Context: an optimization exercise on an open-source flow, tuned for small area, a short achievable clock period and few clock cycles per item. The choices shown serve that exercise and are no tape-out recipe. RTL that was checked went through simulation tests only; none was proved equivalent to the original. Not every run is shown, and edits may drop behaviour that the tests do not exercise. No functional check of the RTL was part of run 3. Power is estimated from default activity; no workload was simulated.

==> run_1/sizes.png <==
Bar = 100 um.
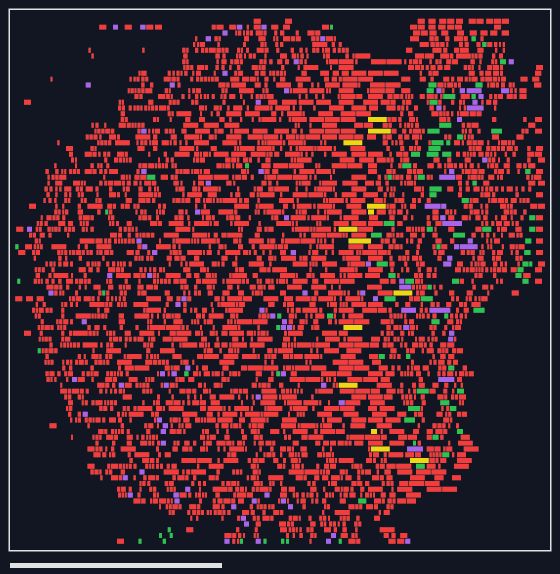
==> run_1/flops_by_reg.png <==
Bar = 100 um. Other sequential cells in the stronger grey, the rest of the logic in the fainter grey.
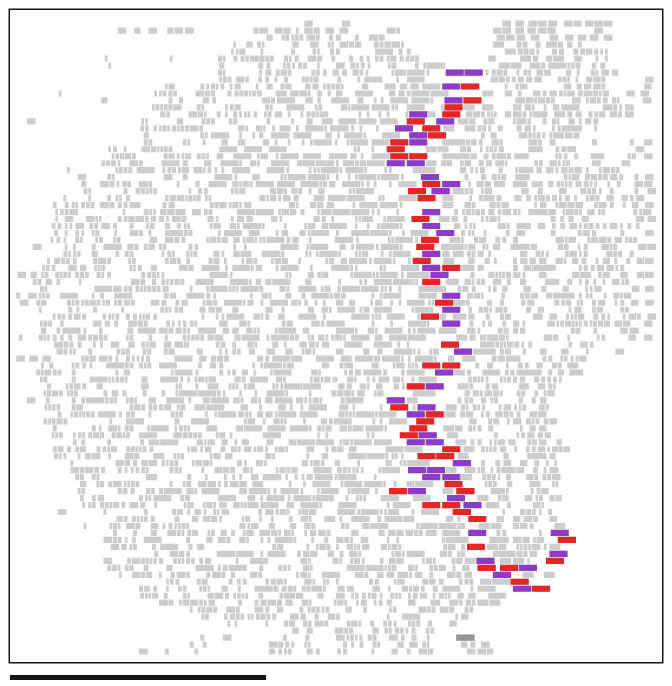
==> run_1/wires.png <==
Bar = 100 um. Only two layers are drawn.
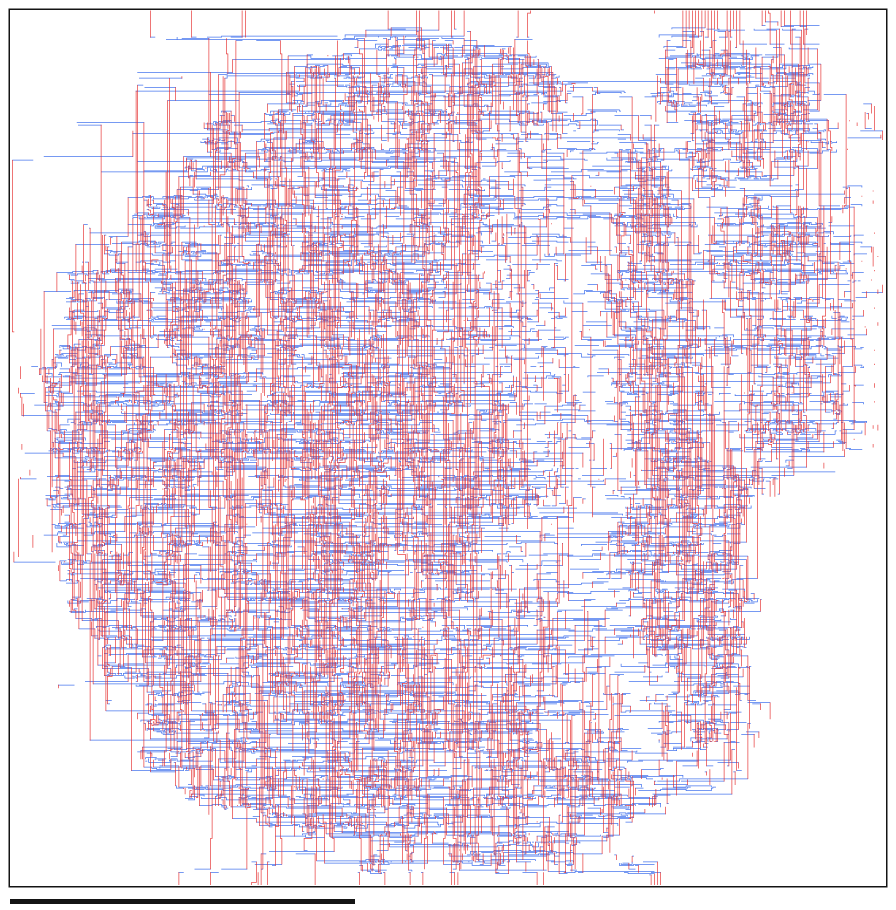
==> run_1/placement_by_type.png <==
Fill, decap, tap and diode cells in grey.
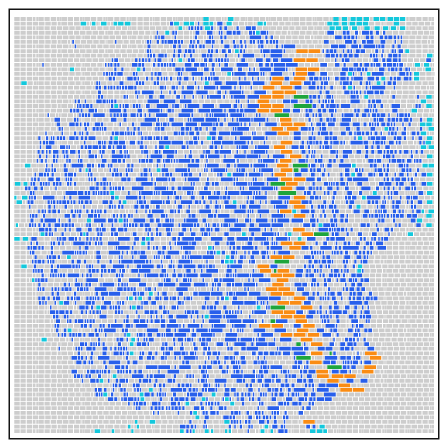
### design.v
module fpmul_dp (
    input wire clk,
    input wire [31:0] A,
    input wire [31:0] B,
    output wire OpNaN,
    output wire OpInf,
    output wire OpZero,
    output wire [7:0] E,
    output wire [22:0] F,
    output wire UF,
    output wire OF,
    output wire FZ );
    wire [7:0] ea = A[30:23];
    wire [7:0] eb = B[30:23];
    wire [22:0] fa = A[22:0];
    wire [22:0] fb = B[22:0];
    wire a_hi = &ea, b_hi = &eb;
    wire a_lo = ~|ea, b_lo = ~|eb;
    wire a_fz = ~|fa, b_fz = ~|fb;
    wire a_nan = a_hi & ~a_fz, b_nan = b_hi & ~b_fz;
    wire a_inf = a_hi & a_fz,  b_inf = b_hi & b_fz;
    wire a_zero = a_lo & a_fz, b_zero = b_lo & b_fz;
    assign OpNaN  = a_nan | b_nan | (a_inf & b_zero) | (a_zero & b_inf);
    assign OpInf  = (a_inf & ~(b_nan | b_zero)) | (b_inf & ~(a_nan | a_zero));
    assign OpZero = (a_zero & ~(b_nan | b_inf)) | (b_zero & ~(a_nan | a_inf));
    wire [24:0] bx = {1'b1, fb, 1'b0};   
    wire [24:0] ax = {1'b1, fa, 1'b0};   
    wire one0 = bx[1] ^ bx[0];
    wire two0 = (bx[2] & ~bx[1] & ~bx[0]) | (~bx[2] & bx[1] & bx[0]);
    wire neg0 = bx[2];
    wire pp0_0 = ((one0 & ax[1]) | (two0 & ax[0])) ^ neg0;
    wire pp0_1 = ((one0 & ax[2]) | (two0 & ax[1])) ^ neg0;
    wire pp0_2 = ((one0 & ax[3]) | (two0 & ax[2])) ^ neg0;
    wire pp0_3 = ((one0 & ax[4]) | (two0 & ax[3])) ^ neg0;
    wire pp0_4 = ((one0 & ax[5]) | (two0 & ax[4])) ^ neg0;
    wire pp0_5 = ((one0 & ax[6]) | (two0 & ax[5])) ^ neg0;
    wire pp0_6 = ((one0 & ax[7]) | (two0 & ax[6])) ^ neg0;
    wire pp0_7 = ((one0 & ax[8]) | (two0 & ax[7])) ^ neg0;
    wire pp0_8 = ((one0 & ax[9]) | (two0 & ax[8])) ^ neg0;
    wire pp0_9 = ((one0 & ax[10]) | (two0 & ax[9])) ^ neg0;
    wire pp0_10 = ((one0 & ax[11]) | (two0 & ax[10])) ^ neg0;
    wire pp0_11 = ((one0 & ax[12]) | (two0 & ax[11])) ^ neg0;
    wire pp0_12 = ((one0 & ax[13]) | (two0 & ax[12])) ^ neg0;
    wire pp0_13 = ((one0 & ax[14]) | (two0 & ax[13])) ^ neg0;
    wire pp0_14 = ((one0 & ax[15]) | (two0 & ax[14])) ^ neg0;
    wire pp0_15 = ((one0 & ax[16]) | (two0 & ax[15])) ^ neg0;
    wire pp0_16 = ((one0 & ax[17]) | (two0 & ax[16])) ^ neg0;
    wire pp0_17 = ((one0 & ax[18]) | (two0 & ax[17])) ^ neg0;
    wire pp0_18 = ((one0 & ax[19]) | (two0 & ax[18])) ^ neg0;
    wire pp0_19 = ((one0 & ax[20]) | (two0 & ax[19])) ^ neg0;
    wire pp0_20 = ((one0 & ax[21]) | (two0 & ax[20])) ^ neg0;
    wire pp0_21 = ((one0 & ax[22]) | (two0 & ax[21])) ^ neg0;
    wire pp0_22 = ((one0 & ax[23]) | (two0 & ax[22])) ^ neg0;
    wire pp0_23 = ((one0 & ax[24]) | (two0 & ax[23])) ^ neg0;
    wire pp0_24 = ((one0 & 1'b0) | (two0 & ax[24])) ^ neg0;
    wire nneg0 = ~neg0;
    wire one1 = bx[3] ^ bx[2];
    wire two1 = (bx[4] & ~bx[3] & ~bx[2]) | (~bx[4] & bx[3] & bx[2]);
    wire neg1 = bx[4];
    wire pp1_0 = ((one1 & ax[1]) | (two1 & ax[0])) ^ neg1;
    wire pp1_1 = ((one1 & ax[2]) | (two1 & ax[1])) ^ neg1;
    wire pp1_2 = ((one1 & ax[3]) | (two1 & ax[2])) ^ neg1;
    wire pp1_3 = ((one1 & ax[4]) | (two1 & ax[3])) ^ neg1;
    wire pp1_4 = ((one1 & ax[5]) | (two1 & ax[4])) ^ neg1;
    wire pp1_5 = ((one1 & ax[6]) | (two1 & ax[5])) ^ neg1;
    wire pp1_6 = ((one1 & ax[7]) | (two1 & ax[6])) ^ neg1;
    wire pp1_7 = ((one1 & ax[8]) | (two1 & ax[7])) ^ neg1;
    wire pp1_8 = ((one1 & ax[9]) | (two1 & ax[8])) ^ neg1;
    wire pp1_9 = ((one1 & ax[10]) | (two1 & ax[9])) ^ neg1;
    wire pp1_10 = ((one1 & ax[11]) | (two1 & ax[10])) ^ neg1;
    wire pp1_11 = ((one1 & ax[12]) | (two1 & ax[11])) ^ neg1;
    wire pp1_12 = ((one1 & ax[13]) | (two1 & ax[12])) ^ neg1;
    wire pp1_13 = ((one1 & ax[14]) | (two1 & ax[13])) ^ neg1;
    wire pp1_14 = ((one1 & ax[15]) | (two1 & ax[14])) ^ neg1;
    wire pp1_15 = ((one1 & ax[16]) | (two1 & ax[15])) ^ neg1;
    wire pp1_16 = ((one1 & ax[17]) | (two1 & ax[16])) ^ neg1;
    wire pp1_17 = ((one1 & ax[18]) | (two1 & ax[17])) ^ neg1;
    wire pp1_18 = ((one1 & ax[19]) | (two1 & ax[18])) ^ neg1;
    wire pp1_19 = ((one1 & ax[20]) | (two1 & ax[19])) ^ neg1;
    wire pp1_20 = ((one1 & ax[21]) | (two1 & ax[20])) ^ neg1;
    wire pp1_21 = ((one1 & ax[22]) | (two1 & ax[21])) ^ neg1;
    wire pp1_22 = ((one1 & ax[23]) | (two1 & ax[22])) ^ neg1;
    wire pp1_23 = ((one1 & ax[24]) | (two1 & ax[23])) ^ neg1;
    wire pp1_24 = ((one1 & 1'b0) | (two1 & ax[24])) ^ neg1;
    wire nneg1 = ~neg1;
    wire one2 = bx[5] ^ bx[4];
    wire two2 = (bx[6] & ~bx[5] & ~bx[4]) | (~bx[6] & bx[5] & bx[4]);
    wire neg2 = bx[6];
    wire pp2_0 = ((one2 & ax[1]) | (two2 & ax[0])) ^ neg2;
    wire pp2_1 = ((one2 & ax[2]) | (two2 & ax[1])) ^ neg2;
    wire pp2_2 = ((one2 & ax[3]) | (two2 & ax[2])) ^ neg2;
    wire pp2_3 = ((one2 & ax[4]) | (two2 & ax[3])) ^ neg2;
    wire pp2_4 = ((one2 & ax[5]) | (two2 & ax[4])) ^ neg2;
    wire pp2_5 = ((one2 & ax[6]) | (two2 & ax[5])) ^ neg2;
    wire pp2_6 = ((one2 & ax[7]) | (two2 & ax[6])) ^ neg2;
    wire pp2_7 = ((one2 & ax[8]) | (two2 & ax[7])) ^ neg2;
    wire pp2_8 = ((one2 & ax[9]) | (two2 & ax[8])) ^ neg2;
    wire pp2_9 = ((one2 & ax[10]) | (two2 & ax[9])) ^ neg2;
    wire pp2_10 = ((one2 & ax[11]) | (two2 & ax[10])) ^ neg2;
    wire pp2_11 = ((one2 & ax[12]) | (two2 & ax[11])) ^ neg2;
    wire pp2_12 = ((one2 & ax[13]) | (two2 & ax[12])) ^ neg2;
    wire pp2_13 = ((one2 & ax[14]) | (two2 & ax[13])) ^ neg2;
    wire pp2_14 = ((one2 & ax[15]) | (two2 & ax[14])) ^ neg2;
    wire pp2_15 = ((one2 & ax[16]) | (two2 & ax[15])) ^ neg2;
    wire pp2_16 = ((one2 & ax[17]) | (two2 & ax[16])) ^ neg2;
    wire pp2_17 = ((one2 & ax[18]) | (two2 & ax[17])) ^ neg2;
    wire pp2_18 = ((one2 & ax[19]) | (two2 & ax[18])) ^ neg2;
    wire pp2_19 = ((one2 & ax[20]) | (two2 & ax[19])) ^ neg2;
    wire pp2_20 = ((one2 & ax[21]) | (two2 & ax[20])) ^ neg2;
    wire pp2_21 = ((one2 & ax[22]) | (two2 & ax[21])) ^ neg2;
    wire pp2_22 = ((one2 & ax[23]) | (two2 & ax[22])) ^ neg2;
    wire pp2_23 = ((one2 & ax[24]) | (two2 & ax[23])) ^ neg2;
    wire pp2_24 = ((one2 & 1'b0) | (two2 & ax[24])) ^ neg2;
    wire nneg2 = ~neg2;
    wire one3 = bx[7] ^ bx[6];
    wire two3 = (bx[8] & ~bx[7] & ~bx[6]) | (~bx[8] & bx[7] & bx[6]);
    wire neg3 = bx[8];
    wire pp3_0 = ((one3 & ax[1]) | (two3 & ax[0])) ^ neg3;
    wire pp3_1 = ((one3 & ax[2]) | (two3 & ax[1])) ^ neg3;
    wire pp3_2 = ((one3 & ax[3]) | (two3 & ax[2])) ^ neg3;
    wire pp3_3 = ((one3 & ax[4]) | (two3 & ax[3])) ^ neg3;
    wire pp3_4 = ((one3 & ax[5]) | (two3 & ax[4])) ^ neg3;
    wire pp3_5 = ((one3 & ax[6]) | (two3 & ax[5])) ^ neg3;
    wire pp3_6 = ((one3 & ax[7]) | (two3 & ax[6])) ^ neg3;
    wire pp3_7 = ((one3 & ax[8]) | (two3 & ax[7])) ^ neg3;
    wire pp3_8 = ((one3 & ax[9]) | (two3 & ax[8])) ^ neg3;
    wire pp3_9 = ((one3 & ax[10]) | (two3 & ax[9])) ^ neg3;
    wire pp3_10 = ((one3 & ax[11]) | (two3 & ax[10])) ^ neg3;
    wire pp3_11 = ((one3 & ax[12]) | (two3 & ax[11])) ^ neg3;
    wire pp3_12 = ((one3 & ax[13]) | (two3 & ax[12])) ^ neg3;
    wire pp3_13 = ((one3 & ax[14]) | (two3 & ax[13])) ^ neg3;
    wire pp3_14 = ((one3 & ax[15]) | (two3 & ax[14])) ^ neg3;
    wire pp3_15 = ((one3 & ax[16]) | (two3 & ax[15])) ^ neg3;
    wire pp3_16 = ((one3 & ax[17]) | (two3 & ax[16])) ^ neg3;
    wire pp3_17 = ((one3 & ax[18]) | (two3 & ax[17])) ^ neg3;
    wire pp3_18 = ((one3 & ax[19]) | (two3 & ax[18])) ^ neg3;
    wire pp3_19 = ((one3 & ax[20]) | (two3 & ax[19])) ^ neg3;
    wire pp3_20 = ((one3 & ax[21]) | (two3 & ax[20])) ^ neg3;
    wire pp3_21 = ((one3 & ax[22]) | (two3 & ax[21])) ^ neg3;
    wire pp3_22 = ((one3 & ax[23]) | (two3 & ax[22])) ^ neg3;
    wire pp3_23 = ((one3 & ax[24]) | (two3 & ax[23])) ^ neg3;
    wire pp3_24 = ((one3 & 1'b0) | (two3 & ax[24])) ^ neg3;
    wire nneg3 = ~neg3;
    wire one4 = bx[9] ^ bx[8];
    wire two4 = (bx[10] & ~bx[9] & ~bx[8]) | (~bx[10] & bx[9] & bx[8]);
    wire neg4 = bx[10];
    wire pp4_0 = ((one4 & ax[1]) | (two4 & ax[0])) ^ neg4;
    wire pp4_1 = ((one4 & ax[2]) | (two4 & ax[1])) ^ neg4;
    wire pp4_2 = ((one4 & ax[3]) | (two4 & ax[2])) ^ neg4;
    wire pp4_3 = ((one4 & ax[4]) | (two4 & ax[3])) ^ neg4;
    wire pp4_4 = ((one4 & ax[5]) | (two4 & ax[4])) ^ neg4;
    wire pp4_5 = ((one4 & ax[6]) | (two4 & ax[5])) ^ neg4;
    wire pp4_6 = ((one4 & ax[7]) | (two4 & ax[6])) ^ neg4;
    wire pp4_7 = ((one4 & ax[8]) | (two4 & ax[7])) ^ neg4;
    wire pp4_8 = ((one4 & ax[9]) | (two4 & ax[8])) ^ neg4;
    wire pp4_9 = ((one4 & ax[10]) | (two4 & ax[9])) ^ neg4;
    wire pp4_10 = ((one4 & ax[11]) | (two4 & ax[10])) ^ neg4;
    wire pp4_11 = ((one4 & ax[12]) | (two4 & ax[11])) ^ neg4;
    wire pp4_12 = ((one4 & ax[13]) | (two4 & ax[12])) ^ neg4;
    wire pp4_13 = ((one4 & ax[14]) | (two4 & ax[13])) ^ neg4;
    wire pp4_14 = ((one4 & ax[15]) | (two4 & ax[14])) ^ neg4;
    wire pp4_15 = ((one4 & ax[16]) | (two4 & ax[15])) ^ neg4;
    wire pp4_16 = ((one4 & ax[17]) | (two4 & ax[16])) ^ neg4;
    wire pp4_17 = ((one4 & ax[18]) | (two4 & ax[17])) ^ neg4;
    wire pp4_18 = ((one4 & ax[19]) | (two4 & ax[18])) ^ neg4;
    wire pp4_19 = ((one4 & ax[20]) | (two4 & ax[19])) ^ neg4;
    wire pp4_20 = ((one4 & ax[21]) | (two4 & ax[20])) ^ neg4;
    wire pp4_21 = ((one4 & ax[22]) | (two4 & ax[21])) ^ neg4;
    wire pp4_22 = ((one4 & ax[23]) | (two4 & ax[22])) ^ neg4;
    wire pp4_23 = ((one4 & ax[24]) | (two4 & ax[23])) ^ neg4;
    wire pp4_24 = ((one4 & 1'b0) | (two4 & ax[24])) ^ neg4;
    wire nneg4 = ~neg4;
    wire one5 = bx[11] ^ bx[10];
    wire two5 = (bx[12] & ~bx[11] & ~bx[10]) | (~bx[12] & bx[11] & bx[10]);
    wire neg5 = bx[12];
    wire pp5_0 = ((one5 & ax[1]) | (two5 & ax[0])) ^ neg5;
    wire pp5_1 = ((one5 & ax[2]) | (two5 & ax[1])) ^ neg5;
    wire pp5_2 = ((one5 & ax[3]) | (two5 & ax[2])) ^ neg5;
    wire pp5_3 = ((one5 & ax[4]) | (two5 & ax[3])) ^ neg5;
    wire pp5_4 = ((one5 & ax[5]) | (two5 & ax[4])) ^ neg5;
    wire pp5_5 = ((one5 & ax[6]) | (two5 & ax[5])) ^ neg5;
    wire pp5_6 = ((one5 & ax[7]) | (two5 & ax[6])) ^ neg5;
    wire pp5_7 = ((one5 & ax[8]) | (two5 & ax[7])) ^ neg5;
    wire pp5_8 = ((one5 & ax[9]) | (two5 & ax[8])) ^ neg5;
    wire pp5_9 = ((one5 & ax[10]) | (two5 & ax[9])) ^ neg5;
    wire pp5_10 = ((one5 & ax[11]) | (two5 & ax[10])) ^ neg5;
    wire pp5_11 = ((one5 & ax[12]) | (two5 & ax[11])) ^ neg5;
    wire pp5_12 = ((one5 & ax[13]) | (two5 & ax[12])) ^ neg5;
    wire pp5_13 = ((one5 & ax[14]) | (two5 & ax[13])) ^ neg5;
    wire pp5_14 = ((one5 & ax[15]) | (two5 & ax[14])) ^ neg5;
    wire pp5_15 = ((one5 & ax[16]) | (two5 & ax[15])) ^ neg5;
    wire pp5_16 = ((one5 & ax[17]) | (two5 & ax[16])) ^ neg5;
    wire pp5_17 = ((one5 & ax[18]) | (two5 & ax[17])) ^ neg5;
    wire pp5_18 = ((one5 & ax[19]) | (two5 & ax[18])) ^ neg5;
    wire pp5_19 = ((one5 & ax[20]) | (two5 & ax[19])) ^ neg5;
    wire pp5_20 = ((one5 & ax[21]) | (two5 & ax[20])) ^ neg5;
    wire pp5_21 = ((one5 & ax[22]) | (two5 & ax[21])) ^ neg5;
    wire pp5_22 = ((one5 & ax[23]) | (two5 & ax[22])) ^ neg5;
    wire pp5_23 = ((one5 & ax[24]) | (two5 & ax[23])) ^ neg5;
    wire pp5_24 = ((one5 & 1'b0) | (two5 & ax[24])) ^ neg5;
    wire nneg5 = ~neg5;
    wire one6 = bx[13] ^ bx[12];
    wire two6 = (bx[14] & ~bx[13] & ~bx[12]) | (~bx[14] & bx[13] & bx[12]);
    wire neg6 = bx[14];
    wire pp6_0 = ((one6 & ax[1]) | (two6 & ax[0])) ^ neg6;
    wire pp6_1 = ((one6 & ax[2]) | (two6 & ax[1])) ^ neg6;
    wire pp6_2 = ((one6 & ax[3]) | (two6 & ax[2])) ^ neg6;
    wire pp6_3 = ((one6 & ax[4]) | (two6 & ax[3])) ^ neg6;
    wire pp6_4 = ((one6 & ax[5]) | (two6 & ax[4])) ^ neg6;
    wire pp6_5 = ((one6 & ax[6]) | (two6 & ax[5])) ^ neg6;
    wire pp6_6 = ((one6 & ax[7]) | (two6 & ax[6])) ^ neg6;
    wire pp6_7 = ((one6 & ax[8]) | (two6 & ax[7])) ^ neg6;
    wire pp6_8 = ((one6 & ax[9]) | (two6 & ax[8])) ^ neg6;
    wire pp6_9 = ((one6 & ax[10]) | (two6 & ax[9])) ^ neg6;
    wire pp6_10 = ((one6 & ax[11]) | (two6 & ax[10])) ^ neg6;
    wire pp6_11 = ((one6 & ax[12]) | (two6 & ax[11])) ^ neg6;
    wire pp6_12 = ((one6 & ax[13]) | (two6 & ax[12])) ^ neg6;
    wire pp6_13 = ((one6 & ax[14]) | (two6 & ax[13])) ^ neg6;
    wire pp6_14 = ((one6 & ax[15]) | (two6 & ax[14])) ^ neg6;
    wire pp6_15 = ((one6 & ax[16]) | (two6 & ax[15])) ^ neg6;
    wire pp6_16 = ((one6 & ax[17]) | (two6 & ax[16])) ^ neg6;
    wire pp6_17 = ((one6 & ax[18]) | (two6 & ax[17])) ^ neg6;
    wire pp6_18 = ((one6 & ax[19]) | (two6 & ax[18])) ^ neg6;
    wire pp6_19 = ((one6 & ax[20]) | (two6 & ax[19])) ^ neg6;
    wire pp6_20 = ((one6 & ax[21]) | (two6 & ax[20])) ^ neg6;
    wire pp6_21 = ((one6 & ax[22]) | (two6 & ax[21])) ^ neg6;
    wire pp6_22 = ((one6 & ax[23]) | (two6 & ax[22])) ^ neg6;
    wire pp6_23 = ((one6 & ax[24]) | (two6 & ax[23])) ^ neg6;
    wire pp6_24 = ((one6 & 1'b0) | (two6 & ax[24])) ^ neg6;
    wire nneg6 = ~neg6;
    wire one7 = bx[15] ^ bx[14];
    wire two7 = (bx[16] & ~bx[15] & ~bx[14]) | (~bx[16] & bx[15] & bx[14]);
    wire neg7 = bx[16];
    wire pp7_0 = ((one7 & ax[1]) | (two7 & ax[0])) ^ neg7;
    wire pp7_1 = ((one7 & ax[2]) | (two7 & ax[1])) ^ neg7;
    wire pp7_2 = ((one7 & ax[3]) | (two7 & ax[2])) ^ neg7;
    wire pp7_3 = ((one7 & ax[4]) | (two7 & ax[3])) ^ neg7;
    wire pp7_4 = ((one7 & ax[5]) | (two7 & ax[4])) ^ neg7;
    wire pp7_5 = ((one7 & ax[6]) | (two7 & ax[5])) ^ neg7;
    wire pp7_6 = ((one7 & ax[7]) | (two7 & ax[6])) ^ neg7;
    wire pp7_7 = ((one7 & ax[8]) | (two7 & ax[7])) ^ neg7;
    wire pp7_8 = ((one7 & ax[9]) | (two7 & ax[8])) ^ neg7;
    wire pp7_9 = ((one7 & ax[10]) | (two7 & ax[9])) ^ neg7;
    wire pp7_10 = ((one7 & ax[11]) | (two7 & ax[10])) ^ neg7;
    wire pp7_11 = ((one7 & ax[12]) | (two7 & ax[11])) ^ neg7;
    wire pp7_12 = ((one7 & ax[13]) | (two7 & ax[12])) ^ neg7;
    wire pp7_13 = ((one7 & ax[14]) | (two7 & ax[13])) ^ neg7;
    wire pp7_14 = ((one7 & ax[15]) | (two7 & ax[14])) ^ neg7;
    wire pp7_15 = ((one7 & ax[16]) | (two7 & ax[15])) ^ neg7;
    wire pp7_16 = ((one7 & ax[17]) | (two7 & ax[16])) ^ neg7;
    wire pp7_17 = ((one7 & ax[18]) | (two7 & ax[17])) ^ neg7;
    wire pp7_18 = ((one7 & ax[19]) | (two7 & ax[18])) ^ neg7;
    wire pp7_19 = ((one7 & ax[20]) | (two7 & ax[19])) ^ neg7;
    wire pp7_20 = ((one7 & ax[21]) | (two7 & ax[20])) ^ neg7;
    wire pp7_21 = ((one7 & ax[22]) | (two7 & ax[21])) ^ neg7;
    wire pp7_22 = ((one7 & ax[23]) | (two7 & ax[22])) ^ neg7;
    wire pp7_23 = ((one7 & ax[24]) | (two7 & ax[23])) ^ neg7;
    wire pp7_24 = ((one7 & 1'b0) | (two7 & ax[24])) ^ neg7;
    wire nneg7 = ~neg7;
    wire one8 = bx[17] ^ bx[16];
    wire two8 = (bx[18] & ~bx[17] & ~bx[16]) | (~bx[18] & bx[17] & bx[16]);
    wire neg8 = bx[18];
    wire pp8_0 = ((one8 & ax[1]) | (two8 & ax[0])) ^ neg8;
    wire pp8_1 = ((one8 & ax[2]) | (two8 & ax[1])) ^ neg8;
    wire pp8_2 = ((one8 & ax[3]) | (two8 & ax[2])) ^ neg8;
    wire pp8_3 = ((one8 & ax[4]) | (two8 & ax[3])) ^ neg8;
    wire pp8_4 = ((one8 & ax[5]) | (two8 & ax[4])) ^ neg8;
    wire pp8_5 = ((one8 & ax[6]) | (two8 & ax[5])) ^ neg8;
    wire pp8_6 = ((one8 & ax[7]) | (two8 & ax[6])) ^ neg8;
    wire pp8_7 = ((one8 & ax[8]) | (two8 & ax[7])) ^ neg8;
    wire pp8_8 = ((one8 & ax[9]) | (two8 & ax[8])) ^ neg8;
    wire pp8_9 = ((one8 & ax[10]) | (two8 & ax[9])) ^ neg8;
    wire pp8_10 = ((one8 & ax[11]) | (two8 & ax[10])) ^ neg8;
    wire pp8_11 = ((one8 & ax[12]) | (two8 & ax[11])) ^ neg8;
    wire pp8_12 = ((one8 & ax[13]) | (two8 & ax[12])) ^ neg8;
    wire pp8_13 = ((one8 & ax[14]) | (two8 & ax[13])) ^ neg8;
    wire pp8_14 = ((one8 & ax[15]) | (two8 & ax[14])) ^ neg8;
    wire pp8_15 = ((one8 & ax[16]) | (two8 & ax[15])) ^ neg8;
    wire pp8_16 = ((one8 & ax[17]) | (two8 & ax[16])) ^ neg8;
    wire pp8_17 = ((one8 & ax[18]) | (two8 & ax[17])) ^ neg8;
    wire pp8_18 = ((one8 & ax[19]) | (two8 & ax[18])) ^ neg8;
    wire pp8_19 = ((one8 & ax[20]) | (two8 & ax[19])) ^ neg8;
    wire pp8_20 = ((one8 & ax[21]) | (two8 & ax[20])) ^ neg8;
    wire pp8_21 = ((one8 & ax[22]) | (two8 & ax[21])) ^ neg8;
    wire pp8_22 = ((one8 & ax[23]) | (two8 & ax[22])) ^ neg8;
    wire pp8_23 = ((one8 & ax[24]) | (two8 & ax[23])) ^ neg8;
    wire pp8_24 = ((one8 & 1'b0) | (two8 & ax[24])) ^ neg8;
    wire nneg8 = ~neg8;
    wire one9 = bx[19] ^ bx[18];
    wire two9 = (bx[20] & ~bx[19] & ~bx[18]) | (~bx[20] & bx[19] & bx[18]);
    wire neg9 = bx[20];
    wire pp9_0 = ((one9 & ax[1]) | (two9 & ax[0])) ^ neg9;
    wire pp9_1 = ((one9 & ax[2]) | (two9 & ax[1])) ^ neg9;
    wire pp9_2 = ((one9 & ax[3]) | (two9 & ax[2])) ^ neg9;
    wire pp9_3 = ((one9 & ax[4]) | (two9 & ax[3])) ^ neg9;
    wire pp9_4 = ((one9 & ax[5]) | (two9 & ax[4])) ^ neg9;
    wire pp9_5 = ((one9 & ax[6]) | (two9 & ax[5])) ^ neg9;
    wire pp9_6 = ((one9 & ax[7]) | (two9 & ax[6])) ^ neg9;
    wire pp9_7 = ((one9 & ax[8]) | (two9 & ax[7])) ^ neg9;
    wire pp9_8 = ((one9 & ax[9]) | (two9 & ax[8])) ^ neg9;
    wire pp9_9 = ((one9 & ax[10]) | (two9 & ax[9])) ^ neg9;
    wire pp9_10 = ((one9 & ax[11]) | (two9 & ax[10])) ^ neg9;
    wire pp9_11 = ((one9 & ax[12]) | (two9 & ax[11])) ^ neg9;
    wire pp9_12 = ((one9 & ax[13]) | (two9 & ax[12])) ^ neg9;
    wire pp9_13 = ((one9 & ax[14]) | (two9 & ax[13])) ^ neg9;
    wire pp9_14 = ((one9 & ax[15]) | (two9 & ax[14])) ^ neg9;
    wire pp9_15 = ((one9 & ax[16]) | (two9 & ax[15])) ^ neg9;
    wire pp9_16 = ((one9 & ax[17]) | (two9 & ax[16])) ^ neg9;
    wire pp9_17 = ((one9 & ax[18]) | (two9 & ax[17])) ^ neg9;
    wire pp9_18 = ((one9 & ax[19]) | (two9 & ax[18])) ^ neg9;
    wire pp9_19 = ((one9 & ax[20]) | (two9 & ax[19])) ^ neg9;
    wire pp9_20 = ((one9 & ax[21]) | (two9 & ax[20])) ^ neg9;
    wire pp9_21 = ((one9 & ax[22]) | (two9 & ax[21])) ^ neg9;
    wire pp9_22 = ((one9 & ax[23]) | (two9 & ax[22])) ^ neg9;
    wire pp9_23 = ((one9 & ax[24]) | (two9 & ax[23])) ^ neg9;
    wire pp9_24 = ((one9 & 1'b0) | (two9 & ax[24])) ^ neg9;
    wire nneg9 = ~neg9;
    wire one10 = bx[21] ^ bx[20];
    wire two10 = (bx[22] & ~bx[21] & ~bx[20]) | (~bx[22] & bx[21] & bx[20]);
    wire neg10 = bx[22];
    wire pp10_0 = ((one10 & ax[1]) | (two10 & ax[0])) ^ neg10;
    wire pp10_1 = ((one10 & ax[2]) | (two10 & ax[1])) ^ neg10;
    wire pp10_2 = ((one10 & ax[3]) | (two10 & ax[2])) ^ neg10;
    wire pp10_3 = ((one10 & ax[4]) | (two10 & ax[3])) ^ neg10;
    wire pp10_4 = ((one10 & ax[5]) | (two10 & ax[4])) ^ neg10;
    wire pp10_5 = ((one10 & ax[6]) | (two10 & ax[5])) ^ neg10;
    wire pp10_6 = ((one10 & ax[7]) | (two10 & ax[6])) ^ neg10;
    wire pp10_7 = ((one10 & ax[8]) | (two10 & ax[7])) ^ neg10;
    wire pp10_8 = ((one10 & ax[9]) | (two10 & ax[8])) ^ neg10;
    wire pp10_9 = ((one10 & ax[10]) | (two10 & ax[9])) ^ neg10;
    wire pp10_10 = ((one10 & ax[11]) | (two10 & ax[10])) ^ neg10;
    wire pp10_11 = ((one10 & ax[12]) | (two10 & ax[11])) ^ neg10;
    wire pp10_12 = ((one10 & ax[13]) | (two10 & ax[12])) ^ neg10;
    wire pp10_13 = ((one10 & ax[14]) | (two10 & ax[13])) ^ neg10;
    wire pp10_14 = ((one10 & ax[15]) | (two10 & ax[14])) ^ neg10;
    wire pp10_15 = ((one10 & ax[16]) | (two10 & ax[15])) ^ neg10;
    wire pp10_16 = ((one10 & ax[17]) | (two10 & ax[16])) ^ neg10;
    wire pp10_17 = ((one10 & ax[18]) | (two10 & ax[17])) ^ neg10;
    wire pp10_18 = ((one10 & ax[19]) | (two10 & ax[18])) ^ neg10;
    wire pp10_19 = ((one10 & ax[20]) | (two10 & ax[19])) ^ neg10;
    wire pp10_20 = ((one10 & ax[21]) | (two10 & ax[20])) ^ neg10;
    wire pp10_21 = ((one10 & ax[22]) | (two10 & ax[21])) ^ neg10;
    wire pp10_22 = ((one10 & ax[23]) | (two10 & ax[22])) ^ neg10;
    wire pp10_23 = ((one10 & ax[24]) | (two10 & ax[23])) ^ neg10;
    wire pp10_24 = ((one10 & 1'b0) | (two10 & ax[24])) ^ neg10;
    wire nneg10 = ~neg10;
    wire one11 = bx[23] ^ bx[22];
    wire two11 = (bx[24] & ~bx[23] & ~bx[22]) | (~bx[24] & bx[23] & bx[22]);
    wire neg11 = bx[24];
    wire pp11_0 = ((one11 & ax[1]) | (two11 & ax[0])) ^ neg11;
    wire pp11_1 = ((one11 & ax[2]) | (two11 & ax[1])) ^ neg11;
    wire pp11_2 = ((one11 & ax[3]) | (two11 & ax[2])) ^ neg11;
    wire pp11_3 = ((one11 & ax[4]) | (two11 & ax[3])) ^ neg11;
    wire pp11_4 = ((one11 & ax[5]) | (two11 & ax[4])) ^ neg11;
    wire pp11_5 = ((one11 & ax[6]) | (two11 & ax[5])) ^ neg11;
    wire pp11_6 = ((one11 & ax[7]) | (two11 & ax[6])) ^ neg11;
    wire pp11_7 = ((one11 & ax[8]) | (two11 & ax[7])) ^ neg11;
    wire pp11_8 = ((one11 & ax[9]) | (two11 & ax[8])) ^ neg11;
    wire pp11_9 = ((one11 & ax[10]) | (two11 & ax[9])) ^ neg11;
    wire pp11_10 = ((one11 & ax[11]) | (two11 & ax[10])) ^ neg11;
    wire pp11_11 = ((one11 & ax[12]) | (two11 & ax[11])) ^ neg11;
    wire pp11_12 = ((one11 & ax[13]) | (two11 & ax[12])) ^ neg11;
    wire pp11_13 = ((one11 & ax[14]) | (two11 & ax[13])) ^ neg11;
    wire pp11_14 = ((one11 & ax[15]) | (two11 & ax[14])) ^ neg11;
    wire pp11_15 = ((one11 & ax[16]) | (two11 & ax[15])) ^ neg11;
    wire pp11_16 = ((one11 & ax[17]) | (two11 & ax[16])) ^ neg11;
    wire pp11_17 = ((one11 & ax[18]) | (two11 & ax[17])) ^ neg11;
    wire pp11_18 = ((one11 & ax[19]) | (two11 & ax[18])) ^ neg11;
    wire pp11_19 = ((one11 & ax[20]) | (two11 & ax[19])) ^ neg11;
    wire pp11_20 = ((one11 & ax[21]) | (two11 & ax[20])) ^ neg11;
    wire pp11_21 = ((one11 & ax[22]) | (two11 & ax[21])) ^ neg11;
    wire pp11_22 = ((one11 & ax[23]) | (two11 & ax[22])) ^ neg11;
    wire pp11_23 = ((one11 & ax[24]) | (two11 & ax[23])) ^ neg11;
    wire pp11_24 = ((one11 & 1'b0) | (two11 & ax[24])) ^ neg11;
    wire nneg11 = ~neg11;
    wire hs0 = 1'b1 ^ ax[2];
    wire hc0 = 1'b1 & ax[2];
    wire hs1 = 1'b1 ^ ax[3];
    wire hc1 = 1'b1 & ax[3];
    wire hs2 = neg8 ^ pp0_16;
    wire hc2 = neg8 & pp0_16;
    wire hs3 = pp0_17 ^ pp1_15;
    wire hc3 = pp0_17 & pp1_15;
    wire s0 = neg9 ^ pp0_18 ^ pp1_16;
    wire c0 = (neg9 & pp0_18) | (neg9 & pp1_16) | (pp0_18 & pp1_16);
    wire hs4 = pp2_14 ^ pp3_12;
    wire hc4 = pp2_14 & pp3_12;
    wire s1 = pp0_19 ^ pp1_17 ^ pp2_15;
    wire c1 = (pp0_19 & pp1_17) | (pp0_19 & pp2_15) | (pp1_17 & pp2_15);
    wire hs5 = pp3_13 ^ pp4_11;
    wire hc5 = pp3_13 & pp4_11;
    wire s2 = neg10 ^ pp0_20 ^ pp10_0;
    wire c2 = (neg10 & pp0_20) | (neg10 & pp10_0) | (pp0_20 & pp10_0);
    wire s3 = pp1_18 ^ pp2_16 ^ pp3_14;
    wire c3 = (pp1_18 & pp2_16) | (pp1_18 & pp3_14) | (pp2_16 & pp3_14);
    wire hs6 = pp4_12 ^ pp5_10;
    wire hc6 = pp4_12 & pp5_10;
    wire s4 = pp0_21 ^ pp10_1 ^ pp1_19;
    wire c4 = (pp0_21 & pp10_1) | (pp0_21 & pp1_19) | (pp10_1 & pp1_19);
    wire s5 = pp2_17 ^ pp3_15 ^ pp4_13;
    wire c5 = (pp2_17 & pp3_15) | (pp2_17 & pp4_13) | (pp3_15 & pp4_13);
    wire hs7 = pp5_11 ^ pp6_9;
    wire hc7 = pp5_11 & pp6_9;
    wire s6 = neg11 ^ pp0_22 ^ pp10_2;
    wire c6 = (neg11 & pp0_22) | (neg11 & pp10_2) | (pp0_22 & pp10_2);
    wire s7 = pp11_0 ^ pp1_20 ^ pp2_18;
    wire c7 = (pp11_0 & pp1_20) | (pp11_0 & pp2_18) | (pp1_20 & pp2_18);
    wire s8 = pp3_16 ^ pp4_14 ^ pp5_12;
    wire c8 = (pp3_16 & pp4_14) | (pp3_16 & pp5_12) | (pp4_14 & pp5_12);
    wire hs8 = pp6_10 ^ pp7_8;
    wire hc8 = pp6_10 & pp7_8;
    wire s9 = pp0_23 ^ pp10_3 ^ pp11_1;
    wire c9 = (pp0_23 & pp10_3) | (pp0_23 & pp11_1) | (pp10_3 & pp11_1);
    wire s10 = pp1_21 ^ pp2_19 ^ pp3_17;
    wire c10 = (pp1_21 & pp2_19) | (pp1_21 & pp3_17) | (pp2_19 & pp3_17);
    wire s11 = pp4_15 ^ pp5_13 ^ pp6_11;
    wire c11 = (pp4_15 & pp5_13) | (pp4_15 & pp6_11) | (pp5_13 & pp6_11);
    wire hs9 = pp7_9 ^ pp8_7;
    wire hc9 = pp7_9 & pp8_7;
    wire s12 = ax[1] ^ pp0_24 ^ pp10_4;
    wire c12 = (ax[1] & pp0_24) | (ax[1] & pp10_4) | (pp0_24 & pp10_4);
    wire s13 = pp11_2 ^ pp1_22 ^ pp2_20;
    wire c13 = (pp11_2 & pp1_22) | (pp11_2 & pp2_20) | (pp1_22 & pp2_20);
    wire s14 = pp3_18 ^ pp4_16 ^ pp5_14;
    wire c14 = (pp3_18 & pp4_16) | (pp3_18 & pp5_14) | (pp4_16 & pp5_14);
    wire s15 = pp6_12 ^ pp7_10 ^ pp8_8;
    wire c15 = (pp6_12 & pp7_10) | (pp6_12 & pp8_8) | (pp7_10 & pp8_8);
    wire s16 = nneg0 ^ hs0 ^ pp10_5;
    wire c16 = (nneg0 & hs0) | (nneg0 & pp10_5) | (hs0 & pp10_5);
    wire s17 = pp11_3 ^ pp1_23 ^ pp2_21;
    wire c17 = (pp11_3 & pp1_23) | (pp11_3 & pp2_21) | (pp1_23 & pp2_21);
    wire s18 = pp3_19 ^ pp4_17 ^ pp5_15;
    wire c18 = (pp3_19 & pp4_17) | (pp3_19 & pp5_15) | (pp4_17 & pp5_15);
    wire s19 = pp6_13 ^ pp7_11 ^ pp8_9;
    wire c19 = (pp6_13 & pp7_11) | (pp6_13 & pp8_9) | (pp7_11 & pp8_9);
    wire s20 = hc0 ^ hs1 ^ pp10_6;
    wire c20 = (hc0 & hs1) | (hc0 & pp10_6) | (hs1 & pp10_6);
    wire s21 = pp11_4 ^ pp1_24 ^ pp2_22;
    wire c21 = (pp11_4 & pp1_24) | (pp11_4 & pp2_22) | (pp1_24 & pp2_22);
    wire s22 = pp3_20 ^ pp4_18 ^ pp5_16;
    wire c22 = (pp3_20 & pp4_18) | (pp3_20 & pp5_16) | (pp4_18 & pp5_16);
    wire s23 = pp6_14 ^ pp7_12 ^ pp8_10;
    wire c23 = (pp6_14 & pp7_12) | (pp6_14 & pp8_10) | (pp7_12 & pp8_10);
    wire s24 = ax[4] ^ nneg1 ^ hc1;
    wire c24 = (ax[4] & nneg1) | (ax[4] & hc1) | (nneg1 & hc1);
    wire s25 = pp10_7 ^ pp11_5 ^ pp2_23;
    wire c25 = (pp10_7 & pp11_5) | (pp10_7 & pp2_23) | (pp11_5 & pp2_23);
    wire s26 = pp3_21 ^ pp4_19 ^ pp5_17;
    wire c26 = (pp3_21 & pp4_19) | (pp3_21 & pp5_17) | (pp4_19 & pp5_17);
    wire s27 = pp6_15 ^ pp7_13 ^ pp8_11;
    wire c27 = (pp6_15 & pp7_13) | (pp6_15 & pp8_11) | (pp7_13 & pp8_11);
    wire s28 = 1'b1 ^ ax[5] ^ pp10_8;
    wire c28 = (1'b1 & ax[5]) | (1'b1 & pp10_8) | (ax[5] & pp10_8);
    wire s29 = pp11_6 ^ pp2_24 ^ pp3_22;
    wire c29 = (pp11_6 & pp2_24) | (pp11_6 & pp3_22) | (pp2_24 & pp3_22);
    wire s30 = pp4_20 ^ pp5_18 ^ pp6_16;
    wire c30 = (pp4_20 & pp5_18) | (pp4_20 & pp6_16) | (pp5_18 & pp6_16);
    wire hs10 = pp7_14 ^ pp8_12;
    wire hc10 = pp7_14 & pp8_12;
    wire s31 = ax[6] ^ nneg2 ^ pp10_9;
    wire c31 = (ax[6] & nneg2) | (ax[6] & pp10_9) | (nneg2 & pp10_9);
    wire s32 = pp11_7 ^ pp3_23 ^ pp4_21;
    wire c32 = (pp11_7 & pp3_23) | (pp11_7 & pp4_21) | (pp3_23 & pp4_21);
    wire s33 = pp5_19 ^ pp6_17 ^ pp7_15;
    wire c33 = (pp5_19 & pp6_17) | (pp5_19 & pp7_15) | (pp6_17 & pp7_15);
    wire s34 = 1'b1 ^ ax[7] ^ pp10_10;
    wire c34 = (1'b1 & ax[7]) | (1'b1 & pp10_10) | (ax[7] & pp10_10);
    wire s35 = pp11_8 ^ pp3_24 ^ pp4_22;
    wire c35 = (pp11_8 & pp3_24) | (pp11_8 & pp4_22) | (pp3_24 & pp4_22);
    wire hs11 = pp5_20 ^ pp6_18;
    wire hc11 = pp5_20 & pp6_18;
    wire s36 = ax[8] ^ nneg3 ^ pp10_11;
    wire c36 = (ax[8] & nneg3) | (ax[8] & pp10_11) | (nneg3 & pp10_11);
    wire s37 = pp11_9 ^ pp4_23 ^ pp5_21;
    wire c37 = (pp11_9 & pp4_23) | (pp11_9 & pp5_21) | (pp4_23 & pp5_21);
    wire s38 = 1'b1 ^ ax[9] ^ pp10_12;
    wire c38 = (1'b1 & ax[9]) | (1'b1 & pp10_12) | (ax[9] & pp10_12);
    wire hs12 = pp11_10 ^ pp4_24;
    wire hc12 = pp11_10 & pp4_24;
    wire s39 = ax[10] ^ nneg4 ^ pp10_13;
    wire c39 = (ax[10] & nneg4) | (ax[10] & pp10_13) | (nneg4 & pp10_13);
    wire hs13 = 1'b1 ^ ax[11];
    wire hc13 = 1'b1 & ax[11];
    wire hs14 = neg5 ^ pp0_10;
    wire hc14 = neg5 & pp0_10;
    wire hs15 = pp0_11 ^ pp1_9;
    wire hc15 = pp0_11 & pp1_9;
    wire s40 = neg6 ^ pp0_12 ^ pp1_10;
    wire c40 = (neg6 & pp0_12) | (neg6 & pp1_10) | (pp0_12 & pp1_10);
    wire hs16 = pp2_8 ^ pp3_6;
    wire hc16 = pp2_8 & pp3_6;
    wire s41 = pp0_13 ^ pp1_11 ^ pp2_9;
    wire c41 = (pp0_13 & pp1_11) | (pp0_13 & pp2_9) | (pp1_11 & pp2_9);
    wire hs17 = pp3_7 ^ pp4_5;
    wire hc17 = pp3_7 & pp4_5;
    wire s42 = neg7 ^ pp0_14 ^ pp1_12;
    wire c42 = (neg7 & pp0_14) | (neg7 & pp1_12) | (pp0_14 & pp1_12);
    wire s43 = pp2_10 ^ pp3_8 ^ pp4_6;
    wire c43 = (pp2_10 & pp3_8) | (pp2_10 & pp4_6) | (pp3_8 & pp4_6);
    wire hs18 = pp5_4 ^ pp6_2;
    wire hc18 = pp5_4 & pp6_2;
    wire s44 = pp0_15 ^ pp1_13 ^ pp2_11;
    wire c44 = (pp0_15 & pp1_13) | (pp0_15 & pp2_11) | (pp1_13 & pp2_11);
    wire s45 = pp3_9 ^ pp4_7 ^ pp5_5;
    wire c45 = (pp3_9 & pp4_7) | (pp3_9 & pp5_5) | (pp4_7 & pp5_5);
    wire hs19 = pp6_3 ^ pp7_1;
    wire hc19 = pp6_3 & pp7_1;
    wire s46 = pp1_14 ^ pp2_12 ^ pp3_10;
    wire c46 = (pp1_14 & pp2_12) | (pp1_14 & pp3_10) | (pp2_12 & pp3_10);
    wire s47 = pp4_8 ^ pp5_6 ^ pp6_4;
    wire c47 = (pp4_8 & pp5_6) | (pp4_8 & pp6_4) | (pp5_6 & pp6_4);
    wire s48 = pp7_2 ^ pp8_0 ^ hs2;
    wire c48 = (pp7_2 & pp8_0) | (pp7_2 & hs2) | (pp8_0 & hs2);
    wire s49 = pp2_13 ^ pp3_11 ^ pp4_9;
    wire c49 = (pp2_13 & pp3_11) | (pp2_13 & pp4_9) | (pp3_11 & pp4_9);
    wire s50 = pp5_7 ^ pp6_5 ^ pp7_3;
    wire c50 = (pp5_7 & pp6_5) | (pp5_7 & pp7_3) | (pp6_5 & pp7_3);
    wire s51 = pp8_1 ^ hc2 ^ hs3;
    wire c51 = (pp8_1 & hc2) | (pp8_1 & hs3) | (hc2 & hs3);
    wire s52 = pp4_10 ^ pp5_8 ^ pp6_6;
    wire c52 = (pp4_10 & pp5_8) | (pp4_10 & pp6_6) | (pp5_8 & pp6_6);
    wire s53 = pp7_4 ^ pp8_2 ^ pp9_0;
    wire c53 = (pp7_4 & pp8_2) | (pp7_4 & pp9_0) | (pp8_2 & pp9_0);
    wire s54 = hc3 ^ hs4 ^ s0;
    wire c54 = (hc3 & hs4) | (hc3 & s0) | (hs4 & s0);
    wire s55 = pp5_9 ^ pp6_7 ^ pp7_5;
    wire c55 = (pp5_9 & pp6_7) | (pp5_9 & pp7_5) | (pp6_7 & pp7_5);
    wire s56 = pp8_3 ^ pp9_1 ^ hc4;
    wire c56 = (pp8_3 & pp9_1) | (pp8_3 & hc4) | (pp9_1 & hc4);
    wire s57 = hs5 ^ c0 ^ s1;
    wire c57 = (hs5 & c0) | (hs5 & s1) | (c0 & s1);
    wire s58 = pp6_8 ^ pp7_6 ^ pp8_4;
    wire c58 = (pp6_8 & pp7_6) | (pp6_8 & pp8_4) | (pp7_6 & pp8_4);
    wire s59 = pp9_2 ^ hc5 ^ hs6;
    wire c59 = (pp9_2 & hc5) | (pp9_2 & hs6) | (hc5 & hs6);
    wire s60 = c1 ^ s2 ^ s3;
    wire c60 = (c1 & s2) | (c1 & s3) | (s2 & s3);
    wire s61 = pp7_7 ^ pp8_5 ^ pp9_3;
    wire c61 = (pp7_7 & pp8_5) | (pp7_7 & pp9_3) | (pp8_5 & pp9_3);
    wire s62 = hc6 ^ hs7 ^ c2;
    wire c62 = (hc6 & hs7) | (hc6 & c2) | (hs7 & c2);
    wire s63 = c3 ^ s4 ^ s5;
    wire c63 = (c3 & s4) | (c3 & s5) | (s4 & s5);
    wire s64 = pp8_6 ^ pp9_4 ^ hc7;
    wire c64 = (pp8_6 & pp9_4) | (pp8_6 & hc7) | (pp9_4 & hc7);
    wire s65 = hs8 ^ c4 ^ c5;
    wire c65 = (hs8 & c4) | (hs8 & c5) | (c4 & c5);
    wire s66 = s6 ^ s7 ^ s8;
    wire c66 = (s6 & s7) | (s6 & s8) | (s7 & s8);
    wire s67 = pp9_5 ^ hc8 ^ hs9;
    wire c67 = (pp9_5 & hc8) | (pp9_5 & hs9) | (hc8 & hs9);
    wire s68 = c6 ^ c7 ^ c8;
    wire c68 = (c6 & c7) | (c6 & c8) | (c7 & c8);
    wire s69 = s10 ^ s11 ^ s9;
    wire c69 = (s10 & s11) | (s10 & s9) | (s11 & s9);
    wire s70 = pp9_6 ^ hc9 ^ c10;
    wire c70 = (pp9_6 & hc9) | (pp9_6 & c10) | (hc9 & c10);
    wire s71 = c11 ^ c9 ^ s12;
    wire c71 = (c11 & c9) | (c11 & s12) | (c9 & s12);
    wire s72 = s13 ^ s14 ^ s15;
    wire c72 = (s13 & s14) | (s13 & s15) | (s14 & s15);
    wire s73 = pp9_7 ^ c12 ^ c13;
    wire c73 = (pp9_7 & c12) | (pp9_7 & c13) | (c12 & c13);
    wire s74 = c14 ^ c15 ^ s16;
    wire c74 = (c14 & c15) | (c14 & s16) | (c15 & s16);
    wire s75 = s17 ^ s18 ^ s19;
    wire c75 = (s17 & s18) | (s17 & s19) | (s18 & s19);
    wire s76 = pp9_8 ^ c16 ^ c17;
    wire c76 = (pp9_8 & c16) | (pp9_8 & c17) | (c16 & c17);
    wire s77 = c18 ^ c19 ^ s20;
    wire c77 = (c18 & c19) | (c18 & s20) | (c19 & s20);
    wire s78 = s21 ^ s22 ^ s23;
    wire c78 = (s21 & s22) | (s21 & s23) | (s22 & s23);
    wire s79 = pp9_9 ^ s24 ^ c20;
    wire c79 = (pp9_9 & s24) | (pp9_9 & c20) | (s24 & c20);
    wire s80 = c21 ^ c22 ^ c23;
    wire c80 = (c21 & c22) | (c21 & c23) | (c22 & c23);
    wire s81 = s25 ^ s26 ^ s27;
    wire c81 = (s25 & s26) | (s25 & s27) | (s26 & s27);
    wire s82 = c24 ^ pp9_10 ^ hs10;
    wire c82 = (c24 & pp9_10) | (c24 & hs10) | (pp9_10 & hs10);
    wire s83 = c25 ^ c26 ^ c27;
    wire c83 = (c25 & c26) | (c25 & c27) | (c26 & c27);
    wire s84 = s28 ^ s29 ^ s30;
    wire c84 = (s28 & s29) | (s28 & s30) | (s29 & s30);
    wire s85 = pp8_13 ^ pp9_11 ^ hc10;
    wire c85 = (pp8_13 & pp9_11) | (pp8_13 & hc10) | (pp9_11 & hc10);
    wire s86 = c28 ^ c29 ^ c30;
    wire c86 = (c28 & c29) | (c28 & c30) | (c29 & c30);
    wire s87 = s31 ^ s32 ^ s33;
    wire c87 = (s31 & s32) | (s31 & s33) | (s32 & s33);
    wire s88 = pp7_16 ^ pp8_14 ^ pp9_12;
    wire c88 = (pp7_16 & pp8_14) | (pp7_16 & pp9_12) | (pp8_14 & pp9_12);
    wire s89 = hs11 ^ c31 ^ c32;
    wire c89 = (hs11 & c31) | (hs11 & c32) | (c31 & c32);
    wire s90 = c33 ^ s34 ^ s35;
    wire c90 = (c33 & s34) | (c33 & s35) | (s34 & s35);
    wire s91 = pp6_19 ^ pp7_17 ^ pp8_15;
    wire c91 = (pp6_19 & pp7_17) | (pp6_19 & pp8_15) | (pp7_17 & pp8_15);
    wire s92 = pp9_13 ^ hc11 ^ c34;
    wire c92 = (pp9_13 & hc11) | (pp9_13 & c34) | (hc11 & c34);
    wire s93 = c35 ^ s36 ^ s37;
    wire c93 = (c35 & s36) | (c35 & s37) | (s36 & s37);
    wire s94 = pp5_22 ^ pp6_20 ^ pp7_18;
    wire c94 = (pp5_22 & pp6_20) | (pp5_22 & pp7_18) | (pp6_20 & pp7_18);
    wire s95 = pp8_16 ^ pp9_14 ^ hs12;
    wire c95 = (pp8_16 & pp9_14) | (pp8_16 & hs12) | (pp9_14 & hs12);
    wire s96 = c36 ^ c37 ^ s38;
    wire c96 = (c36 & c37) | (c36 & s38) | (c37 & s38);
    wire s97 = pp11_11 ^ pp5_23 ^ pp6_21;
    wire c97 = (pp11_11 & pp5_23) | (pp11_11 & pp6_21) | (pp5_23 & pp6_21);
    wire s98 = pp7_19 ^ pp8_17 ^ pp9_15;
    wire c98 = (pp7_19 & pp8_17) | (pp7_19 & pp9_15) | (pp8_17 & pp9_15);
    wire s99 = hc12 ^ c38 ^ s39;
    wire c99 = (hc12 & c38) | (hc12 & s39) | (c38 & s39);
    wire s100 = hs13 ^ pp10_14 ^ pp11_12;
    wire c100 = (hs13 & pp10_14) | (hs13 & pp11_12) | (pp10_14 & pp11_12);
    wire s101 = pp5_24 ^ pp6_22 ^ pp7_20;
    wire c101 = (pp5_24 & pp6_22) | (pp5_24 & pp7_20) | (pp6_22 & pp7_20);
    wire s102 = pp8_18 ^ pp9_16 ^ c39;
    wire c102 = (pp8_18 & pp9_16) | (pp8_18 & c39) | (pp9_16 & c39);
    wire s103 = ax[12] ^ nneg5 ^ hc13;
    wire c103 = (ax[12] & nneg5) | (ax[12] & hc13) | (nneg5 & hc13);
    wire s104 = pp10_15 ^ pp11_13 ^ pp6_23;
    wire c104 = (pp10_15 & pp11_13) | (pp10_15 & pp6_23) | (pp11_13 & pp6_23);
    wire s105 = pp7_21 ^ pp8_19 ^ pp9_17;
    wire c105 = (pp7_21 & pp8_19) | (pp7_21 & pp9_17) | (pp8_19 & pp9_17);
    wire s106 = 1'b1 ^ ax[13] ^ pp10_16;
    wire c106 = (1'b1 & ax[13]) | (1'b1 & pp10_16) | (ax[13] & pp10_16);
    wire s107 = pp11_14 ^ pp6_24 ^ pp7_22;
    wire c107 = (pp11_14 & pp6_24) | (pp11_14 & pp7_22) | (pp6_24 & pp7_22);
    wire hs20 = pp8_20 ^ pp9_18;
    wire hc20 = pp8_20 & pp9_18;
    wire s108 = ax[14] ^ nneg6 ^ pp10_17;
    wire c108 = (ax[14] & nneg6) | (ax[14] & pp10_17) | (nneg6 & pp10_17);
    wire s109 = pp11_15 ^ pp7_23 ^ pp8_21;
    wire c109 = (pp11_15 & pp7_23) | (pp11_15 & pp8_21) | (pp7_23 & pp8_21);
    wire s110 = 1'b1 ^ ax[15] ^ pp10_18;
    wire c110 = (1'b1 & ax[15]) | (1'b1 & pp10_18) | (ax[15] & pp10_18);
    wire hs21 = pp11_16 ^ pp7_24;
    wire hc21 = pp11_16 & pp7_24;
    wire s111 = ax[16] ^ nneg7 ^ pp10_19;
    wire c111 = (ax[16] & nneg7) | (ax[16] & pp10_19) | (nneg7 & pp10_19);
    wire hs22 = 1'b1 ^ ax[17];
    wire hc22 = 1'b1 & ax[17];
    wire hs23 = neg3 ^ pp0_6;
    wire hc23 = neg3 & pp0_6;
    wire hs24 = pp0_7 ^ pp1_5;
    wire hc24 = pp0_7 & pp1_5;
    wire s112 = neg4 ^ pp0_8 ^ pp1_6;
    wire c112 = (neg4 & pp0_8) | (neg4 & pp1_6) | (pp0_8 & pp1_6);
    wire hs25 = pp2_4 ^ pp3_2;
    wire hc25 = pp2_4 & pp3_2;
    wire s113 = pp0_9 ^ pp1_7 ^ pp2_5;
    wire c113 = (pp0_9 & pp1_7) | (pp0_9 & pp2_5) | (pp1_7 & pp2_5);
    wire hs26 = pp3_3 ^ pp4_1;
    wire hc26 = pp3_3 & pp4_1;
    wire s114 = pp1_8 ^ pp2_6 ^ pp3_4;
    wire c114 = (pp1_8 & pp2_6) | (pp1_8 & pp3_4) | (pp2_6 & pp3_4);
    wire s115 = pp4_2 ^ pp5_0 ^ hs14;
    wire c115 = (pp4_2 & pp5_0) | (pp4_2 & hs14) | (pp5_0 & hs14);
    wire s116 = pp2_7 ^ pp3_5 ^ pp4_3;
    wire c116 = (pp2_7 & pp3_5) | (pp2_7 & pp4_3) | (pp3_5 & pp4_3);
    wire s117 = pp5_1 ^ hc14 ^ hs15;
    wire c117 = (pp5_1 & hc14) | (pp5_1 & hs15) | (hc14 & hs15);
    wire s118 = pp4_4 ^ pp5_2 ^ pp6_0;
    wire c118 = (pp4_4 & pp5_2) | (pp4_4 & pp6_0) | (pp5_2 & pp6_0);
    wire s119 = hc15 ^ hs16 ^ s40;
    wire c119 = (hc15 & hs16) | (hc15 & s40) | (hs16 & s40);
    wire s120 = pp5_3 ^ pp6_1 ^ hc16;
    wire c120 = (pp5_3 & pp6_1) | (pp5_3 & hc16) | (pp6_1 & hc16);
    wire s121 = hs17 ^ c40 ^ s41;
    wire c121 = (hs17 & c40) | (hs17 & s41) | (c40 & s41);
    wire s122 = pp7_0 ^ hc17 ^ hs18;
    wire c122 = (pp7_0 & hc17) | (pp7_0 & hs18) | (hc17 & hs18);
    wire s123 = c41 ^ s42 ^ s43;
    wire c123 = (c41 & s42) | (c41 & s43) | (s42 & s43);
    wire s124 = hc18 ^ hs19 ^ c42;
    wire c124 = (hc18 & hs19) | (hc18 & c42) | (hs19 & c42);
    wire s125 = c43 ^ s44 ^ s45;
    wire c125 = (c43 & s44) | (c43 & s45) | (s44 & s45);
    wire s126 = hc19 ^ c44 ^ c45;
    wire c126 = (hc19 & c44) | (hc19 & c45) | (c44 & c45);
    wire s127 = s46 ^ s47 ^ s48;
    wire c127 = (s46 & s47) | (s46 & s48) | (s47 & s48);
    wire s128 = c46 ^ c47 ^ s49;
    wire c128 = (c46 & c47) | (c46 & s49) | (c47 & s49);
    wire s129 = s50 ^ c48 ^ s51;
    wire c129 = (s50 & c48) | (s50 & s51) | (c48 & s51);
    wire s130 = c49 ^ c50 ^ s52;
    wire c130 = (c49 & c50) | (c49 & s52) | (c50 & s52);
    wire s131 = s53 ^ c51 ^ s54;
    wire c131 = (s53 & c51) | (s53 & s54) | (c51 & s54);
    wire s132 = c52 ^ c53 ^ s55;
    wire c132 = (c52 & c53) | (c52 & s55) | (c53 & s55);
    wire s133 = s56 ^ c54 ^ s57;
    wire c133 = (s56 & c54) | (s56 & s57) | (c54 & s57);
    wire s134 = c55 ^ s58 ^ c56;
    wire c134 = (c55 & s58) | (c55 & c56) | (s58 & c56);
    wire s135 = s59 ^ c57 ^ s60;
    wire c135 = (s59 & c57) | (s59 & s60) | (c57 & s60);
    wire s136 = c58 ^ s61 ^ c59;
    wire c136 = (c58 & s61) | (c58 & c59) | (s61 & c59);
    wire s137 = s62 ^ c60 ^ s63;
    wire c137 = (s62 & c60) | (s62 & s63) | (c60 & s63);
    wire s138 = c61 ^ s64 ^ c62;
    wire c138 = (c61 & s64) | (c61 & c62) | (s64 & c62);
    wire s139 = c63 ^ s65 ^ s66;
    wire c139 = (c63 & s65) | (c63 & s66) | (s65 & s66);
    wire s140 = c64 ^ s67 ^ c65;
    wire c140 = (c64 & s67) | (c64 & c65) | (s67 & c65);
    wire s141 = c66 ^ s68 ^ s69;
    wire c141 = (c66 & s68) | (c66 & s69) | (s68 & s69);
    wire s142 = c67 ^ c68 ^ s70;
    wire c142 = (c67 & c68) | (c67 & s70) | (c68 & s70);
    wire s143 = c69 ^ s71 ^ s72;
    wire c143 = (c69 & s71) | (c69 & s72) | (s71 & s72);
    wire s144 = c70 ^ c71 ^ s73;
    wire c144 = (c70 & c71) | (c70 & s73) | (c71 & s73);
    wire s145 = c72 ^ s74 ^ s75;
    wire c145 = (c72 & s74) | (c72 & s75) | (s74 & s75);
    wire s146 = c73 ^ c74 ^ s76;
    wire c146 = (c73 & c74) | (c73 & s76) | (c74 & s76);
    wire s147 = c75 ^ s77 ^ s78;
    wire c147 = (c75 & s77) | (c75 & s78) | (s77 & s78);
    wire s148 = c76 ^ s79 ^ c77;
    wire c148 = (c76 & s79) | (c76 & c77) | (s79 & c77);
    wire s149 = c78 ^ s80 ^ s81;
    wire c149 = (c78 & s80) | (c78 & s81) | (s80 & s81);
    wire s150 = s82 ^ c79 ^ c80;
    wire c150 = (s82 & c79) | (s82 & c80) | (c79 & c80);
    wire s151 = c81 ^ s83 ^ s84;
    wire c151 = (c81 & s83) | (c81 & s84) | (s83 & s84);
    wire s152 = s85 ^ c82 ^ c83;
    wire c152 = (s85 & c82) | (s85 & c83) | (c82 & c83);
    wire s153 = c84 ^ s86 ^ s87;
    wire c153 = (c84 & s86) | (c84 & s87) | (s86 & s87);
    wire s154 = s88 ^ c85 ^ c86;
    wire c154 = (s88 & c85) | (s88 & c86) | (c85 & c86);
    wire s155 = s89 ^ c87 ^ s90;
    wire c155 = (s89 & c87) | (s89 & s90) | (c87 & s90);
    wire s156 = c88 ^ s91 ^ c89;
    wire c156 = (c88 & s91) | (c88 & c89) | (s91 & c89);
    wire s157 = s92 ^ c90 ^ s93;
    wire c157 = (s92 & c90) | (s92 & s93) | (c90 & s93);
    wire s158 = c91 ^ s94 ^ s95;
    wire c158 = (c91 & s94) | (c91 & s95) | (s94 & s95);
    wire s159 = c92 ^ c93 ^ s96;
    wire c159 = (c92 & c93) | (c92 & s96) | (c93 & s96);
    wire s160 = c94 ^ s97 ^ s98;
    wire c160 = (c94 & s97) | (c94 & s98) | (s97 & s98);
    wire s161 = c95 ^ c96 ^ s99;
    wire c161 = (c95 & c96) | (c95 & s99) | (c96 & s99);
    wire s162 = c97 ^ c98 ^ s100;
    wire c162 = (c97 & c98) | (c97 & s100) | (c98 & s100);
    wire s163 = s101 ^ s102 ^ c99;
    wire c163 = (s101 & s102) | (s101 & c99) | (s102 & c99);
    wire s164 = s103 ^ c100 ^ c101;
    wire c164 = (s103 & c100) | (s103 & c101) | (c100 & c101);
    wire s165 = s104 ^ s105 ^ c102;
    wire c165 = (s104 & s105) | (s104 & c102) | (s105 & c102);
    wire s166 = c103 ^ hs20 ^ c104;
    wire c166 = (c103 & hs20) | (c103 & c104) | (hs20 & c104);
    wire s167 = c105 ^ s106 ^ s107;
    wire c167 = (c105 & s106) | (c105 & s107) | (s106 & s107);
    wire s168 = pp9_19 ^ hc20 ^ c106;
    wire c168 = (pp9_19 & hc20) | (pp9_19 & c106) | (hc20 & c106);
    wire s169 = c107 ^ s108 ^ s109;
    wire c169 = (c107 & s108) | (c107 & s109) | (s108 & s109);
    wire s170 = pp8_22 ^ pp9_20 ^ hs21;
    wire c170 = (pp8_22 & pp9_20) | (pp8_22 & hs21) | (pp9_20 & hs21);
    wire s171 = c108 ^ c109 ^ s110;
    wire c171 = (c108 & c109) | (c108 & s110) | (c109 & s110);
    wire s172 = pp11_17 ^ pp8_23 ^ pp9_21;
    wire c172 = (pp11_17 & pp8_23) | (pp11_17 & pp9_21) | (pp8_23 & pp9_21);
    wire s173 = hc21 ^ c110 ^ s111;
    wire c173 = (hc21 & c110) | (hc21 & s111) | (c110 & s111);
    wire s174 = hs22 ^ pp10_20 ^ pp11_18;
    wire c174 = (hs22 & pp10_20) | (hs22 & pp11_18) | (pp10_20 & pp11_18);
    wire s175 = pp8_24 ^ pp9_22 ^ c111;
    wire c175 = (pp8_24 & pp9_22) | (pp8_24 & c111) | (pp9_22 & c111);
    wire s176 = ax[18] ^ nneg8 ^ hc22;
    wire c176 = (ax[18] & nneg8) | (ax[18] & hc22) | (nneg8 & hc22);
    wire s177 = pp10_21 ^ pp11_19 ^ pp9_23;
    wire c177 = (pp10_21 & pp11_19) | (pp10_21 & pp9_23) | (pp11_19 & pp9_23);
    wire s178 = 1'b1 ^ ax[19] ^ pp10_22;
    wire c178 = (1'b1 & ax[19]) | (1'b1 & pp10_22) | (ax[19] & pp10_22);
    wire hs27 = pp11_20 ^ pp9_24;
    wire hc27 = pp11_20 & pp9_24;
    wire s179 = ax[20] ^ nneg9 ^ pp10_23;
    wire c179 = (ax[20] & nneg9) | (ax[20] & pp10_23) | (nneg9 & pp10_23);
    wire hs28 = 1'b1 ^ ax[21];
    wire hc28 = 1'b1 & ax[21];
    wire hs29 = neg2 ^ pp0_4;
    wire hc29 = neg2 & pp0_4;
    wire hs30 = pp0_5 ^ pp1_3;
    wire hc30 = pp0_5 & pp1_3;
    wire s180 = pp1_4 ^ pp2_2 ^ pp3_0;
    wire c180 = (pp1_4 & pp2_2) | (pp1_4 & pp3_0) | (pp2_2 & pp3_0);
    wire s181 = pp2_3 ^ pp3_1 ^ hc23;
    wire c181 = (pp2_3 & pp3_1) | (pp2_3 & hc23) | (pp3_1 & hc23);
    wire s182 = pp4_0 ^ hc24 ^ hs25;
    wire c182 = (pp4_0 & hc24) | (pp4_0 & hs25) | (hc24 & hs25);
    wire s183 = hc25 ^ hs26 ^ c112;
    wire c183 = (hc25 & hs26) | (hc25 & c112) | (hs26 & c112);
    wire s184 = hc26 ^ c113 ^ s114;
    wire c184 = (hc26 & c113) | (hc26 & s114) | (c113 & s114);
    wire s185 = c114 ^ s116 ^ c115;
    wire c185 = (c114 & s116) | (c114 & c115) | (s116 & c115);
    wire s186 = c116 ^ s118 ^ c117;
    wire c186 = (c116 & s118) | (c116 & c117) | (s118 & c117);
    wire s187 = c118 ^ s120 ^ c119;
    wire c187 = (c118 & s120) | (c118 & c119) | (s120 & c119);
    wire s188 = c120 ^ s122 ^ c121;
    wire c188 = (c120 & s122) | (c120 & c121) | (s122 & c121);
    wire s189 = c122 ^ s124 ^ c123;
    wire c189 = (c122 & s124) | (c122 & c123) | (s124 & c123);
    wire s190 = c124 ^ c125 ^ s126;
    wire c190 = (c124 & c125) | (c124 & s126) | (c125 & s126);
    wire s191 = c126 ^ s128 ^ c127;
    wire c191 = (c126 & s128) | (c126 & c127) | (s128 & c127);
    wire s192 = c128 ^ s130 ^ c129;
    wire c192 = (c128 & s130) | (c128 & c129) | (s130 & c129);
    wire s193 = c130 ^ s132 ^ c131;
    wire c193 = (c130 & s132) | (c130 & c131) | (s132 & c131);
    wire s194 = c132 ^ s134 ^ c133;
    wire c194 = (c132 & s134) | (c132 & c133) | (s134 & c133);
    wire s195 = c134 ^ s136 ^ c135;
    wire c195 = (c134 & s136) | (c134 & c135) | (s136 & c135);
    wire s196 = c136 ^ s138 ^ c137;
    wire c196 = (c136 & s138) | (c136 & c137) | (s138 & c137);
    wire s197 = c138 ^ s140 ^ c139;
    wire c197 = (c138 & s140) | (c138 & c139) | (s140 & c139);
    wire s198 = c140 ^ s142 ^ c141;
    wire c198 = (c140 & s142) | (c140 & c141) | (s142 & c141);
    wire s199 = c142 ^ s144 ^ c143;
    wire c199 = (c142 & s144) | (c142 & c143) | (s144 & c143);
    wire s200 = c144 ^ s146 ^ c145;
    wire c200 = (c144 & s146) | (c144 & c145) | (s146 & c145);
    wire s201 = c146 ^ s148 ^ c147;
    wire c201 = (c146 & s148) | (c146 & c147) | (s148 & c147);
    wire s202 = c148 ^ s150 ^ c149;
    wire c202 = (c148 & s150) | (c148 & c149) | (s150 & c149);
    wire s203 = c150 ^ s152 ^ c151;
    wire c203 = (c150 & s152) | (c150 & c151) | (s152 & c151);
    wire s204 = c152 ^ s154 ^ c153;
    wire c204 = (c152 & s154) | (c152 & c153) | (s154 & c153);
    wire s205 = c154 ^ s156 ^ c155;
    wire c205 = (c154 & s156) | (c154 & c155) | (s156 & c155);
    wire s206 = c156 ^ s158 ^ c157;
    wire c206 = (c156 & s158) | (c156 & c157) | (s158 & c157);
    wire s207 = s160 ^ c158 ^ c159;
    wire c207 = (s160 & c158) | (s160 & c159) | (c158 & c159);
    wire s208 = c160 ^ s162 ^ c161;
    wire c208 = (c160 & s162) | (c160 & c161) | (s162 & c161);
    wire s209 = c162 ^ s164 ^ s165;
    wire c209 = (c162 & s164) | (c162 & s165) | (s164 & s165);
    wire s210 = c164 ^ s166 ^ s167;
    wire c210 = (c164 & s166) | (c164 & s167) | (s166 & s167);
    wire s211 = c166 ^ s168 ^ c167;
    wire c211 = (c166 & s168) | (c166 & c167) | (s168 & c167);
    wire s212 = s170 ^ c168 ^ c169;
    wire c212 = (s170 & c168) | (s170 & c169) | (c168 & c169);
    wire s213 = s172 ^ c170 ^ c171;
    wire c213 = (s172 & c170) | (s172 & c171) | (c170 & c171);
    wire s214 = c172 ^ s174 ^ s175;
    wire c214 = (c172 & s174) | (c172 & s175) | (s174 & s175);
    wire s215 = s176 ^ c174 ^ s177;
    wire c215 = (s176 & c174) | (s176 & s177) | (c174 & s177);
    wire s216 = c176 ^ hs27 ^ c177;
    wire c216 = (c176 & hs27) | (c176 & c177) | (hs27 & c177);
    wire s217 = pp11_21 ^ hc27 ^ c178;
    wire c217 = (pp11_21 & hc27) | (pp11_21 & c178) | (hc27 & c178);
    wire s218 = hs28 ^ pp10_24 ^ pp11_22;
    wire c218 = (hs28 & pp10_24) | (hs28 & pp11_22) | (pp10_24 & pp11_22);
    wire s219 = ax[22] ^ nneg10 ^ hc28;
    wire c219 = (ax[22] & nneg10) | (ax[22] & hc28) | (nneg10 & hc28);
    wire hs31 = 1'b1 ^ ax[23];
    wire hc31 = 1'b1 & ax[23];
    wire hs32 = neg1 ^ pp0_2;
    wire hc32 = neg1 & pp0_2;
    wire hs33 = pp0_3 ^ pp1_1;
    wire hc33 = pp0_3 & pp1_1;
    wire s220 = pp1_2 ^ pp2_0 ^ hs29;
    wire c220 = (pp1_2 & pp2_0) | (pp1_2 & hs29) | (pp2_0 & hs29);
    wire s221 = pp2_1 ^ hc29 ^ hs30;
    wire c221 = (pp2_1 & hc29) | (pp2_1 & hs30) | (hc29 & hs30);
    wire s222 = hc30 ^ hs23 ^ s180;
    wire c222 = (hc30 & hs23) | (hc30 & s180) | (hs23 & s180);
    wire s223 = hs24 ^ c180 ^ s181;
    wire c223 = (hs24 & c180) | (hs24 & s181) | (c180 & s181);
    wire s224 = s112 ^ c181 ^ s182;
    wire c224 = (s112 & c181) | (s112 & s182) | (c181 & s182);
    wire s225 = s113 ^ c182 ^ s183;
    wire c225 = (s113 & c182) | (s113 & s183) | (c182 & s183);
    wire s226 = s115 ^ c183 ^ s184;
    wire c226 = (s115 & c183) | (s115 & s184) | (c183 & s184);
    wire s227 = s117 ^ c184 ^ s185;
    wire c227 = (s117 & c184) | (s117 & s185) | (c184 & s185);
    wire s228 = s119 ^ c185 ^ s186;
    wire c228 = (s119 & c185) | (s119 & s186) | (c185 & s186);
    wire s229 = s121 ^ c186 ^ s187;
    wire c229 = (s121 & c186) | (s121 & s187) | (c186 & s187);
    wire s230 = s123 ^ c187 ^ s188;
    wire c230 = (s123 & c187) | (s123 & s188) | (c187 & s188);
    wire s231 = s125 ^ c188 ^ s189;
    wire c231 = (s125 & c188) | (s125 & s189) | (c188 & s189);
    wire s232 = s127 ^ c189 ^ s190;
    wire c232 = (s127 & c189) | (s127 & s190) | (c189 & s190);
    wire s233 = s129 ^ c190 ^ s191;
    wire c233 = (s129 & c190) | (s129 & s191) | (c190 & s191);
    wire s234 = s131 ^ c191 ^ s192;
    wire c234 = (s131 & c191) | (s131 & s192) | (c191 & s192);
    wire s235 = s133 ^ c192 ^ s193;
    wire c235 = (s133 & c192) | (s133 & s193) | (c192 & s193);
    wire s236 = s135 ^ c193 ^ s194;
    wire c236 = (s135 & c193) | (s135 & s194) | (c193 & s194);
    wire s237 = s137 ^ c194 ^ s195;
    wire c237 = (s137 & c194) | (s137 & s195) | (c194 & s195);
    wire s238 = s139 ^ c195 ^ s196;
    wire c238 = (s139 & c195) | (s139 & s196) | (c195 & s196);
    wire s239 = s141 ^ c196 ^ s197;
    wire c239 = (s141 & c196) | (s141 & s197) | (c196 & s197);
    wire s240 = s143 ^ c197 ^ s198;
    wire c240 = (s143 & c197) | (s143 & s198) | (c197 & s198);
    wire s241 = s145 ^ c198 ^ s199;
    wire c241 = (s145 & c198) | (s145 & s199) | (c198 & s199);
    wire s242 = s147 ^ c199 ^ s200;
    wire c242 = (s147 & c199) | (s147 & s200) | (c199 & s200);
    wire s243 = s149 ^ c200 ^ s201;
    wire c243 = (s149 & c200) | (s149 & s201) | (c200 & s201);
    wire s244 = s151 ^ c201 ^ s202;
    wire c244 = (s151 & c201) | (s151 & s202) | (c201 & s202);
    wire s245 = s153 ^ c202 ^ s203;
    wire c245 = (s153 & c202) | (s153 & s203) | (c202 & s203);
    wire s246 = s155 ^ c203 ^ s204;
    wire c246 = (s155 & c203) | (s155 & s204) | (c203 & s204);
    wire s247 = s157 ^ c204 ^ s205;
    wire c247 = (s157 & c204) | (s157 & s205) | (c204 & s205);
    wire s248 = s159 ^ c205 ^ s206;
    wire c248 = (s159 & c205) | (s159 & s206) | (c205 & s206);
    wire s249 = s161 ^ c206 ^ s207;
    wire c249 = (s161 & c206) | (s161 & s207) | (c206 & s207);
    wire s250 = s163 ^ c207 ^ s208;
    wire c250 = (s163 & c207) | (s163 & s208) | (c207 & s208);
    wire s251 = c163 ^ c208 ^ s209;
    wire c251 = (c163 & c208) | (c163 & s209) | (c208 & s209);
    wire s252 = c165 ^ s210 ^ c209;
    wire c252 = (c165 & s210) | (c165 & c209) | (s210 & c209);
    wire s253 = s169 ^ c210 ^ s211;
    wire c253 = (s169 & c210) | (s169 & s211) | (c210 & s211);
    wire s254 = s171 ^ c211 ^ s212;
    wire c254 = (s171 & c211) | (s171 & s212) | (c211 & s212);
    wire s255 = s173 ^ c212 ^ s213;
    wire c255 = (s173 & c212) | (s173 & s213) | (c212 & s213);
    wire s256 = c173 ^ c213 ^ s214;
    wire c256 = (c173 & c213) | (c173 & s214) | (c213 & s214);
    wire s257 = c175 ^ s215 ^ c214;
    wire c257 = (c175 & s215) | (c175 & c214) | (s215 & c214);
    wire s258 = s178 ^ s216 ^ c215;
    wire c258 = (s178 & s216) | (s178 & c215) | (s216 & c215);
    wire s259 = s179 ^ c216 ^ s217;
    wire c259 = (s179 & c216) | (s179 & s217) | (c216 & s217);
    wire s260 = c179 ^ s218 ^ c217;
    wire c260 = (c179 & s218) | (c179 & c217) | (s218 & c217);
    wire s261 = pp11_23 ^ s219 ^ c218;
    wire c261 = (pp11_23 & s219) | (pp11_23 & c218) | (s219 & c218);
    wire s262 = hs31 ^ c219 ^ pp11_24;
    wire c262 = (hs31 & c219) | (hs31 & pp11_24) | (c219 & pp11_24);
    wire s263 = ax[24] ^ nneg11 ^ hc31;
    wire c263 = (ax[24] & nneg11) | (ax[24] & hc31) | (nneg11 & hc31);
    wire [47:0] X = {s263, s262, s261, s260, c258, s258, c256, c255, c254, c253, s253, s252, c250, c249, c248, c247, c246, c245, c244, c243, c242, c241, c240, c239, c238, c237, c236, c235, c234, c233, c232, c231, c230, c229, c228, c227, c226, c225, c224, c223, c222, c221, c220, hc33, hc32, pp1_0, pp0_1, neg0};
    wire [47:0] Y = {c262, c261, c260, c259, s259, c257, s257, s256, s255, s254, c252, c251, s251, s250, s249, s248, s247, s246, s245, s244, s243, s242, s241, s240, s239, s238, s237, s236, s235, s234, s233, s232, s231, s230, s229, s228, s227, s226, s225, s224, s223, s222, s221, s220, hs33, hs32, 1'b0, pp0_0};
    reg [47:0] Xr, Yr;
    always @(posedge clk) begin
        Xr <= X;
        Yr <= Y;
    end
    wire [47:0] M = Xr + Yr;
    wire [24:0] ra = M[47:23] + 25'd1;
    wire [25:0] rb = M[47:22] + 26'd1;
    wire tie_a = M[23] & ~|M[22:0];
    wire tie_b = M[22] & ~|M[21:0];
    wire t = rb[25];
    wire [22:0] fra = {ra[23:2], ra[1] & ~tie_a};
    wire [22:0] frb = {rb[23:2], rb[1] & ~tie_b};
    wire [22:0] fr = t ? fra : frb;
    wire [9:0] e0 = {2'b00, ea} + {2'b00, eb} - 10'd127;
    wire [9:0] e1 = {2'b00, ea} + {2'b00, eb} - 10'd126;
    wire [9:0] e = t ? e1 : e0;
    assign UF = e[9];
    assign OF = ~e[9] & (e[8] | (&e[7:0]));
    assign E = UF ? 8'h00 : OF ? 8'hff : e[7:0];
    assign F = (UF | OF) ? 23'h0 : fr;
    assign FZ = (UF | OF) | (t ? ~|fra : (a_fz & b_fz));
endmodule
module fpmul_cu (
    input wire Clk,
    input wire Rst,
    input wire Start,
    output wire Done );
    reg busy;
    always @(posedge Clk) begin
        if (Rst) busy <= 1'b0;
        else     busy <= Start & ~busy;
    end
    assign Done = Start & busy;
endmodule
module fpmul(
    input wire Clk,
    input wire Rst,
    input wire Start,
    input wire [31:0] A,
    input wire [31:0] B,
    output wire Done,
    output wire [31:0] P,
    output wire UF,
    output wire OF,
    output wire NaNF,
    output wire InfF,
    output wire DNF,
    output wire ZF );
    wire op_nan, op_inf, op_zero;
    wire [7:0] e_out;
    wire [22:0] f_out;
    wire uf, of, fz;
    fpmul_cu cu (
        .Clk(Clk),
        .Rst(Rst), .Start(Start), .Done(Done));
    fpmul_dp dp (
        .clk(Clk),
        .A(A), .B(B),
        .OpNaN(op_nan), .OpInf(op_inf), .OpZero(op_zero),
        .E(e_out), .F(f_out), .UF(uf), .OF(of), .FZ(fz));
    wire s = A[31] ^ B[31];
    wire normal = ~(op_nan | op_inf | op_zero);
    wire ez = ~|e_out;
    assign P[31] = s;
    assign P[30:23] = (op_nan | op_inf) ? 8'hff :
                      op_zero           ? 8'h00 : e_out;
    assign P[22:0]  = op_nan ? 23'h7fffff :
                      (op_inf | op_zero) ? 23'h0 : f_out;
    assign UF = normal & uf;
    assign OF = normal & of;
    assign NaNF = op_nan;
    assign InfF = op_inf | (normal & of);
    assign DNF  = normal & ez & ~fz;
    assign ZF   = op_zero | (normal & ez & fz);
endmodule
### run.sh
#!/bin/bash
# synth_recipe.tcl (not shown) runs the flow's synth.tcl, then flattens the netlist and writes it again
# the make line also repeats each setting of config.mk as NAME=value (left out here)
make -C /OpenROAD-flow-scripts/flow DESIGN_CONFIG=/design/flow/config.mk WORK_HOME=/design/flow/orfs CLKGATE_MAP_FILE= SYNTH_SCRIPT=/design/flow/synth_recipe.tcl finish
### config.mk
export PLATFORM = sky130hd
export DESIGN_NAME = fpmul
export DESIGN_NICKNAME = fpmul
export VERILOG_FILES = /design/flow/design.v
export SDC_FILE = /design/flow/constraint.sdc
export NUM_CORES = 4
export LEC_CHECK = 0
export CAP_MARGIN = 20
export CORE_MARGIN = 2
export CORE_UTILIZATION = 40
export PLACE_DENSITY = 0.6
export SLEW_MARGIN = 20
### constraint.sdc
create_clock -name core_clock -period 8.0 [get_ports {Clk}]
set_input_delay 1.6000 -clock core_clock [delete_from_list [all_inputs] [get_ports {Clk}]]
set_output_delay 1.6000 -clock core_clock [all_outputs]
set_load 0.01 [all_outputs]
==> results.toml, run 1 <==
[grt]
grt_max_degree = 77
antenna_found_initial = 2

[sta]
fin_skew_ps = 0
final-setup-viol-count = 0
fin_tns_setup_ps = 0
finalHoldViolCount = 0
fmax_mhz = 130

[cts]
clk_pin_slew_worst_paths_ps = 70
worstSkewPairLatency_ps = 350
cts.sinks = 96
cts_tree = "done"

[route]
firstDrtPassIters = 6
drc = 0
wire_per_inst_um = 21.0
num_vias = 25349

[floorplan]
die_area_mm2 = 0.0646
dieWidth_um = 254
fp.dieH_um = 254

[placed_design]
hpwlAfterDp_um = 65600
io_buffer_count = 105
finalWeightedCongestion = 0.954

[yosys]
synth_edf_count = 0
ys_types = 97
syn_area_per_cell_um2 = 7.01
postSynthCellCount = 3574

[worst_hold_path]
hold_end = "cu.busy$_SDFF_PP0_"
whs_path_depth = 1

[worst_setup_path]
path_buf_inv = 2
start_kind = "flop"
crit-reg2reg-launch = "cu.busy$_SDFF_PP0_"
slowest_delay_ps = 580

[outcome]
outcome = "complete, no violations"

[layout]
n_antenna_cell = 0

[power_and_ir_drop]
p_per_area_mw_per_mm2 = 368
Testbench counts for the RTL of run 1, summed over its fixed seeds: cycles 4,096, items 2,048.
-- sizes.png (at the start) --
| size | colour | cells |
|---|---|---|
| _6 and larger | yellow | 13 |
| _3 and _4 cells | purple | 103 |
| _0 and _1 cells | red | 3,198 |
| _2 cells | green | 90 |

-- flops_by_reg.png (at the start) --
| netlist name | colour | placed flops |
|---|---|---|
| `dp.Xr` | red | 48 |
| `dp.Yr` | purple | 47 |

-- wires.png (at the start) --
| layer | colour | wire length |
|---|---|---|
| metal 2 | red | 38.7 mm |
| metal 1 | blue | 39.5 mm |

-- placement_by_type.png (at the start) --
| class | colour | cells | share of their area |
|---|---|---|---|
| combinational and other logic | blue | 3,103 | 85% |
| flops | orange | 96 | 7.5% |
| clock drivers and dummy loads | green | 16 | 1.2% |
| other buffers and delay cells | cyan | 189 | 6.2% |

run 1: cell usage in the layout, fill, tap and decap left out, drive strengths merged, types with 96 or more instances in the layout:
master and n:
dfxtp 96, a211oi 100, nand3 136, buf 105
nor2 355, fa 256, inv 344, a21oi 308
o21ai 362, nand2 313
run 1: worst max path at each step:
stage                                 from    end  slack (ps)  cells after the start
after global placement    dp.Yr[0]$_DFF_P_  P[14]         340                     20
after CTS                 dp.Yr[0]$_DFF_P_  P[14]          10                     21
after detailed placement  dp.Yr[0]$_DFF_P_  P[14]         230                     20
final                     dp.Yr[0]$_DFF_P_  P[13]         330                     21
after floorplan           dp.Yr[2]$_DFF_P_  P[14]        1380                     20
after global routing      dp.Yr[0]$_DFF_P_  P[14]         -20                     22
run 1: cells in the mapped netlist (14+ instances only):
master	count	area, um^2
a211oi_1	98	736
a21o_1	20	150
a21oi_1	305	1530
a221oi_1	59	517
a22oi_1	64	480
and2_1	22	138
buf_1	70	263
buf_2	14	70.1
clkbuf_1	288	1080
dfxtp_1	96	1920
fa_1	256	5120
ha_1	95	1190
inv_1	342	1280
maj3_1	86	861
mux2i_1	14	140
nand2_1	310	1160
nand2b_1	17	106
nand3_1	134	671
nand4_1	30	188
nor2_1	355	1330
nor3_1	48	240
nor4_1	15	93.8
o211ai_1	60	450
o21a_1	20	150
o21ai_0	332	1660
o21ai_1	20	100
o22ai_1	77	482
xnor2_1	79	692
xor2_1	41	359
run 1: per-stage QoR:
stage / power [mW] / hold WS, ps / util [%] / cell area (um^2) / cells
final: 9.82 / 410 / 43.1 / 26700 / 4241
after global routing: 10.9 / 453 / 43.1 / 26700 / 4241
after CTS: 9.65 / 410 / 43.0 / 26600 / 4239
after detailed placement: 9.17 / 401 / 42.4 / 26200 / 4221
after global placement: 9.16 / 402 / 42.4 / 26200 / 4221
after floorplan: 6.77 / 388 / - / 25000 / 3574
run 1: cell families after synthesis:
kind of cell / after synthesis / synth area share [%]
buffers and inverters: 720 / 11.0
adders and majority gates: 437 / 28.6
AOI/OAI and AO/OA: 1167 / 29.2
muxes: 18 / 0.784
DFF: 96 / 7.67
and+or+nand+nor: 1012 / 18.3
xor gates and xnor gates: 124 / 4.46
run 1: area by class of cell:
class,instances,area [um^2],area share (%)
tap,837,1050,3.93
sequential,96,1920,7.20
clock buffer,10,229,0.858
timing repair buffer,189,1590,5.95
multi-input combinational,2759,20500,76.9
inverter,344,1290,4.84
clock inverter,6,91.3,0.342
run 1: sequential cells by signal (all words and copies together), names as in the netlist:
signal and cells:
cu.busy 1, dp.Xr 48, dp.Yr 47
run 1: layer usage:
metal	wire length (um)	vias to the layer above	track usage (%)
met5	14	-	0
met3	8080	139	3.74
met2	38700	1175	41.6
met4	2690	4	8.50
li1	-	12050	-
met1	39500	11981	39.3
run 1: where the power goes:
group	internal (mW)	switching [mW]
Clock	0.276	0.181
Sequential	0.770	0.0718
Combinational	3.34	5.18
run 1: timing repair:
item / CTS / global route
pin swaps: 1 / 2
gates resized for setup: 0 / 21
setup endpoints to repair: 23 / 24
gates cloned: 0 / 1
setup buffers: 2 / 1
==> run_1/worst_path.png <==
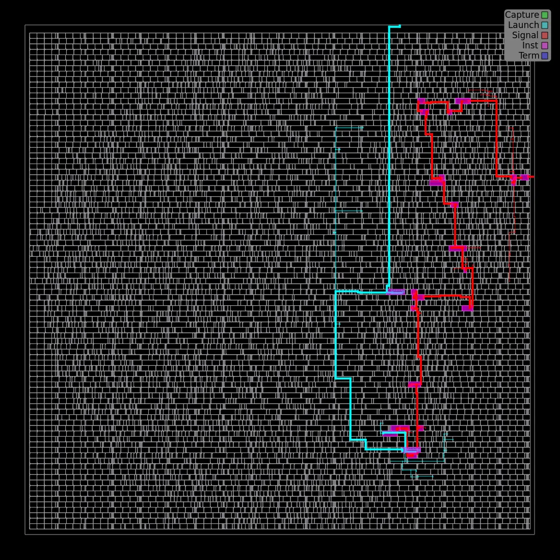

## Run 2: files that changed since run 1, shown whole
==> design.v <==
module fpmul_dp (
    input wire clk,
    input wire [31:0] A,
    input wire [31:0] B,
    output wire [31:0] P,
    output wire UF,
    output wire OF,
    output wire NaNF,
    output wire InfF,
    output wire DNF,
    output wire ZF );
    wire [7:0] ea = A[30:23];
    wire [7:0] eb = B[30:23];
    wire [22:0] fa = A[22:0];
    wire [22:0] fb = B[22:0];
    wire a_hi = &ea, b_hi = &eb;
    wire a_lo = ~|ea, b_lo = ~|eb;
    wire a_fz = ~|fa, b_fz = ~|fb;
    wire a_nan = a_hi & ~a_fz, b_nan = b_hi & ~b_fz;
    wire a_inf = a_hi & a_fz,  b_inf = b_hi & b_fz;
    wire a_zero = a_lo & a_fz, b_zero = b_lo & b_fz;
    wire op_nan  = a_nan | b_nan | (a_inf & b_zero) | (a_zero & b_inf);
    wire op_inf  = (a_inf & ~(b_nan | b_zero)) | (b_inf & ~(a_nan | a_zero));
    wire op_zero = (a_zero & ~(b_nan | b_inf)) | (b_zero & ~(a_nan | a_inf));
    wire [9:0] e_sum = {2'b00, ea} + {2'b00, eb} - 10'd127;
    wire [24:0] bx = {1'b1, fb, 1'b0};   
    wire [24:0] ax = {1'b1, fa, 1'b0};   
    wire one0 = bx[1] ^ bx[0];
    wire two0 = (bx[2] & ~bx[1] & ~bx[0]) | (~bx[2] & bx[1] & bx[0]);
    wire neg0 = bx[2];
    wire pp0_0 = ((one0 & ax[1]) | (two0 & ax[0])) ^ neg0;
    wire pp0_1 = ((one0 & ax[2]) | (two0 & ax[1])) ^ neg0;
    wire pp0_2 = ((one0 & ax[3]) | (two0 & ax[2])) ^ neg0;
    wire pp0_3 = ((one0 & ax[4]) | (two0 & ax[3])) ^ neg0;
    wire pp0_4 = ((one0 & ax[5]) | (two0 & ax[4])) ^ neg0;
    wire pp0_5 = ((one0 & ax[6]) | (two0 & ax[5])) ^ neg0;
    wire pp0_6 = ((one0 & ax[7]) | (two0 & ax[6])) ^ neg0;
    wire pp0_7 = ((one0 & ax[8]) | (two0 & ax[7])) ^ neg0;
    wire pp0_8 = ((one0 & ax[9]) | (two0 & ax[8])) ^ neg0;
    wire pp0_9 = ((one0 & ax[10]) | (two0 & ax[9])) ^ neg0;
    wire pp0_10 = ((one0 & ax[11]) | (two0 & ax[10])) ^ neg0;
    wire pp0_11 = ((one0 & ax[12]) | (two0 & ax[11])) ^ neg0;
    wire pp0_12 = ((one0 & ax[13]) | (two0 & ax[12])) ^ neg0;
    wire pp0_13 = ((one0 & ax[14]) | (two0 & ax[13])) ^ neg0;
    wire pp0_14 = ((one0 & ax[15]) | (two0 & ax[14])) ^ neg0;
    wire pp0_15 = ((one0 & ax[16]) | (two0 & ax[15])) ^ neg0;
    wire pp0_16 = ((one0 & ax[17]) | (two0 & ax[16])) ^ neg0;
    wire pp0_17 = ((one0 & ax[18]) | (two0 & ax[17])) ^ neg0;
    wire pp0_18 = ((one0 & ax[19]) | (two0 & ax[18])) ^ neg0;
    wire pp0_19 = ((one0 & ax[20]) | (two0 & ax[19])) ^ neg0;
    wire pp0_20 = ((one0 & ax[21]) | (two0 & ax[20])) ^ neg0;
    wire pp0_21 = ((one0 & ax[22]) | (two0 & ax[21])) ^ neg0;
    wire pp0_22 = ((one0 & ax[23]) | (two0 & ax[22])) ^ neg0;
    wire pp0_23 = ((one0 & ax[24]) | (two0 & ax[23])) ^ neg0;
    wire pp0_24 = ((one0 & 1'b0) | (two0 & ax[24])) ^ neg0;
    wire nneg0 = ~neg0;
    wire one1 = bx[3] ^ bx[2];
    wire two1 = (bx[4] & ~bx[3] & ~bx[2]) | (~bx[4] & bx[3] & bx[2]);
    wire neg1 = bx[4];
    wire pp1_0 = ((one1 & ax[1]) | (two1 & ax[0])) ^ neg1;
    wire pp1_1 = ((one1 & ax[2]) | (two1 & ax[1])) ^ neg1;
    wire pp1_2 = ((one1 & ax[3]) | (two1 & ax[2])) ^ neg1;
    wire pp1_3 = ((one1 & ax[4]) | (two1 & ax[3])) ^ neg1;
    wire pp1_4 = ((one1 & ax[5]) | (two1 & ax[4])) ^ neg1;
    wire pp1_5 = ((one1 & ax[6]) | (two1 & ax[5])) ^ neg1;
    wire pp1_6 = ((one1 & ax[7]) | (two1 & ax[6])) ^ neg1;
    wire pp1_7 = ((one1 & ax[8]) | (two1 & ax[7])) ^ neg1;
    wire pp1_8 = ((one1 & ax[9]) | (two1 & ax[8])) ^ neg1;
    wire pp1_9 = ((one1 & ax[10]) | (two1 & ax[9])) ^ neg1;
    wire pp1_10 = ((one1 & ax[11]) | (two1 & ax[10])) ^ neg1;
    wire pp1_11 = ((one1 & ax[12]) | (two1 & ax[11])) ^ neg1;
    wire pp1_12 = ((one1 & ax[13]) | (two1 & ax[12])) ^ neg1;
    wire pp1_13 = ((one1 & ax[14]) | (two1 & ax[13])) ^ neg1;
    wire pp1_14 = ((one1 & ax[15]) | (two1 & ax[14])) ^ neg1;
    wire pp1_15 = ((one1 & ax[16]) | (two1 & ax[15])) ^ neg1;
    wire pp1_16 = ((one1 & ax[17]) | (two1 & ax[16])) ^ neg1;
    wire pp1_17 = ((one1 & ax[18]) | (two1 & ax[17])) ^ neg1;
    wire pp1_18 = ((one1 & ax[19]) | (two1 & ax[18])) ^ neg1;
    wire pp1_19 = ((one1 & ax[20]) | (two1 & ax[19])) ^ neg1;
    wire pp1_20 = ((one1 & ax[21]) | (two1 & ax[20])) ^ neg1;
    wire pp1_21 = ((one1 & ax[22]) | (two1 & ax[21])) ^ neg1;
    wire pp1_22 = ((one1 & ax[23]) | (two1 & ax[22])) ^ neg1;
    wire pp1_23 = ((one1 & ax[24]) | (two1 & ax[23])) ^ neg1;
    wire pp1_24 = ((one1 & 1'b0) | (two1 & ax[24])) ^ neg1;
    wire nneg1 = ~neg1;
    wire one2 = bx[5] ^ bx[4];
    wire two2 = (bx[6] & ~bx[5] & ~bx[4]) | (~bx[6] & bx[5] & bx[4]);
    wire neg2 = bx[6];
    wire pp2_0 = ((one2 & ax[1]) | (two2 & ax[0])) ^ neg2;
    wire pp2_1 = ((one2 & ax[2]) | (two2 & ax[1])) ^ neg2;
    wire pp2_2 = ((one2 & ax[3]) | (two2 & ax[2])) ^ neg2;
    wire pp2_3 = ((one2 & ax[4]) | (two2 & ax[3])) ^ neg2;
    wire pp2_4 = ((one2 & ax[5]) | (two2 & ax[4])) ^ neg2;
    wire pp2_5 = ((one2 & ax[6]) | (two2 & ax[5])) ^ neg2;
    wire pp2_6 = ((one2 & ax[7]) | (two2 & ax[6])) ^ neg2;
    wire pp2_7 = ((one2 & ax[8]) | (two2 & ax[7])) ^ neg2;
    wire pp2_8 = ((one2 & ax[9]) | (two2 & ax[8])) ^ neg2;
    wire pp2_9 = ((one2 & ax[10]) | (two2 & ax[9])) ^ neg2;
    wire pp2_10 = ((one2 & ax[11]) | (two2 & ax[10])) ^ neg2;
    wire pp2_11 = ((one2 & ax[12]) | (two2 & ax[11])) ^ neg2;
    wire pp2_12 = ((one2 & ax[13]) | (two2 & ax[12])) ^ neg2;
    wire pp2_13 = ((one2 & ax[14]) | (two2 & ax[13])) ^ neg2;
    wire pp2_14 = ((one2 & ax[15]) | (two2 & ax[14])) ^ neg2;
    wire pp2_15 = ((one2 & ax[16]) | (two2 & ax[15])) ^ neg2;
    wire pp2_16 = ((one2 & ax[17]) | (two2 & ax[16])) ^ neg2;
    wire pp2_17 = ((one2 & ax[18]) | (two2 & ax[17])) ^ neg2;
    wire pp2_18 = ((one2 & ax[19]) | (two2 & ax[18])) ^ neg2;
    wire pp2_19 = ((one2 & ax[20]) | (two2 & ax[19])) ^ neg2;
    wire pp2_20 = ((one2 & ax[21]) | (two2 & ax[20])) ^ neg2;
    wire pp2_21 = ((one2 & ax[22]) | (two2 & ax[21])) ^ neg2;
    wire pp2_22 = ((one2 & ax[23]) | (two2 & ax[22])) ^ neg2;
    wire pp2_23 = ((one2 & ax[24]) | (two2 & ax[23])) ^ neg2;
    wire pp2_24 = ((one2 & 1'b0) | (two2 & ax[24])) ^ neg2;
    wire nneg2 = ~neg2;
    wire one3 = bx[7] ^ bx[6];
    wire two3 = (bx[8] & ~bx[7] & ~bx[6]) | (~bx[8] & bx[7] & bx[6]);
    wire neg3 = bx[8];
    wire pp3_0 = ((one3 & ax[1]) | (two3 & ax[0])) ^ neg3;
    wire pp3_1 = ((one3 & ax[2]) | (two3 & ax[1])) ^ neg3;
    wire pp3_2 = ((one3 & ax[3]) | (two3 & ax[2])) ^ neg3;
    wire pp3_3 = ((one3 & ax[4]) | (two3 & ax[3])) ^ neg3;
    wire pp3_4 = ((one3 & ax[5]) | (two3 & ax[4])) ^ neg3;
    wire pp3_5 = ((one3 & ax[6]) | (two3 & ax[5])) ^ neg3;
    wire pp3_6 = ((one3 & ax[7]) | (two3 & ax[6])) ^ neg3;
    wire pp3_7 = ((one3 & ax[8]) | (two3 & ax[7])) ^ neg3;
    wire pp3_8 = ((one3 & ax[9]) | (two3 & ax[8])) ^ neg3;
    wire pp3_9 = ((one3 & ax[10]) | (two3 & ax[9])) ^ neg3;
    wire pp3_10 = ((one3 & ax[11]) | (two3 & ax[10])) ^ neg3;
    wire pp3_11 = ((one3 & ax[12]) | (two3 & ax[11])) ^ neg3;
    wire pp3_12 = ((one3 & ax[13]) | (two3 & ax[12])) ^ neg3;
    wire pp3_13 = ((one3 & ax[14]) | (two3 & ax[13])) ^ neg3;
    wire pp3_14 = ((one3 & ax[15]) | (two3 & ax[14])) ^ neg3;
    wire pp3_15 = ((one3 & ax[16]) | (two3 & ax[15])) ^ neg3;
    wire pp3_16 = ((one3 & ax[17]) | (two3 & ax[16])) ^ neg3;
    wire pp3_17 = ((one3 & ax[18]) | (two3 & ax[17])) ^ neg3;
    wire pp3_18 = ((one3 & ax[19]) | (two3 & ax[18])) ^ neg3;
    wire pp3_19 = ((one3 & ax[20]) | (two3 & ax[19])) ^ neg3;
    wire pp3_20 = ((one3 & ax[21]) | (two3 & ax[20])) ^ neg3;
    wire pp3_21 = ((one3 & ax[22]) | (two3 & ax[21])) ^ neg3;
    wire pp3_22 = ((one3 & ax[23]) | (two3 & ax[22])) ^ neg3;
    wire pp3_23 = ((one3 & ax[24]) | (two3 & ax[23])) ^ neg3;
    wire pp3_24 = ((one3 & 1'b0) | (two3 & ax[24])) ^ neg3;
    wire nneg3 = ~neg3;
    wire one4 = bx[9] ^ bx[8];
    wire two4 = (bx[10] & ~bx[9] & ~bx[8]) | (~bx[10] & bx[9] & bx[8]);
    wire neg4 = bx[10];
    wire pp4_0 = ((one4 & ax[1]) | (two4 & ax[0])) ^ neg4;
    wire pp4_1 = ((one4 & ax[2]) | (two4 & ax[1])) ^ neg4;
    wire pp4_2 = ((one4 & ax[3]) | (two4 & ax[2])) ^ neg4;
    wire pp4_3 = ((one4 & ax[4]) | (two4 & ax[3])) ^ neg4;
    wire pp4_4 = ((one4 & ax[5]) | (two4 & ax[4])) ^ neg4;
    wire pp4_5 = ((one4 & ax[6]) | (two4 & ax[5])) ^ neg4;
    wire pp4_6 = ((one4 & ax[7]) | (two4 & ax[6])) ^ neg4;
    wire pp4_7 = ((one4 & ax[8]) | (two4 & ax[7])) ^ neg4;
    wire pp4_8 = ((one4 & ax[9]) | (two4 & ax[8])) ^ neg4;
    wire pp4_9 = ((one4 & ax[10]) | (two4 & ax[9])) ^ neg4;
    wire pp4_10 = ((one4 & ax[11]) | (two4 & ax[10])) ^ neg4;
    wire pp4_11 = ((one4 & ax[12]) | (two4 & ax[11])) ^ neg4;
    wire pp4_12 = ((one4 & ax[13]) | (two4 & ax[12])) ^ neg4;
    wire pp4_13 = ((one4 & ax[14]) | (two4 & ax[13])) ^ neg4;
    wire pp4_14 = ((one4 & ax[15]) | (two4 & ax[14])) ^ neg4;
    wire pp4_15 = ((one4 & ax[16]) | (two4 & ax[15])) ^ neg4;
    wire pp4_16 = ((one4 & ax[17]) | (two4 & ax[16])) ^ neg4;
    wire pp4_17 = ((one4 & ax[18]) | (two4 & ax[17])) ^ neg4;
    wire pp4_18 = ((one4 & ax[19]) | (two4 & ax[18])) ^ neg4;
    wire pp4_19 = ((one4 & ax[20]) | (two4 & ax[19])) ^ neg4;
    wire pp4_20 = ((one4 & ax[21]) | (two4 & ax[20])) ^ neg4;
    wire pp4_21 = ((one4 & ax[22]) | (two4 & ax[21])) ^ neg4;
    wire pp4_22 = ((one4 & ax[23]) | (two4 & ax[22])) ^ neg4;
    wire pp4_23 = ((one4 & ax[24]) | (two4 & ax[23])) ^ neg4;
    wire pp4_24 = ((one4 & 1'b0) | (two4 & ax[24])) ^ neg4;
    wire nneg4 = ~neg4;
    wire one5 = bx[11] ^ bx[10];
    wire two5 = (bx[12] & ~bx[11] & ~bx[10]) | (~bx[12] & bx[11] & bx[10]);
    wire neg5 = bx[12];
    wire pp5_0 = ((one5 & ax[1]) | (two5 & ax[0])) ^ neg5;
    wire pp5_1 = ((one5 & ax[2]) | (two5 & ax[1])) ^ neg5;
    wire pp5_2 = ((one5 & ax[3]) | (two5 & ax[2])) ^ neg5;
    wire pp5_3 = ((one5 & ax[4]) | (two5 & ax[3])) ^ neg5;
    wire pp5_4 = ((one5 & ax[5]) | (two5 & ax[4])) ^ neg5;
    wire pp5_5 = ((one5 & ax[6]) | (two5 & ax[5])) ^ neg5;
    wire pp5_6 = ((one5 & ax[7]) | (two5 & ax[6])) ^ neg5;
    wire pp5_7 = ((one5 & ax[8]) | (two5 & ax[7])) ^ neg5;
    wire pp5_8 = ((one5 & ax[9]) | (two5 & ax[8])) ^ neg5;
    wire pp5_9 = ((one5 & ax[10]) | (two5 & ax[9])) ^ neg5;
    wire pp5_10 = ((one5 & ax[11]) | (two5 & ax[10])) ^ neg5;
    wire pp5_11 = ((one5 & ax[12]) | (two5 & ax[11])) ^ neg5;
    wire pp5_12 = ((one5 & ax[13]) | (two5 & ax[12])) ^ neg5;
    wire pp5_13 = ((one5 & ax[14]) | (two5 & ax[13])) ^ neg5;
    wire pp5_14 = ((one5 & ax[15]) | (two5 & ax[14])) ^ neg5;
    wire pp5_15 = ((one5 & ax[16]) | (two5 & ax[15])) ^ neg5;
    wire pp5_16 = ((one5 & ax[17]) | (two5 & ax[16])) ^ neg5;
    wire pp5_17 = ((one5 & ax[18]) | (two5 & ax[17])) ^ neg5;
    wire pp5_18 = ((one5 & ax[19]) | (two5 & ax[18])) ^ neg5;
    wire pp5_19 = ((one5 & ax[20]) | (two5 & ax[19])) ^ neg5;
    wire pp5_20 = ((one5 & ax[21]) | (two5 & ax[20])) ^ neg5;
    wire pp5_21 = ((one5 & ax[22]) | (two5 & ax[21])) ^ neg5;
    wire pp5_22 = ((one5 & ax[23]) | (two5 & ax[22])) ^ neg5;
    wire pp5_23 = ((one5 & ax[24]) | (two5 & ax[23])) ^ neg5;
    wire pp5_24 = ((one5 & 1'b0) | (two5 & ax[24])) ^ neg5;
    wire nneg5 = ~neg5;
    wire one6 = bx[13] ^ bx[12];
    wire two6 = (bx[14] & ~bx[13] & ~bx[12]) | (~bx[14] & bx[13] & bx[12]);
    wire neg6 = bx[14];
    wire pp6_0 = ((one6 & ax[1]) | (two6 & ax[0])) ^ neg6;
    wire pp6_1 = ((one6 & ax[2]) | (two6 & ax[1])) ^ neg6;
    wire pp6_2 = ((one6 & ax[3]) | (two6 & ax[2])) ^ neg6;
    wire pp6_3 = ((one6 & ax[4]) | (two6 & ax[3])) ^ neg6;
    wire pp6_4 = ((one6 & ax[5]) | (two6 & ax[4])) ^ neg6;
    wire pp6_5 = ((one6 & ax[6]) | (two6 & ax[5])) ^ neg6;
    wire pp6_6 = ((one6 & ax[7]) | (two6 & ax[6])) ^ neg6;
    wire pp6_7 = ((one6 & ax[8]) | (two6 & ax[7])) ^ neg6;
    wire pp6_8 = ((one6 & ax[9]) | (two6 & ax[8])) ^ neg6;
    wire pp6_9 = ((one6 & ax[10]) | (two6 & ax[9])) ^ neg6;
    wire pp6_10 = ((one6 & ax[11]) | (two6 & ax[10])) ^ neg6;
    wire pp6_11 = ((one6 & ax[12]) | (two6 & ax[11])) ^ neg6;
    wire pp6_12 = ((one6 & ax[13]) | (two6 & ax[12])) ^ neg6;
    wire pp6_13 = ((one6 & ax[14]) | (two6 & ax[13])) ^ neg6;
    wire pp6_14 = ((one6 & ax[15]) | (two6 & ax[14])) ^ neg6;
    wire pp6_15 = ((one6 & ax[16]) | (two6 & ax[15])) ^ neg6;
    wire pp6_16 = ((one6 & ax[17]) | (two6 & ax[16])) ^ neg6;
    wire pp6_17 = ((one6 & ax[18]) | (two6 & ax[17])) ^ neg6;
    wire pp6_18 = ((one6 & ax[19]) | (two6 & ax[18])) ^ neg6;
    wire pp6_19 = ((one6 & ax[20]) | (two6 & ax[19])) ^ neg6;
    wire pp6_20 = ((one6 & ax[21]) | (two6 & ax[20])) ^ neg6;
    wire pp6_21 = ((one6 & ax[22]) | (two6 & ax[21])) ^ neg6;
    wire pp6_22 = ((one6 & ax[23]) | (two6 & ax[22])) ^ neg6;
    wire pp6_23 = ((one6 & ax[24]) | (two6 & ax[23])) ^ neg6;
    wire pp6_24 = ((one6 & 1'b0) | (two6 & ax[24])) ^ neg6;
    wire nneg6 = ~neg6;
    wire one7 = bx[15] ^ bx[14];
    wire two7 = (bx[16] & ~bx[15] & ~bx[14]) | (~bx[16] & bx[15] & bx[14]);
    wire neg7 = bx[16];
    wire pp7_0 = ((one7 & ax[1]) | (two7 & ax[0])) ^ neg7;
    wire pp7_1 = ((one7 & ax[2]) | (two7 & ax[1])) ^ neg7;
    wire pp7_2 = ((one7 & ax[3]) | (two7 & ax[2])) ^ neg7;
    wire pp7_3 = ((one7 & ax[4]) | (two7 & ax[3])) ^ neg7;
    wire pp7_4 = ((one7 & ax[5]) | (two7 & ax[4])) ^ neg7;
    wire pp7_5 = ((one7 & ax[6]) | (two7 & ax[5])) ^ neg7;
    wire pp7_6 = ((one7 & ax[7]) | (two7 & ax[6])) ^ neg7;
    wire pp7_7 = ((one7 & ax[8]) | (two7 & ax[7])) ^ neg7;
    wire pp7_8 = ((one7 & ax[9]) | (two7 & ax[8])) ^ neg7;
    wire pp7_9 = ((one7 & ax[10]) | (two7 & ax[9])) ^ neg7;
    wire pp7_10 = ((one7 & ax[11]) | (two7 & ax[10])) ^ neg7;
    wire pp7_11 = ((one7 & ax[12]) | (two7 & ax[11])) ^ neg7;
    wire pp7_12 = ((one7 & ax[13]) | (two7 & ax[12])) ^ neg7;
    wire pp7_13 = ((one7 & ax[14]) | (two7 & ax[13])) ^ neg7;
    wire pp7_14 = ((one7 & ax[15]) | (two7 & ax[14])) ^ neg7;
    wire pp7_15 = ((one7 & ax[16]) | (two7 & ax[15])) ^ neg7;
    wire pp7_16 = ((one7 & ax[17]) | (two7 & ax[16])) ^ neg7;
    wire pp7_17 = ((one7 & ax[18]) | (two7 & ax[17])) ^ neg7;
    wire pp7_18 = ((one7 & ax[19]) | (two7 & ax[18])) ^ neg7;
    wire pp7_19 = ((one7 & ax[20]) | (two7 & ax[19])) ^ neg7;
    wire pp7_20 = ((one7 & ax[21]) | (two7 & ax[20])) ^ neg7;
    wire pp7_21 = ((one7 & ax[22]) | (two7 & ax[21])) ^ neg7;
    wire pp7_22 = ((one7 & ax[23]) | (two7 & ax[22])) ^ neg7;
    wire pp7_23 = ((one7 & ax[24]) | (two7 & ax[23])) ^ neg7;
    wire pp7_24 = ((one7 & 1'b0) | (two7 & ax[24])) ^ neg7;
    wire nneg7 = ~neg7;
    wire one8 = bx[17] ^ bx[16];
    wire two8 = (bx[18] & ~bx[17] & ~bx[16]) | (~bx[18] & bx[17] & bx[16]);
    wire neg8 = bx[18];
    wire pp8_0 = ((one8 & ax[1]) | (two8 & ax[0])) ^ neg8;
    wire pp8_1 = ((one8 & ax[2]) | (two8 & ax[1])) ^ neg8;
    wire pp8_2 = ((one8 & ax[3]) | (two8 & ax[2])) ^ neg8;
    wire pp8_3 = ((one8 & ax[4]) | (two8 & ax[3])) ^ neg8;
    wire pp8_4 = ((one8 & ax[5]) | (two8 & ax[4])) ^ neg8;
    wire pp8_5 = ((one8 & ax[6]) | (two8 & ax[5])) ^ neg8;
    wire pp8_6 = ((one8 & ax[7]) | (two8 & ax[6])) ^ neg8;
    wire pp8_7 = ((one8 & ax[8]) | (two8 & ax[7])) ^ neg8;
    wire pp8_8 = ((one8 & ax[9]) | (two8 & ax[8])) ^ neg8;
    wire pp8_9 = ((one8 & ax[10]) | (two8 & ax[9])) ^ neg8;
    wire pp8_10 = ((one8 & ax[11]) | (two8 & ax[10])) ^ neg8;
    wire pp8_11 = ((one8 & ax[12]) | (two8 & ax[11])) ^ neg8;
    wire pp8_12 = ((one8 & ax[13]) | (two8 & ax[12])) ^ neg8;
    wire pp8_13 = ((one8 & ax[14]) | (two8 & ax[13])) ^ neg8;
    wire pp8_14 = ((one8 & ax[15]) | (two8 & ax[14])) ^ neg8;
    wire pp8_15 = ((one8 & ax[16]) | (two8 & ax[15])) ^ neg8;
    wire pp8_16 = ((one8 & ax[17]) | (two8 & ax[16])) ^ neg8;
    wire pp8_17 = ((one8 & ax[18]) | (two8 & ax[17])) ^ neg8;
    wire pp8_18 = ((one8 & ax[19]) | (two8 & ax[18])) ^ neg8;
    wire pp8_19 = ((one8 & ax[20]) | (two8 & ax[19])) ^ neg8;
    wire pp8_20 = ((one8 & ax[21]) | (two8 & ax[20])) ^ neg8;
    wire pp8_21 = ((one8 & ax[22]) | (two8 & ax[21])) ^ neg8;
    wire pp8_22 = ((one8 & ax[23]) | (two8 & ax[22])) ^ neg8;
    wire pp8_23 = ((one8 & ax[24]) | (two8 & ax[23])) ^ neg8;
    wire pp8_24 = ((one8 & 1'b0) | (two8 & ax[24])) ^ neg8;
    wire nneg8 = ~neg8;
    wire one9 = bx[19] ^ bx[18];
    wire two9 = (bx[20] & ~bx[19] & ~bx[18]) | (~bx[20] & bx[19] & bx[18]);
    wire neg9 = bx[20];
    wire pp9_0 = ((one9 & ax[1]) | (two9 & ax[0])) ^ neg9;
    wire pp9_1 = ((one9 & ax[2]) | (two9 & ax[1])) ^ neg9;
    wire pp9_2 = ((one9 & ax[3]) | (two9 & ax[2])) ^ neg9;
    wire pp9_3 = ((one9 & ax[4]) | (two9 & ax[3])) ^ neg9;
    wire pp9_4 = ((one9 & ax[5]) | (two9 & ax[4])) ^ neg9;
    wire pp9_5 = ((one9 & ax[6]) | (two9 & ax[5])) ^ neg9;
    wire pp9_6 = ((one9 & ax[7]) | (two9 & ax[6])) ^ neg9;
    wire pp9_7 = ((one9 & ax[8]) | (two9 & ax[7])) ^ neg9;
    wire pp9_8 = ((one9 & ax[9]) | (two9 & ax[8])) ^ neg9;
    wire pp9_9 = ((one9 & ax[10]) | (two9 & ax[9])) ^ neg9;
    wire pp9_10 = ((one9 & ax[11]) | (two9 & ax[10])) ^ neg9;
    wire pp9_11 = ((one9 & ax[12]) | (two9 & ax[11])) ^ neg9;
    wire pp9_12 = ((one9 & ax[13]) | (two9 & ax[12])) ^ neg9;
    wire pp9_13 = ((one9 & ax[14]) | (two9 & ax[13])) ^ neg9;
    wire pp9_14 = ((one9 & ax[15]) | (two9 & ax[14])) ^ neg9;
    wire pp9_15 = ((one9 & ax[16]) | (two9 & ax[15])) ^ neg9;
    wire pp9_16 = ((one9 & ax[17]) | (two9 & ax[16])) ^ neg9;
    wire pp9_17 = ((one9 & ax[18]) | (two9 & ax[17])) ^ neg9;
    wire pp9_18 = ((one9 & ax[19]) | (two9 & ax[18])) ^ neg9;
    wire pp9_19 = ((one9 & ax[20]) | (two9 & ax[19])) ^ neg9;
    wire pp9_20 = ((one9 & ax[21]) | (two9 & ax[20])) ^ neg9;
    wire pp9_21 = ((one9 & ax[22]) | (two9 & ax[21])) ^ neg9;
    wire pp9_22 = ((one9 & ax[23]) | (two9 & ax[22])) ^ neg9;
    wire pp9_23 = ((one9 & ax[24]) | (two9 & ax[23])) ^ neg9;
    wire pp9_24 = ((one9 & 1'b0) | (two9 & ax[24])) ^ neg9;
    wire nneg9 = ~neg9;
    wire one10 = bx[21] ^ bx[20];
    wire two10 = (bx[22] & ~bx[21] & ~bx[20]) | (~bx[22] & bx[21] & bx[20]);
    wire neg10 = bx[22];
    wire pp10_0 = ((one10 & ax[1]) | (two10 & ax[0])) ^ neg10;
    wire pp10_1 = ((one10 & ax[2]) | (two10 & ax[1])) ^ neg10;
    wire pp10_2 = ((one10 & ax[3]) | (two10 & ax[2])) ^ neg10;
    wire pp10_3 = ((one10 & ax[4]) | (two10 & ax[3])) ^ neg10;
    wire pp10_4 = ((one10 & ax[5]) | (two10 & ax[4])) ^ neg10;
    wire pp10_5 = ((one10 & ax[6]) | (two10 & ax[5])) ^ neg10;
    wire pp10_6 = ((one10 & ax[7]) | (two10 & ax[6])) ^ neg10;
    wire pp10_7 = ((one10 & ax[8]) | (two10 & ax[7])) ^ neg10;
    wire pp10_8 = ((one10 & ax[9]) | (two10 & ax[8])) ^ neg10;
    wire pp10_9 = ((one10 & ax[10]) | (two10 & ax[9])) ^ neg10;
    wire pp10_10 = ((one10 & ax[11]) | (two10 & ax[10])) ^ neg10;
    wire pp10_11 = ((one10 & ax[12]) | (two10 & ax[11])) ^ neg10;
    wire pp10_12 = ((one10 & ax[13]) | (two10 & ax[12])) ^ neg10;
    wire pp10_13 = ((one10 & ax[14]) | (two10 & ax[13])) ^ neg10;
    wire pp10_14 = ((one10 & ax[15]) | (two10 & ax[14])) ^ neg10;
    wire pp10_15 = ((one10 & ax[16]) | (two10 & ax[15])) ^ neg10;
    wire pp10_16 = ((one10 & ax[17]) | (two10 & ax[16])) ^ neg10;
    wire pp10_17 = ((one10 & ax[18]) | (two10 & ax[17])) ^ neg10;
    wire pp10_18 = ((one10 & ax[19]) | (two10 & ax[18])) ^ neg10;
    wire pp10_19 = ((one10 & ax[20]) | (two10 & ax[19])) ^ neg10;
    wire pp10_20 = ((one10 & ax[21]) | (two10 & ax[20])) ^ neg10;
    wire pp10_21 = ((one10 & ax[22]) | (two10 & ax[21])) ^ neg10;
    wire pp10_22 = ((one10 & ax[23]) | (two10 & ax[22])) ^ neg10;
    wire pp10_23 = ((one10 & ax[24]) | (two10 & ax[23])) ^ neg10;
    wire pp10_24 = ((one10 & 1'b0) | (two10 & ax[24])) ^ neg10;
    wire nneg10 = ~neg10;
    wire one11 = bx[23] ^ bx[22];
    wire two11 = (bx[24] & ~bx[23] & ~bx[22]) | (~bx[24] & bx[23] & bx[22]);
    wire neg11 = bx[24];
    wire pp11_0 = ((one11 & ax[1]) | (two11 & ax[0])) ^ neg11;
    wire pp11_1 = ((one11 & ax[2]) | (two11 & ax[1])) ^ neg11;
    wire pp11_2 = ((one11 & ax[3]) | (two11 & ax[2])) ^ neg11;
    wire pp11_3 = ((one11 & ax[4]) | (two11 & ax[3])) ^ neg11;
    wire pp11_4 = ((one11 & ax[5]) | (two11 & ax[4])) ^ neg11;
    wire pp11_5 = ((one11 & ax[6]) | (two11 & ax[5])) ^ neg11;
    wire pp11_6 = ((one11 & ax[7]) | (two11 & ax[6])) ^ neg11;
    wire pp11_7 = ((one11 & ax[8]) | (two11 & ax[7])) ^ neg11;
    wire pp11_8 = ((one11 & ax[9]) | (two11 & ax[8])) ^ neg11;
    wire pp11_9 = ((one11 & ax[10]) | (two11 & ax[9])) ^ neg11;
    wire pp11_10 = ((one11 & ax[11]) | (two11 & ax[10])) ^ neg11;
    wire pp11_11 = ((one11 & ax[12]) | (two11 & ax[11])) ^ neg11;
    wire pp11_12 = ((one11 & ax[13]) | (two11 & ax[12])) ^ neg11;
    wire pp11_13 = ((one11 & ax[14]) | (two11 & ax[13])) ^ neg11;
    wire pp11_14 = ((one11 & ax[15]) | (two11 & ax[14])) ^ neg11;
    wire pp11_15 = ((one11 & ax[16]) | (two11 & ax[15])) ^ neg11;
    wire pp11_16 = ((one11 & ax[17]) | (two11 & ax[16])) ^ neg11;
    wire pp11_17 = ((one11 & ax[18]) | (two11 & ax[17])) ^ neg11;
    wire pp11_18 = ((one11 & ax[19]) | (two11 & ax[18])) ^ neg11;
    wire pp11_19 = ((one11 & ax[20]) | (two11 & ax[19])) ^ neg11;
    wire pp11_20 = ((one11 & ax[21]) | (two11 & ax[20])) ^ neg11;
    wire pp11_21 = ((one11 & ax[22]) | (two11 & ax[21])) ^ neg11;
    wire pp11_22 = ((one11 & ax[23]) | (two11 & ax[22])) ^ neg11;
    wire pp11_23 = ((one11 & ax[24]) | (two11 & ax[23])) ^ neg11;
    wire pp11_24 = ((one11 & 1'b0) | (two11 & ax[24])) ^ neg11;
    wire nneg11 = ~neg11;
    wire ths0 = 1'b1 ^ neg11;
    wire thc0 = 1'b1 & neg11;
    wire ths1 = 1'b1 ^ ax[2];
    wire thc1 = 1'b1 & ax[2];
    wire ths2 = 1'b1 ^ ax[3];
    wire thc2 = 1'b1 & ax[3];
    wire ths3 = neg8 ^ pp0_16;
    wire thc3 = neg8 & pp0_16;
    wire ths4 = pp0_17 ^ pp1_15;
    wire thc4 = pp0_17 & pp1_15;
    wire ts0 = neg9 ^ pp0_18 ^ pp1_16;
    wire tc0 = (neg9 & pp0_18) | (neg9 & pp1_16) | (pp0_18 & pp1_16);
    wire ths5 = pp2_14 ^ pp3_12;
    wire thc5 = pp2_14 & pp3_12;
    wire ts1 = pp0_19 ^ pp1_17 ^ pp2_15;
    wire tc1 = (pp0_19 & pp1_17) | (pp0_19 & pp2_15) | (pp1_17 & pp2_15);
    wire ths6 = pp3_13 ^ pp4_11;
    wire thc6 = pp3_13 & pp4_11;
    wire ts2 = neg10 ^ pp0_20 ^ pp10_0;
    wire tc2 = (neg10 & pp0_20) | (neg10 & pp10_0) | (pp0_20 & pp10_0);
    wire ts3 = pp1_18 ^ pp2_16 ^ pp3_14;
    wire tc3 = (pp1_18 & pp2_16) | (pp1_18 & pp3_14) | (pp2_16 & pp3_14);
    wire ths7 = pp4_12 ^ pp5_10;
    wire thc7 = pp4_12 & pp5_10;
    wire ts4 = pp0_21 ^ pp10_1 ^ pp1_19;
    wire tc4 = (pp0_21 & pp10_1) | (pp0_21 & pp1_19) | (pp10_1 & pp1_19);
    wire ts5 = pp2_17 ^ pp3_15 ^ pp4_13;
    wire tc5 = (pp2_17 & pp3_15) | (pp2_17 & pp4_13) | (pp3_15 & pp4_13);
    wire ths8 = pp5_11 ^ pp6_9;
    wire thc8 = pp5_11 & pp6_9;
    wire ts6 = ths0 ^ pp0_22 ^ pp10_2;
    wire tc6 = (ths0 & pp0_22) | (ths0 & pp10_2) | (pp0_22 & pp10_2);
    wire ts7 = pp11_0 ^ pp1_20 ^ pp2_18;
    wire tc7 = (pp11_0 & pp1_20) | (pp11_0 & pp2_18) | (pp1_20 & pp2_18);
    wire ts8 = pp3_16 ^ pp4_14 ^ pp5_12;
    wire tc8 = (pp3_16 & pp4_14) | (pp3_16 & pp5_12) | (pp4_14 & pp5_12);
    wire ths9 = pp6_10 ^ pp7_8;
    wire thc9 = pp6_10 & pp7_8;
    wire ts9 = thc0 ^ pp0_23 ^ pp10_3;
    wire tc9 = (thc0 & pp0_23) | (thc0 & pp10_3) | (pp0_23 & pp10_3);
    wire ts10 = pp11_1 ^ pp1_21 ^ pp2_19;
    wire tc10 = (pp11_1 & pp1_21) | (pp11_1 & pp2_19) | (pp1_21 & pp2_19);
    wire ts11 = pp3_17 ^ pp4_15 ^ pp5_13;
    wire tc11 = (pp3_17 & pp4_15) | (pp3_17 & pp5_13) | (pp4_15 & pp5_13);
    wire ts12 = pp6_11 ^ pp7_9 ^ pp8_7;
    wire tc12 = (pp6_11 & pp7_9) | (pp6_11 & pp8_7) | (pp7_9 & pp8_7);
    wire ts13 = ax[1] ^ pp0_24 ^ pp10_4;
    wire tc13 = (ax[1] & pp0_24) | (ax[1] & pp10_4) | (pp0_24 & pp10_4);
    wire ts14 = pp11_2 ^ pp1_22 ^ pp2_20;
    wire tc14 = (pp11_2 & pp1_22) | (pp11_2 & pp2_20) | (pp1_22 & pp2_20);
    wire ts15 = pp3_18 ^ pp4_16 ^ pp5_14;
    wire tc15 = (pp3_18 & pp4_16) | (pp3_18 & pp5_14) | (pp4_16 & pp5_14);
    wire ts16 = pp6_12 ^ pp7_10 ^ pp8_8;
    wire tc16 = (pp6_12 & pp7_10) | (pp6_12 & pp8_8) | (pp7_10 & pp8_8);
    wire ts17 = nneg0 ^ ths1 ^ pp10_5;
    wire tc17 = (nneg0 & ths1) | (nneg0 & pp10_5) | (ths1 & pp10_5);
    wire ts18 = pp11_3 ^ pp1_23 ^ pp2_21;
    wire tc18 = (pp11_3 & pp1_23) | (pp11_3 & pp2_21) | (pp1_23 & pp2_21);
    wire ts19 = pp3_19 ^ pp4_17 ^ pp5_15;
    wire tc19 = (pp3_19 & pp4_17) | (pp3_19 & pp5_15) | (pp4_17 & pp5_15);
    wire ts20 = pp6_13 ^ pp7_11 ^ pp8_9;
    wire tc20 = (pp6_13 & pp7_11) | (pp6_13 & pp8_9) | (pp7_11 & pp8_9);
    wire ts21 = thc1 ^ ths2 ^ pp10_6;
    wire tc21 = (thc1 & ths2) | (thc1 & pp10_6) | (ths2 & pp10_6);
    wire ts22 = pp11_4 ^ pp1_24 ^ pp2_22;
    wire tc22 = (pp11_4 & pp1_24) | (pp11_4 & pp2_22) | (pp1_24 & pp2_22);
    wire ts23 = pp3_20 ^ pp4_18 ^ pp5_16;
    wire tc23 = (pp3_20 & pp4_18) | (pp3_20 & pp5_16) | (pp4_18 & pp5_16);
    wire ts24 = pp6_14 ^ pp7_12 ^ pp8_10;
    wire tc24 = (pp6_14 & pp7_12) | (pp6_14 & pp8_10) | (pp7_12 & pp8_10);
    wire ts25 = ax[4] ^ nneg1 ^ thc2;
    wire tc25 = (ax[4] & nneg1) | (ax[4] & thc2) | (nneg1 & thc2);
    wire ts26 = pp10_7 ^ pp11_5 ^ pp2_23;
    wire tc26 = (pp10_7 & pp11_5) | (pp10_7 & pp2_23) | (pp11_5 & pp2_23);
    wire ts27 = pp3_21 ^ pp4_19 ^ pp5_17;
    wire tc27 = (pp3_21 & pp4_19) | (pp3_21 & pp5_17) | (pp4_19 & pp5_17);
    wire ts28 = pp6_15 ^ pp7_13 ^ pp8_11;
    wire tc28 = (pp6_15 & pp7_13) | (pp6_15 & pp8_11) | (pp7_13 & pp8_11);
    wire ts29 = 1'b1 ^ ax[5] ^ pp10_8;
    wire tc29 = (1'b1 & ax[5]) | (1'b1 & pp10_8) | (ax[5] & pp10_8);
    wire ts30 = pp11_6 ^ pp2_24 ^ pp3_22;
    wire tc30 = (pp11_6 & pp2_24) | (pp11_6 & pp3_22) | (pp2_24 & pp3_22);
    wire ts31 = pp4_20 ^ pp5_18 ^ pp6_16;
    wire tc31 = (pp4_20 & pp5_18) | (pp4_20 & pp6_16) | (pp5_18 & pp6_16);
    wire ths10 = pp7_14 ^ pp8_12;
    wire thc10 = pp7_14 & pp8_12;
    wire ts32 = ax[6] ^ nneg2 ^ pp10_9;
    wire tc32 = (ax[6] & nneg2) | (ax[6] & pp10_9) | (nneg2 & pp10_9);
    wire ts33 = pp11_7 ^ pp3_23 ^ pp4_21;
    wire tc33 = (pp11_7 & pp3_23) | (pp11_7 & pp4_21) | (pp3_23 & pp4_21);
    wire ts34 = pp5_19 ^ pp6_17 ^ pp7_15;
    wire tc34 = (pp5_19 & pp6_17) | (pp5_19 & pp7_15) | (pp6_17 & pp7_15);
    wire ts35 = 1'b1 ^ ax[7] ^ pp10_10;
    wire tc35 = (1'b1 & ax[7]) | (1'b1 & pp10_10) | (ax[7] & pp10_10);
    wire ts36 = pp11_8 ^ pp3_24 ^ pp4_22;
    wire tc36 = (pp11_8 & pp3_24) | (pp11_8 & pp4_22) | (pp3_24 & pp4_22);
    wire ths11 = pp5_20 ^ pp6_18;
    wire thc11 = pp5_20 & pp6_18;
    wire ts37 = ax[8] ^ nneg3 ^ pp10_11;
    wire tc37 = (ax[8] & nneg3) | (ax[8] & pp10_11) | (nneg3 & pp10_11);
    wire ts38 = pp11_9 ^ pp4_23 ^ pp5_21;
    wire tc38 = (pp11_9 & pp4_23) | (pp11_9 & pp5_21) | (pp4_23 & pp5_21);
    wire ts39 = 1'b1 ^ ax[9] ^ pp10_12;
    wire tc39 = (1'b1 & ax[9]) | (1'b1 & pp10_12) | (ax[9] & pp10_12);
    wire ths12 = pp11_10 ^ pp4_24;
    wire thc12 = pp11_10 & pp4_24;
    wire ts40 = ax[10] ^ nneg4 ^ pp10_13;
    wire tc40 = (ax[10] & nneg4) | (ax[10] & pp10_13) | (nneg4 & pp10_13);
    wire ths13 = 1'b1 ^ ax[11];
    wire thc13 = 1'b1 & ax[11];
    wire ths14 = neg5 ^ pp0_10;
    wire thc14 = neg5 & pp0_10;
    wire ths15 = pp0_11 ^ pp1_9;
    wire thc15 = pp0_11 & pp1_9;
    wire ts41 = neg6 ^ pp0_12 ^ pp1_10;
    wire tc41 = (neg6 & pp0_12) | (neg6 & pp1_10) | (pp0_12 & pp1_10);
    wire ths16 = pp2_8 ^ pp3_6;
    wire thc16 = pp2_8 & pp3_6;
    wire ts42 = pp0_13 ^ pp1_11 ^ pp2_9;
    wire tc42 = (pp0_13 & pp1_11) | (pp0_13 & pp2_9) | (pp1_11 & pp2_9);
    wire ths17 = pp3_7 ^ pp4_5;
    wire thc17 = pp3_7 & pp4_5;
    wire ts43 = neg7 ^ pp0_14 ^ pp1_12;
    wire tc43 = (neg7 & pp0_14) | (neg7 & pp1_12) | (pp0_14 & pp1_12);
    wire ts44 = pp2_10 ^ pp3_8 ^ pp4_6;
    wire tc44 = (pp2_10 & pp3_8) | (pp2_10 & pp4_6) | (pp3_8 & pp4_6);
    wire ths18 = pp5_4 ^ pp6_2;
    wire thc18 = pp5_4 & pp6_2;
    wire ts45 = pp0_15 ^ pp1_13 ^ pp2_11;
    wire tc45 = (pp0_15 & pp1_13) | (pp0_15 & pp2_11) | (pp1_13 & pp2_11);
    wire ts46 = pp3_9 ^ pp4_7 ^ pp5_5;
    wire tc46 = (pp3_9 & pp4_7) | (pp3_9 & pp5_5) | (pp4_7 & pp5_5);
    wire ths19 = pp6_3 ^ pp7_1;
    wire thc19 = pp6_3 & pp7_1;
    wire ts47 = pp1_14 ^ pp2_12 ^ pp3_10;
    wire tc47 = (pp1_14 & pp2_12) | (pp1_14 & pp3_10) | (pp2_12 & pp3_10);
    wire ts48 = pp4_8 ^ pp5_6 ^ pp6_4;
    wire tc48 = (pp4_8 & pp5_6) | (pp4_8 & pp6_4) | (pp5_6 & pp6_4);
    wire ts49 = pp7_2 ^ pp8_0 ^ ths3;
    wire tc49 = (pp7_2 & pp8_0) | (pp7_2 & ths3) | (pp8_0 & ths3);
    wire ts50 = pp2_13 ^ pp3_11 ^ pp4_9;
    wire tc50 = (pp2_13 & pp3_11) | (pp2_13 & pp4_9) | (pp3_11 & pp4_9);
    wire ts51 = pp5_7 ^ pp6_5 ^ pp7_3;
    wire tc51 = (pp5_7 & pp6_5) | (pp5_7 & pp7_3) | (pp6_5 & pp7_3);
    wire ts52 = pp8_1 ^ thc3 ^ ths4;
    wire tc52 = (pp8_1 & thc3) | (pp8_1 & ths4) | (thc3 & ths4);
    wire ts53 = pp4_10 ^ pp5_8 ^ pp6_6;
    wire tc53 = (pp4_10 & pp5_8) | (pp4_10 & pp6_6) | (pp5_8 & pp6_6);
    wire ts54 = pp7_4 ^ pp8_2 ^ pp9_0;
    wire tc54 = (pp7_4 & pp8_2) | (pp7_4 & pp9_0) | (pp8_2 & pp9_0);
    wire ts55 = thc4 ^ ths5 ^ ts0;
    wire tc55 = (thc4 & ths5) | (thc4 & ts0) | (ths5 & ts0);
    wire ts56 = pp5_9 ^ pp6_7 ^ pp7_5;
    wire tc56 = (pp5_9 & pp6_7) | (pp5_9 & pp7_5) | (pp6_7 & pp7_5);
    wire ts57 = pp8_3 ^ pp9_1 ^ thc5;
    wire tc57 = (pp8_3 & pp9_1) | (pp8_3 & thc5) | (pp9_1 & thc5);
    wire ts58 = ths6 ^ tc0 ^ ts1;
    wire tc58 = (ths6 & tc0) | (ths6 & ts1) | (tc0 & ts1);
    wire ts59 = pp6_8 ^ pp7_6 ^ pp8_4;
    wire tc59 = (pp6_8 & pp7_6) | (pp6_8 & pp8_4) | (pp7_6 & pp8_4);
    wire ts60 = pp9_2 ^ thc6 ^ ths7;
    wire tc60 = (pp9_2 & thc6) | (pp9_2 & ths7) | (thc6 & ths7);
    wire ts61 = tc1 ^ ts2 ^ ts3;
    wire tc61 = (tc1 & ts2) | (tc1 & ts3) | (ts2 & ts3);
    wire ts62 = pp7_7 ^ pp8_5 ^ pp9_3;
    wire tc62 = (pp7_7 & pp8_5) | (pp7_7 & pp9_3) | (pp8_5 & pp9_3);
    wire ts63 = thc7 ^ ths8 ^ tc2;
    wire tc63 = (thc7 & ths8) | (thc7 & tc2) | (ths8 & tc2);
    wire ts64 = tc3 ^ ts4 ^ ts5;
    wire tc64 = (tc3 & ts4) | (tc3 & ts5) | (ts4 & ts5);
    wire ts65 = pp8_6 ^ pp9_4 ^ thc8;
    wire tc65 = (pp8_6 & pp9_4) | (pp8_6 & thc8) | (pp9_4 & thc8);
    wire ts66 = ths9 ^ tc4 ^ tc5;
    wire tc66 = (ths9 & tc4) | (ths9 & tc5) | (tc4 & tc5);
    wire ts67 = ts6 ^ ts7 ^ ts8;
    wire tc67 = (ts6 & ts7) | (ts6 & ts8) | (ts7 & ts8);
    wire ts68 = pp9_5 ^ thc9 ^ tc6;
    wire tc68 = (pp9_5 & thc9) | (pp9_5 & tc6) | (thc9 & tc6);
    wire ts69 = tc7 ^ tc8 ^ ts9;
    wire tc69 = (tc7 & tc8) | (tc7 & ts9) | (tc8 & ts9);
    wire ts70 = ts10 ^ ts11 ^ ts12;
    wire tc70 = (ts10 & ts11) | (ts10 & ts12) | (ts11 & ts12);
    wire ts71 = pp9_6 ^ tc9 ^ tc10;
    wire tc71 = (pp9_6 & tc9) | (pp9_6 & tc10) | (tc9 & tc10);
    wire ts72 = tc11 ^ tc12 ^ ts13;
    wire tc72 = (tc11 & tc12) | (tc11 & ts13) | (tc12 & ts13);
    wire ts73 = ts14 ^ ts15 ^ ts16;
    wire tc73 = (ts14 & ts15) | (ts14 & ts16) | (ts15 & ts16);
    wire ts74 = pp9_7 ^ tc13 ^ tc14;
    wire tc74 = (pp9_7 & tc13) | (pp9_7 & tc14) | (tc13 & tc14);
    wire ts75 = tc15 ^ tc16 ^ ts17;
    wire tc75 = (tc15 & tc16) | (tc15 & ts17) | (tc16 & ts17);
    wire ts76 = ts18 ^ ts19 ^ ts20;
    wire tc76 = (ts18 & ts19) | (ts18 & ts20) | (ts19 & ts20);
    wire ts77 = pp9_8 ^ tc17 ^ tc18;
    wire tc77 = (pp9_8 & tc17) | (pp9_8 & tc18) | (tc17 & tc18);
    wire ts78 = tc19 ^ tc20 ^ ts21;
    wire tc78 = (tc19 & tc20) | (tc19 & ts21) | (tc20 & ts21);
    wire ts79 = ts22 ^ ts23 ^ ts24;
    wire tc79 = (ts22 & ts23) | (ts22 & ts24) | (ts23 & ts24);
    wire ts80 = pp9_9 ^ ts25 ^ tc21;
    wire tc80 = (pp9_9 & ts25) | (pp9_9 & tc21) | (ts25 & tc21);
    wire ts81 = tc22 ^ tc23 ^ tc24;
    wire tc81 = (tc22 & tc23) | (tc22 & tc24) | (tc23 & tc24);
    wire ts82 = ts26 ^ ts27 ^ ts28;
    wire tc82 = (ts26 & ts27) | (ts26 & ts28) | (ts27 & ts28);
    wire ts83 = tc25 ^ pp9_10 ^ ths10;
    wire tc83 = (tc25 & pp9_10) | (tc25 & ths10) | (pp9_10 & ths10);
    wire ts84 = tc26 ^ tc27 ^ tc28;
    wire tc84 = (tc26 & tc27) | (tc26 & tc28) | (tc27 & tc28);
    wire ts85 = ts29 ^ ts30 ^ ts31;
    wire tc85 = (ts29 & ts30) | (ts29 & ts31) | (ts30 & ts31);
    wire ts86 = pp8_13 ^ pp9_11 ^ thc10;
    wire tc86 = (pp8_13 & pp9_11) | (pp8_13 & thc10) | (pp9_11 & thc10);
    wire ts87 = tc29 ^ tc30 ^ tc31;
    wire tc87 = (tc29 & tc30) | (tc29 & tc31) | (tc30 & tc31);
    wire ts88 = ts32 ^ ts33 ^ ts34;
    wire tc88 = (ts32 & ts33) | (ts32 & ts34) | (ts33 & ts34);
    wire ts89 = pp7_16 ^ pp8_14 ^ pp9_12;
    wire tc89 = (pp7_16 & pp8_14) | (pp7_16 & pp9_12) | (pp8_14 & pp9_12);
    wire ts90 = ths11 ^ tc32 ^ tc33;
    wire tc90 = (ths11 & tc32) | (ths11 & tc33) | (tc32 & tc33);
    wire ts91 = tc34 ^ ts35 ^ ts36;
    wire tc91 = (tc34 & ts35) | (tc34 & ts36) | (ts35 & ts36);
    wire ts92 = pp6_19 ^ pp7_17 ^ pp8_15;
    wire tc92 = (pp6_19 & pp7_17) | (pp6_19 & pp8_15) | (pp7_17 & pp8_15);
    wire ts93 = pp9_13 ^ thc11 ^ tc35;
    wire tc93 = (pp9_13 & thc11) | (pp9_13 & tc35) | (thc11 & tc35);
    wire ts94 = tc36 ^ ts37 ^ ts38;
    wire tc94 = (tc36 & ts37) | (tc36 & ts38) | (ts37 & ts38);
    wire ts95 = pp5_22 ^ pp6_20 ^ pp7_18;
    wire tc95 = (pp5_22 & pp6_20) | (pp5_22 & pp7_18) | (pp6_20 & pp7_18);
    wire ts96 = pp8_16 ^ pp9_14 ^ ths12;
    wire tc96 = (pp8_16 & pp9_14) | (pp8_16 & ths12) | (pp9_14 & ths12);
    wire ts97 = tc37 ^ tc38 ^ ts39;
    wire tc97 = (tc37 & tc38) | (tc37 & ts39) | (tc38 & ts39);
    wire ts98 = pp11_11 ^ pp5_23 ^ pp6_21;
    wire tc98 = (pp11_11 & pp5_23) | (pp11_11 & pp6_21) | (pp5_23 & pp6_21);
    wire ts99 = pp7_19 ^ pp8_17 ^ pp9_15;
    wire tc99 = (pp7_19 & pp8_17) | (pp7_19 & pp9_15) | (pp8_17 & pp9_15);
    wire ts100 = thc12 ^ tc39 ^ ts40;
    wire tc100 = (thc12 & tc39) | (thc12 & ts40) | (tc39 & ts40);
    wire ts101 = ths13 ^ pp10_14 ^ pp11_12;
    wire tc101 = (ths13 & pp10_14) | (ths13 & pp11_12) | (pp10_14 & pp11_12);
    wire ts102 = pp5_24 ^ pp6_22 ^ pp7_20;
    wire tc102 = (pp5_24 & pp6_22) | (pp5_24 & pp7_20) | (pp6_22 & pp7_20);
    wire ts103 = pp8_18 ^ pp9_16 ^ tc40;
    wire tc103 = (pp8_18 & pp9_16) | (pp8_18 & tc40) | (pp9_16 & tc40);
    wire ts104 = ax[12] ^ nneg5 ^ thc13;
    wire tc104 = (ax[12] & nneg5) | (ax[12] & thc13) | (nneg5 & thc13);
    wire ts105 = pp10_15 ^ pp11_13 ^ pp6_23;
    wire tc105 = (pp10_15 & pp11_13) | (pp10_15 & pp6_23) | (pp11_13 & pp6_23);
    wire ts106 = pp7_21 ^ pp8_19 ^ pp9_17;
    wire tc106 = (pp7_21 & pp8_19) | (pp7_21 & pp9_17) | (pp8_19 & pp9_17);
    wire ts107 = 1'b1 ^ ax[13] ^ pp10_16;
    wire tc107 = (1'b1 & ax[13]) | (1'b1 & pp10_16) | (ax[13] & pp10_16);
    wire ts108 = pp11_14 ^ pp6_24 ^ pp7_22;
    wire tc108 = (pp11_14 & pp6_24) | (pp11_14 & pp7_22) | (pp6_24 & pp7_22);
    wire ths20 = pp8_20 ^ pp9_18;
    wire thc20 = pp8_20 & pp9_18;
    wire ts109 = ax[14] ^ nneg6 ^ pp10_17;
    wire tc109 = (ax[14] & nneg6) | (ax[14] & pp10_17) | (nneg6 & pp10_17);
    wire ts110 = pp11_15 ^ pp7_23 ^ pp8_21;
    wire tc110 = (pp11_15 & pp7_23) | (pp11_15 & pp8_21) | (pp7_23 & pp8_21);
    wire ts111 = 1'b1 ^ ax[15] ^ pp10_18;
    wire tc111 = (1'b1 & ax[15]) | (1'b1 & pp10_18) | (ax[15] & pp10_18);
    wire ths21 = pp11_16 ^ pp7_24;
    wire thc21 = pp11_16 & pp7_24;
    wire ts112 = ax[16] ^ nneg7 ^ pp10_19;
    wire tc112 = (ax[16] & nneg7) | (ax[16] & pp10_19) | (nneg7 & pp10_19);
    wire ths22 = 1'b1 ^ ax[17];
    wire thc22 = 1'b1 & ax[17];
    wire ths23 = neg3 ^ pp0_6;
    wire thc23 = neg3 & pp0_6;
    wire ths24 = pp0_7 ^ pp1_5;
    wire thc24 = pp0_7 & pp1_5;
    wire ts113 = neg4 ^ pp0_8 ^ pp1_6;
    wire tc113 = (neg4 & pp0_8) | (neg4 & pp1_6) | (pp0_8 & pp1_6);
    wire ths25 = pp2_4 ^ pp3_2;
    wire thc25 = pp2_4 & pp3_2;
    wire ts114 = pp0_9 ^ pp1_7 ^ pp2_5;
    wire tc114 = (pp0_9 & pp1_7) | (pp0_9 & pp2_5) | (pp1_7 & pp2_5);
    wire ths26 = pp3_3 ^ pp4_1;
    wire thc26 = pp3_3 & pp4_1;
    wire ts115 = pp1_8 ^ pp2_6 ^ pp3_4;
    wire tc115 = (pp1_8 & pp2_6) | (pp1_8 & pp3_4) | (pp2_6 & pp3_4);
    wire ts116 = pp4_2 ^ pp5_0 ^ ths14;
    wire tc116 = (pp4_2 & pp5_0) | (pp4_2 & ths14) | (pp5_0 & ths14);
    wire ts117 = pp2_7 ^ pp3_5 ^ pp4_3;
    wire tc117 = (pp2_7 & pp3_5) | (pp2_7 & pp4_3) | (pp3_5 & pp4_3);
    wire ts118 = pp5_1 ^ thc14 ^ ths15;
    wire tc118 = (pp5_1 & thc14) | (pp5_1 & ths15) | (thc14 & ths15);
    wire ts119 = pp4_4 ^ pp5_2 ^ pp6_0;
    wire tc119 = (pp4_4 & pp5_2) | (pp4_4 & pp6_0) | (pp5_2 & pp6_0);
    wire ts120 = thc15 ^ ths16 ^ ts41;
    wire tc120 = (thc15 & ths16) | (thc15 & ts41) | (ths16 & ts41);
    wire ts121 = pp5_3 ^ pp6_1 ^ thc16;
    wire tc121 = (pp5_3 & pp6_1) | (pp5_3 & thc16) | (pp6_1 & thc16);
    wire ts122 = ths17 ^ tc41 ^ ts42;
    wire tc122 = (ths17 & tc41) | (ths17 & ts42) | (tc41 & ts42);
    wire ts123 = pp7_0 ^ thc17 ^ ths18;
    wire tc123 = (pp7_0 & thc17) | (pp7_0 & ths18) | (thc17 & ths18);
    wire ts124 = tc42 ^ ts43 ^ ts44;
    wire tc124 = (tc42 & ts43) | (tc42 & ts44) | (ts43 & ts44);
    wire ts125 = thc18 ^ ths19 ^ tc43;
    wire tc125 = (thc18 & ths19) | (thc18 & tc43) | (ths19 & tc43);
    wire ts126 = tc44 ^ ts45 ^ ts46;
    wire tc126 = (tc44 & ts45) | (tc44 & ts46) | (ts45 & ts46);
    wire ts127 = thc19 ^ tc45 ^ tc46;
    wire tc127 = (thc19 & tc45) | (thc19 & tc46) | (tc45 & tc46);
    wire ts128 = ts47 ^ ts48 ^ ts49;
    wire tc128 = (ts47 & ts48) | (ts47 & ts49) | (ts48 & ts49);
    wire ts129 = tc47 ^ tc48 ^ ts50;
    wire tc129 = (tc47 & tc48) | (tc47 & ts50) | (tc48 & ts50);
    wire ts130 = ts51 ^ tc49 ^ ts52;
    wire tc130 = (ts51 & tc49) | (ts51 & ts52) | (tc49 & ts52);
    wire ts131 = tc50 ^ tc51 ^ ts53;
    wire tc131 = (tc50 & tc51) | (tc50 & ts53) | (tc51 & ts53);
    wire ts132 = ts54 ^ tc52 ^ ts55;
    wire tc132 = (ts54 & tc52) | (ts54 & ts55) | (tc52 & ts55);
    wire ts133 = tc53 ^ tc54 ^ ts56;
    wire tc133 = (tc53 & tc54) | (tc53 & ts56) | (tc54 & ts56);
    wire ts134 = ts57 ^ tc55 ^ ts58;
    wire tc134 = (ts57 & tc55) | (ts57 & ts58) | (tc55 & ts58);
    wire ts135 = tc56 ^ ts59 ^ tc57;
    wire tc135 = (tc56 & ts59) | (tc56 & tc57) | (ts59 & tc57);
    wire ts136 = ts60 ^ tc58 ^ ts61;
    wire tc136 = (ts60 & tc58) | (ts60 & ts61) | (tc58 & ts61);
    wire ts137 = tc59 ^ ts62 ^ tc60;
    wire tc137 = (tc59 & ts62) | (tc59 & tc60) | (ts62 & tc60);
    wire ts138 = ts63 ^ tc61 ^ ts64;
    wire tc138 = (ts63 & tc61) | (ts63 & ts64) | (tc61 & ts64);
    wire ts139 = tc62 ^ ts65 ^ tc63;
    wire tc139 = (tc62 & ts65) | (tc62 & tc63) | (ts65 & tc63);
    wire ts140 = tc64 ^ ts66 ^ ts67;
    wire tc140 = (tc64 & ts66) | (tc64 & ts67) | (ts66 & ts67);
    wire ts141 = tc65 ^ tc66 ^ ts68;
    wire tc141 = (tc65 & tc66) | (tc65 & ts68) | (tc66 & ts68);
    wire ts142 = tc67 ^ ts69 ^ ts70;
    wire tc142 = (tc67 & ts69) | (tc67 & ts70) | (ts69 & ts70);
    wire ts143 = tc68 ^ tc69 ^ ts71;
    wire tc143 = (tc68 & tc69) | (tc68 & ts71) | (tc69 & ts71);
    wire ts144 = tc70 ^ ts72 ^ ts73;
    wire tc144 = (tc70 & ts72) | (tc70 & ts73) | (ts72 & ts73);
    wire ts145 = tc71 ^ tc72 ^ ts74;
    wire tc145 = (tc71 & tc72) | (tc71 & ts74) | (tc72 & ts74);
    wire ts146 = tc73 ^ ts75 ^ ts76;
    wire tc146 = (tc73 & ts75) | (tc73 & ts76) | (ts75 & ts76);
    wire ts147 = tc74 ^ tc75 ^ ts77;
    wire tc147 = (tc74 & tc75) | (tc74 & ts77) | (tc75 & ts77);
    wire ts148 = tc76 ^ ts78 ^ ts79;
    wire tc148 = (tc76 & ts78) | (tc76 & ts79) | (ts78 & ts79);
    wire ts149 = tc77 ^ ts80 ^ tc78;
    wire tc149 = (tc77 & ts80) | (tc77 & tc78) | (ts80 & tc78);
    wire ts150 = tc79 ^ ts81 ^ ts82;
    wire tc150 = (tc79 & ts81) | (tc79 & ts82) | (ts81 & ts82);
    wire ts151 = ts83 ^ tc80 ^ tc81;
    wire tc151 = (ts83 & tc80) | (ts83 & tc81) | (tc80 & tc81);
    wire ts152 = tc82 ^ ts84 ^ ts85;
    wire tc152 = (tc82 & ts84) | (tc82 & ts85) | (ts84 & ts85);
    wire ts153 = ts86 ^ tc83 ^ tc84;
    wire tc153 = (ts86 & tc83) | (ts86 & tc84) | (tc83 & tc84);
    wire ts154 = tc85 ^ ts87 ^ ts88;
    wire tc154 = (tc85 & ts87) | (tc85 & ts88) | (ts87 & ts88);
    wire ts155 = ts89 ^ tc86 ^ tc87;
    wire tc155 = (ts89 & tc86) | (ts89 & tc87) | (tc86 & tc87);
    wire ts156 = ts90 ^ tc88 ^ ts91;
    wire tc156 = (ts90 & tc88) | (ts90 & ts91) | (tc88 & ts91);
    wire ts157 = tc89 ^ ts92 ^ tc90;
    wire tc157 = (tc89 & ts92) | (tc89 & tc90) | (ts92 & tc90);
    wire ts158 = ts93 ^ tc91 ^ ts94;
    wire tc158 = (ts93 & tc91) | (ts93 & ts94) | (tc91 & ts94);
    wire ts159 = tc92 ^ ts95 ^ ts96;
    wire tc159 = (tc92 & ts95) | (tc92 & ts96) | (ts95 & ts96);
    wire ts160 = tc93 ^ tc94 ^ ts97;
    wire tc160 = (tc93 & tc94) | (tc93 & ts97) | (tc94 & ts97);
    wire ts161 = tc95 ^ ts98 ^ ts99;
    wire tc161 = (tc95 & ts98) | (tc95 & ts99) | (ts98 & ts99);
    wire ts162 = tc96 ^ tc97 ^ ts100;
    wire tc162 = (tc96 & tc97) | (tc96 & ts100) | (tc97 & ts100);
    wire ts163 = tc98 ^ tc99 ^ ts101;
    wire tc163 = (tc98 & tc99) | (tc98 & ts101) | (tc99 & ts101);
    wire ts164 = ts102 ^ ts103 ^ tc100;
    wire tc164 = (ts102 & ts103) | (ts102 & tc100) | (ts103 & tc100);
    wire ts165 = ts104 ^ tc101 ^ tc102;
    wire tc165 = (ts104 & tc101) | (ts104 & tc102) | (tc101 & tc102);
    wire ts166 = ts105 ^ ts106 ^ tc103;
    wire tc166 = (ts105 & ts106) | (ts105 & tc103) | (ts106 & tc103);
    wire ts167 = tc104 ^ ths20 ^ tc105;
    wire tc167 = (tc104 & ths20) | (tc104 & tc105) | (ths20 & tc105);
    wire ts168 = tc106 ^ ts107 ^ ts108;
    wire tc168 = (tc106 & ts107) | (tc106 & ts108) | (ts107 & ts108);
    wire ts169 = pp9_19 ^ thc20 ^ tc107;
    wire tc169 = (pp9_19 & thc20) | (pp9_19 & tc107) | (thc20 & tc107);
    wire ts170 = tc108 ^ ts109 ^ ts110;
    wire tc170 = (tc108 & ts109) | (tc108 & ts110) | (ts109 & ts110);
    wire ts171 = pp8_22 ^ pp9_20 ^ ths21;
    wire tc171 = (pp8_22 & pp9_20) | (pp8_22 & ths21) | (pp9_20 & ths21);
    wire ts172 = tc109 ^ tc110 ^ ts111;
    wire tc172 = (tc109 & tc110) | (tc109 & ts111) | (tc110 & ts111);
    wire ts173 = pp11_17 ^ pp8_23 ^ pp9_21;
    wire tc173 = (pp11_17 & pp8_23) | (pp11_17 & pp9_21) | (pp8_23 & pp9_21);
    wire ts174 = thc21 ^ tc111 ^ ts112;
    wire tc174 = (thc21 & tc111) | (thc21 & ts112) | (tc111 & ts112);
    wire ts175 = ths22 ^ pp10_20 ^ pp11_18;
    wire tc175 = (ths22 & pp10_20) | (ths22 & pp11_18) | (pp10_20 & pp11_18);
    wire ts176 = pp8_24 ^ pp9_22 ^ tc112;
    wire tc176 = (pp8_24 & pp9_22) | (pp8_24 & tc112) | (pp9_22 & tc112);
    wire ts177 = ax[18] ^ nneg8 ^ thc22;
    wire tc177 = (ax[18] & nneg8) | (ax[18] & thc22) | (nneg8 & thc22);
    wire ts178 = pp10_21 ^ pp11_19 ^ pp9_23;
    wire tc178 = (pp10_21 & pp11_19) | (pp10_21 & pp9_23) | (pp11_19 & pp9_23);
    wire ts179 = 1'b1 ^ ax[19] ^ pp10_22;
    wire tc179 = (1'b1 & ax[19]) | (1'b1 & pp10_22) | (ax[19] & pp10_22);
    wire ths27 = pp11_20 ^ pp9_24;
    wire thc27 = pp11_20 & pp9_24;
    wire ts180 = ax[20] ^ nneg9 ^ pp10_23;
    wire tc180 = (ax[20] & nneg9) | (ax[20] & pp10_23) | (nneg9 & pp10_23);
    wire ths28 = 1'b1 ^ ax[21];
    wire thc28 = 1'b1 & ax[21];
    wire ths29 = neg2 ^ pp0_4;
    wire thc29 = neg2 & pp0_4;
    wire ths30 = pp0_5 ^ pp1_3;
    wire thc30 = pp0_5 & pp1_3;
    wire ts181 = pp1_4 ^ pp2_2 ^ pp3_0;
    wire tc181 = (pp1_4 & pp2_2) | (pp1_4 & pp3_0) | (pp2_2 & pp3_0);
    wire ts182 = pp2_3 ^ pp3_1 ^ thc23;
    wire tc182 = (pp2_3 & pp3_1) | (pp2_3 & thc23) | (pp3_1 & thc23);
    wire ts183 = pp4_0 ^ thc24 ^ ths25;
    wire tc183 = (pp4_0 & thc24) | (pp4_0 & ths25) | (thc24 & ths25);
    wire ts184 = thc25 ^ ths26 ^ tc113;
    wire tc184 = (thc25 & ths26) | (thc25 & tc113) | (ths26 & tc113);
    wire ts185 = thc26 ^ tc114 ^ ts115;
    wire tc185 = (thc26 & tc114) | (thc26 & ts115) | (tc114 & ts115);
    wire ts186 = tc115 ^ ts117 ^ tc116;
    wire tc186 = (tc115 & ts117) | (tc115 & tc116) | (ts117 & tc116);
    wire ts187 = tc117 ^ ts119 ^ tc118;
    wire tc187 = (tc117 & ts119) | (tc117 & tc118) | (ts119 & tc118);
    wire ts188 = tc119 ^ ts121 ^ tc120;
    wire tc188 = (tc119 & ts121) | (tc119 & tc120) | (ts121 & tc120);
    wire ts189 = tc121 ^ ts123 ^ tc122;
    wire tc189 = (tc121 & ts123) | (tc121 & tc122) | (ts123 & tc122);
    wire ts190 = tc123 ^ ts125 ^ tc124;
    wire tc190 = (tc123 & ts125) | (tc123 & tc124) | (ts125 & tc124);
    wire ts191 = tc125 ^ tc126 ^ ts127;
    wire tc191 = (tc125 & tc126) | (tc125 & ts127) | (tc126 & ts127);
    wire ts192 = tc127 ^ ts129 ^ tc128;
    wire tc192 = (tc127 & ts129) | (tc127 & tc128) | (ts129 & tc128);
    wire ts193 = tc129 ^ ts131 ^ tc130;
    wire tc193 = (tc129 & ts131) | (tc129 & tc130) | (ts131 & tc130);
    wire ts194 = tc131 ^ ts133 ^ tc132;
    wire tc194 = (tc131 & ts133) | (tc131 & tc132) | (ts133 & tc132);
    wire ts195 = tc133 ^ ts135 ^ tc134;
    wire tc195 = (tc133 & ts135) | (tc133 & tc134) | (ts135 & tc134);
    wire ts196 = tc135 ^ ts137 ^ tc136;
    wire tc196 = (tc135 & ts137) | (tc135 & tc136) | (ts137 & tc136);
    wire ts197 = tc137 ^ ts139 ^ tc138;
    wire tc197 = (tc137 & ts139) | (tc137 & tc138) | (ts139 & tc138);
    wire ts198 = tc139 ^ ts141 ^ tc140;
    wire tc198 = (tc139 & ts141) | (tc139 & tc140) | (ts141 & tc140);
    wire ts199 = tc141 ^ ts143 ^ tc142;
    wire tc199 = (tc141 & ts143) | (tc141 & tc142) | (ts143 & tc142);
    wire ts200 = tc143 ^ ts145 ^ tc144;
    wire tc200 = (tc143 & ts145) | (tc143 & tc144) | (ts145 & tc144);
    wire ts201 = tc145 ^ ts147 ^ tc146;
    wire tc201 = (tc145 & ts147) | (tc145 & tc146) | (ts147 & tc146);
    wire ts202 = tc147 ^ ts149 ^ tc148;
    wire tc202 = (tc147 & ts149) | (tc147 & tc148) | (ts149 & tc148);
    wire ts203 = tc149 ^ ts151 ^ tc150;
    wire tc203 = (tc149 & ts151) | (tc149 & tc150) | (ts151 & tc150);
    wire ts204 = tc151 ^ ts153 ^ tc152;
    wire tc204 = (tc151 & ts153) | (tc151 & tc152) | (ts153 & tc152);
    wire ts205 = tc153 ^ ts155 ^ tc154;
    wire tc205 = (tc153 & ts155) | (tc153 & tc154) | (ts155 & tc154);
    wire ts206 = tc155 ^ ts157 ^ tc156;
    wire tc206 = (tc155 & ts157) | (tc155 & tc156) | (ts157 & tc156);
    wire ts207 = tc157 ^ ts159 ^ tc158;
    wire tc207 = (tc157 & ts159) | (tc157 & tc158) | (ts159 & tc158);
    wire ts208 = ts161 ^ tc159 ^ tc160;
    wire tc208 = (ts161 & tc159) | (ts161 & tc160) | (tc159 & tc160);
    wire ts209 = tc161 ^ ts163 ^ tc162;
    wire tc209 = (tc161 & ts163) | (tc161 & tc162) | (ts163 & tc162);
    wire ts210 = tc163 ^ ts165 ^ ts166;
    wire tc210 = (tc163 & ts165) | (tc163 & ts166) | (ts165 & ts166);
    wire ts211 = tc165 ^ ts167 ^ ts168;
    wire tc211 = (tc165 & ts167) | (tc165 & ts168) | (ts167 & ts168);
    wire ts212 = tc167 ^ ts169 ^ tc168;
    wire tc212 = (tc167 & ts169) | (tc167 & tc168) | (ts169 & tc168);
    wire ts213 = ts171 ^ tc169 ^ tc170;
    wire tc213 = (ts171 & tc169) | (ts171 & tc170) | (tc169 & tc170);
    wire ts214 = ts173 ^ tc171 ^ tc172;
    wire tc214 = (ts173 & tc171) | (ts173 & tc172) | (tc171 & tc172);
    wire ts215 = tc173 ^ ts175 ^ ts176;
    wire tc215 = (tc173 & ts175) | (tc173 & ts176) | (ts175 & ts176);
    wire ts216 = ts177 ^ tc175 ^ ts178;
    wire tc216 = (ts177 & tc175) | (ts177 & ts178) | (tc175 & ts178);
    wire ts217 = tc177 ^ ths27 ^ tc178;
    wire tc217 = (tc177 & ths27) | (tc177 & tc178) | (ths27 & tc178);
    wire ts218 = pp11_21 ^ thc27 ^ tc179;
    wire tc218 = (pp11_21 & thc27) | (pp11_21 & tc179) | (thc27 & tc179);
    wire ts219 = ths28 ^ pp10_24 ^ pp11_22;
    wire tc219 = (ths28 & pp10_24) | (ths28 & pp11_22) | (pp10_24 & pp11_22);
    wire ts220 = ax[22] ^ nneg10 ^ thc28;
    wire tc220 = (ax[22] & nneg10) | (ax[22] & thc28) | (nneg10 & thc28);
    wire ths31 = 1'b1 ^ ax[23];
    wire thc31 = 1'b1 & ax[23];
    wire ths32 = neg1 ^ pp0_2;
    wire thc32 = neg1 & pp0_2;
    wire ths33 = pp0_3 ^ pp1_1;
    wire thc33 = pp0_3 & pp1_1;
    wire ts221 = pp1_2 ^ pp2_0 ^ ths29;
    wire tc221 = (pp1_2 & pp2_0) | (pp1_2 & ths29) | (pp2_0 & ths29);
    wire ts222 = pp2_1 ^ thc29 ^ ths30;
    wire tc222 = (pp2_1 & thc29) | (pp2_1 & ths30) | (thc29 & ths30);
    wire ts223 = thc30 ^ ths23 ^ ts181;
    wire tc223 = (thc30 & ths23) | (thc30 & ts181) | (ths23 & ts181);
    wire ts224 = ths24 ^ tc181 ^ ts182;
    wire tc224 = (ths24 & tc181) | (ths24 & ts182) | (tc181 & ts182);
    wire ts225 = ts113 ^ tc182 ^ ts183;
    wire tc225 = (ts113 & tc182) | (ts113 & ts183) | (tc182 & ts183);
    wire ts226 = ts114 ^ tc183 ^ ts184;
    wire tc226 = (ts114 & tc183) | (ts114 & ts184) | (tc183 & ts184);
    wire ts227 = ts116 ^ tc184 ^ ts185;
    wire tc227 = (ts116 & tc184) | (ts116 & ts185) | (tc184 & ts185);
    wire ts228 = ts118 ^ tc185 ^ ts186;
    wire tc228 = (ts118 & tc185) | (ts118 & ts186) | (tc185 & ts186);
    wire ts229 = ts120 ^ tc186 ^ ts187;
    wire tc229 = (ts120 & tc186) | (ts120 & ts187) | (tc186 & ts187);
    wire ts230 = ts122 ^ tc187 ^ ts188;
    wire tc230 = (ts122 & tc187) | (ts122 & ts188) | (tc187 & ts188);
    wire ts231 = ts124 ^ tc188 ^ ts189;
    wire tc231 = (ts124 & tc188) | (ts124 & ts189) | (tc188 & ts189);
    wire ts232 = ts126 ^ tc189 ^ ts190;
    wire tc232 = (ts126 & tc189) | (ts126 & ts190) | (tc189 & ts190);
    wire ts233 = ts128 ^ tc190 ^ ts191;
    wire tc233 = (ts128 & tc190) | (ts128 & ts191) | (tc190 & ts191);
    wire ts234 = ts130 ^ tc191 ^ ts192;
    wire tc234 = (ts130 & tc191) | (ts130 & ts192) | (tc191 & ts192);
    wire ts235 = ts132 ^ tc192 ^ ts193;
    wire tc235 = (ts132 & tc192) | (ts132 & ts193) | (tc192 & ts193);
    wire ts236 = ts134 ^ tc193 ^ ts194;
    wire tc236 = (ts134 & tc193) | (ts134 & ts194) | (tc193 & ts194);
    wire ts237 = ts136 ^ tc194 ^ ts195;
    wire tc237 = (ts136 & tc194) | (ts136 & ts195) | (tc194 & ts195);
    wire ts238 = ts138 ^ tc195 ^ ts196;
    wire tc238 = (ts138 & tc195) | (ts138 & ts196) | (tc195 & ts196);
    wire ts239 = ts140 ^ tc196 ^ ts197;
    wire tc239 = (ts140 & tc196) | (ts140 & ts197) | (tc196 & ts197);
    wire ts240 = ts142 ^ tc197 ^ ts198;
    wire tc240 = (ts142 & tc197) | (ts142 & ts198) | (tc197 & ts198);
    wire ts241 = ts144 ^ tc198 ^ ts199;
    wire tc241 = (ts144 & tc198) | (ts144 & ts199) | (tc198 & ts199);
    wire ts242 = ts146 ^ tc199 ^ ts200;
    wire tc242 = (ts146 & tc199) | (ts146 & ts200) | (tc199 & ts200);
    wire ts243 = ts148 ^ tc200 ^ ts201;
    wire tc243 = (ts148 & tc200) | (ts148 & ts201) | (tc200 & ts201);
    wire ts244 = ts150 ^ tc201 ^ ts202;
    wire tc244 = (ts150 & tc201) | (ts150 & ts202) | (tc201 & ts202);
    wire ts245 = ts152 ^ tc202 ^ ts203;
    wire tc245 = (ts152 & tc202) | (ts152 & ts203) | (tc202 & ts203);
    wire ts246 = ts154 ^ tc203 ^ ts204;
    wire tc246 = (ts154 & tc203) | (ts154 & ts204) | (tc203 & ts204);
    wire ts247 = ts156 ^ tc204 ^ ts205;
    wire tc247 = (ts156 & tc204) | (ts156 & ts205) | (tc204 & ts205);
    wire ts248 = ts158 ^ tc205 ^ ts206;
    wire tc248 = (ts158 & tc205) | (ts158 & ts206) | (tc205 & ts206);
    wire ts249 = ts160 ^ tc206 ^ ts207;
    wire tc249 = (ts160 & tc206) | (ts160 & ts207) | (tc206 & ts207);
    wire ts250 = ts162 ^ tc207 ^ ts208;
    wire tc250 = (ts162 & tc207) | (ts162 & ts208) | (tc207 & ts208);
    wire ts251 = ts164 ^ tc208 ^ ts209;
    wire tc251 = (ts164 & tc208) | (ts164 & ts209) | (tc208 & ts209);
    wire ts252 = tc164 ^ tc209 ^ ts210;
    wire tc252 = (tc164 & tc209) | (tc164 & ts210) | (tc209 & ts210);
    wire ts253 = tc166 ^ ts211 ^ tc210;
    wire tc253 = (tc166 & ts211) | (tc166 & tc210) | (ts211 & tc210);
    wire ts254 = ts170 ^ tc211 ^ ts212;
    wire tc254 = (ts170 & tc211) | (ts170 & ts212) | (tc211 & ts212);
    wire ts255 = ts172 ^ tc212 ^ ts213;
    wire tc255 = (ts172 & tc212) | (ts172 & ts213) | (tc212 & ts213);
    wire ts256 = ts174 ^ tc213 ^ ts214;
    wire tc256 = (ts174 & tc213) | (ts174 & ts214) | (tc213 & ts214);
    wire ts257 = tc174 ^ tc214 ^ ts215;
    wire tc257 = (tc174 & tc214) | (tc174 & ts215) | (tc214 & ts215);
    wire ts258 = tc176 ^ ts216 ^ tc215;
    wire tc258 = (tc176 & ts216) | (tc176 & tc215) | (ts216 & tc215);
    wire ts259 = ts179 ^ ts217 ^ tc216;
    wire tc259 = (ts179 & ts217) | (ts179 & tc216) | (ts217 & tc216);
    wire ts260 = ts180 ^ tc217 ^ ts218;
    wire tc260 = (ts180 & tc217) | (ts180 & ts218) | (tc217 & ts218);
    wire ts261 = tc180 ^ ts219 ^ tc218;
    wire tc261 = (tc180 & ts219) | (tc180 & tc218) | (ts219 & tc218);
    wire ts262 = pp11_23 ^ ts220 ^ tc219;
    wire tc262 = (pp11_23 & ts220) | (pp11_23 & tc219) | (ts220 & tc219);
    wire ts263 = ths31 ^ tc220 ^ pp11_24;
    wire tc263 = (ths31 & tc220) | (ths31 & pp11_24) | (tc220 & pp11_24);
    wire ts264 = ax[24] ^ nneg11 ^ thc31;
    wire tc264 = (ax[24] & nneg11) | (ax[24] & thc31) | (nneg11 & thc31);
    wire [47:0] X = {ts264, ts263, ts262, ts261, tc259, ts259, tc257, tc256, tc255, tc254, ts254, ts253, tc251, tc250, tc249, tc248, tc247, tc246, tc245, tc244, tc243, tc242, tc241, tc240, tc239, tc238, tc237, tc236, tc235, tc234, tc233, tc232, tc231, tc230, tc229, tc228, tc227, tc226, tc225, tc224, tc223, tc222, tc221, thc33, thc32, pp1_0, pp0_1, neg0};
    wire [47:0] Y = {tc263, tc262, tc261, tc260, ts260, tc258, ts258, ts257, ts256, ts255, tc253, tc252, ts252, ts251, ts250, ts249, ts248, ts247, ts246, ts245, ts244, ts243, ts242, ts241, ts240, ts239, ts238, ts237, ts236, ts235, ts234, ts233, ts232, ts231, ts230, ts229, ts228, ts227, ts226, ts225, ts224, ts223, ts222, ts221, ths33, ths32, 1'b0, pp0_0};
    wire [24:0] hx_d = X[47:23] ^ Y[47:23];
    wire [24:1] hy_d = X[46:23] & Y[46:23];
    reg [24:0] hx;
    reg [24:1] hy;
    reg [22:0] xl, yl;
    reg [9:0] e0;
    reg nan_r, inf_r, zero_r, sgn_r, fz1_r;
    always @(posedge clk) begin
        hx <= hx_d;
        hy <= hy_d;
        xl <= X[22:0];
        yl <= Y[22:0];
        e0 <= e_sum;
        nan_r <= op_nan;
        inf_r <= op_inf;
        zero_r <= op_zero;
        sgn_r <= A[31] ^ B[31];
        fz1_r <= a_fz & b_fz;
    end
    wire [22:0] lg = xl & yl;
    wire [22:0] lp = xl ^ yl;
    wire [22:0] lo = xl | yl;
    wire [23:0] lcg, lcp;
    prefix24 lpf (.g({1'b0, lg}), .p({1'b0, lp}), .cg(lcg), .cp(lcp));
    wire c22 = lcg[22];
    wire c23 = lcg[23];
    wire z22 = lp[22] ^ c22;
    wire low_zero = (lp[21:0] == {lo[20:0], 1'b0});
    wire [23:0] ug = hx[24:1] & hy[24:1];
    wire [23:0] up = hx[24:1] ^ hy[24:1];
    wire [23:0] cg, cp;
    prefix24 pf (.g(ug), .p(up), .cg(cg), .cp(cp));
    wire [23:0] W0 = up ^ cg;
    wire [23:0] W1 = up ^ (cg | cp);
    wire x23 = hx[0];
    wire carry_b = x23 & c23;
    wire bit23_b = x23 ^ c23;
    wire carry_a = (x23 & c23) | (x23 & z22) | (c23 & z22);
    wire tie_b = low_zero & ~z22;
    wire tie_a = low_zero & z22 & bit23_b;
    wire t = carry_b ? W1[23] : W0[23];
    wire [22:0] fb_r = {carry_b ? W1[21:0] : W0[21:0], bit23_b & ~tie_b};
    wire [22:0] fa0 = {W0[22:1], W0[0] & ~tie_a};
    wire [22:0] fa1 = {W1[22:1], W1[0] & ~tie_a};
    wire [22:0] fa_r = carry_a ? fa1 : fa0;
    wire fa_z = carry_a ? ~|fa1 : ~|fa0;
    wire normal = ~(nan_r | inf_r | zero_r);
    wire [9:0] e1 = e0 + 10'd1;
    wire uf0 = e0[9], uf1 = e1[9];
    wire of0 = ~e0[9] & (e0[8] | (&e0[7:0]));
    wire of1 = ~e1[9] & (e1[8] | (&e1[7:0]));
    wire ez0 = ~|e0[7:0], ez1 = ~|e1[7:0];
    wire [7:0] pe0 = (nan_r | inf_r | (normal & of0)) ? 8'hff : (zero_r | uf0) ? 8'h00 : e0[7:0];
    wire [7:0] pe1 = (nan_r | inf_r | (normal & of1)) ? 8'hff : (zero_r | uf1) ? 8'h00 : e1[7:0];
    wire kill0 = inf_r | zero_r | uf0 | of0;
    wire kill1 = inf_r | zero_r | uf1 | of1;
    wire [22:0] pf0 = nan_r ? 23'h7fffff : kill0 ? 23'h0 : fb_r;
    wire [22:0] pf1 = nan_r ? 23'h7fffff : kill1 ? 23'h0 : fa_r;
    wire dn0 = normal & ~of0 & ~uf0 & ez0 & ~fz1_r;
    wire dn1 = normal & ~of1 & ~uf1 & ez1 & ~fa_z;
    wire zf0 = zero_r | (normal & (uf0 | (~of0 & ez0 & fz1_r)));
    wire zf1 = zero_r | (normal & (uf1 | (~of1 & ez1 & fa_z)));
    assign P[31] = sgn_r;
    assign P[30:23] = t ? pe1 : pe0;
    assign P[22:0] = t ? pf1 : pf0;
    assign UF = normal & (t ? uf1 : uf0);
    assign OF = normal & (t ? of1 : of0);
    assign NaNF = nan_r;
    assign InfF = inf_r | (normal & (t ? of1 : of0));
    assign DNF = t ? dn1 : dn0;
    assign ZF = t ? zf1 : zf0;
endmodule
module prefix24 (
    input wire [23:0] g,
    input wire [23:0] p,
    output wire [23:0] cg,
    output wire [23:0] cp );
    wire [23:0] G [0:5];
    wire [23:0] Pp [0:5];
    assign G[0] = g;
    assign Pp[0] = p;
    genvar l, i;
    generate
        for (l = 0; l < 5; l = l + 1) begin : lvl
            for (i = 0; i < 24; i = i + 1) begin : bt
                if ((i >> l) & 1) begin : comb
                    localparam integer j = ((i >> l) << l) - 1;
                    assign G[l+1][i] = G[l][i] | (Pp[l][i] & G[l][j]);
                    assign Pp[l+1][i] = Pp[l][i] & Pp[l][j];
                end else begin : pass
                    assign G[l+1][i] = G[l][i];
                    assign Pp[l+1][i] = Pp[l][i];
                end
            end
        end
    endgenerate
    assign cg = {G[5][22:0], 1'b0};
    assign cp = {Pp[5][22:0], 1'b1};
endmodule
module fpmul_cu (
    input wire Clk,
    input wire Rst,
    input wire Start,
    output wire Done );
    reg busy;
    always @(posedge Clk) begin
        if (Rst) busy <= 1'b0;
        else     busy <= Start & ~busy;
    end
    assign Done = Start & busy;
endmodule
module fpmul(
    input wire Clk,
    input wire Rst,
    input wire Start,
    input wire [31:0] A,
    input wire [31:0] B,
    output wire Done,
    output wire [31:0] P,
    output wire UF,
    output wire OF,
    output wire NaNF,
    output wire InfF,
    output wire DNF,
    output wire ZF );
    fpmul_cu cu (
        .Clk(Clk), .Rst(Rst), .Start(Start), .Done(Done));
    fpmul_dp dp (
        .clk(Clk), .A(A), .B(B),
        .P(P), .UF(UF), .OF(OF), .NaNF(NaNF), .InfF(InfF), .DNF(DNF), .ZF(ZF));
endmodule
==> config.mk <==
export PLATFORM = sky130hd
export DESIGN_NAME = fpmul
export DESIGN_NICKNAME = fpmul
export VERILOG_FILES = /design/flow/design.v
export SDC_FILE = /design/flow/constraint.sdc
export NUM_CORES = 4
export LEC_CHECK = 0
export CAP_MARGIN = 20
export CORE_MARGIN = 2
export CORE_UTILIZATION = 40
export PLACE_DENSITY = 0.6
export SETUP_SLACK_MARGIN = 2.5
export SLEW_MARGIN = 20
export SYNTH_HIERARCHICAL = 1
==> run_2/worst_path.png <==
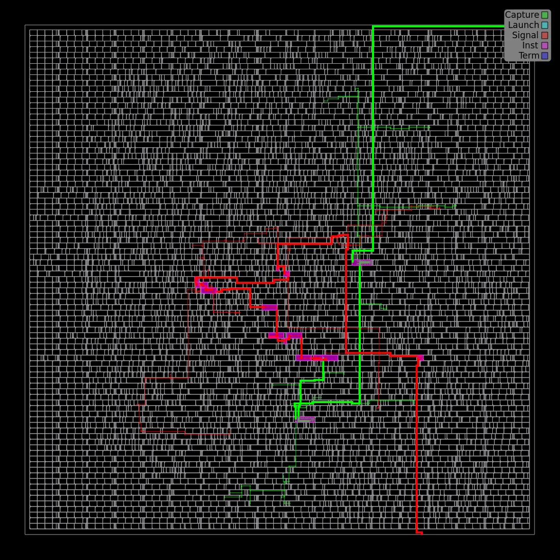
worst setup margin: 2560 ps
Finished Core Util: 46.7%
final non-filler cell total: 3,872
crit path time final: 5440 ps

==> run_2/flops_by_reg.png <==
Bar = 50 um. Other sequential cells in the stronger grey, the rest of the logic in the fainter grey.
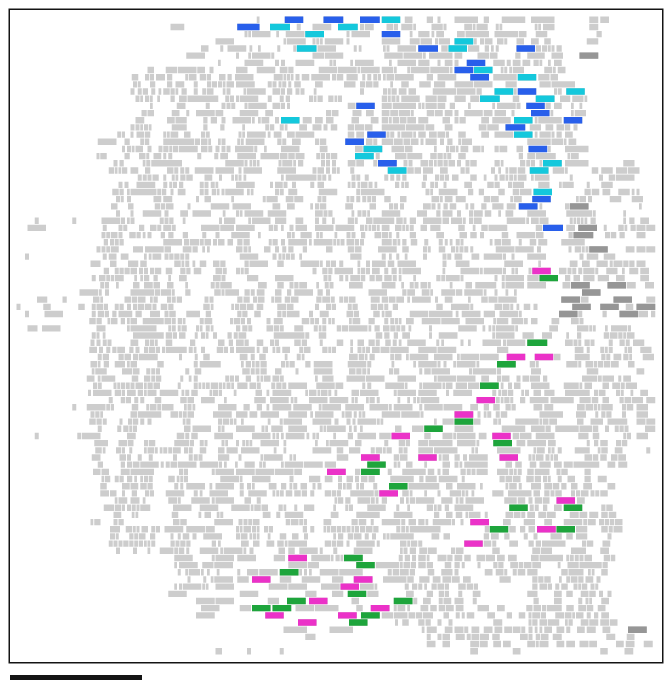
| netlist name | colour | placed flops |
|---|---|---|
| `dp.yl` | cyan | 22 |
| `dp.xl` | blue | 23 |
| `dp.hx` | magenta | 25 |
| `dp.hy` | green | 24 |
not coloured: 16

==> run 2 against run 1 <==
Compared with the run above: clock power increased by 4%; critical path depth shrank 8; total power down 3.7%; sequential cell count up 14; first-iteration DRC count grew 32%; sequential share of layout area rose by 0.89 points; setup slack gained 2200 ps; cell count fell by 8.7%; via count down 2.8%; core utilization rose by 3.6 points; worst hold slack improved by 21 ps.
==> results.toml, run 2 <==
[worst_setup_path]
r2r-end = "cu.busy$_SDFF_PP0_"
slowest_delay_ps = 540
reg2reg_depth = 1
crit-reg2reg-launch = "cu.busy$_SDFF_PP0_"
crit_arrival_ps = 5720
cp-end-kind = "flop"
reg2reg_slack_ps = 7450
start_kind = "primary input"
path_cells = "clkbuf_4 > inv_1 > buf_4 > nor3_1 > o21ai_0 > o221ai_1 > fa_1 > fa_1 > fa_1 > inv_1 > fa_1 > fa_1 > ha_1"

[placed_design]
io_buffer_count = 105
dpl-instance-area_mm2 = 0.0247
dp_cells = 3766
finalWeightedCongestion = 0.931
hpwlAfterDp_um = 65500

[power_and_ir_drop]
p_clk_share_pct = 5.0
p_sw_mw = 4.83
swShare_pct = 51.0
sequentialPowerShare_pct = 11.3
intPower_mw = 4.63
p_per_area_mw_per_mm2 = 345
pwr-share-comb_pct = 83.6

[layout]
regMostFlops = "dp.hx"
largest_registers = "dp.hx: 25 flops, dp.hy: 24 flops, dp.xl: 23 flops"
syn2layout_area_growth_pct = 15.9
largest_reg_flops = 25
final_common_cell = "a21oi_1"
fin_area_mm2 = 0.0274
layout_common_cells = "a21oi_1, inv_1, fa_1"

[worst_hold_path]
whs_path_depth = 1
hold_end = "cu.busy$_SDFF_PP0_"
hold_start = "cu.busy$_SDFF_PP0_"

[route]
num_vias = 24648
wire_per_inst_um = 24.7
drtIter0Drc = 3916
firstDrtPassIters = 7
drc = 0
viasPerCell = 6.37

[floorplan]
fp.dieH_um = 247
dieWidth_um = 247
die_area_mm2 = 0.0611
core_mm2 = 0.0587
rows = 89

[yosys]
synth_warnings = 9
syn_area_per_cell_um2 = 7.46
postSynthCellCount = 3172

[sta]
fmax_mhz = 184
slew_violations = 0
fin_skew_ps = 0
fin_tns_setup_ps = 0
final-setup-viol-count = 0
finalHoldViolCount = 0

[grt]
grt_max_degree = 75
antenna_found_initial = 3
grt_pass1_vias = 22776

[cts]
cts_tree = "done"
worstSkewPairLatency_ps = 380
cts.sinks = 110
clk_pin_slew_worst_paths_ps = 90

[outcome]
outcome = "complete, no violations"
Testbench counts for the RTL of run 2, summed over its fixed seeds: cycles 4,096, items 2,048.
run 2: layer usage:
layer / GRT usage, % / vias to the layer above / part of all wire, %
met5: 0 / - / 0.015
met2: 45.9 / 1627 / 44
met1: 42.1 / 11878 / 41
li1: - / 10901 / -
met4: 10.6 / 2 / 3.8
met3: 6.24 / 240 / 12
run 2: power groups by stage:
stage | sequential, mW | combinational, mW | clock, mW
floorplan | 0.956 | 4.85 | 0
global placement | 1.04 | 6.91 | 0
detailed placement | 1.04 | 7.04 | 0
CTS | 1.05 | 7.44 | 0.482
global route | 1.09 | 8.70 | 0.501
finish | 1.07 | 7.91 | 0.476
run 2: how the worst max path moves through the flow:
stage | end | startpoint | depth (start not counted)
floorplan | dp.hx[9]$_DFF_P_ | B[10] | 15
global placement | dp.hx[1]$_DFF_P_ | B[18] | 11
detailed placement | dp.hx[12]$_DFF_P_ | B[18] | 11
CTS | P[0] | dp.xl[17]$_DFF_P_ | 14
global route | dp.hx[4]$_DFF_P_ | B[4] | 15
finish | dp.hx[6]$_DFF_P_ | A[20] | 13
run 2: metrics by stage:
step	util, %	hold slack [ps]	setup WS, ps	power (mW)
after floorplan	-	401	2500	5.80
after global placement	42.2	411	1310	7.95
after detailed placement	42.2	422	1290	8.08
after CTS	45.2	438	2390	8.97
after global routing	46.7	460	2460	10.3
final	46.7	431	2560	9.46
run 2: what timing repair did:
item,in CTS,in global routing
endpoints found under the hold margin,0,0
setup buffers,41,25
endpoints found under the setup margin,92,61
pin swaps,32,33
cloned,13,10
resized for setup,283,147
run 2: final cells by class:
| class | count | area [um^2] | area share (%) |
|---|---|---|---|
| diodes | 2 | 5.00 | 0.0183 |
| clock buffers | 11 | 253 | 0.922 |
| repair buffers | 274 | 2930 | 10.7 |
| inverters | 356 | 1370 | 5.01 |
| repair inverters | 1 | 7.51 | 0.0274 |
| clock inverters | 4 | 35.0 | 0.128 |
| flip-flops and latches | 110 | 2220 | 8.10 |
| multi-input cells | 2341 | 19600 | 71.6 |
| well taps | 773 | 967 | 3.53 |
run 2: worst max-delay path, delay by kind of cell:
family                   cells  cell delay (ps)
AND/OR/NAND/NOR              1               70
AO/OA/AOI/OAI                2              310
adder cells (fa/ha/maj)      6             2720
buffers and inverters        4             1000
==> run_2/sizes.png <==
Bar = 50 um.
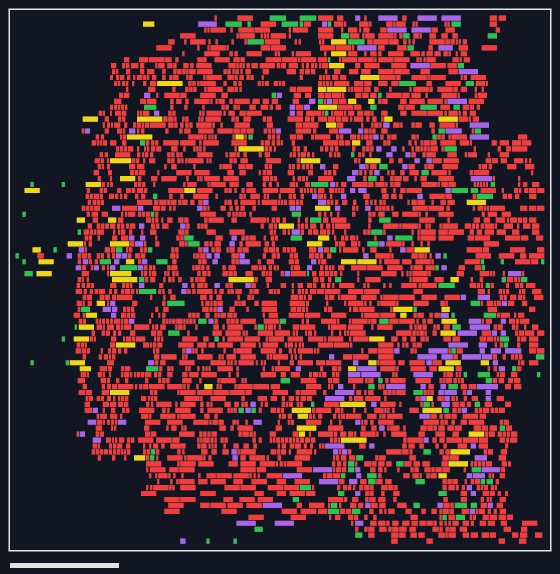

==> run 3: too many edits to list; what changed since run 2 <==
design.v: 1106 -> 1118 lines; modules unchanged: 3
  fpmul_dp: edited, 1047 -> 1059 lines
==> flow/run.sh (new file) <==
#!/bin/bash
# Layout flow: the standard flow (standard.sh), run unchanged for
# synthesis, then for the rest of the layout with two ORFS settings changed:
# the port buffers are buf_4 cells (instead of the delay cells the resizer
# picks by default), and timing repair may resize a cell to one of another
# footprint. Each make run's output is kept in its own log file here.
set -euo pipefail
cd "$(dirname "$0")/.."
bash standard.sh synth > synth.log 2>&1
sed 's|"\${@:-finish}"|MATCH_CELL_FOOTPRINT=0 "BUFFER_PORTS_ARGS=-buffer_cell sky130_fd_sc_hd__buf_4" "${@:-finish}"|' \
    standard.sh > layout.sh
grep -q 'MATCH_CELL_FOOTPRINT=0' layout.sh
bash layout.sh finish > layout.log 2>&1
==> standard.sh (new file) <==
#!/bin/bash
# synth_recipe.tcl (not shown) runs the flow's synth.tcl, then flattens the netlist and writes it again
# the make line also repeats each setting of config.mk as NAME=value (left out here)
make -C /OpenROAD-flow-scripts/flow DESIGN_CONFIG=/design/flow/config.mk WORK_HOME=/design/flow/orfs CLKGATE_MAP_FILE= SYNTH_SCRIPT=/design/flow/synth_recipe.tcl "${@:-finish}"
removed: run.sh
==> run_3/sizes.png <==
Bar = 50 um.
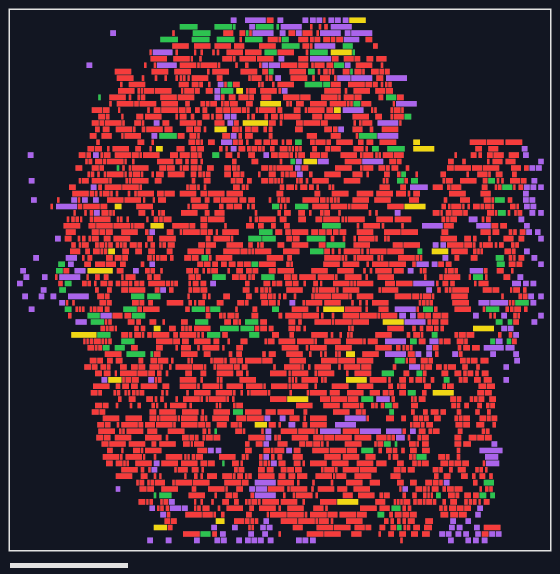
| size | colour | cells |
|---|---|---|
| _6 and larger | yellow | 31 |
| _0 and _1 cells | red | 1,983 |
| _2 cells | green | 121 |
| _3 and _4 cells | purple | 243 |

==> run 3 against run 2 <==
Compared with the run above: first-iteration DRC count fell by 60%; critical path depth fell by 2; setup slack improved by 1.1 ps; cell count fell by 21%; combinational power fell by 3.3%; register-to-register slack barely moved; clock power fell by 7.6%; synthesized cell count fell by 26%; maximum frequency barely moved.
==> results.toml, run 3 <==
[outcome]
outcome = "complete, no violations"

[cts]
cts.sinks = 110
worstSkewPairLatency_ps = 380
clk_pin_slew_worst_paths_ps = 90

[route]
top_layer_used = "met4"
viasPerCell = 5.68
wl_met1_um = 29100
num_vias = 17328
drtIter0Drc = 1581
firstDrtPassIters = 5
met2WireLength_um = 30200
wire_per_inst_um = 22.8

[layout]
layout_common_cells = "inv_1, xnor2_1, fa_1"
n_antenna_cell = 0
fin_area_mm2 = 0.0231
regMostFlops = "dp.hx"
largest_reg_flops = 25
syn2layout_area_growth_pct = 14.5
final_common_cell = "inv_1"

[yosys]
syn_area_per_cell_um2 = 8.59
postSynthCellCount = 2351

[worst_setup_path]
path_cells = "buf_4 > nor2_1 > nand2_1 > o21ai_1 > a22oi_1 > fa_1 > fa_1 > inv_1 > fa_1 > fa_1 > ha_1"
reg2reg_depth = 1
crit-reg2reg-launch = "cu.busy$_SDFF_PP0_"
start_kind = "primary input"
cp-end-kind = "flop"
reg2reg_slack_ps = 7460
r2r-end = "cu.busy$_SDFF_PP0_"
crit_arrival_ps = 5700
slowest_delay_ps = 610
critical-path-top-delay-family = "adder cells"

[floorplan]
core_mm2 = 0.0500
dieWidth_um = 229
rows = 82
fp.dieH_um = 229
die_area_mm2 = 0.0523

[grt]
antenna_found_initial = 0
grt_max_degree = 36
grt_pass1_vias = 17218

[placed_design]
finalWeightedCongestion = 1.00
hpwlAfterDp_um = 54500
io_buffer_count = 105
dpl-instance-area_mm2 = 0.0212

[sta]
fin_tns_setup_ps = 0
post-route-min-period_ps = 5440
finalHoldViolCount = 0
slew_violations = 0
final-setup-viol-count = 0
fmax_mhz = 184

[worst_hold_path]
hold_end = "cu.busy$_SDFF_PP0_"
whs_path_depth = 1
hold_start = "cu.busy$_SDFF_PP0_"

[power_and_ir_drop]
p_sw_mw = 4.63
pwr-share-comb_pct = 83.6
p_per_area_mw_per_mm2 = 395
intPower_mw = 4.51
p_clk_share_pct = 4.8
==> run_3/flops_by_reg.png <==
Bar = 50 um. Other sequential cells in the stronger grey, the rest of the logic in the fainter grey.
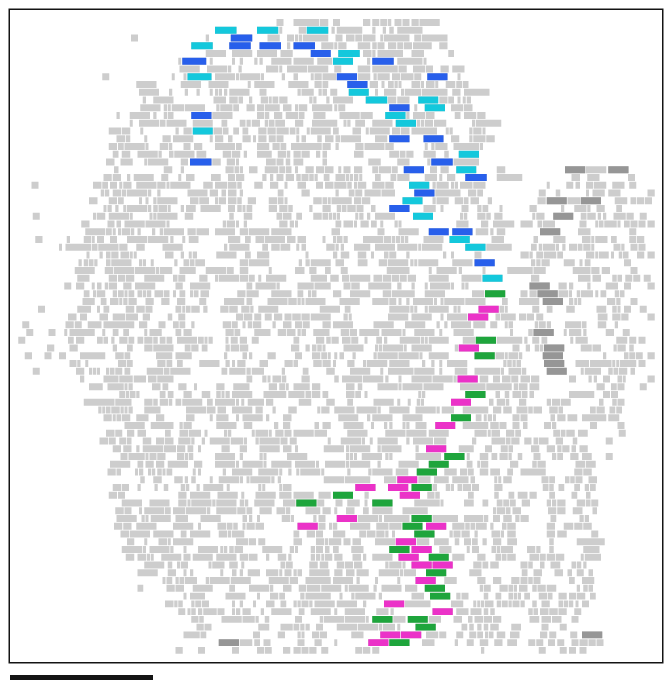
| netlist name | colour | placed flops |
|---|---|---|
| `dp.hy` | green | 24 |
| `dp.yl` | cyan | 22 |
| `dp.xl` | blue | 23 |
| `dp.hx` | magenta | 25 |
not coloured: 16
Register Area: 0.00223 mm^2
Seq area share: 9.63%
Finished Core Util: 46.3%
Seq. pwr: 1.06 mW

run 3: final cells by class:
class / count / area (um^2) / share of cell area (%)
timing repair inverter: 5 / 43.8 / 0.189
inverter: 374 / 1580 / 6.83
clock buffer: 10 / 229 / 0.990
sequential: 110 / 2230 / 9.63
multi-input combinational: 1701 / 16800 / 72.6
tap: 672 / 841 / 3.63
clock inverter: 6 / 53.8 / 0.233
timing repair buffer: 172 / 1370 / 5.92
run 3: worst max path at each step:
stage                startpoint                 to  slack (ps)  depth (start not counted)
2_1_floorplan              B[7]   dp.hx[8]$_DFF_P_        2490                         16
3_3_place_gp              B[19]  dp.hx[11]$_DFF_P_        1670                         13
3_5_place_dp              B[19]  dp.hx[11]$_DFF_P_        1630                         13
4_1_cts                    B[5]   dp.hx[7]$_DFF_P_        2480                         15
5_1_grt        dp.hy[1]$_DFF_P_                 ZF        2460                         14
6_report                  B[17]   dp.hx[1]$_DFF_P_        2560                         11
run 3: stage by stage:
stage	util, %	hold WS [ps]	instances
after floorplan	-	401	2351
after global placement	42.5	410	2976
after detailed placement	42.5	415	2976
after CTS	44.6	428	3014
after global routing	46.3	469	3050
final	46.3	426	3050
run 3: power groups by stage:
stage                     combinational, mW  sequential (mW)  clock [mW]
after CTS                              7.35             1.04       0.456
after detailed placement               7.01             1.04           0
after floorplan                        4.91            0.968           0
after global placement                 6.81             1.04           0
after global routing                   8.57             1.08       0.480
final                                  7.65             1.06       0.440
run 3: what timing repair did:
action	CTS	global route
cloned	4	3
pin swaps	6	27
endpoints found under the setup margin	70	41
buffers inserted	18	33
resized for setup	138	116
run 3: layer usage:
metal | vias up | global-route usage [%]
met5 | - | 0
met4 | 0 | 13.4
met3 | 199 | 5.45
met2 | 873 | 39.9
met1 | 8480 | 35.2
li1 | 7776 | -
==> run_3/wires.png <==
Bar = 50 um. Only two layers are drawn.
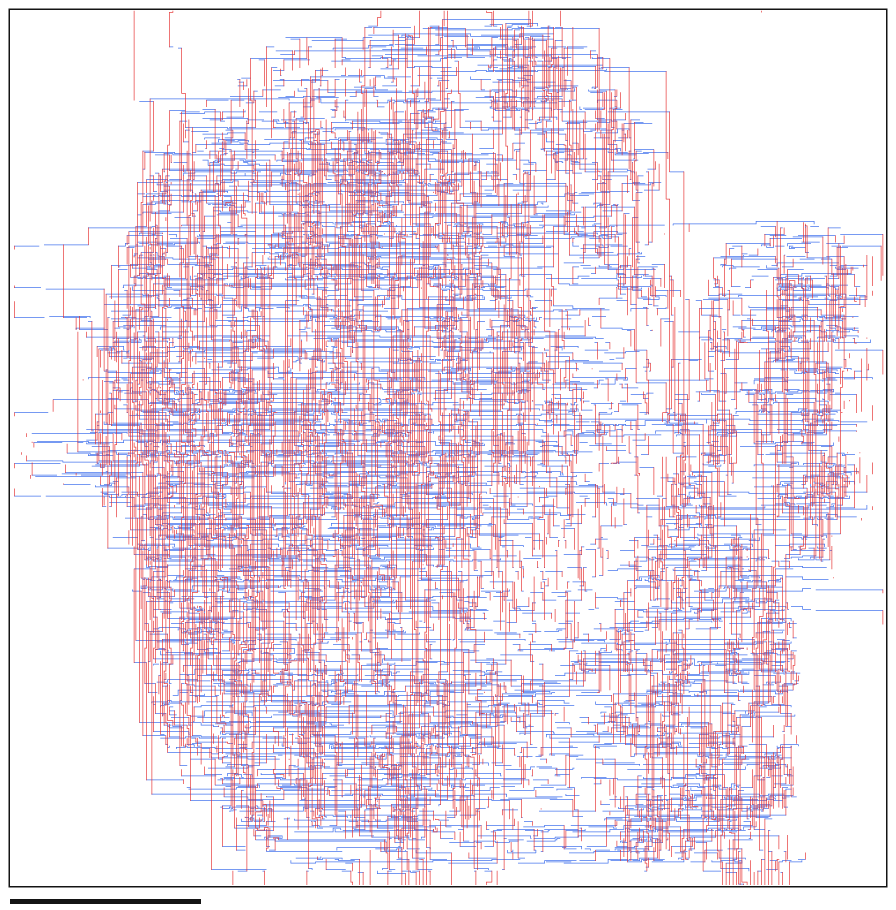

==> run 4: changes to the inputs <==
--- a/design.v
+++ b/design.v
@@ -1,4 +1,4 @@
-module fpmul_dp (
+module fpmul_dp #(parameter LK = 12) (
     input wire clk,
     input wire [31:0] A,
     input wire [31:0] B,
@@ -987,16 +987,26 @@
     wire [47:0] Y = {tc263, tc262, tc261, tc260, ts260, tc258, ts258, ts257, ts256, ts255, tc253, tc252, ts252, ts251, ts250, ts249, ts248, ts247, ts246, ts245, ts244, ts243, ts242, ts241, ts240, ts239, ts238, ts237, ts236, ts235, ts234, ts233, ts232, ts231, ts230, ts229, ts228, ts227, ts226, ts225, ts224, ts223, ts222, ts221, ths33, ths32, 1'b0, pp0_0};
     wire [24:0] hx_d = X[47:23] ^ Y[47:23];
     wire [24:1] hy_d = X[46:23] & Y[46:23];
+    wire [LK-1:0] l1g = X[LK-1:0] & Y[LK-1:0];
+    wire [LK-1:0] l1p = X[LK-1:0] ^ Y[LK-1:0];
+    wire [LK-1:0] l1o = X[LK-1:0] | Y[LK-1:0];
+    wire [23:0] l1cg, l1cp;
+    prefix24 l1pf (.g({{(24-LK){1'b0}}, l1g}), .p({{(24-LK){1'b0}}, l1p}), .cg(l1cg), .cp(l1cp));
+    wire clk_d = l1cg[LK];
+    wire zlk_d = (l1p == {l1o[LK-2:0], 1'b0});
     reg [24:0] hx;
     reg [24:1] hy;
-    reg [22:0] xl, yl;
+    reg [22:LK] xl, yl;
+    reg clk_r, zlk_r;
     reg [9:0] e0;
     reg nan_r, inf_r, zero_r, sgn_r, fz1_r;
     always @(posedge clk) begin
         hx <= hx_d;
         hy <= hy_d;
-        xl <= X[22:0];
-        yl <= Y[22:0];
+        xl <= X[22:LK];
+        yl <= Y[22:LK];
+        clk_r <= clk_d;
+        zlk_r <= zlk_d;
         e0 <= e_sum;
         nan_r <= op_nan;
         inf_r <= op_inf;
@@ -1004,15 +1014,15 @@
         sgn_r <= A[31] ^ B[31];
         fz1_r <= a_fz & b_fz;
     end
-    wire [22:0] lg = xl & yl;
-    wire [22:0] lp = xl ^ yl;
-    wire [22:0] lo = xl | yl;
+    wire [22:LK] lg = xl & yl;
+    wire [22:LK] lp = xl ^ yl;
+    wire [22:LK] lo = xl | yl;
     wire [23:0] lcg, lcp;
-    prefix24 lpf (.g({1'b0, lg}), .p({1'b0, lp}), .cg(lcg), .cp(lcp));
-    wire c22 = lcg[22];
-    wire c23 = lcg[23];
+    prefix24 lpf (.g({{(LK+1){1'b0}}, lg}), .p({{(LK+1){1'b0}}, lp}), .cg(lcg), .cp(lcp));
+    wire c22 = lcg[22-LK] | (lcp[22-LK] & clk_r);
+    wire c23 = lcg[23-LK] | (lcp[23-LK] & clk_r);
     wire z22 = lp[22] ^ c22;
-    wire low_zero = (lp[21:0] == {lo[20:0], 1'b0});
+    wire low_zero = zlk_r & (lp[LK] == clk_r) & (lp[21:LK+1] == lo[20:LK]);
     wire [23:0] ug = hx[24:1] & hy[24:1];
     wire [23:0] up = hx[24:1] ^ hy[24:1];
     wire [23:0] cg, cp;
==> run_4/wires.png <==
Bar = 50 um. Only two layers are drawn.
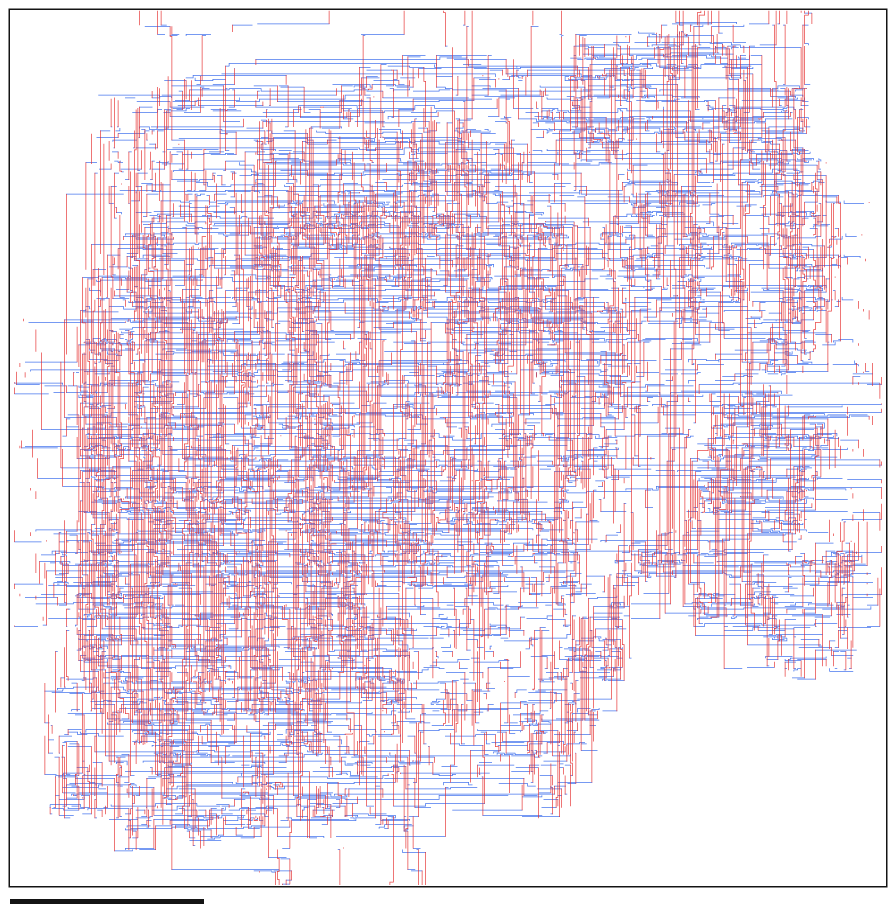
| layer | colour | wire length |
|---|---|---|
| metal 2 | red | 31.0 mm |
| metal 1 | blue | 30.1 mm |
WL/cell: 23.8 um
GRT Util Overall: 28.2%
drt total wl: 71,500 um
Vias: 17,494

==> run 4 against run 3 <==
Compared with the run above: die area is 2.9% lower; setup slack worse by 49 ps; total power is 3.3% lower; critical path depth up 4; first-iteration DRC count rose by 12%; design area decreased by 2.7%; synthesized area down 3.0%; sequential power fell by 15%; combinational power fell by 2%; register-to-register slack hardly changed; via count grew 0.96%; critical path type is now reg2out; largest power group unchanged.
==> results.toml, run 4 <==
[outcome]
outcome = "complete, no violations"

[cts]
cts.sinks = 89
worstSkewPairLatency_ps = 370

[floorplan]
die_area_mm2 = 0.0508
fp.dieH_um = 225
dieWidth_um = 225

[yosys]
postSynthCellCount = 2330

[placed_design]
finalWeightedCongestion = 0.974

[worst_setup_path]
reg2reg_slack_ps = 7460
crit-reg2reg-launch = "cu.busy$_SDFF_PP0_"
slowest_delay_ps = 560
path_depth = 15
reg2reg_depth = 1
r2r-end = "cu.busy$_SDFF_PP0_"
path_cells = "inv_1 > ha_2 > a21oi_2 > inv_1 > a21oi_2 > o21ai_2 > a221o_1 > a21o_1 > ha_4 > nand4_1 > or4_4 > a2111o_1 > o21ai_2 > a221o_1 > buf_6"

[layout]
multi_input_comb_area_mm2 = 0.0166
regMostFlops = "dp.hx"
layout_common_cells = "inv_1, xnor2_1, fa_1"
syn2layout_area_growth_pct = 14.8
largest_reg_flops = 25
n_antenna_cell = 0

[sta]
final-setup-viol-count = 0
slew_violations = 0
post-route-min-period_ps = 5490
fin_tns_setup_ps = 0
fmax_mhz = 182

[worst_hold_path]
whs_path_depth = 1
hold_start = "cu.busy$_SDFF_PP0_"
hold_end = "cu.busy$_SDFF_PP0_"

[route]
drtIter0Drc = 1766

[grt]
grt_max_degree = 54

[power_and_ir_drop]
p_sw_mw = 4.54
intPower_mw = 4.31
p_clk_share_pct = 5.2
Testbench counts for the RTL of run 4, summed over its fixed seeds: cycles 4,096, items 2,048.
==> run_4/placement_by_type.png <==
Fill, decap, tap and diode cells in grey.
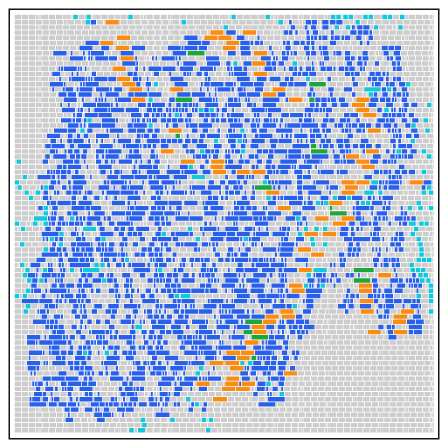
| class | colour | cells | share of their area |
|---|---|---|---|
| flops | orange | 89 | 8.2% |
| clock drivers and dummy loads | green | 16 | 1.4% |
| other buffers and delay cells | cyan | 178 | 6.7% |
| combinational and other logic | blue | 2,098 | 84% |
Finished Core Util: 46.3%
fin area: 0.0225 mm^2
row count: 81
core area: 0.0486 mm^2
Seq area share: 7.96%

## run 4: area by class of cell
type                    instances  area share, %
clock buffers                  11           1.08
clock inverters                 5          0.278
inverters                     372           6.98
multi-input cells            1722           73.6
flip-flops and latches         89           7.96
well taps                     622           3.46
repair buffers                178           6.45
repair inverters                4          0.156
## run 4: layer usage
metal,part of all wire [%],global-route usage [%]
met5,0.018,0
met4,4.9,12.5
met3,9.7,5.63
met2,43,43.0
met1,42,38.5
## run 4: how the worst max path moves through the flow
stage | from | slack (ps) | endpoint
2_1_floorplan | B[21] | 2500 | dp.hx[8]$_DFF_P_
3_3_place_gp | B[1] | 1240 | dp.zlk_r$_DFF_P_
3_5_place_dp | B[1] | 1230 | dp.zlk_r$_DFF_P_
4_1_cts | dp.hy[9]$_DFF_P_ | 2500 | ZF
5_1_grt | dp.xl[19]$_DFF_P_ | 2340 | ZF
6_report | dp.xl[19]$_DFF_P_ | 2510 | ZF
## run 4: power groups by stage
stage	sequential [mW]	combinational, mW	clock [mW]
after floorplan	0.812	4.97	0
after global placement	0.890	6.76	0
after CTS	0.881	7.25	0.471
final	0.902	7.48	0.460
after global routing	0.916	8.47	0.487
after detailed placement	0.885	6.93	0
## run 4: per-stage QoR
stage | setup WS [ps] | cells | power [mW] | hold WS, ps
floorplan | 2500 | 2330 | 5.78 | 401
finish | 2510 | 3003 | 8.84 | 417
CTS | 2500 | 2971 | 8.60 | 420
detailed placement | 1230 | 2928 | 7.82 | 410
global route | 2340 | 3003 | 9.87 | 424
global placement | 1240 | 2928 | 7.65 | 409
## run 4: repair_timing
item / CTS / global route
resized for setup: 139 / 103
cloned: 7 / 1
pin swaps: 8 / 26
setup endpoints to repair: 69 / 63
hold buffers: 0 / 0
setup buffers: 20 / 31
==> run_4/worst_path.png <==
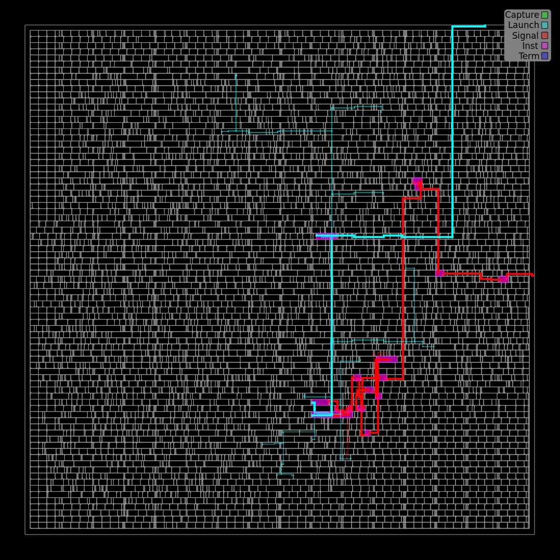

==> run 5: too many edits to list; what changed since run 4 <==
design.v: 1128 -> 1148 lines; modules unchanged: 3
  fpmul_dp: edited, 1069 -> 1072 lines
  fpmul_fa: new, 9 lines
  fpmul_ha: new, 8 lines
==> module fpmul_ha as of run 5 <==
module fpmul_ha (
    input wire a,
    input wire b,
    output wire s,
    output wire co );
    assign s = a ^ b;
    assign co = a & b;
endmodule
==> module fpmul_fa as of run 5 <==
module fpmul_fa (
    input wire a,
    input wire b,
    input wire c,
    output wire s,
    output wire co );
    assign s = a ^ b ^ c;
    assign co = (a & b) | (a & c) | (b & c);
endmodule
==> run_5/worst_path.png <==
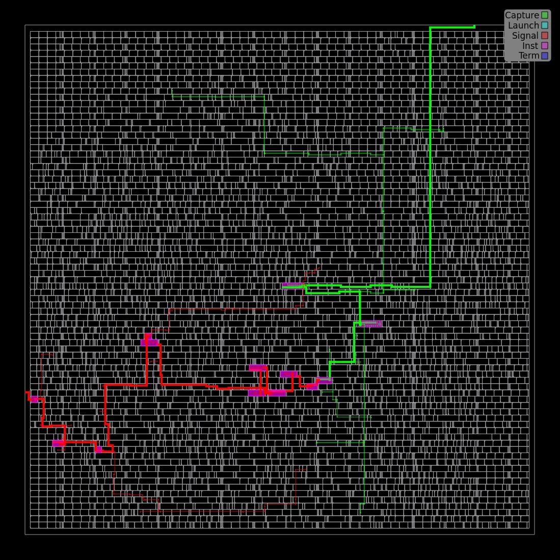
crit path time final: 5450 ps
final non-filler cell total: 2,664

==> run_5/flops_by_reg.png <==
Bar = 50 um. Other sequential cells in the stronger grey, the rest of the logic in the fainter grey.
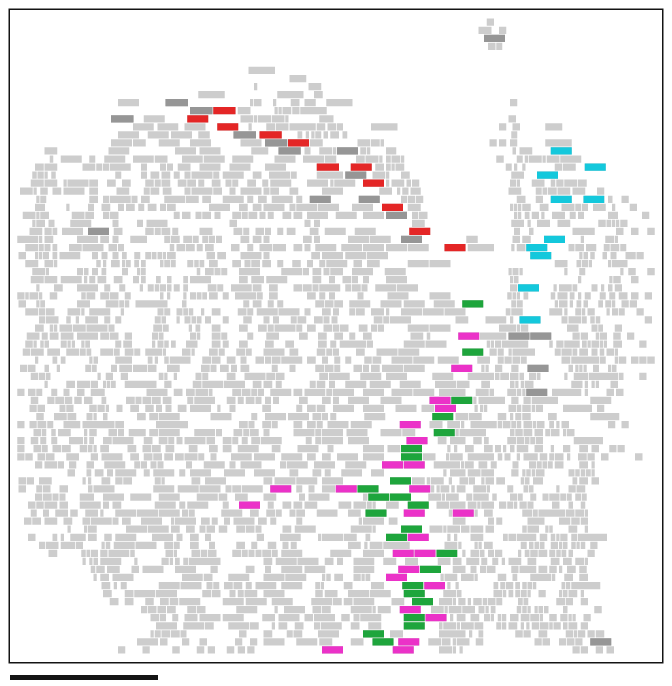
| netlist name | colour | placed flops |
|---|---|---|
| `dp.yl` | red | 11 |
| `dp.e0` | cyan | 10 |
| `dp.hx` | magenta | 25 |
| `dp.hy` | green | 24 |

==> run 5 against run 4 <==
Compared with the run above: via count down 11%; design area down 6.2%; register-to-register slack hardly changed; die area decreased by 4.4%; maximum frequency up 0.66%; setup slack improved by 36 ps; largest cell class unchanged; first-iteration DRC count fell by 25%; clock power shrank 4%; sequential power is 1% lower; clock skew unchanged; still clean; sequential share of layout area grew 0.53 points; highest routed layer is now met4.
==> results.toml, run 5 <==
[worst_setup_path]
crit_path_max_fanout = 24
reg2reg_slack_ps = 7460
crit-reg2reg-launch = "cu.busy$_SDFF_PP0_"
reg2reg_depth = 1
cp-end-kind = "flop"
r2r-end = "cu.busy$_SDFF_PP0_"

[layout]
final_nets = 2563
multi_input_comb_area_mm2 = 0.0164
n_antenna_cell = 0
layout_common_cells = "xnor2_1, fa_1, o22ai_1"
layout-drive-gt1-share_pct = 13.9
largest_reg_flops = 25
syn2layout_area_growth_pct = 12.7
regMostFlops = "dp.hx"

[cts]
cts_tree = "done"
worstSkewPairLatency_ps = 370
cts_max_level = 3
cts.sinks = 89
cts-hold-fix-buffers = 0

[floorplan]
fp.dieH_um = 220
rows = 79
core_mm2 = 0.0464
initial_core_util_pct = 40.4
dieWidth_um = 220
io-pin-count = 106
die_area_mm2 = 0.0486

[worst_hold_path]
whs_path_depth = 1
hold_end = "cu.busy$_SDFF_PP0_"
hold_start = "cu.busy$_SDFF_PP0_"
hp-class = "reg2reg"

[power_and_ir_drop]
pwr-share-comb_pct = 84.0
intPower_mw = 4.17
sequentialPowerShare_pct = 10.7
p_clk_share_pct = 5.3
p_sw_mw = 4.15

[placed_design]
io_buffer_count = 105
finalWeightedCongestion = 0.941
hpwlAfterDp_um = 45100
dp_cells = 2617
dp_slack_ps = 1760

[route]
drtIter0Drc = 1318
wire_per_inst_um = 22.1
wl_um = 58900
num_vias = 15631
drtAntennaViolNets = 0
drc = 0
firstDrtPassIters = 6

[yosys]
postSynthCellCount = 2040

[sta]
final-setup-viol-count = 0
setup_slack_ps = 2550
fin_tns_setup_ps = 0
slew_violations = 0
fmax_mhz = 183
rsz0062_at_grt = "yes"

[grt]
gr-total-overflow = 0
grt_pass1_wl_um = 91200
grtUsageTotal_pct = 24.4
grt_max_degree = 54

[outcome]
outcome = "complete, no violations"
Testbench counts for the RTL of run 5, summed over its fixed seeds: cycles 4,096, items 2,048.
==> run 5: through the flow <==
step                      utilization (%)  hold WS (ps)  instance area (um^2)  power, mW
final                                45.5           434                 21100       8.32
after global routing                 45.5           456                 21100       9.25
after CTS                            44.6           435                 20700       8.15
after detailed placement             42.7           419                 19800       7.32
after global placement               42.7           409                 19800       7.16
after floorplan                         -           401                 18800       5.36
==> run 5: per-layer routing <==
metal	global-route usage (%)	routed length, um	up-vias
met5	0	0	-
met4	9.04	1940	0
met3	5.02	5580	130
met2	38.5	26300	742
met1	33.0	25100	7664
li1	-	-	7095
==> run 5: how the worst max path moves through the flow <==
stage	slack [ps]	endpoint	start
floorplan	2530	dp.zlk_r$_DFF_P_	B[1]
global placement	1770	dp.zlk_r$_DFF_P_	B[9]
detailed placement	1760	dp.zlk_r$_DFF_P_	B[9]
CTS	2500	P[16]	dp.hx[8]$_DFF_P_
global route	2440	P[5]	dp.yl[13]$_DFF_P_
finish	2550	dp.hx[6]$_DFF_P_	B[19]
==> run 5: repair_timing <==
action	CTS	global route
buffers inserted	9	13
resized for setup	81	71
cloned	5	4
hold endpoints to repair	0	0
pin swaps	20	18
endpoints found under the setup margin	64	56
==> run 5: power groups by stage <==
stage	clock network (mW)	registers, mW	logic, mW
3_5_place_dp	0	0.892	6.43
6_report	0.443	0.889	6.99
4_1_cts	0.463	0.886	6.80
3_3_place_gp	0	0.890	6.27
2_1_floorplan	0	0.831	4.53
5_1_grt	0.479	0.915	7.86
==> run 5: final cells by class <==
class                      count  area share, %
clock inverter                 7          0.397
timing repair inverter         3          0.124
multi-input combinational   1669           77.5
inverter                     136           3.30
clock buffer                   9           1.07
sequential                    89           8.49
tap                          607           3.60
timing repair buffer         144           5.52
==> run 5: worst max-delay path: stages <==
cell and delay [ps]:
buf_4 150, ha_1 360, clkinvlp_4 490, o22ai_1 370
fa_1 530, fa_1 490, fa_1 460, fa_1 530
fa_1 430, ha_1 280
==> run_5/wires.png <==
Bar = 50 um. Only two layers are drawn.
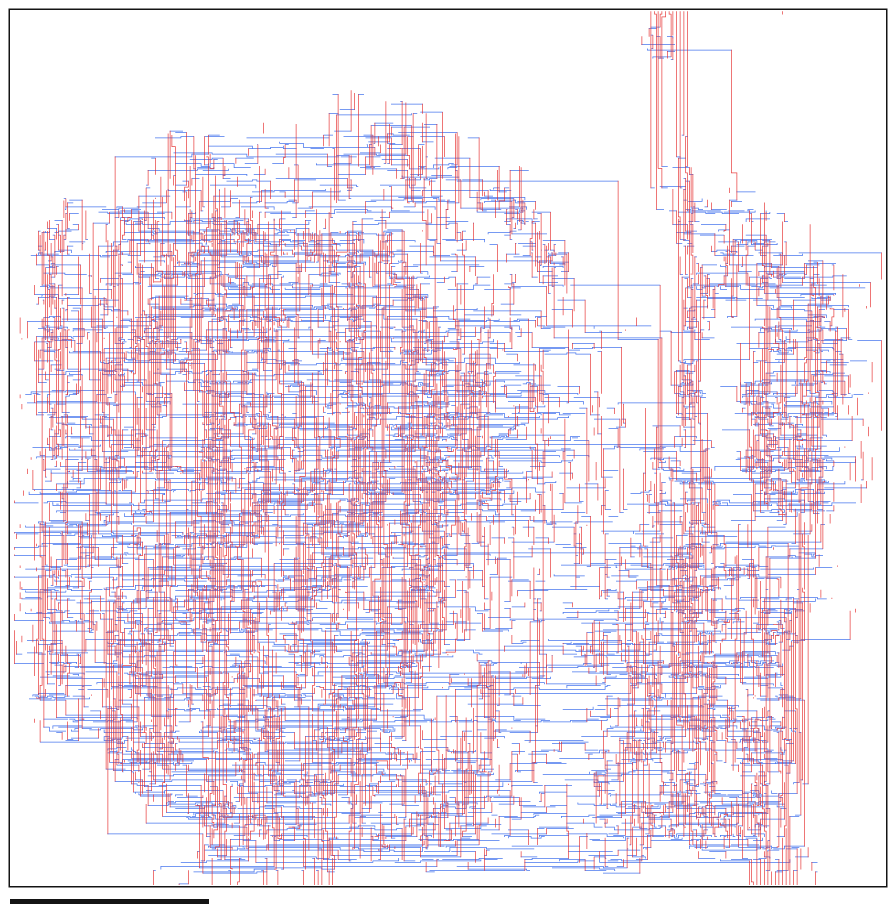

==> run 6: changes to the inputs <==
--- a/config.mk
+++ b/config.mk
@@ -7,8 +7,8 @@
 export LEC_CHECK = 0
 export CAP_MARGIN = 20
 export CORE_MARGIN = 2
-export CORE_UTILIZATION = 40
-export PLACE_DENSITY = 0.6
+export CORE_UTILIZATION = 70
+export PLACE_DENSITY = 0.85
 export SETUP_SLACK_MARGIN = 2.5
 export SLEW_MARGIN = 20
 export SYNTH_HIERARCHICAL = 1
==> run_6/wires.png <==
Bar = 50 um. Only two layers are drawn.
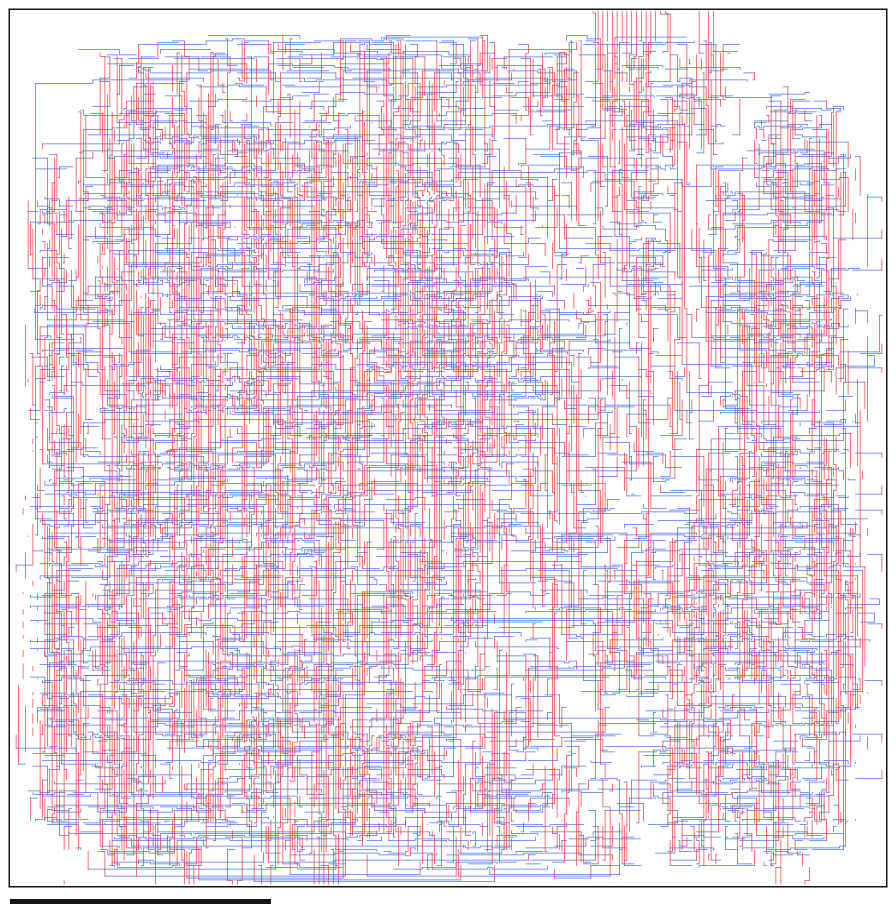
| layer | colour | wire length |
|---|---|---|
| metal 1 | blue | 21.4 mm |
| metal 2 | red | 25.4 mm |
drt total wl: 58,600 um
WL/cell: 24.5 um
GRT Util Overall: 40.2%
Vias: 16,616

==> run 6 against run 5 <==
Compared with the run above: critical path type unchanged; sequential cell count stayed put; setup slack worse by 25 ps; total power is 0.44% higher; synthesized area stayed put; clock skew stayed put; register-to-register slack hardly changed; wire length is 0.49% lower; sequential power is 1% higher; worst hold slack worse by 4.3 ps; core utilization is 34 points higher; non-clock buffer count is 6 lower; largest cell class unchanged.
==> results.toml, run 6 <==
[outcome]
outcome = "complete, no violations"

[floorplan]
io-pin-count = 106
die_area_mm2 = 0.0281
fp.dieH_um = 168
dieWidth_um = 168
rows = 59
initial_core_util_pct = 71.7

[layout]
layout-drive-gt1-share_pct = 13.8
layout_common_cells = "xnor2_1, fa_1, o22ai_1"
n_antenna_cell = 0
regMostFlops = "dp.hx"
instances_no_fill = 2392
final_nets = 2563
syn2layout_area_growth_pct = 11.0
largest_reg_flops = 25

[grt]
grt_max_degree = 54
gr-total-overflow = 0
grt_pass1_wl_um = 88200

[worst_setup_path]
crit-reg2reg-launch = "cu.busy$_SDFF_PP0_"
reg2reg_slack_ps = 7450
r2r-end = "cu.busy$_SDFF_PP0_"
cp-end-kind = "flop"
crit_path_max_fanout = 24

[cts]
cts_tree = "done"
worstSkewPairLatency_ps = 340
cts_max_level = 3
cts.sinks = 89

[power_and_ir_drop]
swShare_pct = 49.6
pwr-share-comb_pct = 83.5
sequentialPowerShare_pct = 10.7
intPower_mw = 4.21
p_sw_mw = 4.14

[sta]
rsz0062_at_grt = "yes"
fin_tns_setup_ps = 0
final-setup-viol-count = 0
fmax_mhz = 183
post-route-min-period_ps = 5480

[worst_hold_path]
whs_path_depth = 1
hold_start = "cu.busy$_SDFF_PP0_"
hp-class = "reg2reg"

[route]
firstDrtPassIters = 9
drtIter0Drc = 2211
drtAntennaViolNets = 0
drc = 0

[placed_design]
io_buffer_count = 105
dp_cells = 2346
finalWeightedCongestion = 1.03
==> run_6/placement_by_type.png <==
Fill, decap, tap and diode cells in grey.
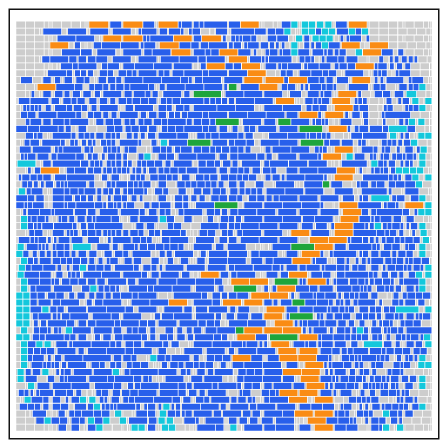
| class | colour | cells | share of their area |
|---|---|---|---|
| clock drivers and dummy loads | green | 16 | 1.7% |
| other buffers and delay cells | cyan | 138 | 5.5% |
| combinational and other logic | blue | 1,814 | 84% |
| flops | orange | 89 | 8.8% |
Finished Core Util: 79.6%
core area: 0.0261 mm^2

## run 6: cell types whose count changed in the layout (fill, tap and decap cells not counted), moves of 4 or more
cell	change
inv_2	-6
ha_2	+4
inv_6	+5
clkinvlp_2	+4
buf_4	-7
inv_1	+4
## run 6: layer usage
metal  GRT usage, %  vias to the layer above  wire length [um]  share of wire, %
li1               -                     7091                 -                 -
met1           50.3                     7914             21400                36
met4           21.0                        0              4280               7.3
met2           63.4                     1256             25400                43
met3           11.7                      355              7590                13
met5              0                        -                 0                 0
## run 6: metrics by stage
step	cell area [um^2]	hold slack, ps	util (%)	total power [mW]	worst slack, ps
floorplan	18800	401	-	5.36	2530
finish	20800	430	79.6	8.36	2520
CTS	20300	432	77.5	7.98	2500
global route	20800	450	79.6	9.12	2440
detailed placement	19500	422	74.5	7.19	1780
global placement	19500	411	74.5	6.88	1900
## run 6: power groups by stage
| stage | clock [mW] | sequential (mW) | combinational [mW] |
|---|---|---|---|
| floorplan | 0 | 0.831 | 4.53 |
| global placement | 0 | 0.883 | 5.99 |
| detailed placement | 0 | 0.891 | 6.30 |
| CTS | 0.484 | 0.887 | 6.61 |
| global route | 0.505 | 0.916 | 7.70 |
| finish | 0.481 | 0.898 | 6.98 |
## run 6: area by class of cell
cell class / instances / area [um^2]
Clock buffer: 11 / 253
Fill cell: 1683 / 5340
Timing Repair inverter: 9 / 63.8
Timing Repair Buffer: 138 / 1120
Tap cell: 335 / 419
Multi-Input combinational cell: 1669 / 16300
Sequential cell: 89 / 1790
Clock inverter: 5 / 85.1
Inverter: 136 / 714
## run 6: what timing repair did
action | in CTS | in global routing
pin swaps | 8 | 9
buffers inserted | 4 | 12
resized for setup | 77 | 71
gates cloned | 5 | 9
hold endpoints to repair | 0 | 0
endpoints found under the setup margin | 63 | 62
hold buffers | 0 | 0
## run 6: worst max-delay path by stage
stage	endpoint	slack, ps	from	depth (start not counted)
floorplan	dp.zlk_r$_DFF_P_	2530	B[1]	16
global placement	dp.zlk_r$_DFF_P_	1900	B[1]	14
detailed placement	dp.zlk_r$_DFF_P_	1780	B[1]	15
CTS	dp.zlk_r$_DFF_P_	2500	B[3]	12
global route	P[25]	2440	dp.xl[16]$_DFF_P_	19
finish	dp.hx[3]$_DFF_P_	2520	B[19]	10
## run 6: worst max-delay path: stages
cell        delay (ps)
buf_4              140
ha_1               360
clkinvlp_4         500
o22ai_1            350
fa_1               540
fa_1               440
fa_1               510
fa_1               550
fa_1               420
ha_1               290
==> run_6/flops_by_reg.png <==
Bar = 50 um. Other sequential cells in the stronger grey, the rest of the logic in the fainter grey.
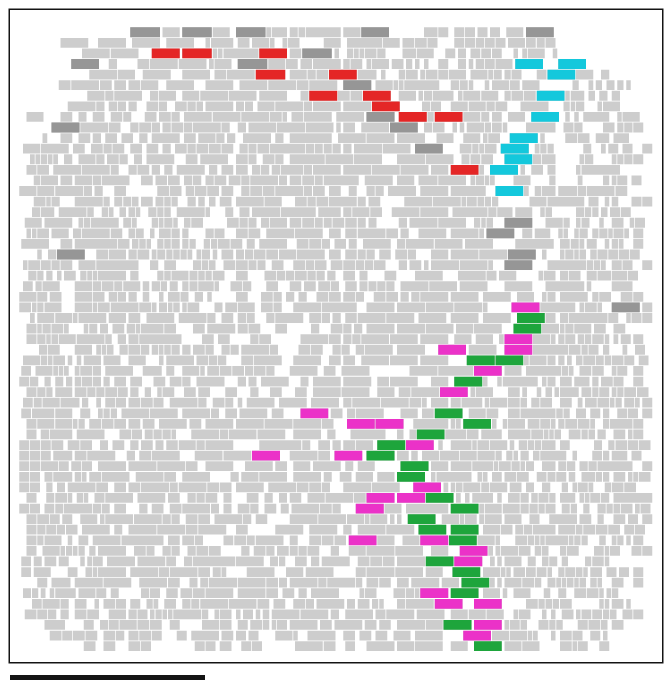

==> run 7: too many edits to list; what changed since run 6 <==
design.v: 1148 -> 1574 lines; modules unchanged: 5
  fpmul_dp: edited, 1072 -> 1072 lines
  prefix24ks: new, 279 lines
  fpmul_pgn: new, 10 lines
  fpmul_pgp: new, 10 lines
  prefix13ks: new, 127 lines
==> module prefix13ks as of run 7 <==
module prefix13ks (
    input wire [12:0] g,
    input wire [12:0] p,
    output wire [12:0] cg,
    output wire [12:0] cp );
    wire g1_0, p1_0;
    assign g1_0 = ~g[0];
    assign p1_0 = ~p[0];
    wire g1_1, p1_1;
    fpmul_pgn u1_1 (.gh(g[1]), .ph(p[1]), .gl(g[0]), .pl(p[0]), .go(g1_1), .po(p1_1));
    wire g1_2, p1_2;
    fpmul_pgn u1_2 (.gh(g[2]), .ph(p[2]), .gl(g[1]), .pl(p[1]), .go(g1_2), .po(p1_2));
    wire g1_3, p1_3;
    fpmul_pgn u1_3 (.gh(g[3]), .ph(p[3]), .gl(g[2]), .pl(p[2]), .go(g1_3), .po(p1_3));
    wire g1_4, p1_4;
    fpmul_pgn u1_4 (.gh(g[4]), .ph(p[4]), .gl(g[3]), .pl(p[3]), .go(g1_4), .po(p1_4));
    wire g1_5, p1_5;
    fpmul_pgn u1_5 (.gh(g[5]), .ph(p[5]), .gl(g[4]), .pl(p[4]), .go(g1_5), .po(p1_5));
    wire g1_6, p1_6;
    fpmul_pgn u1_6 (.gh(g[6]), .ph(p[6]), .gl(g[5]), .pl(p[5]), .go(g1_6), .po(p1_6));
    wire g1_7, p1_7;
    fpmul_pgn u1_7 (.gh(g[7]), .ph(p[7]), .gl(g[6]), .pl(p[6]), .go(g1_7), .po(p1_7));
    wire g1_8, p1_8;
    fpmul_pgn u1_8 (.gh(g[8]), .ph(p[8]), .gl(g[7]), .pl(p[7]), .go(g1_8), .po(p1_8));
    wire g1_9, p1_9;
    fpmul_pgn u1_9 (.gh(g[9]), .ph(p[9]), .gl(g[8]), .pl(p[8]), .go(g1_9), .po(p1_9));
    wire g1_10, p1_10;
    fpmul_pgn u1_10 (.gh(g[10]), .ph(p[10]), .gl(g[9]), .pl(p[9]), .go(g1_10), .po(p1_10));
    wire g1_11, p1_11;
    fpmul_pgn u1_11 (.gh(g[11]), .ph(p[11]), .gl(g[10]), .pl(p[10]), .go(g1_11), .po(p1_11));
    wire g1_12, p1_12;
    fpmul_pgn u1_12 (.gh(g[12]), .ph(p[12]), .gl(g[11]), .pl(p[11]), .go(g1_12), .po(p1_12));
    wire g2_0, p2_0;
    assign g2_0 = ~g1_0;
    assign p2_0 = ~p1_0;
    wire g2_1, p2_1;
    assign g2_1 = ~g1_1;
    assign p2_1 = ~p1_1;
    wire g2_2, p2_2;
    fpmul_pgp u2_2 (.gh(g1_2), .ph(p1_2), .gl(g1_0), .pl(p1_0), .go(g2_2), .po(p2_2));
    wire g2_3, p2_3;
    fpmul_pgp u2_3 (.gh(g1_3), .ph(p1_3), .gl(g1_1), .pl(p1_1), .go(g2_3), .po(p2_3));
    wire g2_4, p2_4;
    fpmul_pgp u2_4 (.gh(g1_4), .ph(p1_4), .gl(g1_2), .pl(p1_2), .go(g2_4), .po(p2_4));
    wire g2_5, p2_5;
    fpmul_pgp u2_5 (.gh(g1_5), .ph(p1_5), .gl(g1_3), .pl(p1_3), .go(g2_5), .po(p2_5));
    wire g2_6, p2_6;
    fpmul_pgp u2_6 (.gh(g1_6), .ph(p1_6), .gl(g1_4), .pl(p1_4), .go(g2_6), .po(p2_6));
    wire g2_7, p2_7;
    fpmul_pgp u2_7 (.gh(g1_7), .ph(p1_7), .gl(g1_5), .pl(p1_5), .go(g2_7), .po(p2_7));
    wire g2_8, p2_8;
    fpmul_pgp u2_8 (.gh(g1_8), .ph(p1_8), .gl(g1_6), .pl(p1_6), .go(g2_8), .po(p2_8));
    wire g2_9, p2_9;
    fpmul_pgp u2_9 (.gh(g1_9), .ph(p1_9), .gl(g1_7), .pl(p1_7), .go(g2_9), .po(p2_9));
    wire g2_10, p2_10;
    fpmul_pgp u2_10 (.gh(g1_10), .ph(p1_10), .gl(g1_8), .pl(p1_8), .go(g2_10), .po(p2_10));
    wire g2_11, p2_11;
    fpmul_pgp u2_11 (.gh(g1_11), .ph(p1_11), .gl(g1_9), .pl(p1_9), .go(g2_11), .po(p2_11));
    wire g2_12, p2_12;
    fpmul_pgp u2_12 (.gh(g1_12), .ph(p1_12), .gl(g1_10), .pl(p1_10), .go(g2_12), .po(p2_12));
    wire g3_0, p3_0;
    assign g3_0 = ~g2_0;
    assign p3_0 = ~p2_0;
    wire g3_1, p3_1;
    assign g3_1 = ~g2_1;
    assign p3_1 = ~p2_1;
    wire g3_2, p3_2;
    assign g3_2 = ~g2_2;
    assign p3_2 = ~p2_2;
    wire g3_3, p3_3;
    assign g3_3 = ~g2_3;
    assign p3_3 = ~p2_3;
    wire g3_4, p3_4;
    fpmul_pgn u3_4 (.gh(g2_4), .ph(p2_4), .gl(g2_0), .pl(p2_0), .go(g3_4), .po(p3_4));
    wire g3_5, p3_5;
    fpmul_pgn u3_5 (.gh(g2_5), .ph(p2_5), .gl(g2_1), .pl(p2_1), .go(g3_5), .po(p3_5));
    wire g3_6, p3_6;
    fpmul_pgn u3_6 (.gh(g2_6), .ph(p2_6), .gl(g2_2), .pl(p2_2), .go(g3_6), .po(p3_6));
    wire g3_7, p3_7;
    fpmul_pgn u3_7 (.gh(g2_7), .ph(p2_7), .gl(g2_3), .pl(p2_3), .go(g3_7), .po(p3_7));
    wire g3_8, p3_8;
    fpmul_pgn u3_8 (.gh(g2_8), .ph(p2_8), .gl(g2_4), .pl(p2_4), .go(g3_8), .po(p3_8));
    wire g3_9, p3_9;
    fpmul_pgn u3_9 (.gh(g2_9), .ph(p2_9), .gl(g2_5), .pl(p2_5), .go(g3_9), .po(p3_9));
    wire g3_10, p3_10;
    fpmul_pgn u3_10 (.gh(g2_10), .ph(p2_10), .gl(g2_6), .pl(p2_6), .go(g3_10), .po(p3_10));
    wire g3_11, p3_11;
    fpmul_pgn u3_11 (.gh(g2_11), .ph(p2_11), .gl(g2_7), .pl(p2_7), .go(g3_11), .po(p3_11));
    wire g3_12, p3_12;
    fpmul_pgn u3_12 (.gh(g2_12), .ph(p2_12), .gl(g2_8), .pl(p2_8), .go(g3_12), .po(p3_12));
    wire g4_0, p4_0;
    assign g4_0 = ~g3_0;
    assign p4_0 = ~p3_0;
    wire g4_1, p4_1;
    assign g4_1 = ~g3_1;
    assign p4_1 = ~p3_1;
    wire g4_2, p4_2;
    assign g4_2 = ~g3_2;
    assign p4_2 = ~p3_2;
    wire g4_3, p4_3;
    assign g4_3 = ~g3_3;
    assign p4_3 = ~p3_3;
    wire g4_4, p4_4;
    assign g4_4 = ~g3_4;
    assign p4_4 = ~p3_4;
    wire g4_5, p4_5;
    assign g4_5 = ~g3_5;
    assign p4_5 = ~p3_5;
    wire g4_6, p4_6;
    assign g4_6 = ~g3_6;
    assign p4_6 = ~p3_6;
    wire g4_7, p4_7;
    assign g4_7 = ~g3_7;
    assign p4_7 = ~p3_7;
    wire g4_8, p4_8;
    fpmul_pgp u4_8 (.gh(g3_8), .ph(p3_8), .gl(g3_0), .pl(p3_0), .go(g4_8), .po(p4_8));
    wire g4_9, p4_9;
    fpmul_pgp u4_9 (.gh(g3_9), .ph(p3_9), .gl(g3_1), .pl(p3_1), .go(g4_9), .po(p4_9));
    wire g4_10, p4_10;
    fpmul_pgp u4_10 (.gh(g3_10), .ph(p3_10), .gl(g3_2), .pl(p3_2), .go(g4_10), .po(p4_10));
    wire g4_11, p4_11;
    fpmul_pgp u4_11 (.gh(g3_11), .ph(p3_11), .gl(g3_3), .pl(p3_3), .go(g4_11), .po(p4_11));
    wire g4_12, p4_12;
    fpmul_pgp u4_12 (.gh(g3_12), .ph(p3_12), .gl(g3_4), .pl(p3_4), .go(g4_12), .po(p4_12));
    assign cg = {g4_11, g4_10, g4_9, g4_8, g4_7, g4_6, g4_5, g4_4, g4_3, g4_2, g4_1, g4_0, 1'b0};
    assign cp = {p4_11, p4_10, p4_9, p4_8, p4_7, p4_6, p4_5, p4_4, p4_3, p4_2, p4_1, p4_0, 1'b1};
endmodule
==> module fpmul_pgn as of run 7 <==
module fpmul_pgn (
    input wire gh,
    input wire ph,
    input wire gl,
    input wire pl,
    output wire go,
    output wire po );
    assign go = ~(gh | (ph & gl));
    assign po = ~(ph & pl);
endmodule
==> module fpmul_pgp as of run 7 <==
module fpmul_pgp (
    input wire gh,
    input wire ph,
    input wire gl,
    input wire pl,
    output wire go,
    output wire po );
    assign go = ~(gh & (ph | gl));
    assign po = ~(ph | pl);
endmodule
--- a/config.mk
+++ b/config.mk
@@ -8,7 +8,7 @@
 export CAP_MARGIN = 20
 export CORE_MARGIN = 2
-export CORE_UTILIZATION = 70
-export PLACE_DENSITY = 0.85
-export SETUP_SLACK_MARGIN = 2.5
+export CORE_UTILIZATION = 40
+export PLACE_DENSITY = 0.6
+export SETUP_SLACK_MARGIN = 3.0
 export SLEW_MARGIN = 20
 export SYNTH_HIERARCHICAL = 1
==> run_7/flops_by_reg.png <==
Bar = 50 um. Other sequential cells in the stronger grey, the rest of the logic in the fainter grey.
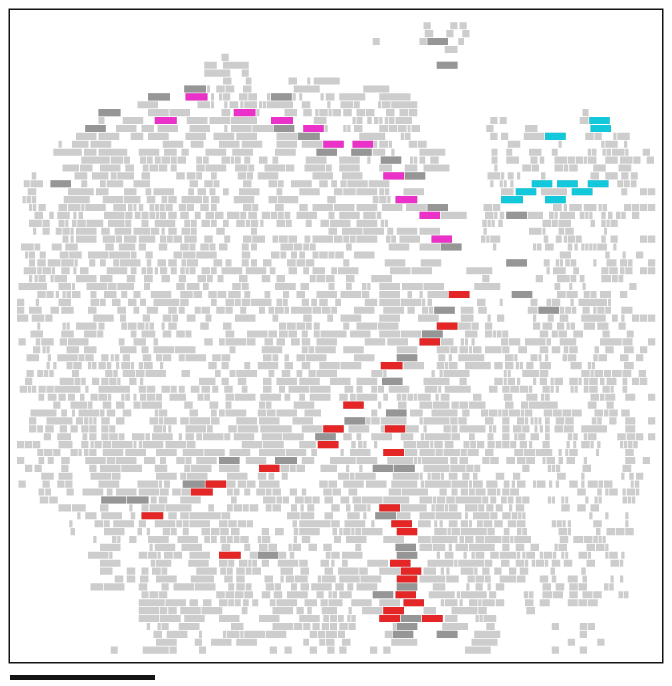
| netlist name | colour | placed flops |
|---|---|---|
| `dp.yu` | red | 25 |
| `dp.e0` | cyan | 10 |
| `dp.yl` | magenta | 11 |

==> run 7 against run 6 <==
Compared with the run above: highest routed layer is now met5; clock power shrank 2%; largest power group unchanged; critical path type unchanged; wire length up 19%; design area is 12% higher; sequential cell count grew 1; sequential power grew 0.8%; first-iteration DRC count decreased by 29%; die area rose by 79%.
==> results.toml, run 7 <==
[outcome]
outcome = "complete, no violations"

[grt]
gr-total-overflow = 0
grt_pass1_wl_um = 103000

[worst_setup_path]
cp_slowest_cell = "fa_1"
path_depth = 10
slowest_delay_ps = 530
path_cells = "buf_16 > ha_1 > clkinvlp_4 > buf_4 > o22ai_1 > fa_1 > fa_1 > fa_1 > fa_1 > fa_1"
crit_path_frequent_cell = "fa_1"
critical-path-top-delay-family = "adder cells"

[sta]
final-setup-viol-count = 0
post-route-min-period_ps = 5000

[floorplan]
die_area_mm2 = 0.0503
dieWidth_um = 224
io-pin-count = 106
fp.dieH_um = 224

[layout]
layout-drive-gt1-share_pct = 26.1
final_nets = 2734
instances_no_fill = 2850

[power_and_ir_drop]
p_sw_mw = 5.74
swShare_pct = 50.6
intPower_mw = 5.61

[placed_design]
io_buffer_count = 105
dp_cells = 2709

[route]
num_vias = 17031
top_layer_used = "met5"
drc = 0
met3_length_um = 5700
wire_per_inst_um = 24.4
drtIter0Drc = 1568

[cts]
worstSkewPairLatency_ps = 370
Testbench counts for the RTL of run 7, summed over its fixed seeds: cycles 4,096, items 2,048.
==> run_7/sizes.png <==
Bar = 50 um.
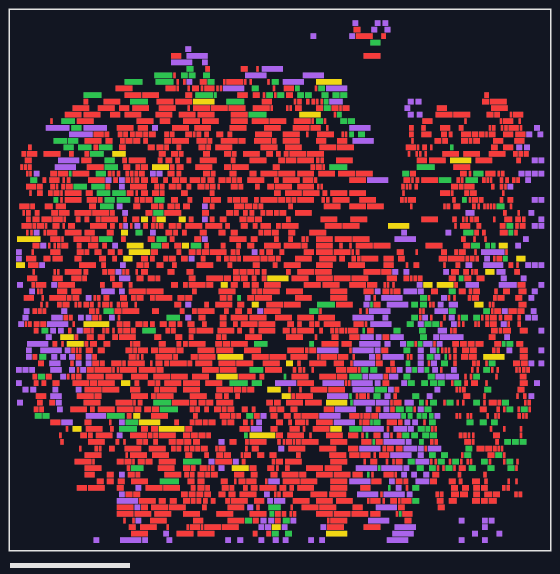
| size | colour | cells |
|---|---|---|
| _3 and _4 cells | purple | 322 |
| _2 cells | green | 216 |
| _0 and _1 cells | red | 1,651 |
| _6 and larger | yellow | 46 |

## run 7: final timing paths
kind                            from                 end  slack [ps]
setup / recovery                B[1]    dp.yu[1]$_DFF_P_        3000
hold / removal    cu.busy$_SDFF_PP0_  cu.busy$_SDFF_PP0_         430
setup reg to reg  cu.busy$_SDFF_PP0_  cu.busy$_SDFF_PP0_        7460
hold reg to reg   cu.busy$_SDFF_PP0_  cu.busy$_SDFF_PP0_         430
## run 7: routing by layer
layer | vias to the layer above | track usage [%]
li1 | 7532 | -
met1 | 8440 | 35.0
met2 | 859 | 44.0
met3 | 198 | 4.61
met4 | 2 | 12.0
met5 | - | 0
## run 7: power by group through the flow
stage	clock network (mW)	registers, mW	logic [mW]
global placement	0	0.868	8.15
detailed placement	0	0.867	8.34
CTS	0.492	0.880	9.41
finish	0.472	0.905	9.98
global route	0.504	0.922	10.9
floorplan	0	0.802	6.11
## run 7: repair_timing
action	CTS	global route
hold buffers	0	0
pin swaps	40	54
setup endpoints to repair	82	65
cloned	12	9
setup buffers	42	62
gates resized for setup	207	100
## run 7: area by class of cell
class	instances	area (um^2)
inverters	179	851
clock inverters	4	73.8
fillers	4475	24600
repair buffers	231	1870
flip-flops and latches	90	1830
clock buffers	12	246
repair inverters	15	120
multi-input cells	1704	17500
well taps	615	769
## run 7: through the flow
stage                     hold WS [ps]  area [um^2]  setup WS (ps)
final                              428        23200           3000
after floorplan                    401        19700           2910
after global placement             410        20400           2040
after global routing               447        23200           2920
after CTS                          436        22200           3010
after detailed placement           426        20400           2020
==> run_7/wires.png <==
Bar = 50 um. Only two layers are drawn.
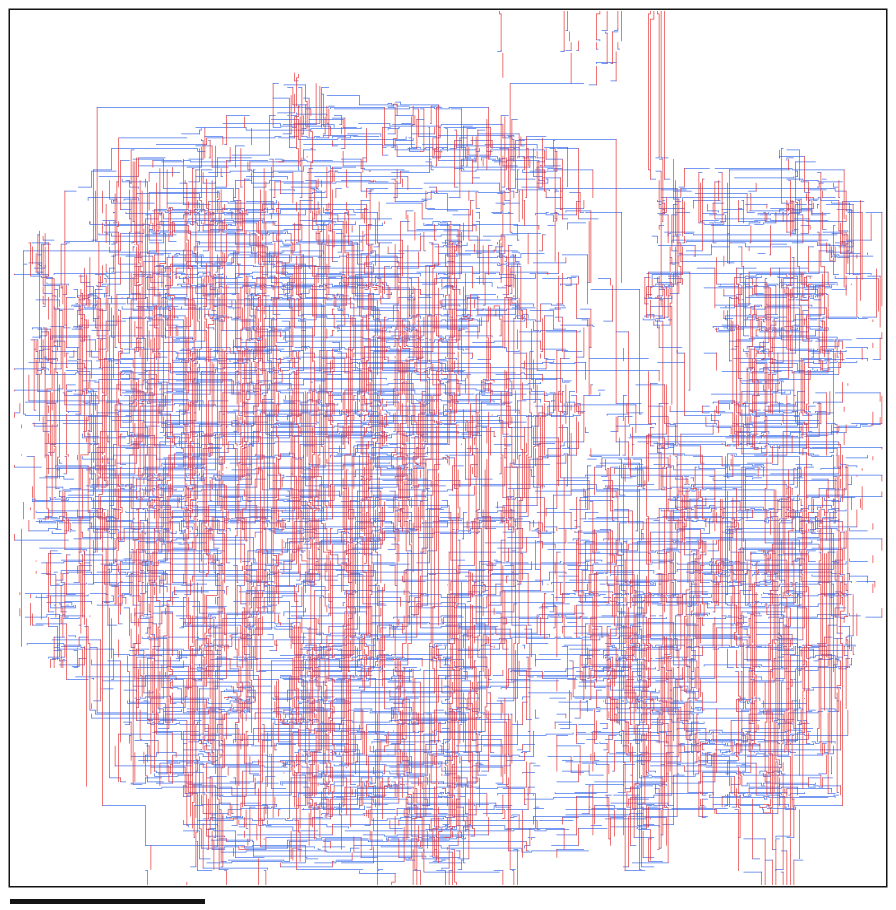

==> run 8: changes to the inputs <==
--- a/config.mk
+++ b/config.mk
@@ -9,6 +9,6 @@
 export CORE_MARGIN = 2
 export CORE_UTILIZATION = 40
 export PLACE_DENSITY = 0.6
-export SETUP_SLACK_MARGIN = 3.0
+export SETUP_SLACK_MARGIN = 2.75
 export SLEW_MARGIN = 20
 export SYNTH_HIERARCHICAL = 1
==> run_8/wires.png <==
Bar = 50 um. Only two layers are drawn.
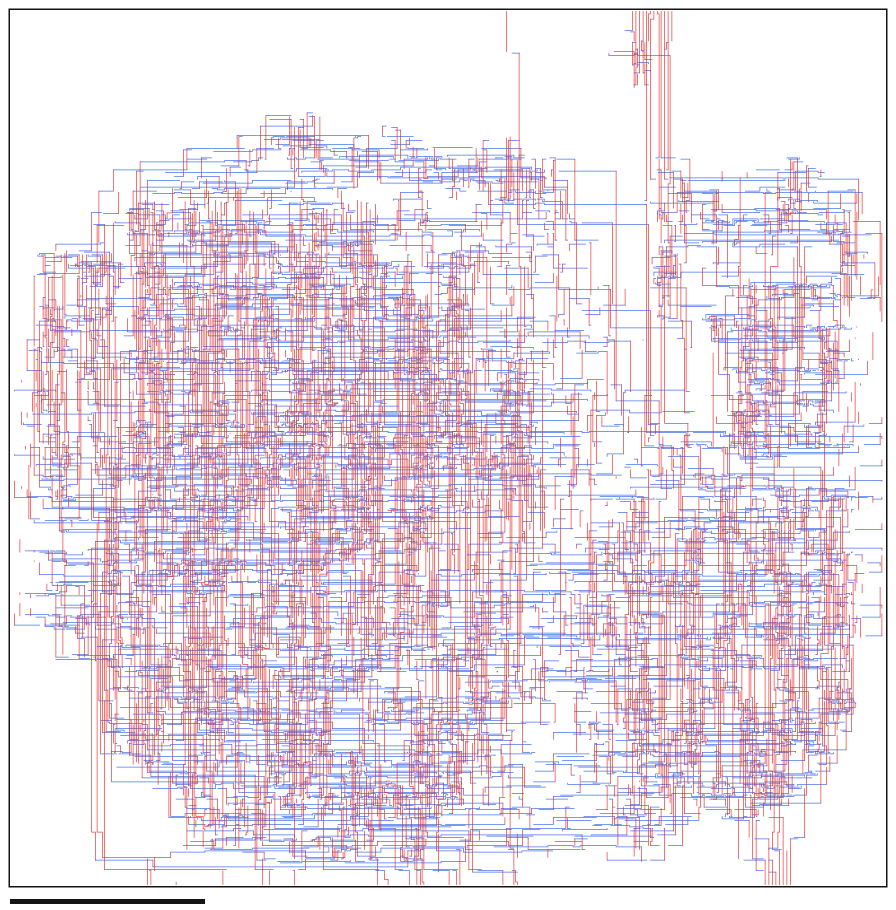
| layer | colour | wire length |
|---|---|---|
| metal 2 | red | 29.5 mm |
| metal 1 | blue | 27.4 mm |

==> run_8/layout.png <==
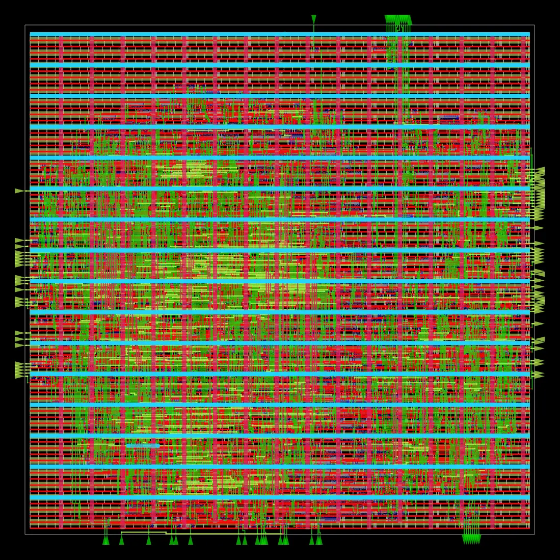
die height: 224 um
final non-filler cell total: 2,747
fin area: 0.0217 mm^2

==> run 8 against run 7 <==
Compared with the run above: still clean on timing, DRC and antenna; synthesized area unchanged; critical path depth increased by 2; maximum frequency decreased by 3.5%; design area decreased by 6.5%; setup slack got worse by 180 ps; largest cell class unchanged; highest routed layer unchanged.
==> results.toml, run 8 <==
[worst_setup_path]
crit_arrival_ps = 5430
cp-end-kind = "flop"
reg2reg_depth = 1

[floorplan]
dieWidth_um = 224
die_area_mm2 = 0.0503
io-pin-count = 106

[placed_design]
dp_slack_ps = 1960
finalWeightedCongestion = 0.954
io_buffer_count = 105
dp_cells = 2707

[layout]
final_nets = 2631
layout-drive-gt1-share_pct = 17.7

[sta]
final-setup-viol-count = 0
setup_slack_ps = 2820
post-route-min-period_ps = 5180
hold_ws_ps = 438

[route]
drtIter0Drc = 1354
wire_per_inst_um = 23.5
num_vias = 16313

[worst_hold_path]
hp-class = "reg2reg"

[yosys]
synth_warnings = 9
postSynthCellCount = 2153

[grt]
grt_pass1_wl_um = 98600
antenna_found_initial = 1
gr-total-overflow = 0

[power_and_ir_drop]
p_per_area_mw_per_mm2 = 483

[cts]
worstSkewPairLatency_ps = 380

[outcome]
outcome = "complete, no violations"
==> run 8: metal layers <==
metal / share of wire (%) / up-vias / global-route usage [%]
met5: 0.019 / - / 0
met4: 3.8 / 2 / 9.08
met3: 7.9 / 144 / 4.61
met2: 46 / 737 / 41.2
met1: 43 / 8097 / 34.5
li1: - / 7333 / -
==> run 8: worst paths after layout <==
check	slack, ps	startpoint	endpoint
setup / recovery	2820	B[3]	dp.yu[5]$_DFF_P_
hold / removal	440	cu.busy$_SDFF_PP0_	cu.busy$_SDFF_PP0_
setup reg to reg	7440	cu.busy$_SDFF_PP0_	cu.busy$_SDFF_PP0_
hold reg to reg	440	cu.busy$_SDFF_PP0_	cu.busy$_SDFF_PP0_
==> run 8: area by class of cell <==
type	count	area, um^2
timing repair inverter	8	62.6
inverter	179	817
tap	615	769
fill	4590	26100
timing repair buffer	135	1060
clock inverter	6	113
multi-input combinational	1704	16900
sequential	90	1810
clock buffer	10	229
==> run 8: worst max-delay path, cell delays in order <==
cell,delay [ps]
buf_4,160
ha_1,490
clkinvlp_4,250
buf_4,220
o21ai_0,80
nand2_1,80
o31ai_1,100
fa_1,550
fa_1,540
fa_1,400
fa_1,520
fa_1,430
==> run 8: timing repair <==
item	CTS	global route
resized for setup	112	71
hold buffers	0	0
setup endpoints to repair	72	55
gates cloned	3	7
setup buffers	4	9
pin swaps	3	10
endpoints found under the hold margin	0	0
==> run 8: metrics by stage <==
step | utilization [%] | instance area (um^2) | power [mW]
CTS | 44.3 | 21200 | 10.1
global placement | 42.4 | 20300 | 8.96
finish | 45.4 | 21700 | 10.5
global route | 45.4 | 21700 | 11.5
detailed placement | 42.4 | 20300 | 9.18
floorplan | - | 19400 | 6.87
==> run 8: where the power goes <==
group          leakage (nW)  total (mW)  switching [mW]  internal [mW]
Combinational          7.70        9.13            5.08           4.05
Sequential            0.757       0.863           0.129          0.734
Clock                 0.167       0.502           0.195          0.307
==> run_8/placement_by_type.png <==
Fill, decap, tap and diode cells in grey.
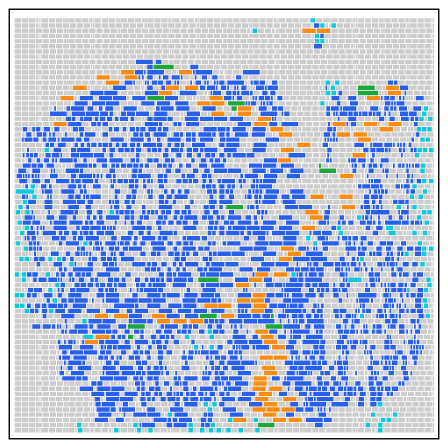

==> run 9: changes to the inputs <==
--- a/design.v
+++ b/design.v
@@ -985,6 +985,8 @@
     fpmul_fa u_ts264 (.a(ax[24]), .b(nneg11), .c(thc31), .s(ts264), .co(tc264));
     wire [47:0] X = {ts264, ts263, ts262, ts261, tc259, ts259, tc257, tc256, tc255, tc254, ts254, ts253, tc251, tc250, tc249, tc248, tc247, tc246, tc245, tc244, tc243, tc242, tc241, tc240, tc239, tc238, tc237, tc236, tc235, tc234, tc233, tc232, tc231, tc230, tc229, tc228, tc227, tc226, tc225, tc224, tc223, tc222, tc221, thc33, thc32, pp1_0, pp0_1, neg0};
     wire [47:0] Y = {tc263, tc262, tc261, tc260, ts260, tc258, ts258, ts257, ts256, ts255, tc253, tc252, ts252, ts251, ts250, ts249, ts248, ts247, ts246, ts245, ts244, ts243, ts242, ts241, ts240, ts239, ts238, ts237, ts236, ts235, ts234, ts233, ts232, ts231, ts230, ts229, ts228, ts227, ts226, ts225, ts224, ts223, ts222, ts221, ths33, ths32, 1'b0, pp0_0};
+    wire [24:0] hx_d = X[47:23] ^ Y[47:23];
+    wire [24:1] hy_d = X[46:23] & Y[46:23];
     wire [LK-1:0] l1g = X[LK-1:0] & Y[LK-1:0];
     wire [LK-1:0] l1p = X[LK-1:0] ^ Y[LK-1:0];
     wire [LK-1:0] l1o = X[LK-1:0] | Y[LK-1:0];
@@ -992,15 +994,15 @@
     prefix24 l1pf (.g({{(24-LK){1'b0}}, l1g}), .p({{(24-LK){1'b0}}, l1p}), .cg(l1cg), .cp(l1cp));
     wire clk_d = l1cg[LK];
     wire zlk_d = (l1p == {l1o[LK-2:0], 1'b0});
-    reg [24:0] xu;
-    reg [24:0] yu;
+    reg [24:0] hx;
+    reg [24:1] hy;
     reg [22:LK] xl, yl;
     reg clk_r, zlk_r;
     reg [9:0] e0;
     reg nan_r, inf_r, zero_r, sgn_r, fz1_r;
     always @(posedge clk) begin
-        xu <= X[47:23];
-        yu <= Y[47:23];
+        hx <= hx_d;
+        hy <= hy_d;
         xl <= X[22:LK];
         yl <= Y[22:LK];
         clk_r <= clk_d;
@@ -1021,8 +1023,6 @@
     wire c23 = lcg[24-LK];
     wire z22 = lp[22] ^ c22;
     wire low_zero = zlk_r & (lp[LK] == clk_r) & (lp[21:LK+1] == lo[20:LK]);
-    wire [24:0] hx = xu ^ yu;
-    wire [24:1] hy = xu[23:0] & yu[23:0];
     wire [23:0] ug = hx[24:1] & hy[24:1];
     wire [23:0] up = hx[24:1] ^ hy[24:1];
     wire [23:0] cg, cp;
==> run_9/placement_by_type.png <==
Fill, decap, tap and diode cells in grey.
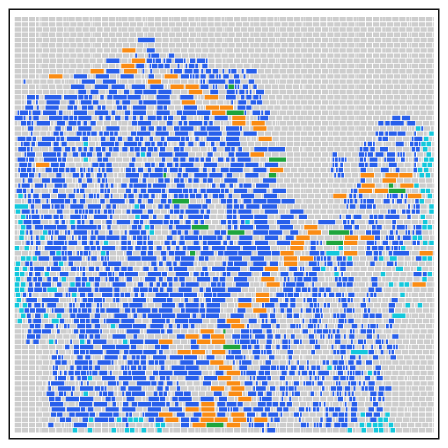
| class | colour | cells | share of their area |
|---|---|---|---|
| clock drivers and dummy loads | green | 16 | 1.5% |
| combinational and other logic | blue | 1,872 | 84% |
| other buffers and delay cells | cyan | 143 | 5.6% |
| flops | orange | 89 | 8.6% |

==> run_9/wires.png <==
Bar = 50 um. Only two layers are drawn.
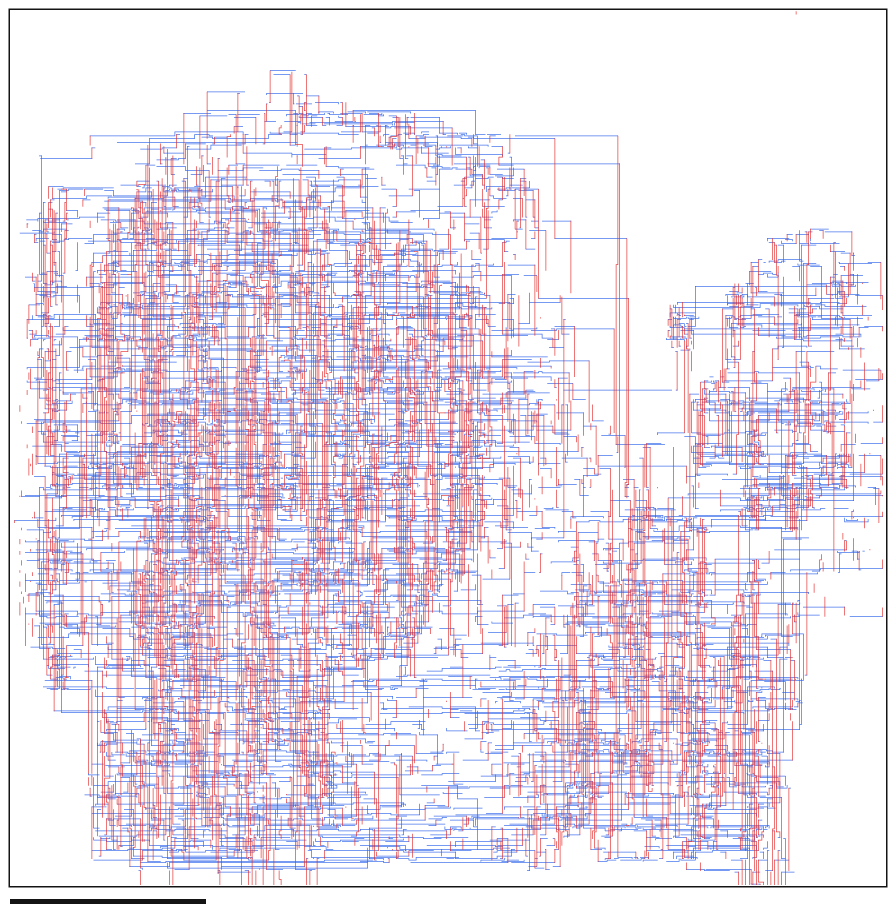
| layer | colour | wire length |
|---|---|---|
| metal 2 | red | 27.3 mm |
| metal 1 | blue | 26.8 mm |
WL/cell: 22.8 um
GRT Util Overall: 24.3%
Vias: 16,203

==> run 9 against run 8 <==
Compared with the run above: via count shrank 0.67%; synthesized area shrank 0.56%; critical path depth shrank 2; critical endpoint is now dp.hx[5]$_DFF_P_; highest routed layer is now met4.
==> results.toml, run 9 <==
[outcome]
outcome = "complete, no violations"

[sta]
rsz0062_at_grt = "yes"
post-route-min-period_ps = 5220
final-setup-viol-count = 0
hold_ws_ps = 427

[floorplan]
fp.dieH_um = 224
io-pin-count = 106
dieWidth_um = 224
die_area_mm2 = 0.0501

[grt]
grt.busiest_layer = "met2"
gr-total-overflow = 0
use_met3_pct = 4.12
met1_usage_pct = 33.8
antenna_found_initial = 2
grt_pass1_wl_um = 93700
use_met2_pct = 38.0

[worst_setup_path]
path_cells = "buf_4 > nor3b_2 > a21oi_4 > a21oi_1 > fa_1 > fa_1 > fa_1 > fa_1 > fa_1 > ha_1"
path_buf_inv = 1
cp-end-kind = "flop"
critical-path-top-delay-family = "adder cells"
crit_arrival_ps = 5480
cp-startpoint = "B[3]"
slowest_delay_ps = 550
crit-reg2reg-launch = "cu.busy$_SDFF_PP0_"
crit_path_frequent_cell = "fa_1"
cp_slowest_cell = "fa_1"

[layout]
regMostFlops = "dp.hx"
seqCellArea_mm2 = 0.00178
layout-drive-gt1-share_pct = 18.2
n_fill_cell = 4630
final_nets = 2619
fin_area_mm2 = 0.0214

[yosys]
postSynthCellCount = 2127
synth_warnings = 9
syn_area_mm2 = 0.0193

[power_and_ir_drop]
max-vdd-ir-drop_mv = 0.244
p_per_area_mw_per_mm2 = 407

[placed_design]
hpwlAfterDp_um = 47600
io_buffer_count = 105
dpl-instance-area_mm2 = 0.0202
finalWeightedCongestion = 0.981
dp_slack_ps = 1870

[worst_hold_path]
hp-class = "reg2reg"
hold_start = "cu.busy$_SDFF_PP0_"

[cts]
worstSkewPairLatency_ps = 360
cts-hold-fix-buffers = 0
cts_tree = "done"
Testbench counts for the RTL of run 9, summed over its fixed seeds: cycles 4,096, items 2,048.
==> run 9: path summary, 6_finish.rpt <==
| path | end | slack (ps) | cells past startpoint |
|---|---|---|---|
| worst max-delay path | dp.hx[5]$_DFF_P_ | 2780 | 10 |
| worst min-delay path | cu.busy$_SDFF_PP0_ | 430 | 1 |
| worst max register to register | cu.busy$_SDFF_PP0_ | 7460 | 1 |
| worst min register to register | cu.busy$_SDFF_PP0_ | 430 | 1 |
==> run 9: power breakdown <==
part | internal (mW) | total, mW | switching, mW
clock network | 0.246 | 0.450 | 0.203
registers | 0.748 | 0.873 | 0.125
logic | 3.28 | 7.40 | 4.11
total | 4.28 | 8.72 | 4.44
==> run 9: repair_timing <==
| action | CTS | global route |
|---|---|---|
| gates resized for setup | 85 | 68 |
| cloned | 7 | 11 |
| pin swaps | 2 | 3 |
| endpoints found under the setup margin | 77 | 52 |
| setup buffers | 6 | 14 |
==> run 9: metal layers <==
layer | part of all wire [%] | vias to the layer above
li1 | - | 7289
met1 | 43 | 7954
met2 | 44 | 822
met3 | 9.2 | 138
met4 | 3.8 | 0
met5 | 0 | -
==> run 9: cell type report <==
cell class | count | area share [%]
clock buffer | 10 | 1.07
clock inverter | 6 | 0.333
inverter | 177 | 3.88
multi-input combinational | 1682 | 77.0
sequential | 89 | 8.32
tap | 615 | 3.59
timing repair buffer | 143 | 5.36
timing repair inverter | 13 | 0.456
==> run 9: through the flow <==
| stage | std cells | power (mW) | util (%) |
|---|---|---|---|
| after floorplan | 2127 | 6.03 | - |
| after global placement | 2681 | 7.83 | 42.4 |
| after detailed placement | 2681 | 8.00 | 42.4 |
| after CTS | 2710 | 8.63 | 43.9 |
| after global routing | 2735 | 9.69 | 44.9 |
| final | 2735 | 8.72 | 44.9 |
==> run_9/worst_path.png <==
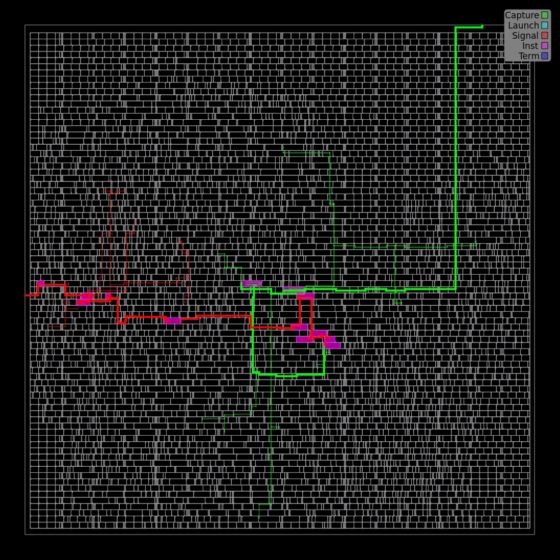

==> run 10: changes to the inputs <==
--- a/config.mk
+++ b/config.mk
@@ -9,6 +9,6 @@
 export CORE_MARGIN = 2
 export CORE_UTILIZATION = 40
 export PLACE_DENSITY = 0.6
-export SETUP_SLACK_MARGIN = 2.75
+export SETUP_SLACK_MARGIN = 2.9
 export SLEW_MARGIN = 20
 export SYNTH_HIERARCHICAL = 1
==> run_10/worst_path.png <==
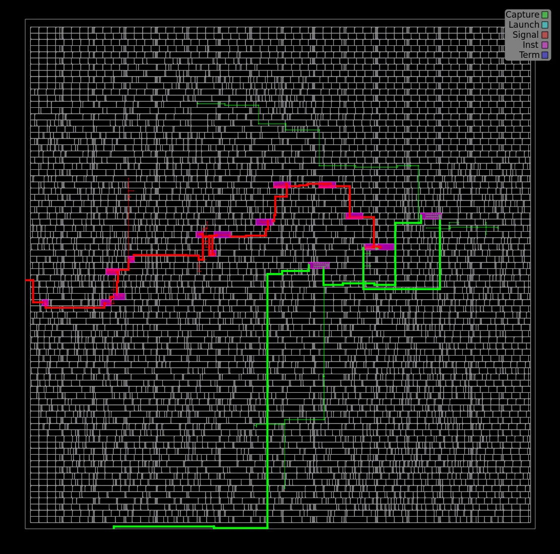
Finished Core Util: 48.5%
worst setup margin: 2920 ps
setup TNS: 0 ps

==> run 10 against run 9 <==
Compared with the run above: combinational power rose by 8.6%; cell count rose by 1.2%; setup slack improved by 130 ps; synthesized cell count did not move; non-clock buffer count rose by 32; wire length rose by 7.5%; total power rose by 8.5%; die area did not move; still clean on timing, DRC and antenna.
==> results.toml, run 10 <==
[outcome]
outcome = "complete, no violations"

[layout]
final_nets = 2653
seqCellArea_mm2 = 0.00179
regMostFlops = "dp.hx"

[sta]
final-setup-viol-count = 0
hold_ws_ps = 426
post-route-min-period_ps = 5080

[worst_setup_path]
reg2reg_depth = 1
cp-startpoint = "B[2]"
cp-end-kind = "flop"
path_cells = "buf_4 > ha_1 > nand2b_4 > clkinv_8 > buf_4 > xnor2_1 > o22ai_1 > fa_1 > fa_1 > fa_1 > fa_1 > fa_1 > ha_1"
crit-reg2reg-launch = "cu.busy$_SDFF_PP0_"
crit_path_frequent_cell = "fa_1"
cp_slowest_cell = "fa_1"
crit_arrival_ps = 5340

[floorplan]
die_area_mm2 = 0.0501
dieWidth_um = 224
io-pin-count = 106
fp.dieH_um = 224

[placed_design]
io_buffer_count = 105
dpl-instance-area_mm2 = 0.0207
hpwlAfterDp_um = 48600
finalWeightedCongestion = 0.953

[yosys]
postSynthCellCount = 2127

[grt]
antenna_found_initial = 0
gr-total-overflow = 0
grt_pass1_wl_um = 101000

[cts]
cts_tree = "done"
worstSkewPairLatency_ps = 360
cts-hold-fix-buffers = 0

[power_and_ir_drop]
power_mw = 9.45
max-vdd-ir-drop_mv = 0.230
p_per_area_mw_per_mm2 = 408

[worst_hold_path]
whs_path_depth = 1
hp-class = "reg2reg"
hold_start = "cu.busy$_SDFF_PP0_"

[route]
wire_per_inst_um = 24.2
==> run_10/placement_by_type.png <==
Fill, decap, tap and diode cells in grey.
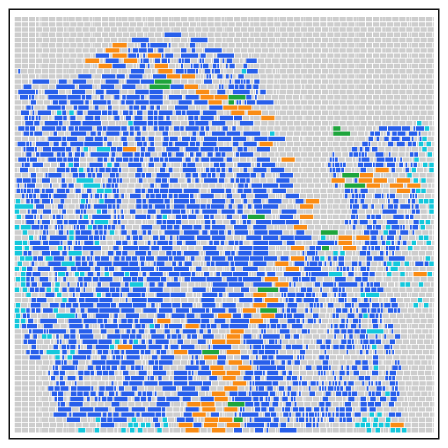
| class | colour | cells | share of their area |
|---|---|---|---|
| combinational and other logic | blue | 1,874 | 83% |
| flops | orange | 89 | 8.0% |
| other buffers and delay cells | cyan | 175 | 6.9% |
| clock drivers and dummy loads | green | 16 | 1.6% |
row count: 80
Seq area share: 7.74%
core area: 0.0477 mm^2
fin area: 0.0232 mm^2

run 10: cell types whose count changed in the layout (fill, tap and decap cells not counted), moves of 12 or more:
| cell | before | now |
|---|---|---|
| xnor2_4 | 0 | 14 |
| a21oi_2 | 73 | 59 |
| xnor2_1 | 301 | 264 |
| xnor2_2 | 6 | 29 |
| ha_1 | 144 | 132 |
| fa_2 | 6 | 36 |
| o22ai_2 | 2 | 22 |
| ha_2 | 26 | 8 |
| a21oi_4 | 3 | 17 |
| ha_4 | 7 | 37 |
| fa_1 | 254 | 224 |
| o22ai_1 | 224 | 202 |
| buf_4 | 134 | 148 |
run 10: path summary, 6_finish.rpt:
path	endpoint	slack, ps
worst min-delay path	cu.busy$_SDFF_PP0_	430
worst min register to register	cu.busy$_SDFF_PP0_	430
worst max register to register	cu.busy$_SDFF_PP0_	7460
worst max-delay path	dp.hx[0]$_DFF_P_	2920
run 10: final cells by class:
type                       count  share of cell area (%)
clock inverter                 6                   0.524
inverter                     177                    3.65
sequential                    89                    7.74
timing repair buffer         175                    6.72
timing repair inverter        14                   0.551
multi-input combinational   1683                    76.5
clock buffer                  10                    1.03
tap                          615                    3.32
run 10: worst max-delay path: cells and delay by family:
kind	cells	cell delay (ps)
compound gates	1	160
xor+xnor	1	250
fa+ha+maj	7	2750
buf+inv	3	400
simple gates	1	160
run 10: report_power, final:
group          internal, mW  switching [mW]  leakage, nW  total [mW]
registers             0.752           0.138        0.746       0.891
logic                  3.67            4.37         8.18        8.04
clock network         0.320           0.206        0.177       0.525
total                  4.74            4.71         9.10        9.45
run 10: routing by layer:
metal  vias up  part of all wire, %  GRT usage (%)
li1       7376                    -              -
met1      8203                   41           35.2
met2       925                   45           42.4
met3       153                  9.5           5.47
met4         0                  3.9           9.66
met5         -                    0              0
run 10: stage by stage:
step,setup WS [ps],instances
after global placement,1860,2684
after global routing,2810,2769
after floorplan,2840,2127
after CTS,2900,2743
final,2920,2769
after detailed placement,1820,2684
run 10: repair_timing:
action,4_1_cts,5_1_grt
endpoints found under the setup margin,74,64
pin swaps,8,22
resized for setup,135,124
endpoints found under the hold margin,0,0
gates cloned,18,5
setup buffers,25,21
==> run_10/sizes.png <==
Bar = 50 um.
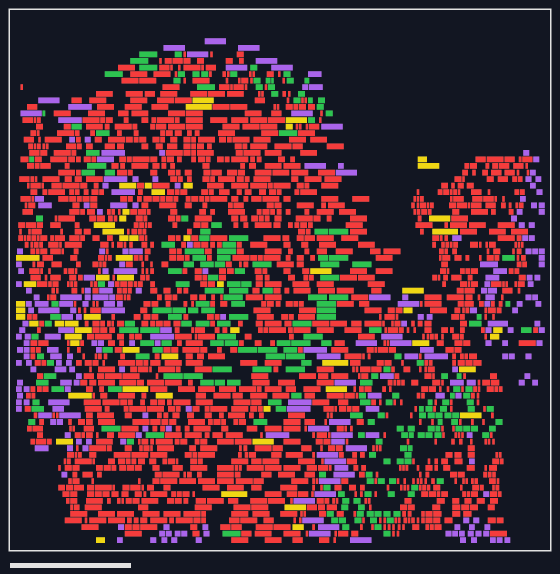

==> run 11: changes to the inputs <==
--- a/config.mk
+++ b/config.mk
@@ -9,6 +9,6 @@
 export CORE_MARGIN = 2
 export CORE_UTILIZATION = 40
 export PLACE_DENSITY = 0.6
-export SETUP_SLACK_MARGIN = 2.9
+export SETUP_SLACK_MARGIN = 2.6
 export SLEW_MARGIN = 20
 export SYNTH_HIERARCHICAL = 1
==> run_11/sizes.png <==
Bar = 50 um.
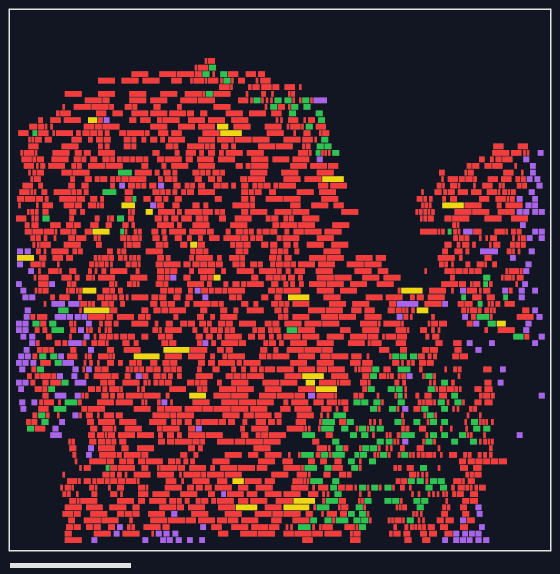
| size | colour | cells |
|---|---|---|
| _6 and larger | yellow | 27 |
| _2 cells | green | 155 |
| _3 and _4 cells | purple | 154 |
| _0 and _1 cells | red | 1,766 |
area grow syn2layout: 8.94%
non-clock buffer count: 133
worst setup margin: 2680 ps
fin area: 0.0210 mm^2

==> run 11 against run 10 <==
Compared with the run above: clock skew unchanged; via count down 3.8%; non-clock buffer count decreased by 42; core utilization fell by 4.4 points; largest power group unchanged; clock power shrank 14%; synthesized area stayed put; largest cell class unchanged; setup slack got worse by 230 ps; register-to-register slack hardly changed.
==> results.toml, run 11 <==
[outcome]
outcome = "complete, no violations"

[grt]
grt_pass1_vias = 16002
grt_pass1_wl_um = 93200

[floorplan]
die_area_mm2 = 0.0501
rows = 80
io-pin-count = 106

[layout]
regMostFlops = "dp.hx"
utilization_pct = 44.1
final_common_cell = "xnor2_1"
final_nets = 2601
seqCellArea_mm2 = 0.00178

[cts]
cts_tree = "done"
worstSkewPairLatency_ps = 360
cts_max_level = 3

[route]
wire_per_inst_um = 22.6

[power_and_ir_drop]
power_mw = 8.56
p_per_area_mw_per_mm2 = 407
p_clk_share_pct = 5.2
swShare_pct = 51.2
p_sw_mw = 4.38
max-vdd-ir-drop_mv = 0.237
intPower_mw = 4.18

[placed_design]
hpwlAfterDp_um = 48300
finalWeightedCongestion = 0.982
dpl-instance-area_mm2 = 0.0202

[worst_setup_path]
cp-end-kind = "flop"
cp-startpoint = "B[3]"
crit_arrival_ps = 5610
crit-reg2reg-launch = "cu.busy$_SDFF_PP0_"

[worst_hold_path]
hold_start = "cu.busy$_SDFF_PP0_"

[sta]
fin_tns_setup_ps = 0
post-route-min-period_ps = 5320
final-setup-viol-count = 0

[yosys]
postSynthCellCount = 2127
==> run_11/layout.png <==
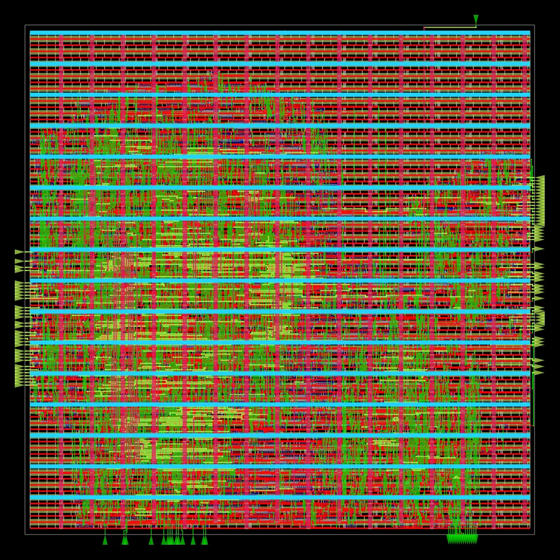
drt total wl: 61,400 um
final non-filler cell total: 2,717
die height: 224 um
Die Width: 224 um

==> run 11: worst paths after layout <==
check,endpoint,slack (ps),depth (start not counted)
setup / recovery,dp.zlk_r$_DFF_P_,2680,13
setup reg to reg,cu.busy$_SDFF_PP0_,7460,1
hold / removal,cu.busy$_SDFF_PP0_,420,1
hold reg to reg,cu.busy$_SDFF_PP0_,420,1
==> run 11: final cells by class <==
class | count | share of cell area (%)
Clock buffer | 11 | 1.20
Clock inverter | 5 | 0.297
Inverter | 177 | 4.00
Multi-Input combinational cell | 1680 | 77.3
Sequential cell | 89 | 8.47
Tap cell | 615 | 3.66
Timing Repair Buffer | 133 | 4.85
Timing Repair inverter | 7 | 0.232
==> run 11: per-layer routing <==
metal	share of wire, %	vias up	wire length (um)	track usage [%]
li1	-	7223	-	-
met1	44	7866	27000	33.5
met2	45	835	27500	38.5
met3	8.4	107	5160	4.07
met4	2.8	0	1710	6.49
met5	0	-	0	0
==> run 11: through the flow <==
stage               hold slack (ps)  std cells
global route                    462       2717
floorplan                       401       2127
global placement                408       2681
CTS                             427       2700
finish                          423       2717
detailed placement              417       2681
==> run 11: worst max-delay path, cell delays in order <==
cell	delay (ps)
buf_4	150
ha_1	480
clkinvlp_2	560
o22ai_1	310
ha_1	280
fa_1	460
fa_1	540
inv_1	50
ha_1	310
xor2_1	160
nand4_1	100
or4_1	470
a21oi_1	130
==> run 11: power groups by stage <==
| stage | sequential, mW | clock (mW) | combinational, mW |
|---|---|---|---|
| after floorplan | 0.833 | 0 | 5.18 |
| after global placement | 0.878 | 0 | 6.94 |
| after detailed placement | 0.882 | 0 | 7.09 |
| after CTS | 0.876 | 0.463 | 7.21 |
| after global routing | 0.898 | 0.483 | 8.13 |
| final | 0.874 | 0.449 | 7.24 |
==> run 11: timing repair <==
| item | 4_1_cts | 5_1_grt |
|---|---|---|
| setup endpoints to repair | 70 | 58 |
| pin swaps | 2 | 2 |
| buffers inserted | 2 | 10 |
| resized for setup | 54 | 55 |
| cloned | 1 | 7 |
| hold buffers | 0 | 0 |

==> static timing again, ports no longer ideal <==
How much do the figures lean on ideal ports? The routed layouts below were timed once more, with nothing changed but the port constraints.
Step 1: set_driving_cell puts a clkbuf_16 on Clk and a buf_2 on each other input, an assumption about the parent block.
Step 2 adds t to the input delays and takes it off the output delays; t is the mean of the earliest and latest rising clock arrival at the registers after step 1. Input paths then give back, and output paths get back, about the clock's delay inside the block.
a / b / c = no drivers / after step 1 / after step 2; a / b = the first two.
run	shift t [ns]	setup slack, ns	latest minus earliest clock arrival (ns)	slew at the worst register clock pin (ns)	worst slew at a driven data input, ns
run 1	0.394	0.335 / 0.285 / 0.456	0.007 / 0.007	0.07 / 0.07	0.06
run 2	0.433	2.560 / 2.516 / 2.112	0.019 / 0.020	0.09 / 0.09	0.09
run 3	0.420	2.561 / 2.559 / 2.168	0.021 / 0.022	0.09 / 0.09	0.07
run 4	0.421	2.512 / 2.460 / 2.161	0.009 / 0.010	0.07 / 0.07	0.09
run 5	0.423	2.548 / 2.577 / 2.155	0.013 / 0.013	0.08 / 0.08	0.06
run 6	0.401	2.522 / 2.535 / 2.150	0.019 / 0.019	0.08 / 0.08	0.06
run 7	0.423	3.001 / 2.931 / 2.508	0.012 / 0.011	0.07 / 0.07	0.16
run 8	0.424	2.821 / 2.818 / 2.413	0.011 / 0.011	0.07 / 0.07	0.09
run 9	0.424	2.785 / 2.810 / 2.385	0.027 / 0.027	0.09 / 0.09	0.06
run 10	0.417	2.916 / 2.801 / 2.384	0.015 / 0.014	0.08 / 0.08	0.19
run 11	0.412	2.685 / 2.714 / 2.301	0.014 / 0.015	0.07 / 0.07	0.06
After both steps every run listed still meets setup and hold. For run 10, which loses most, drivers alone change the setup slack by -0.115 ns; drivers and shift together by -0.532 ns.
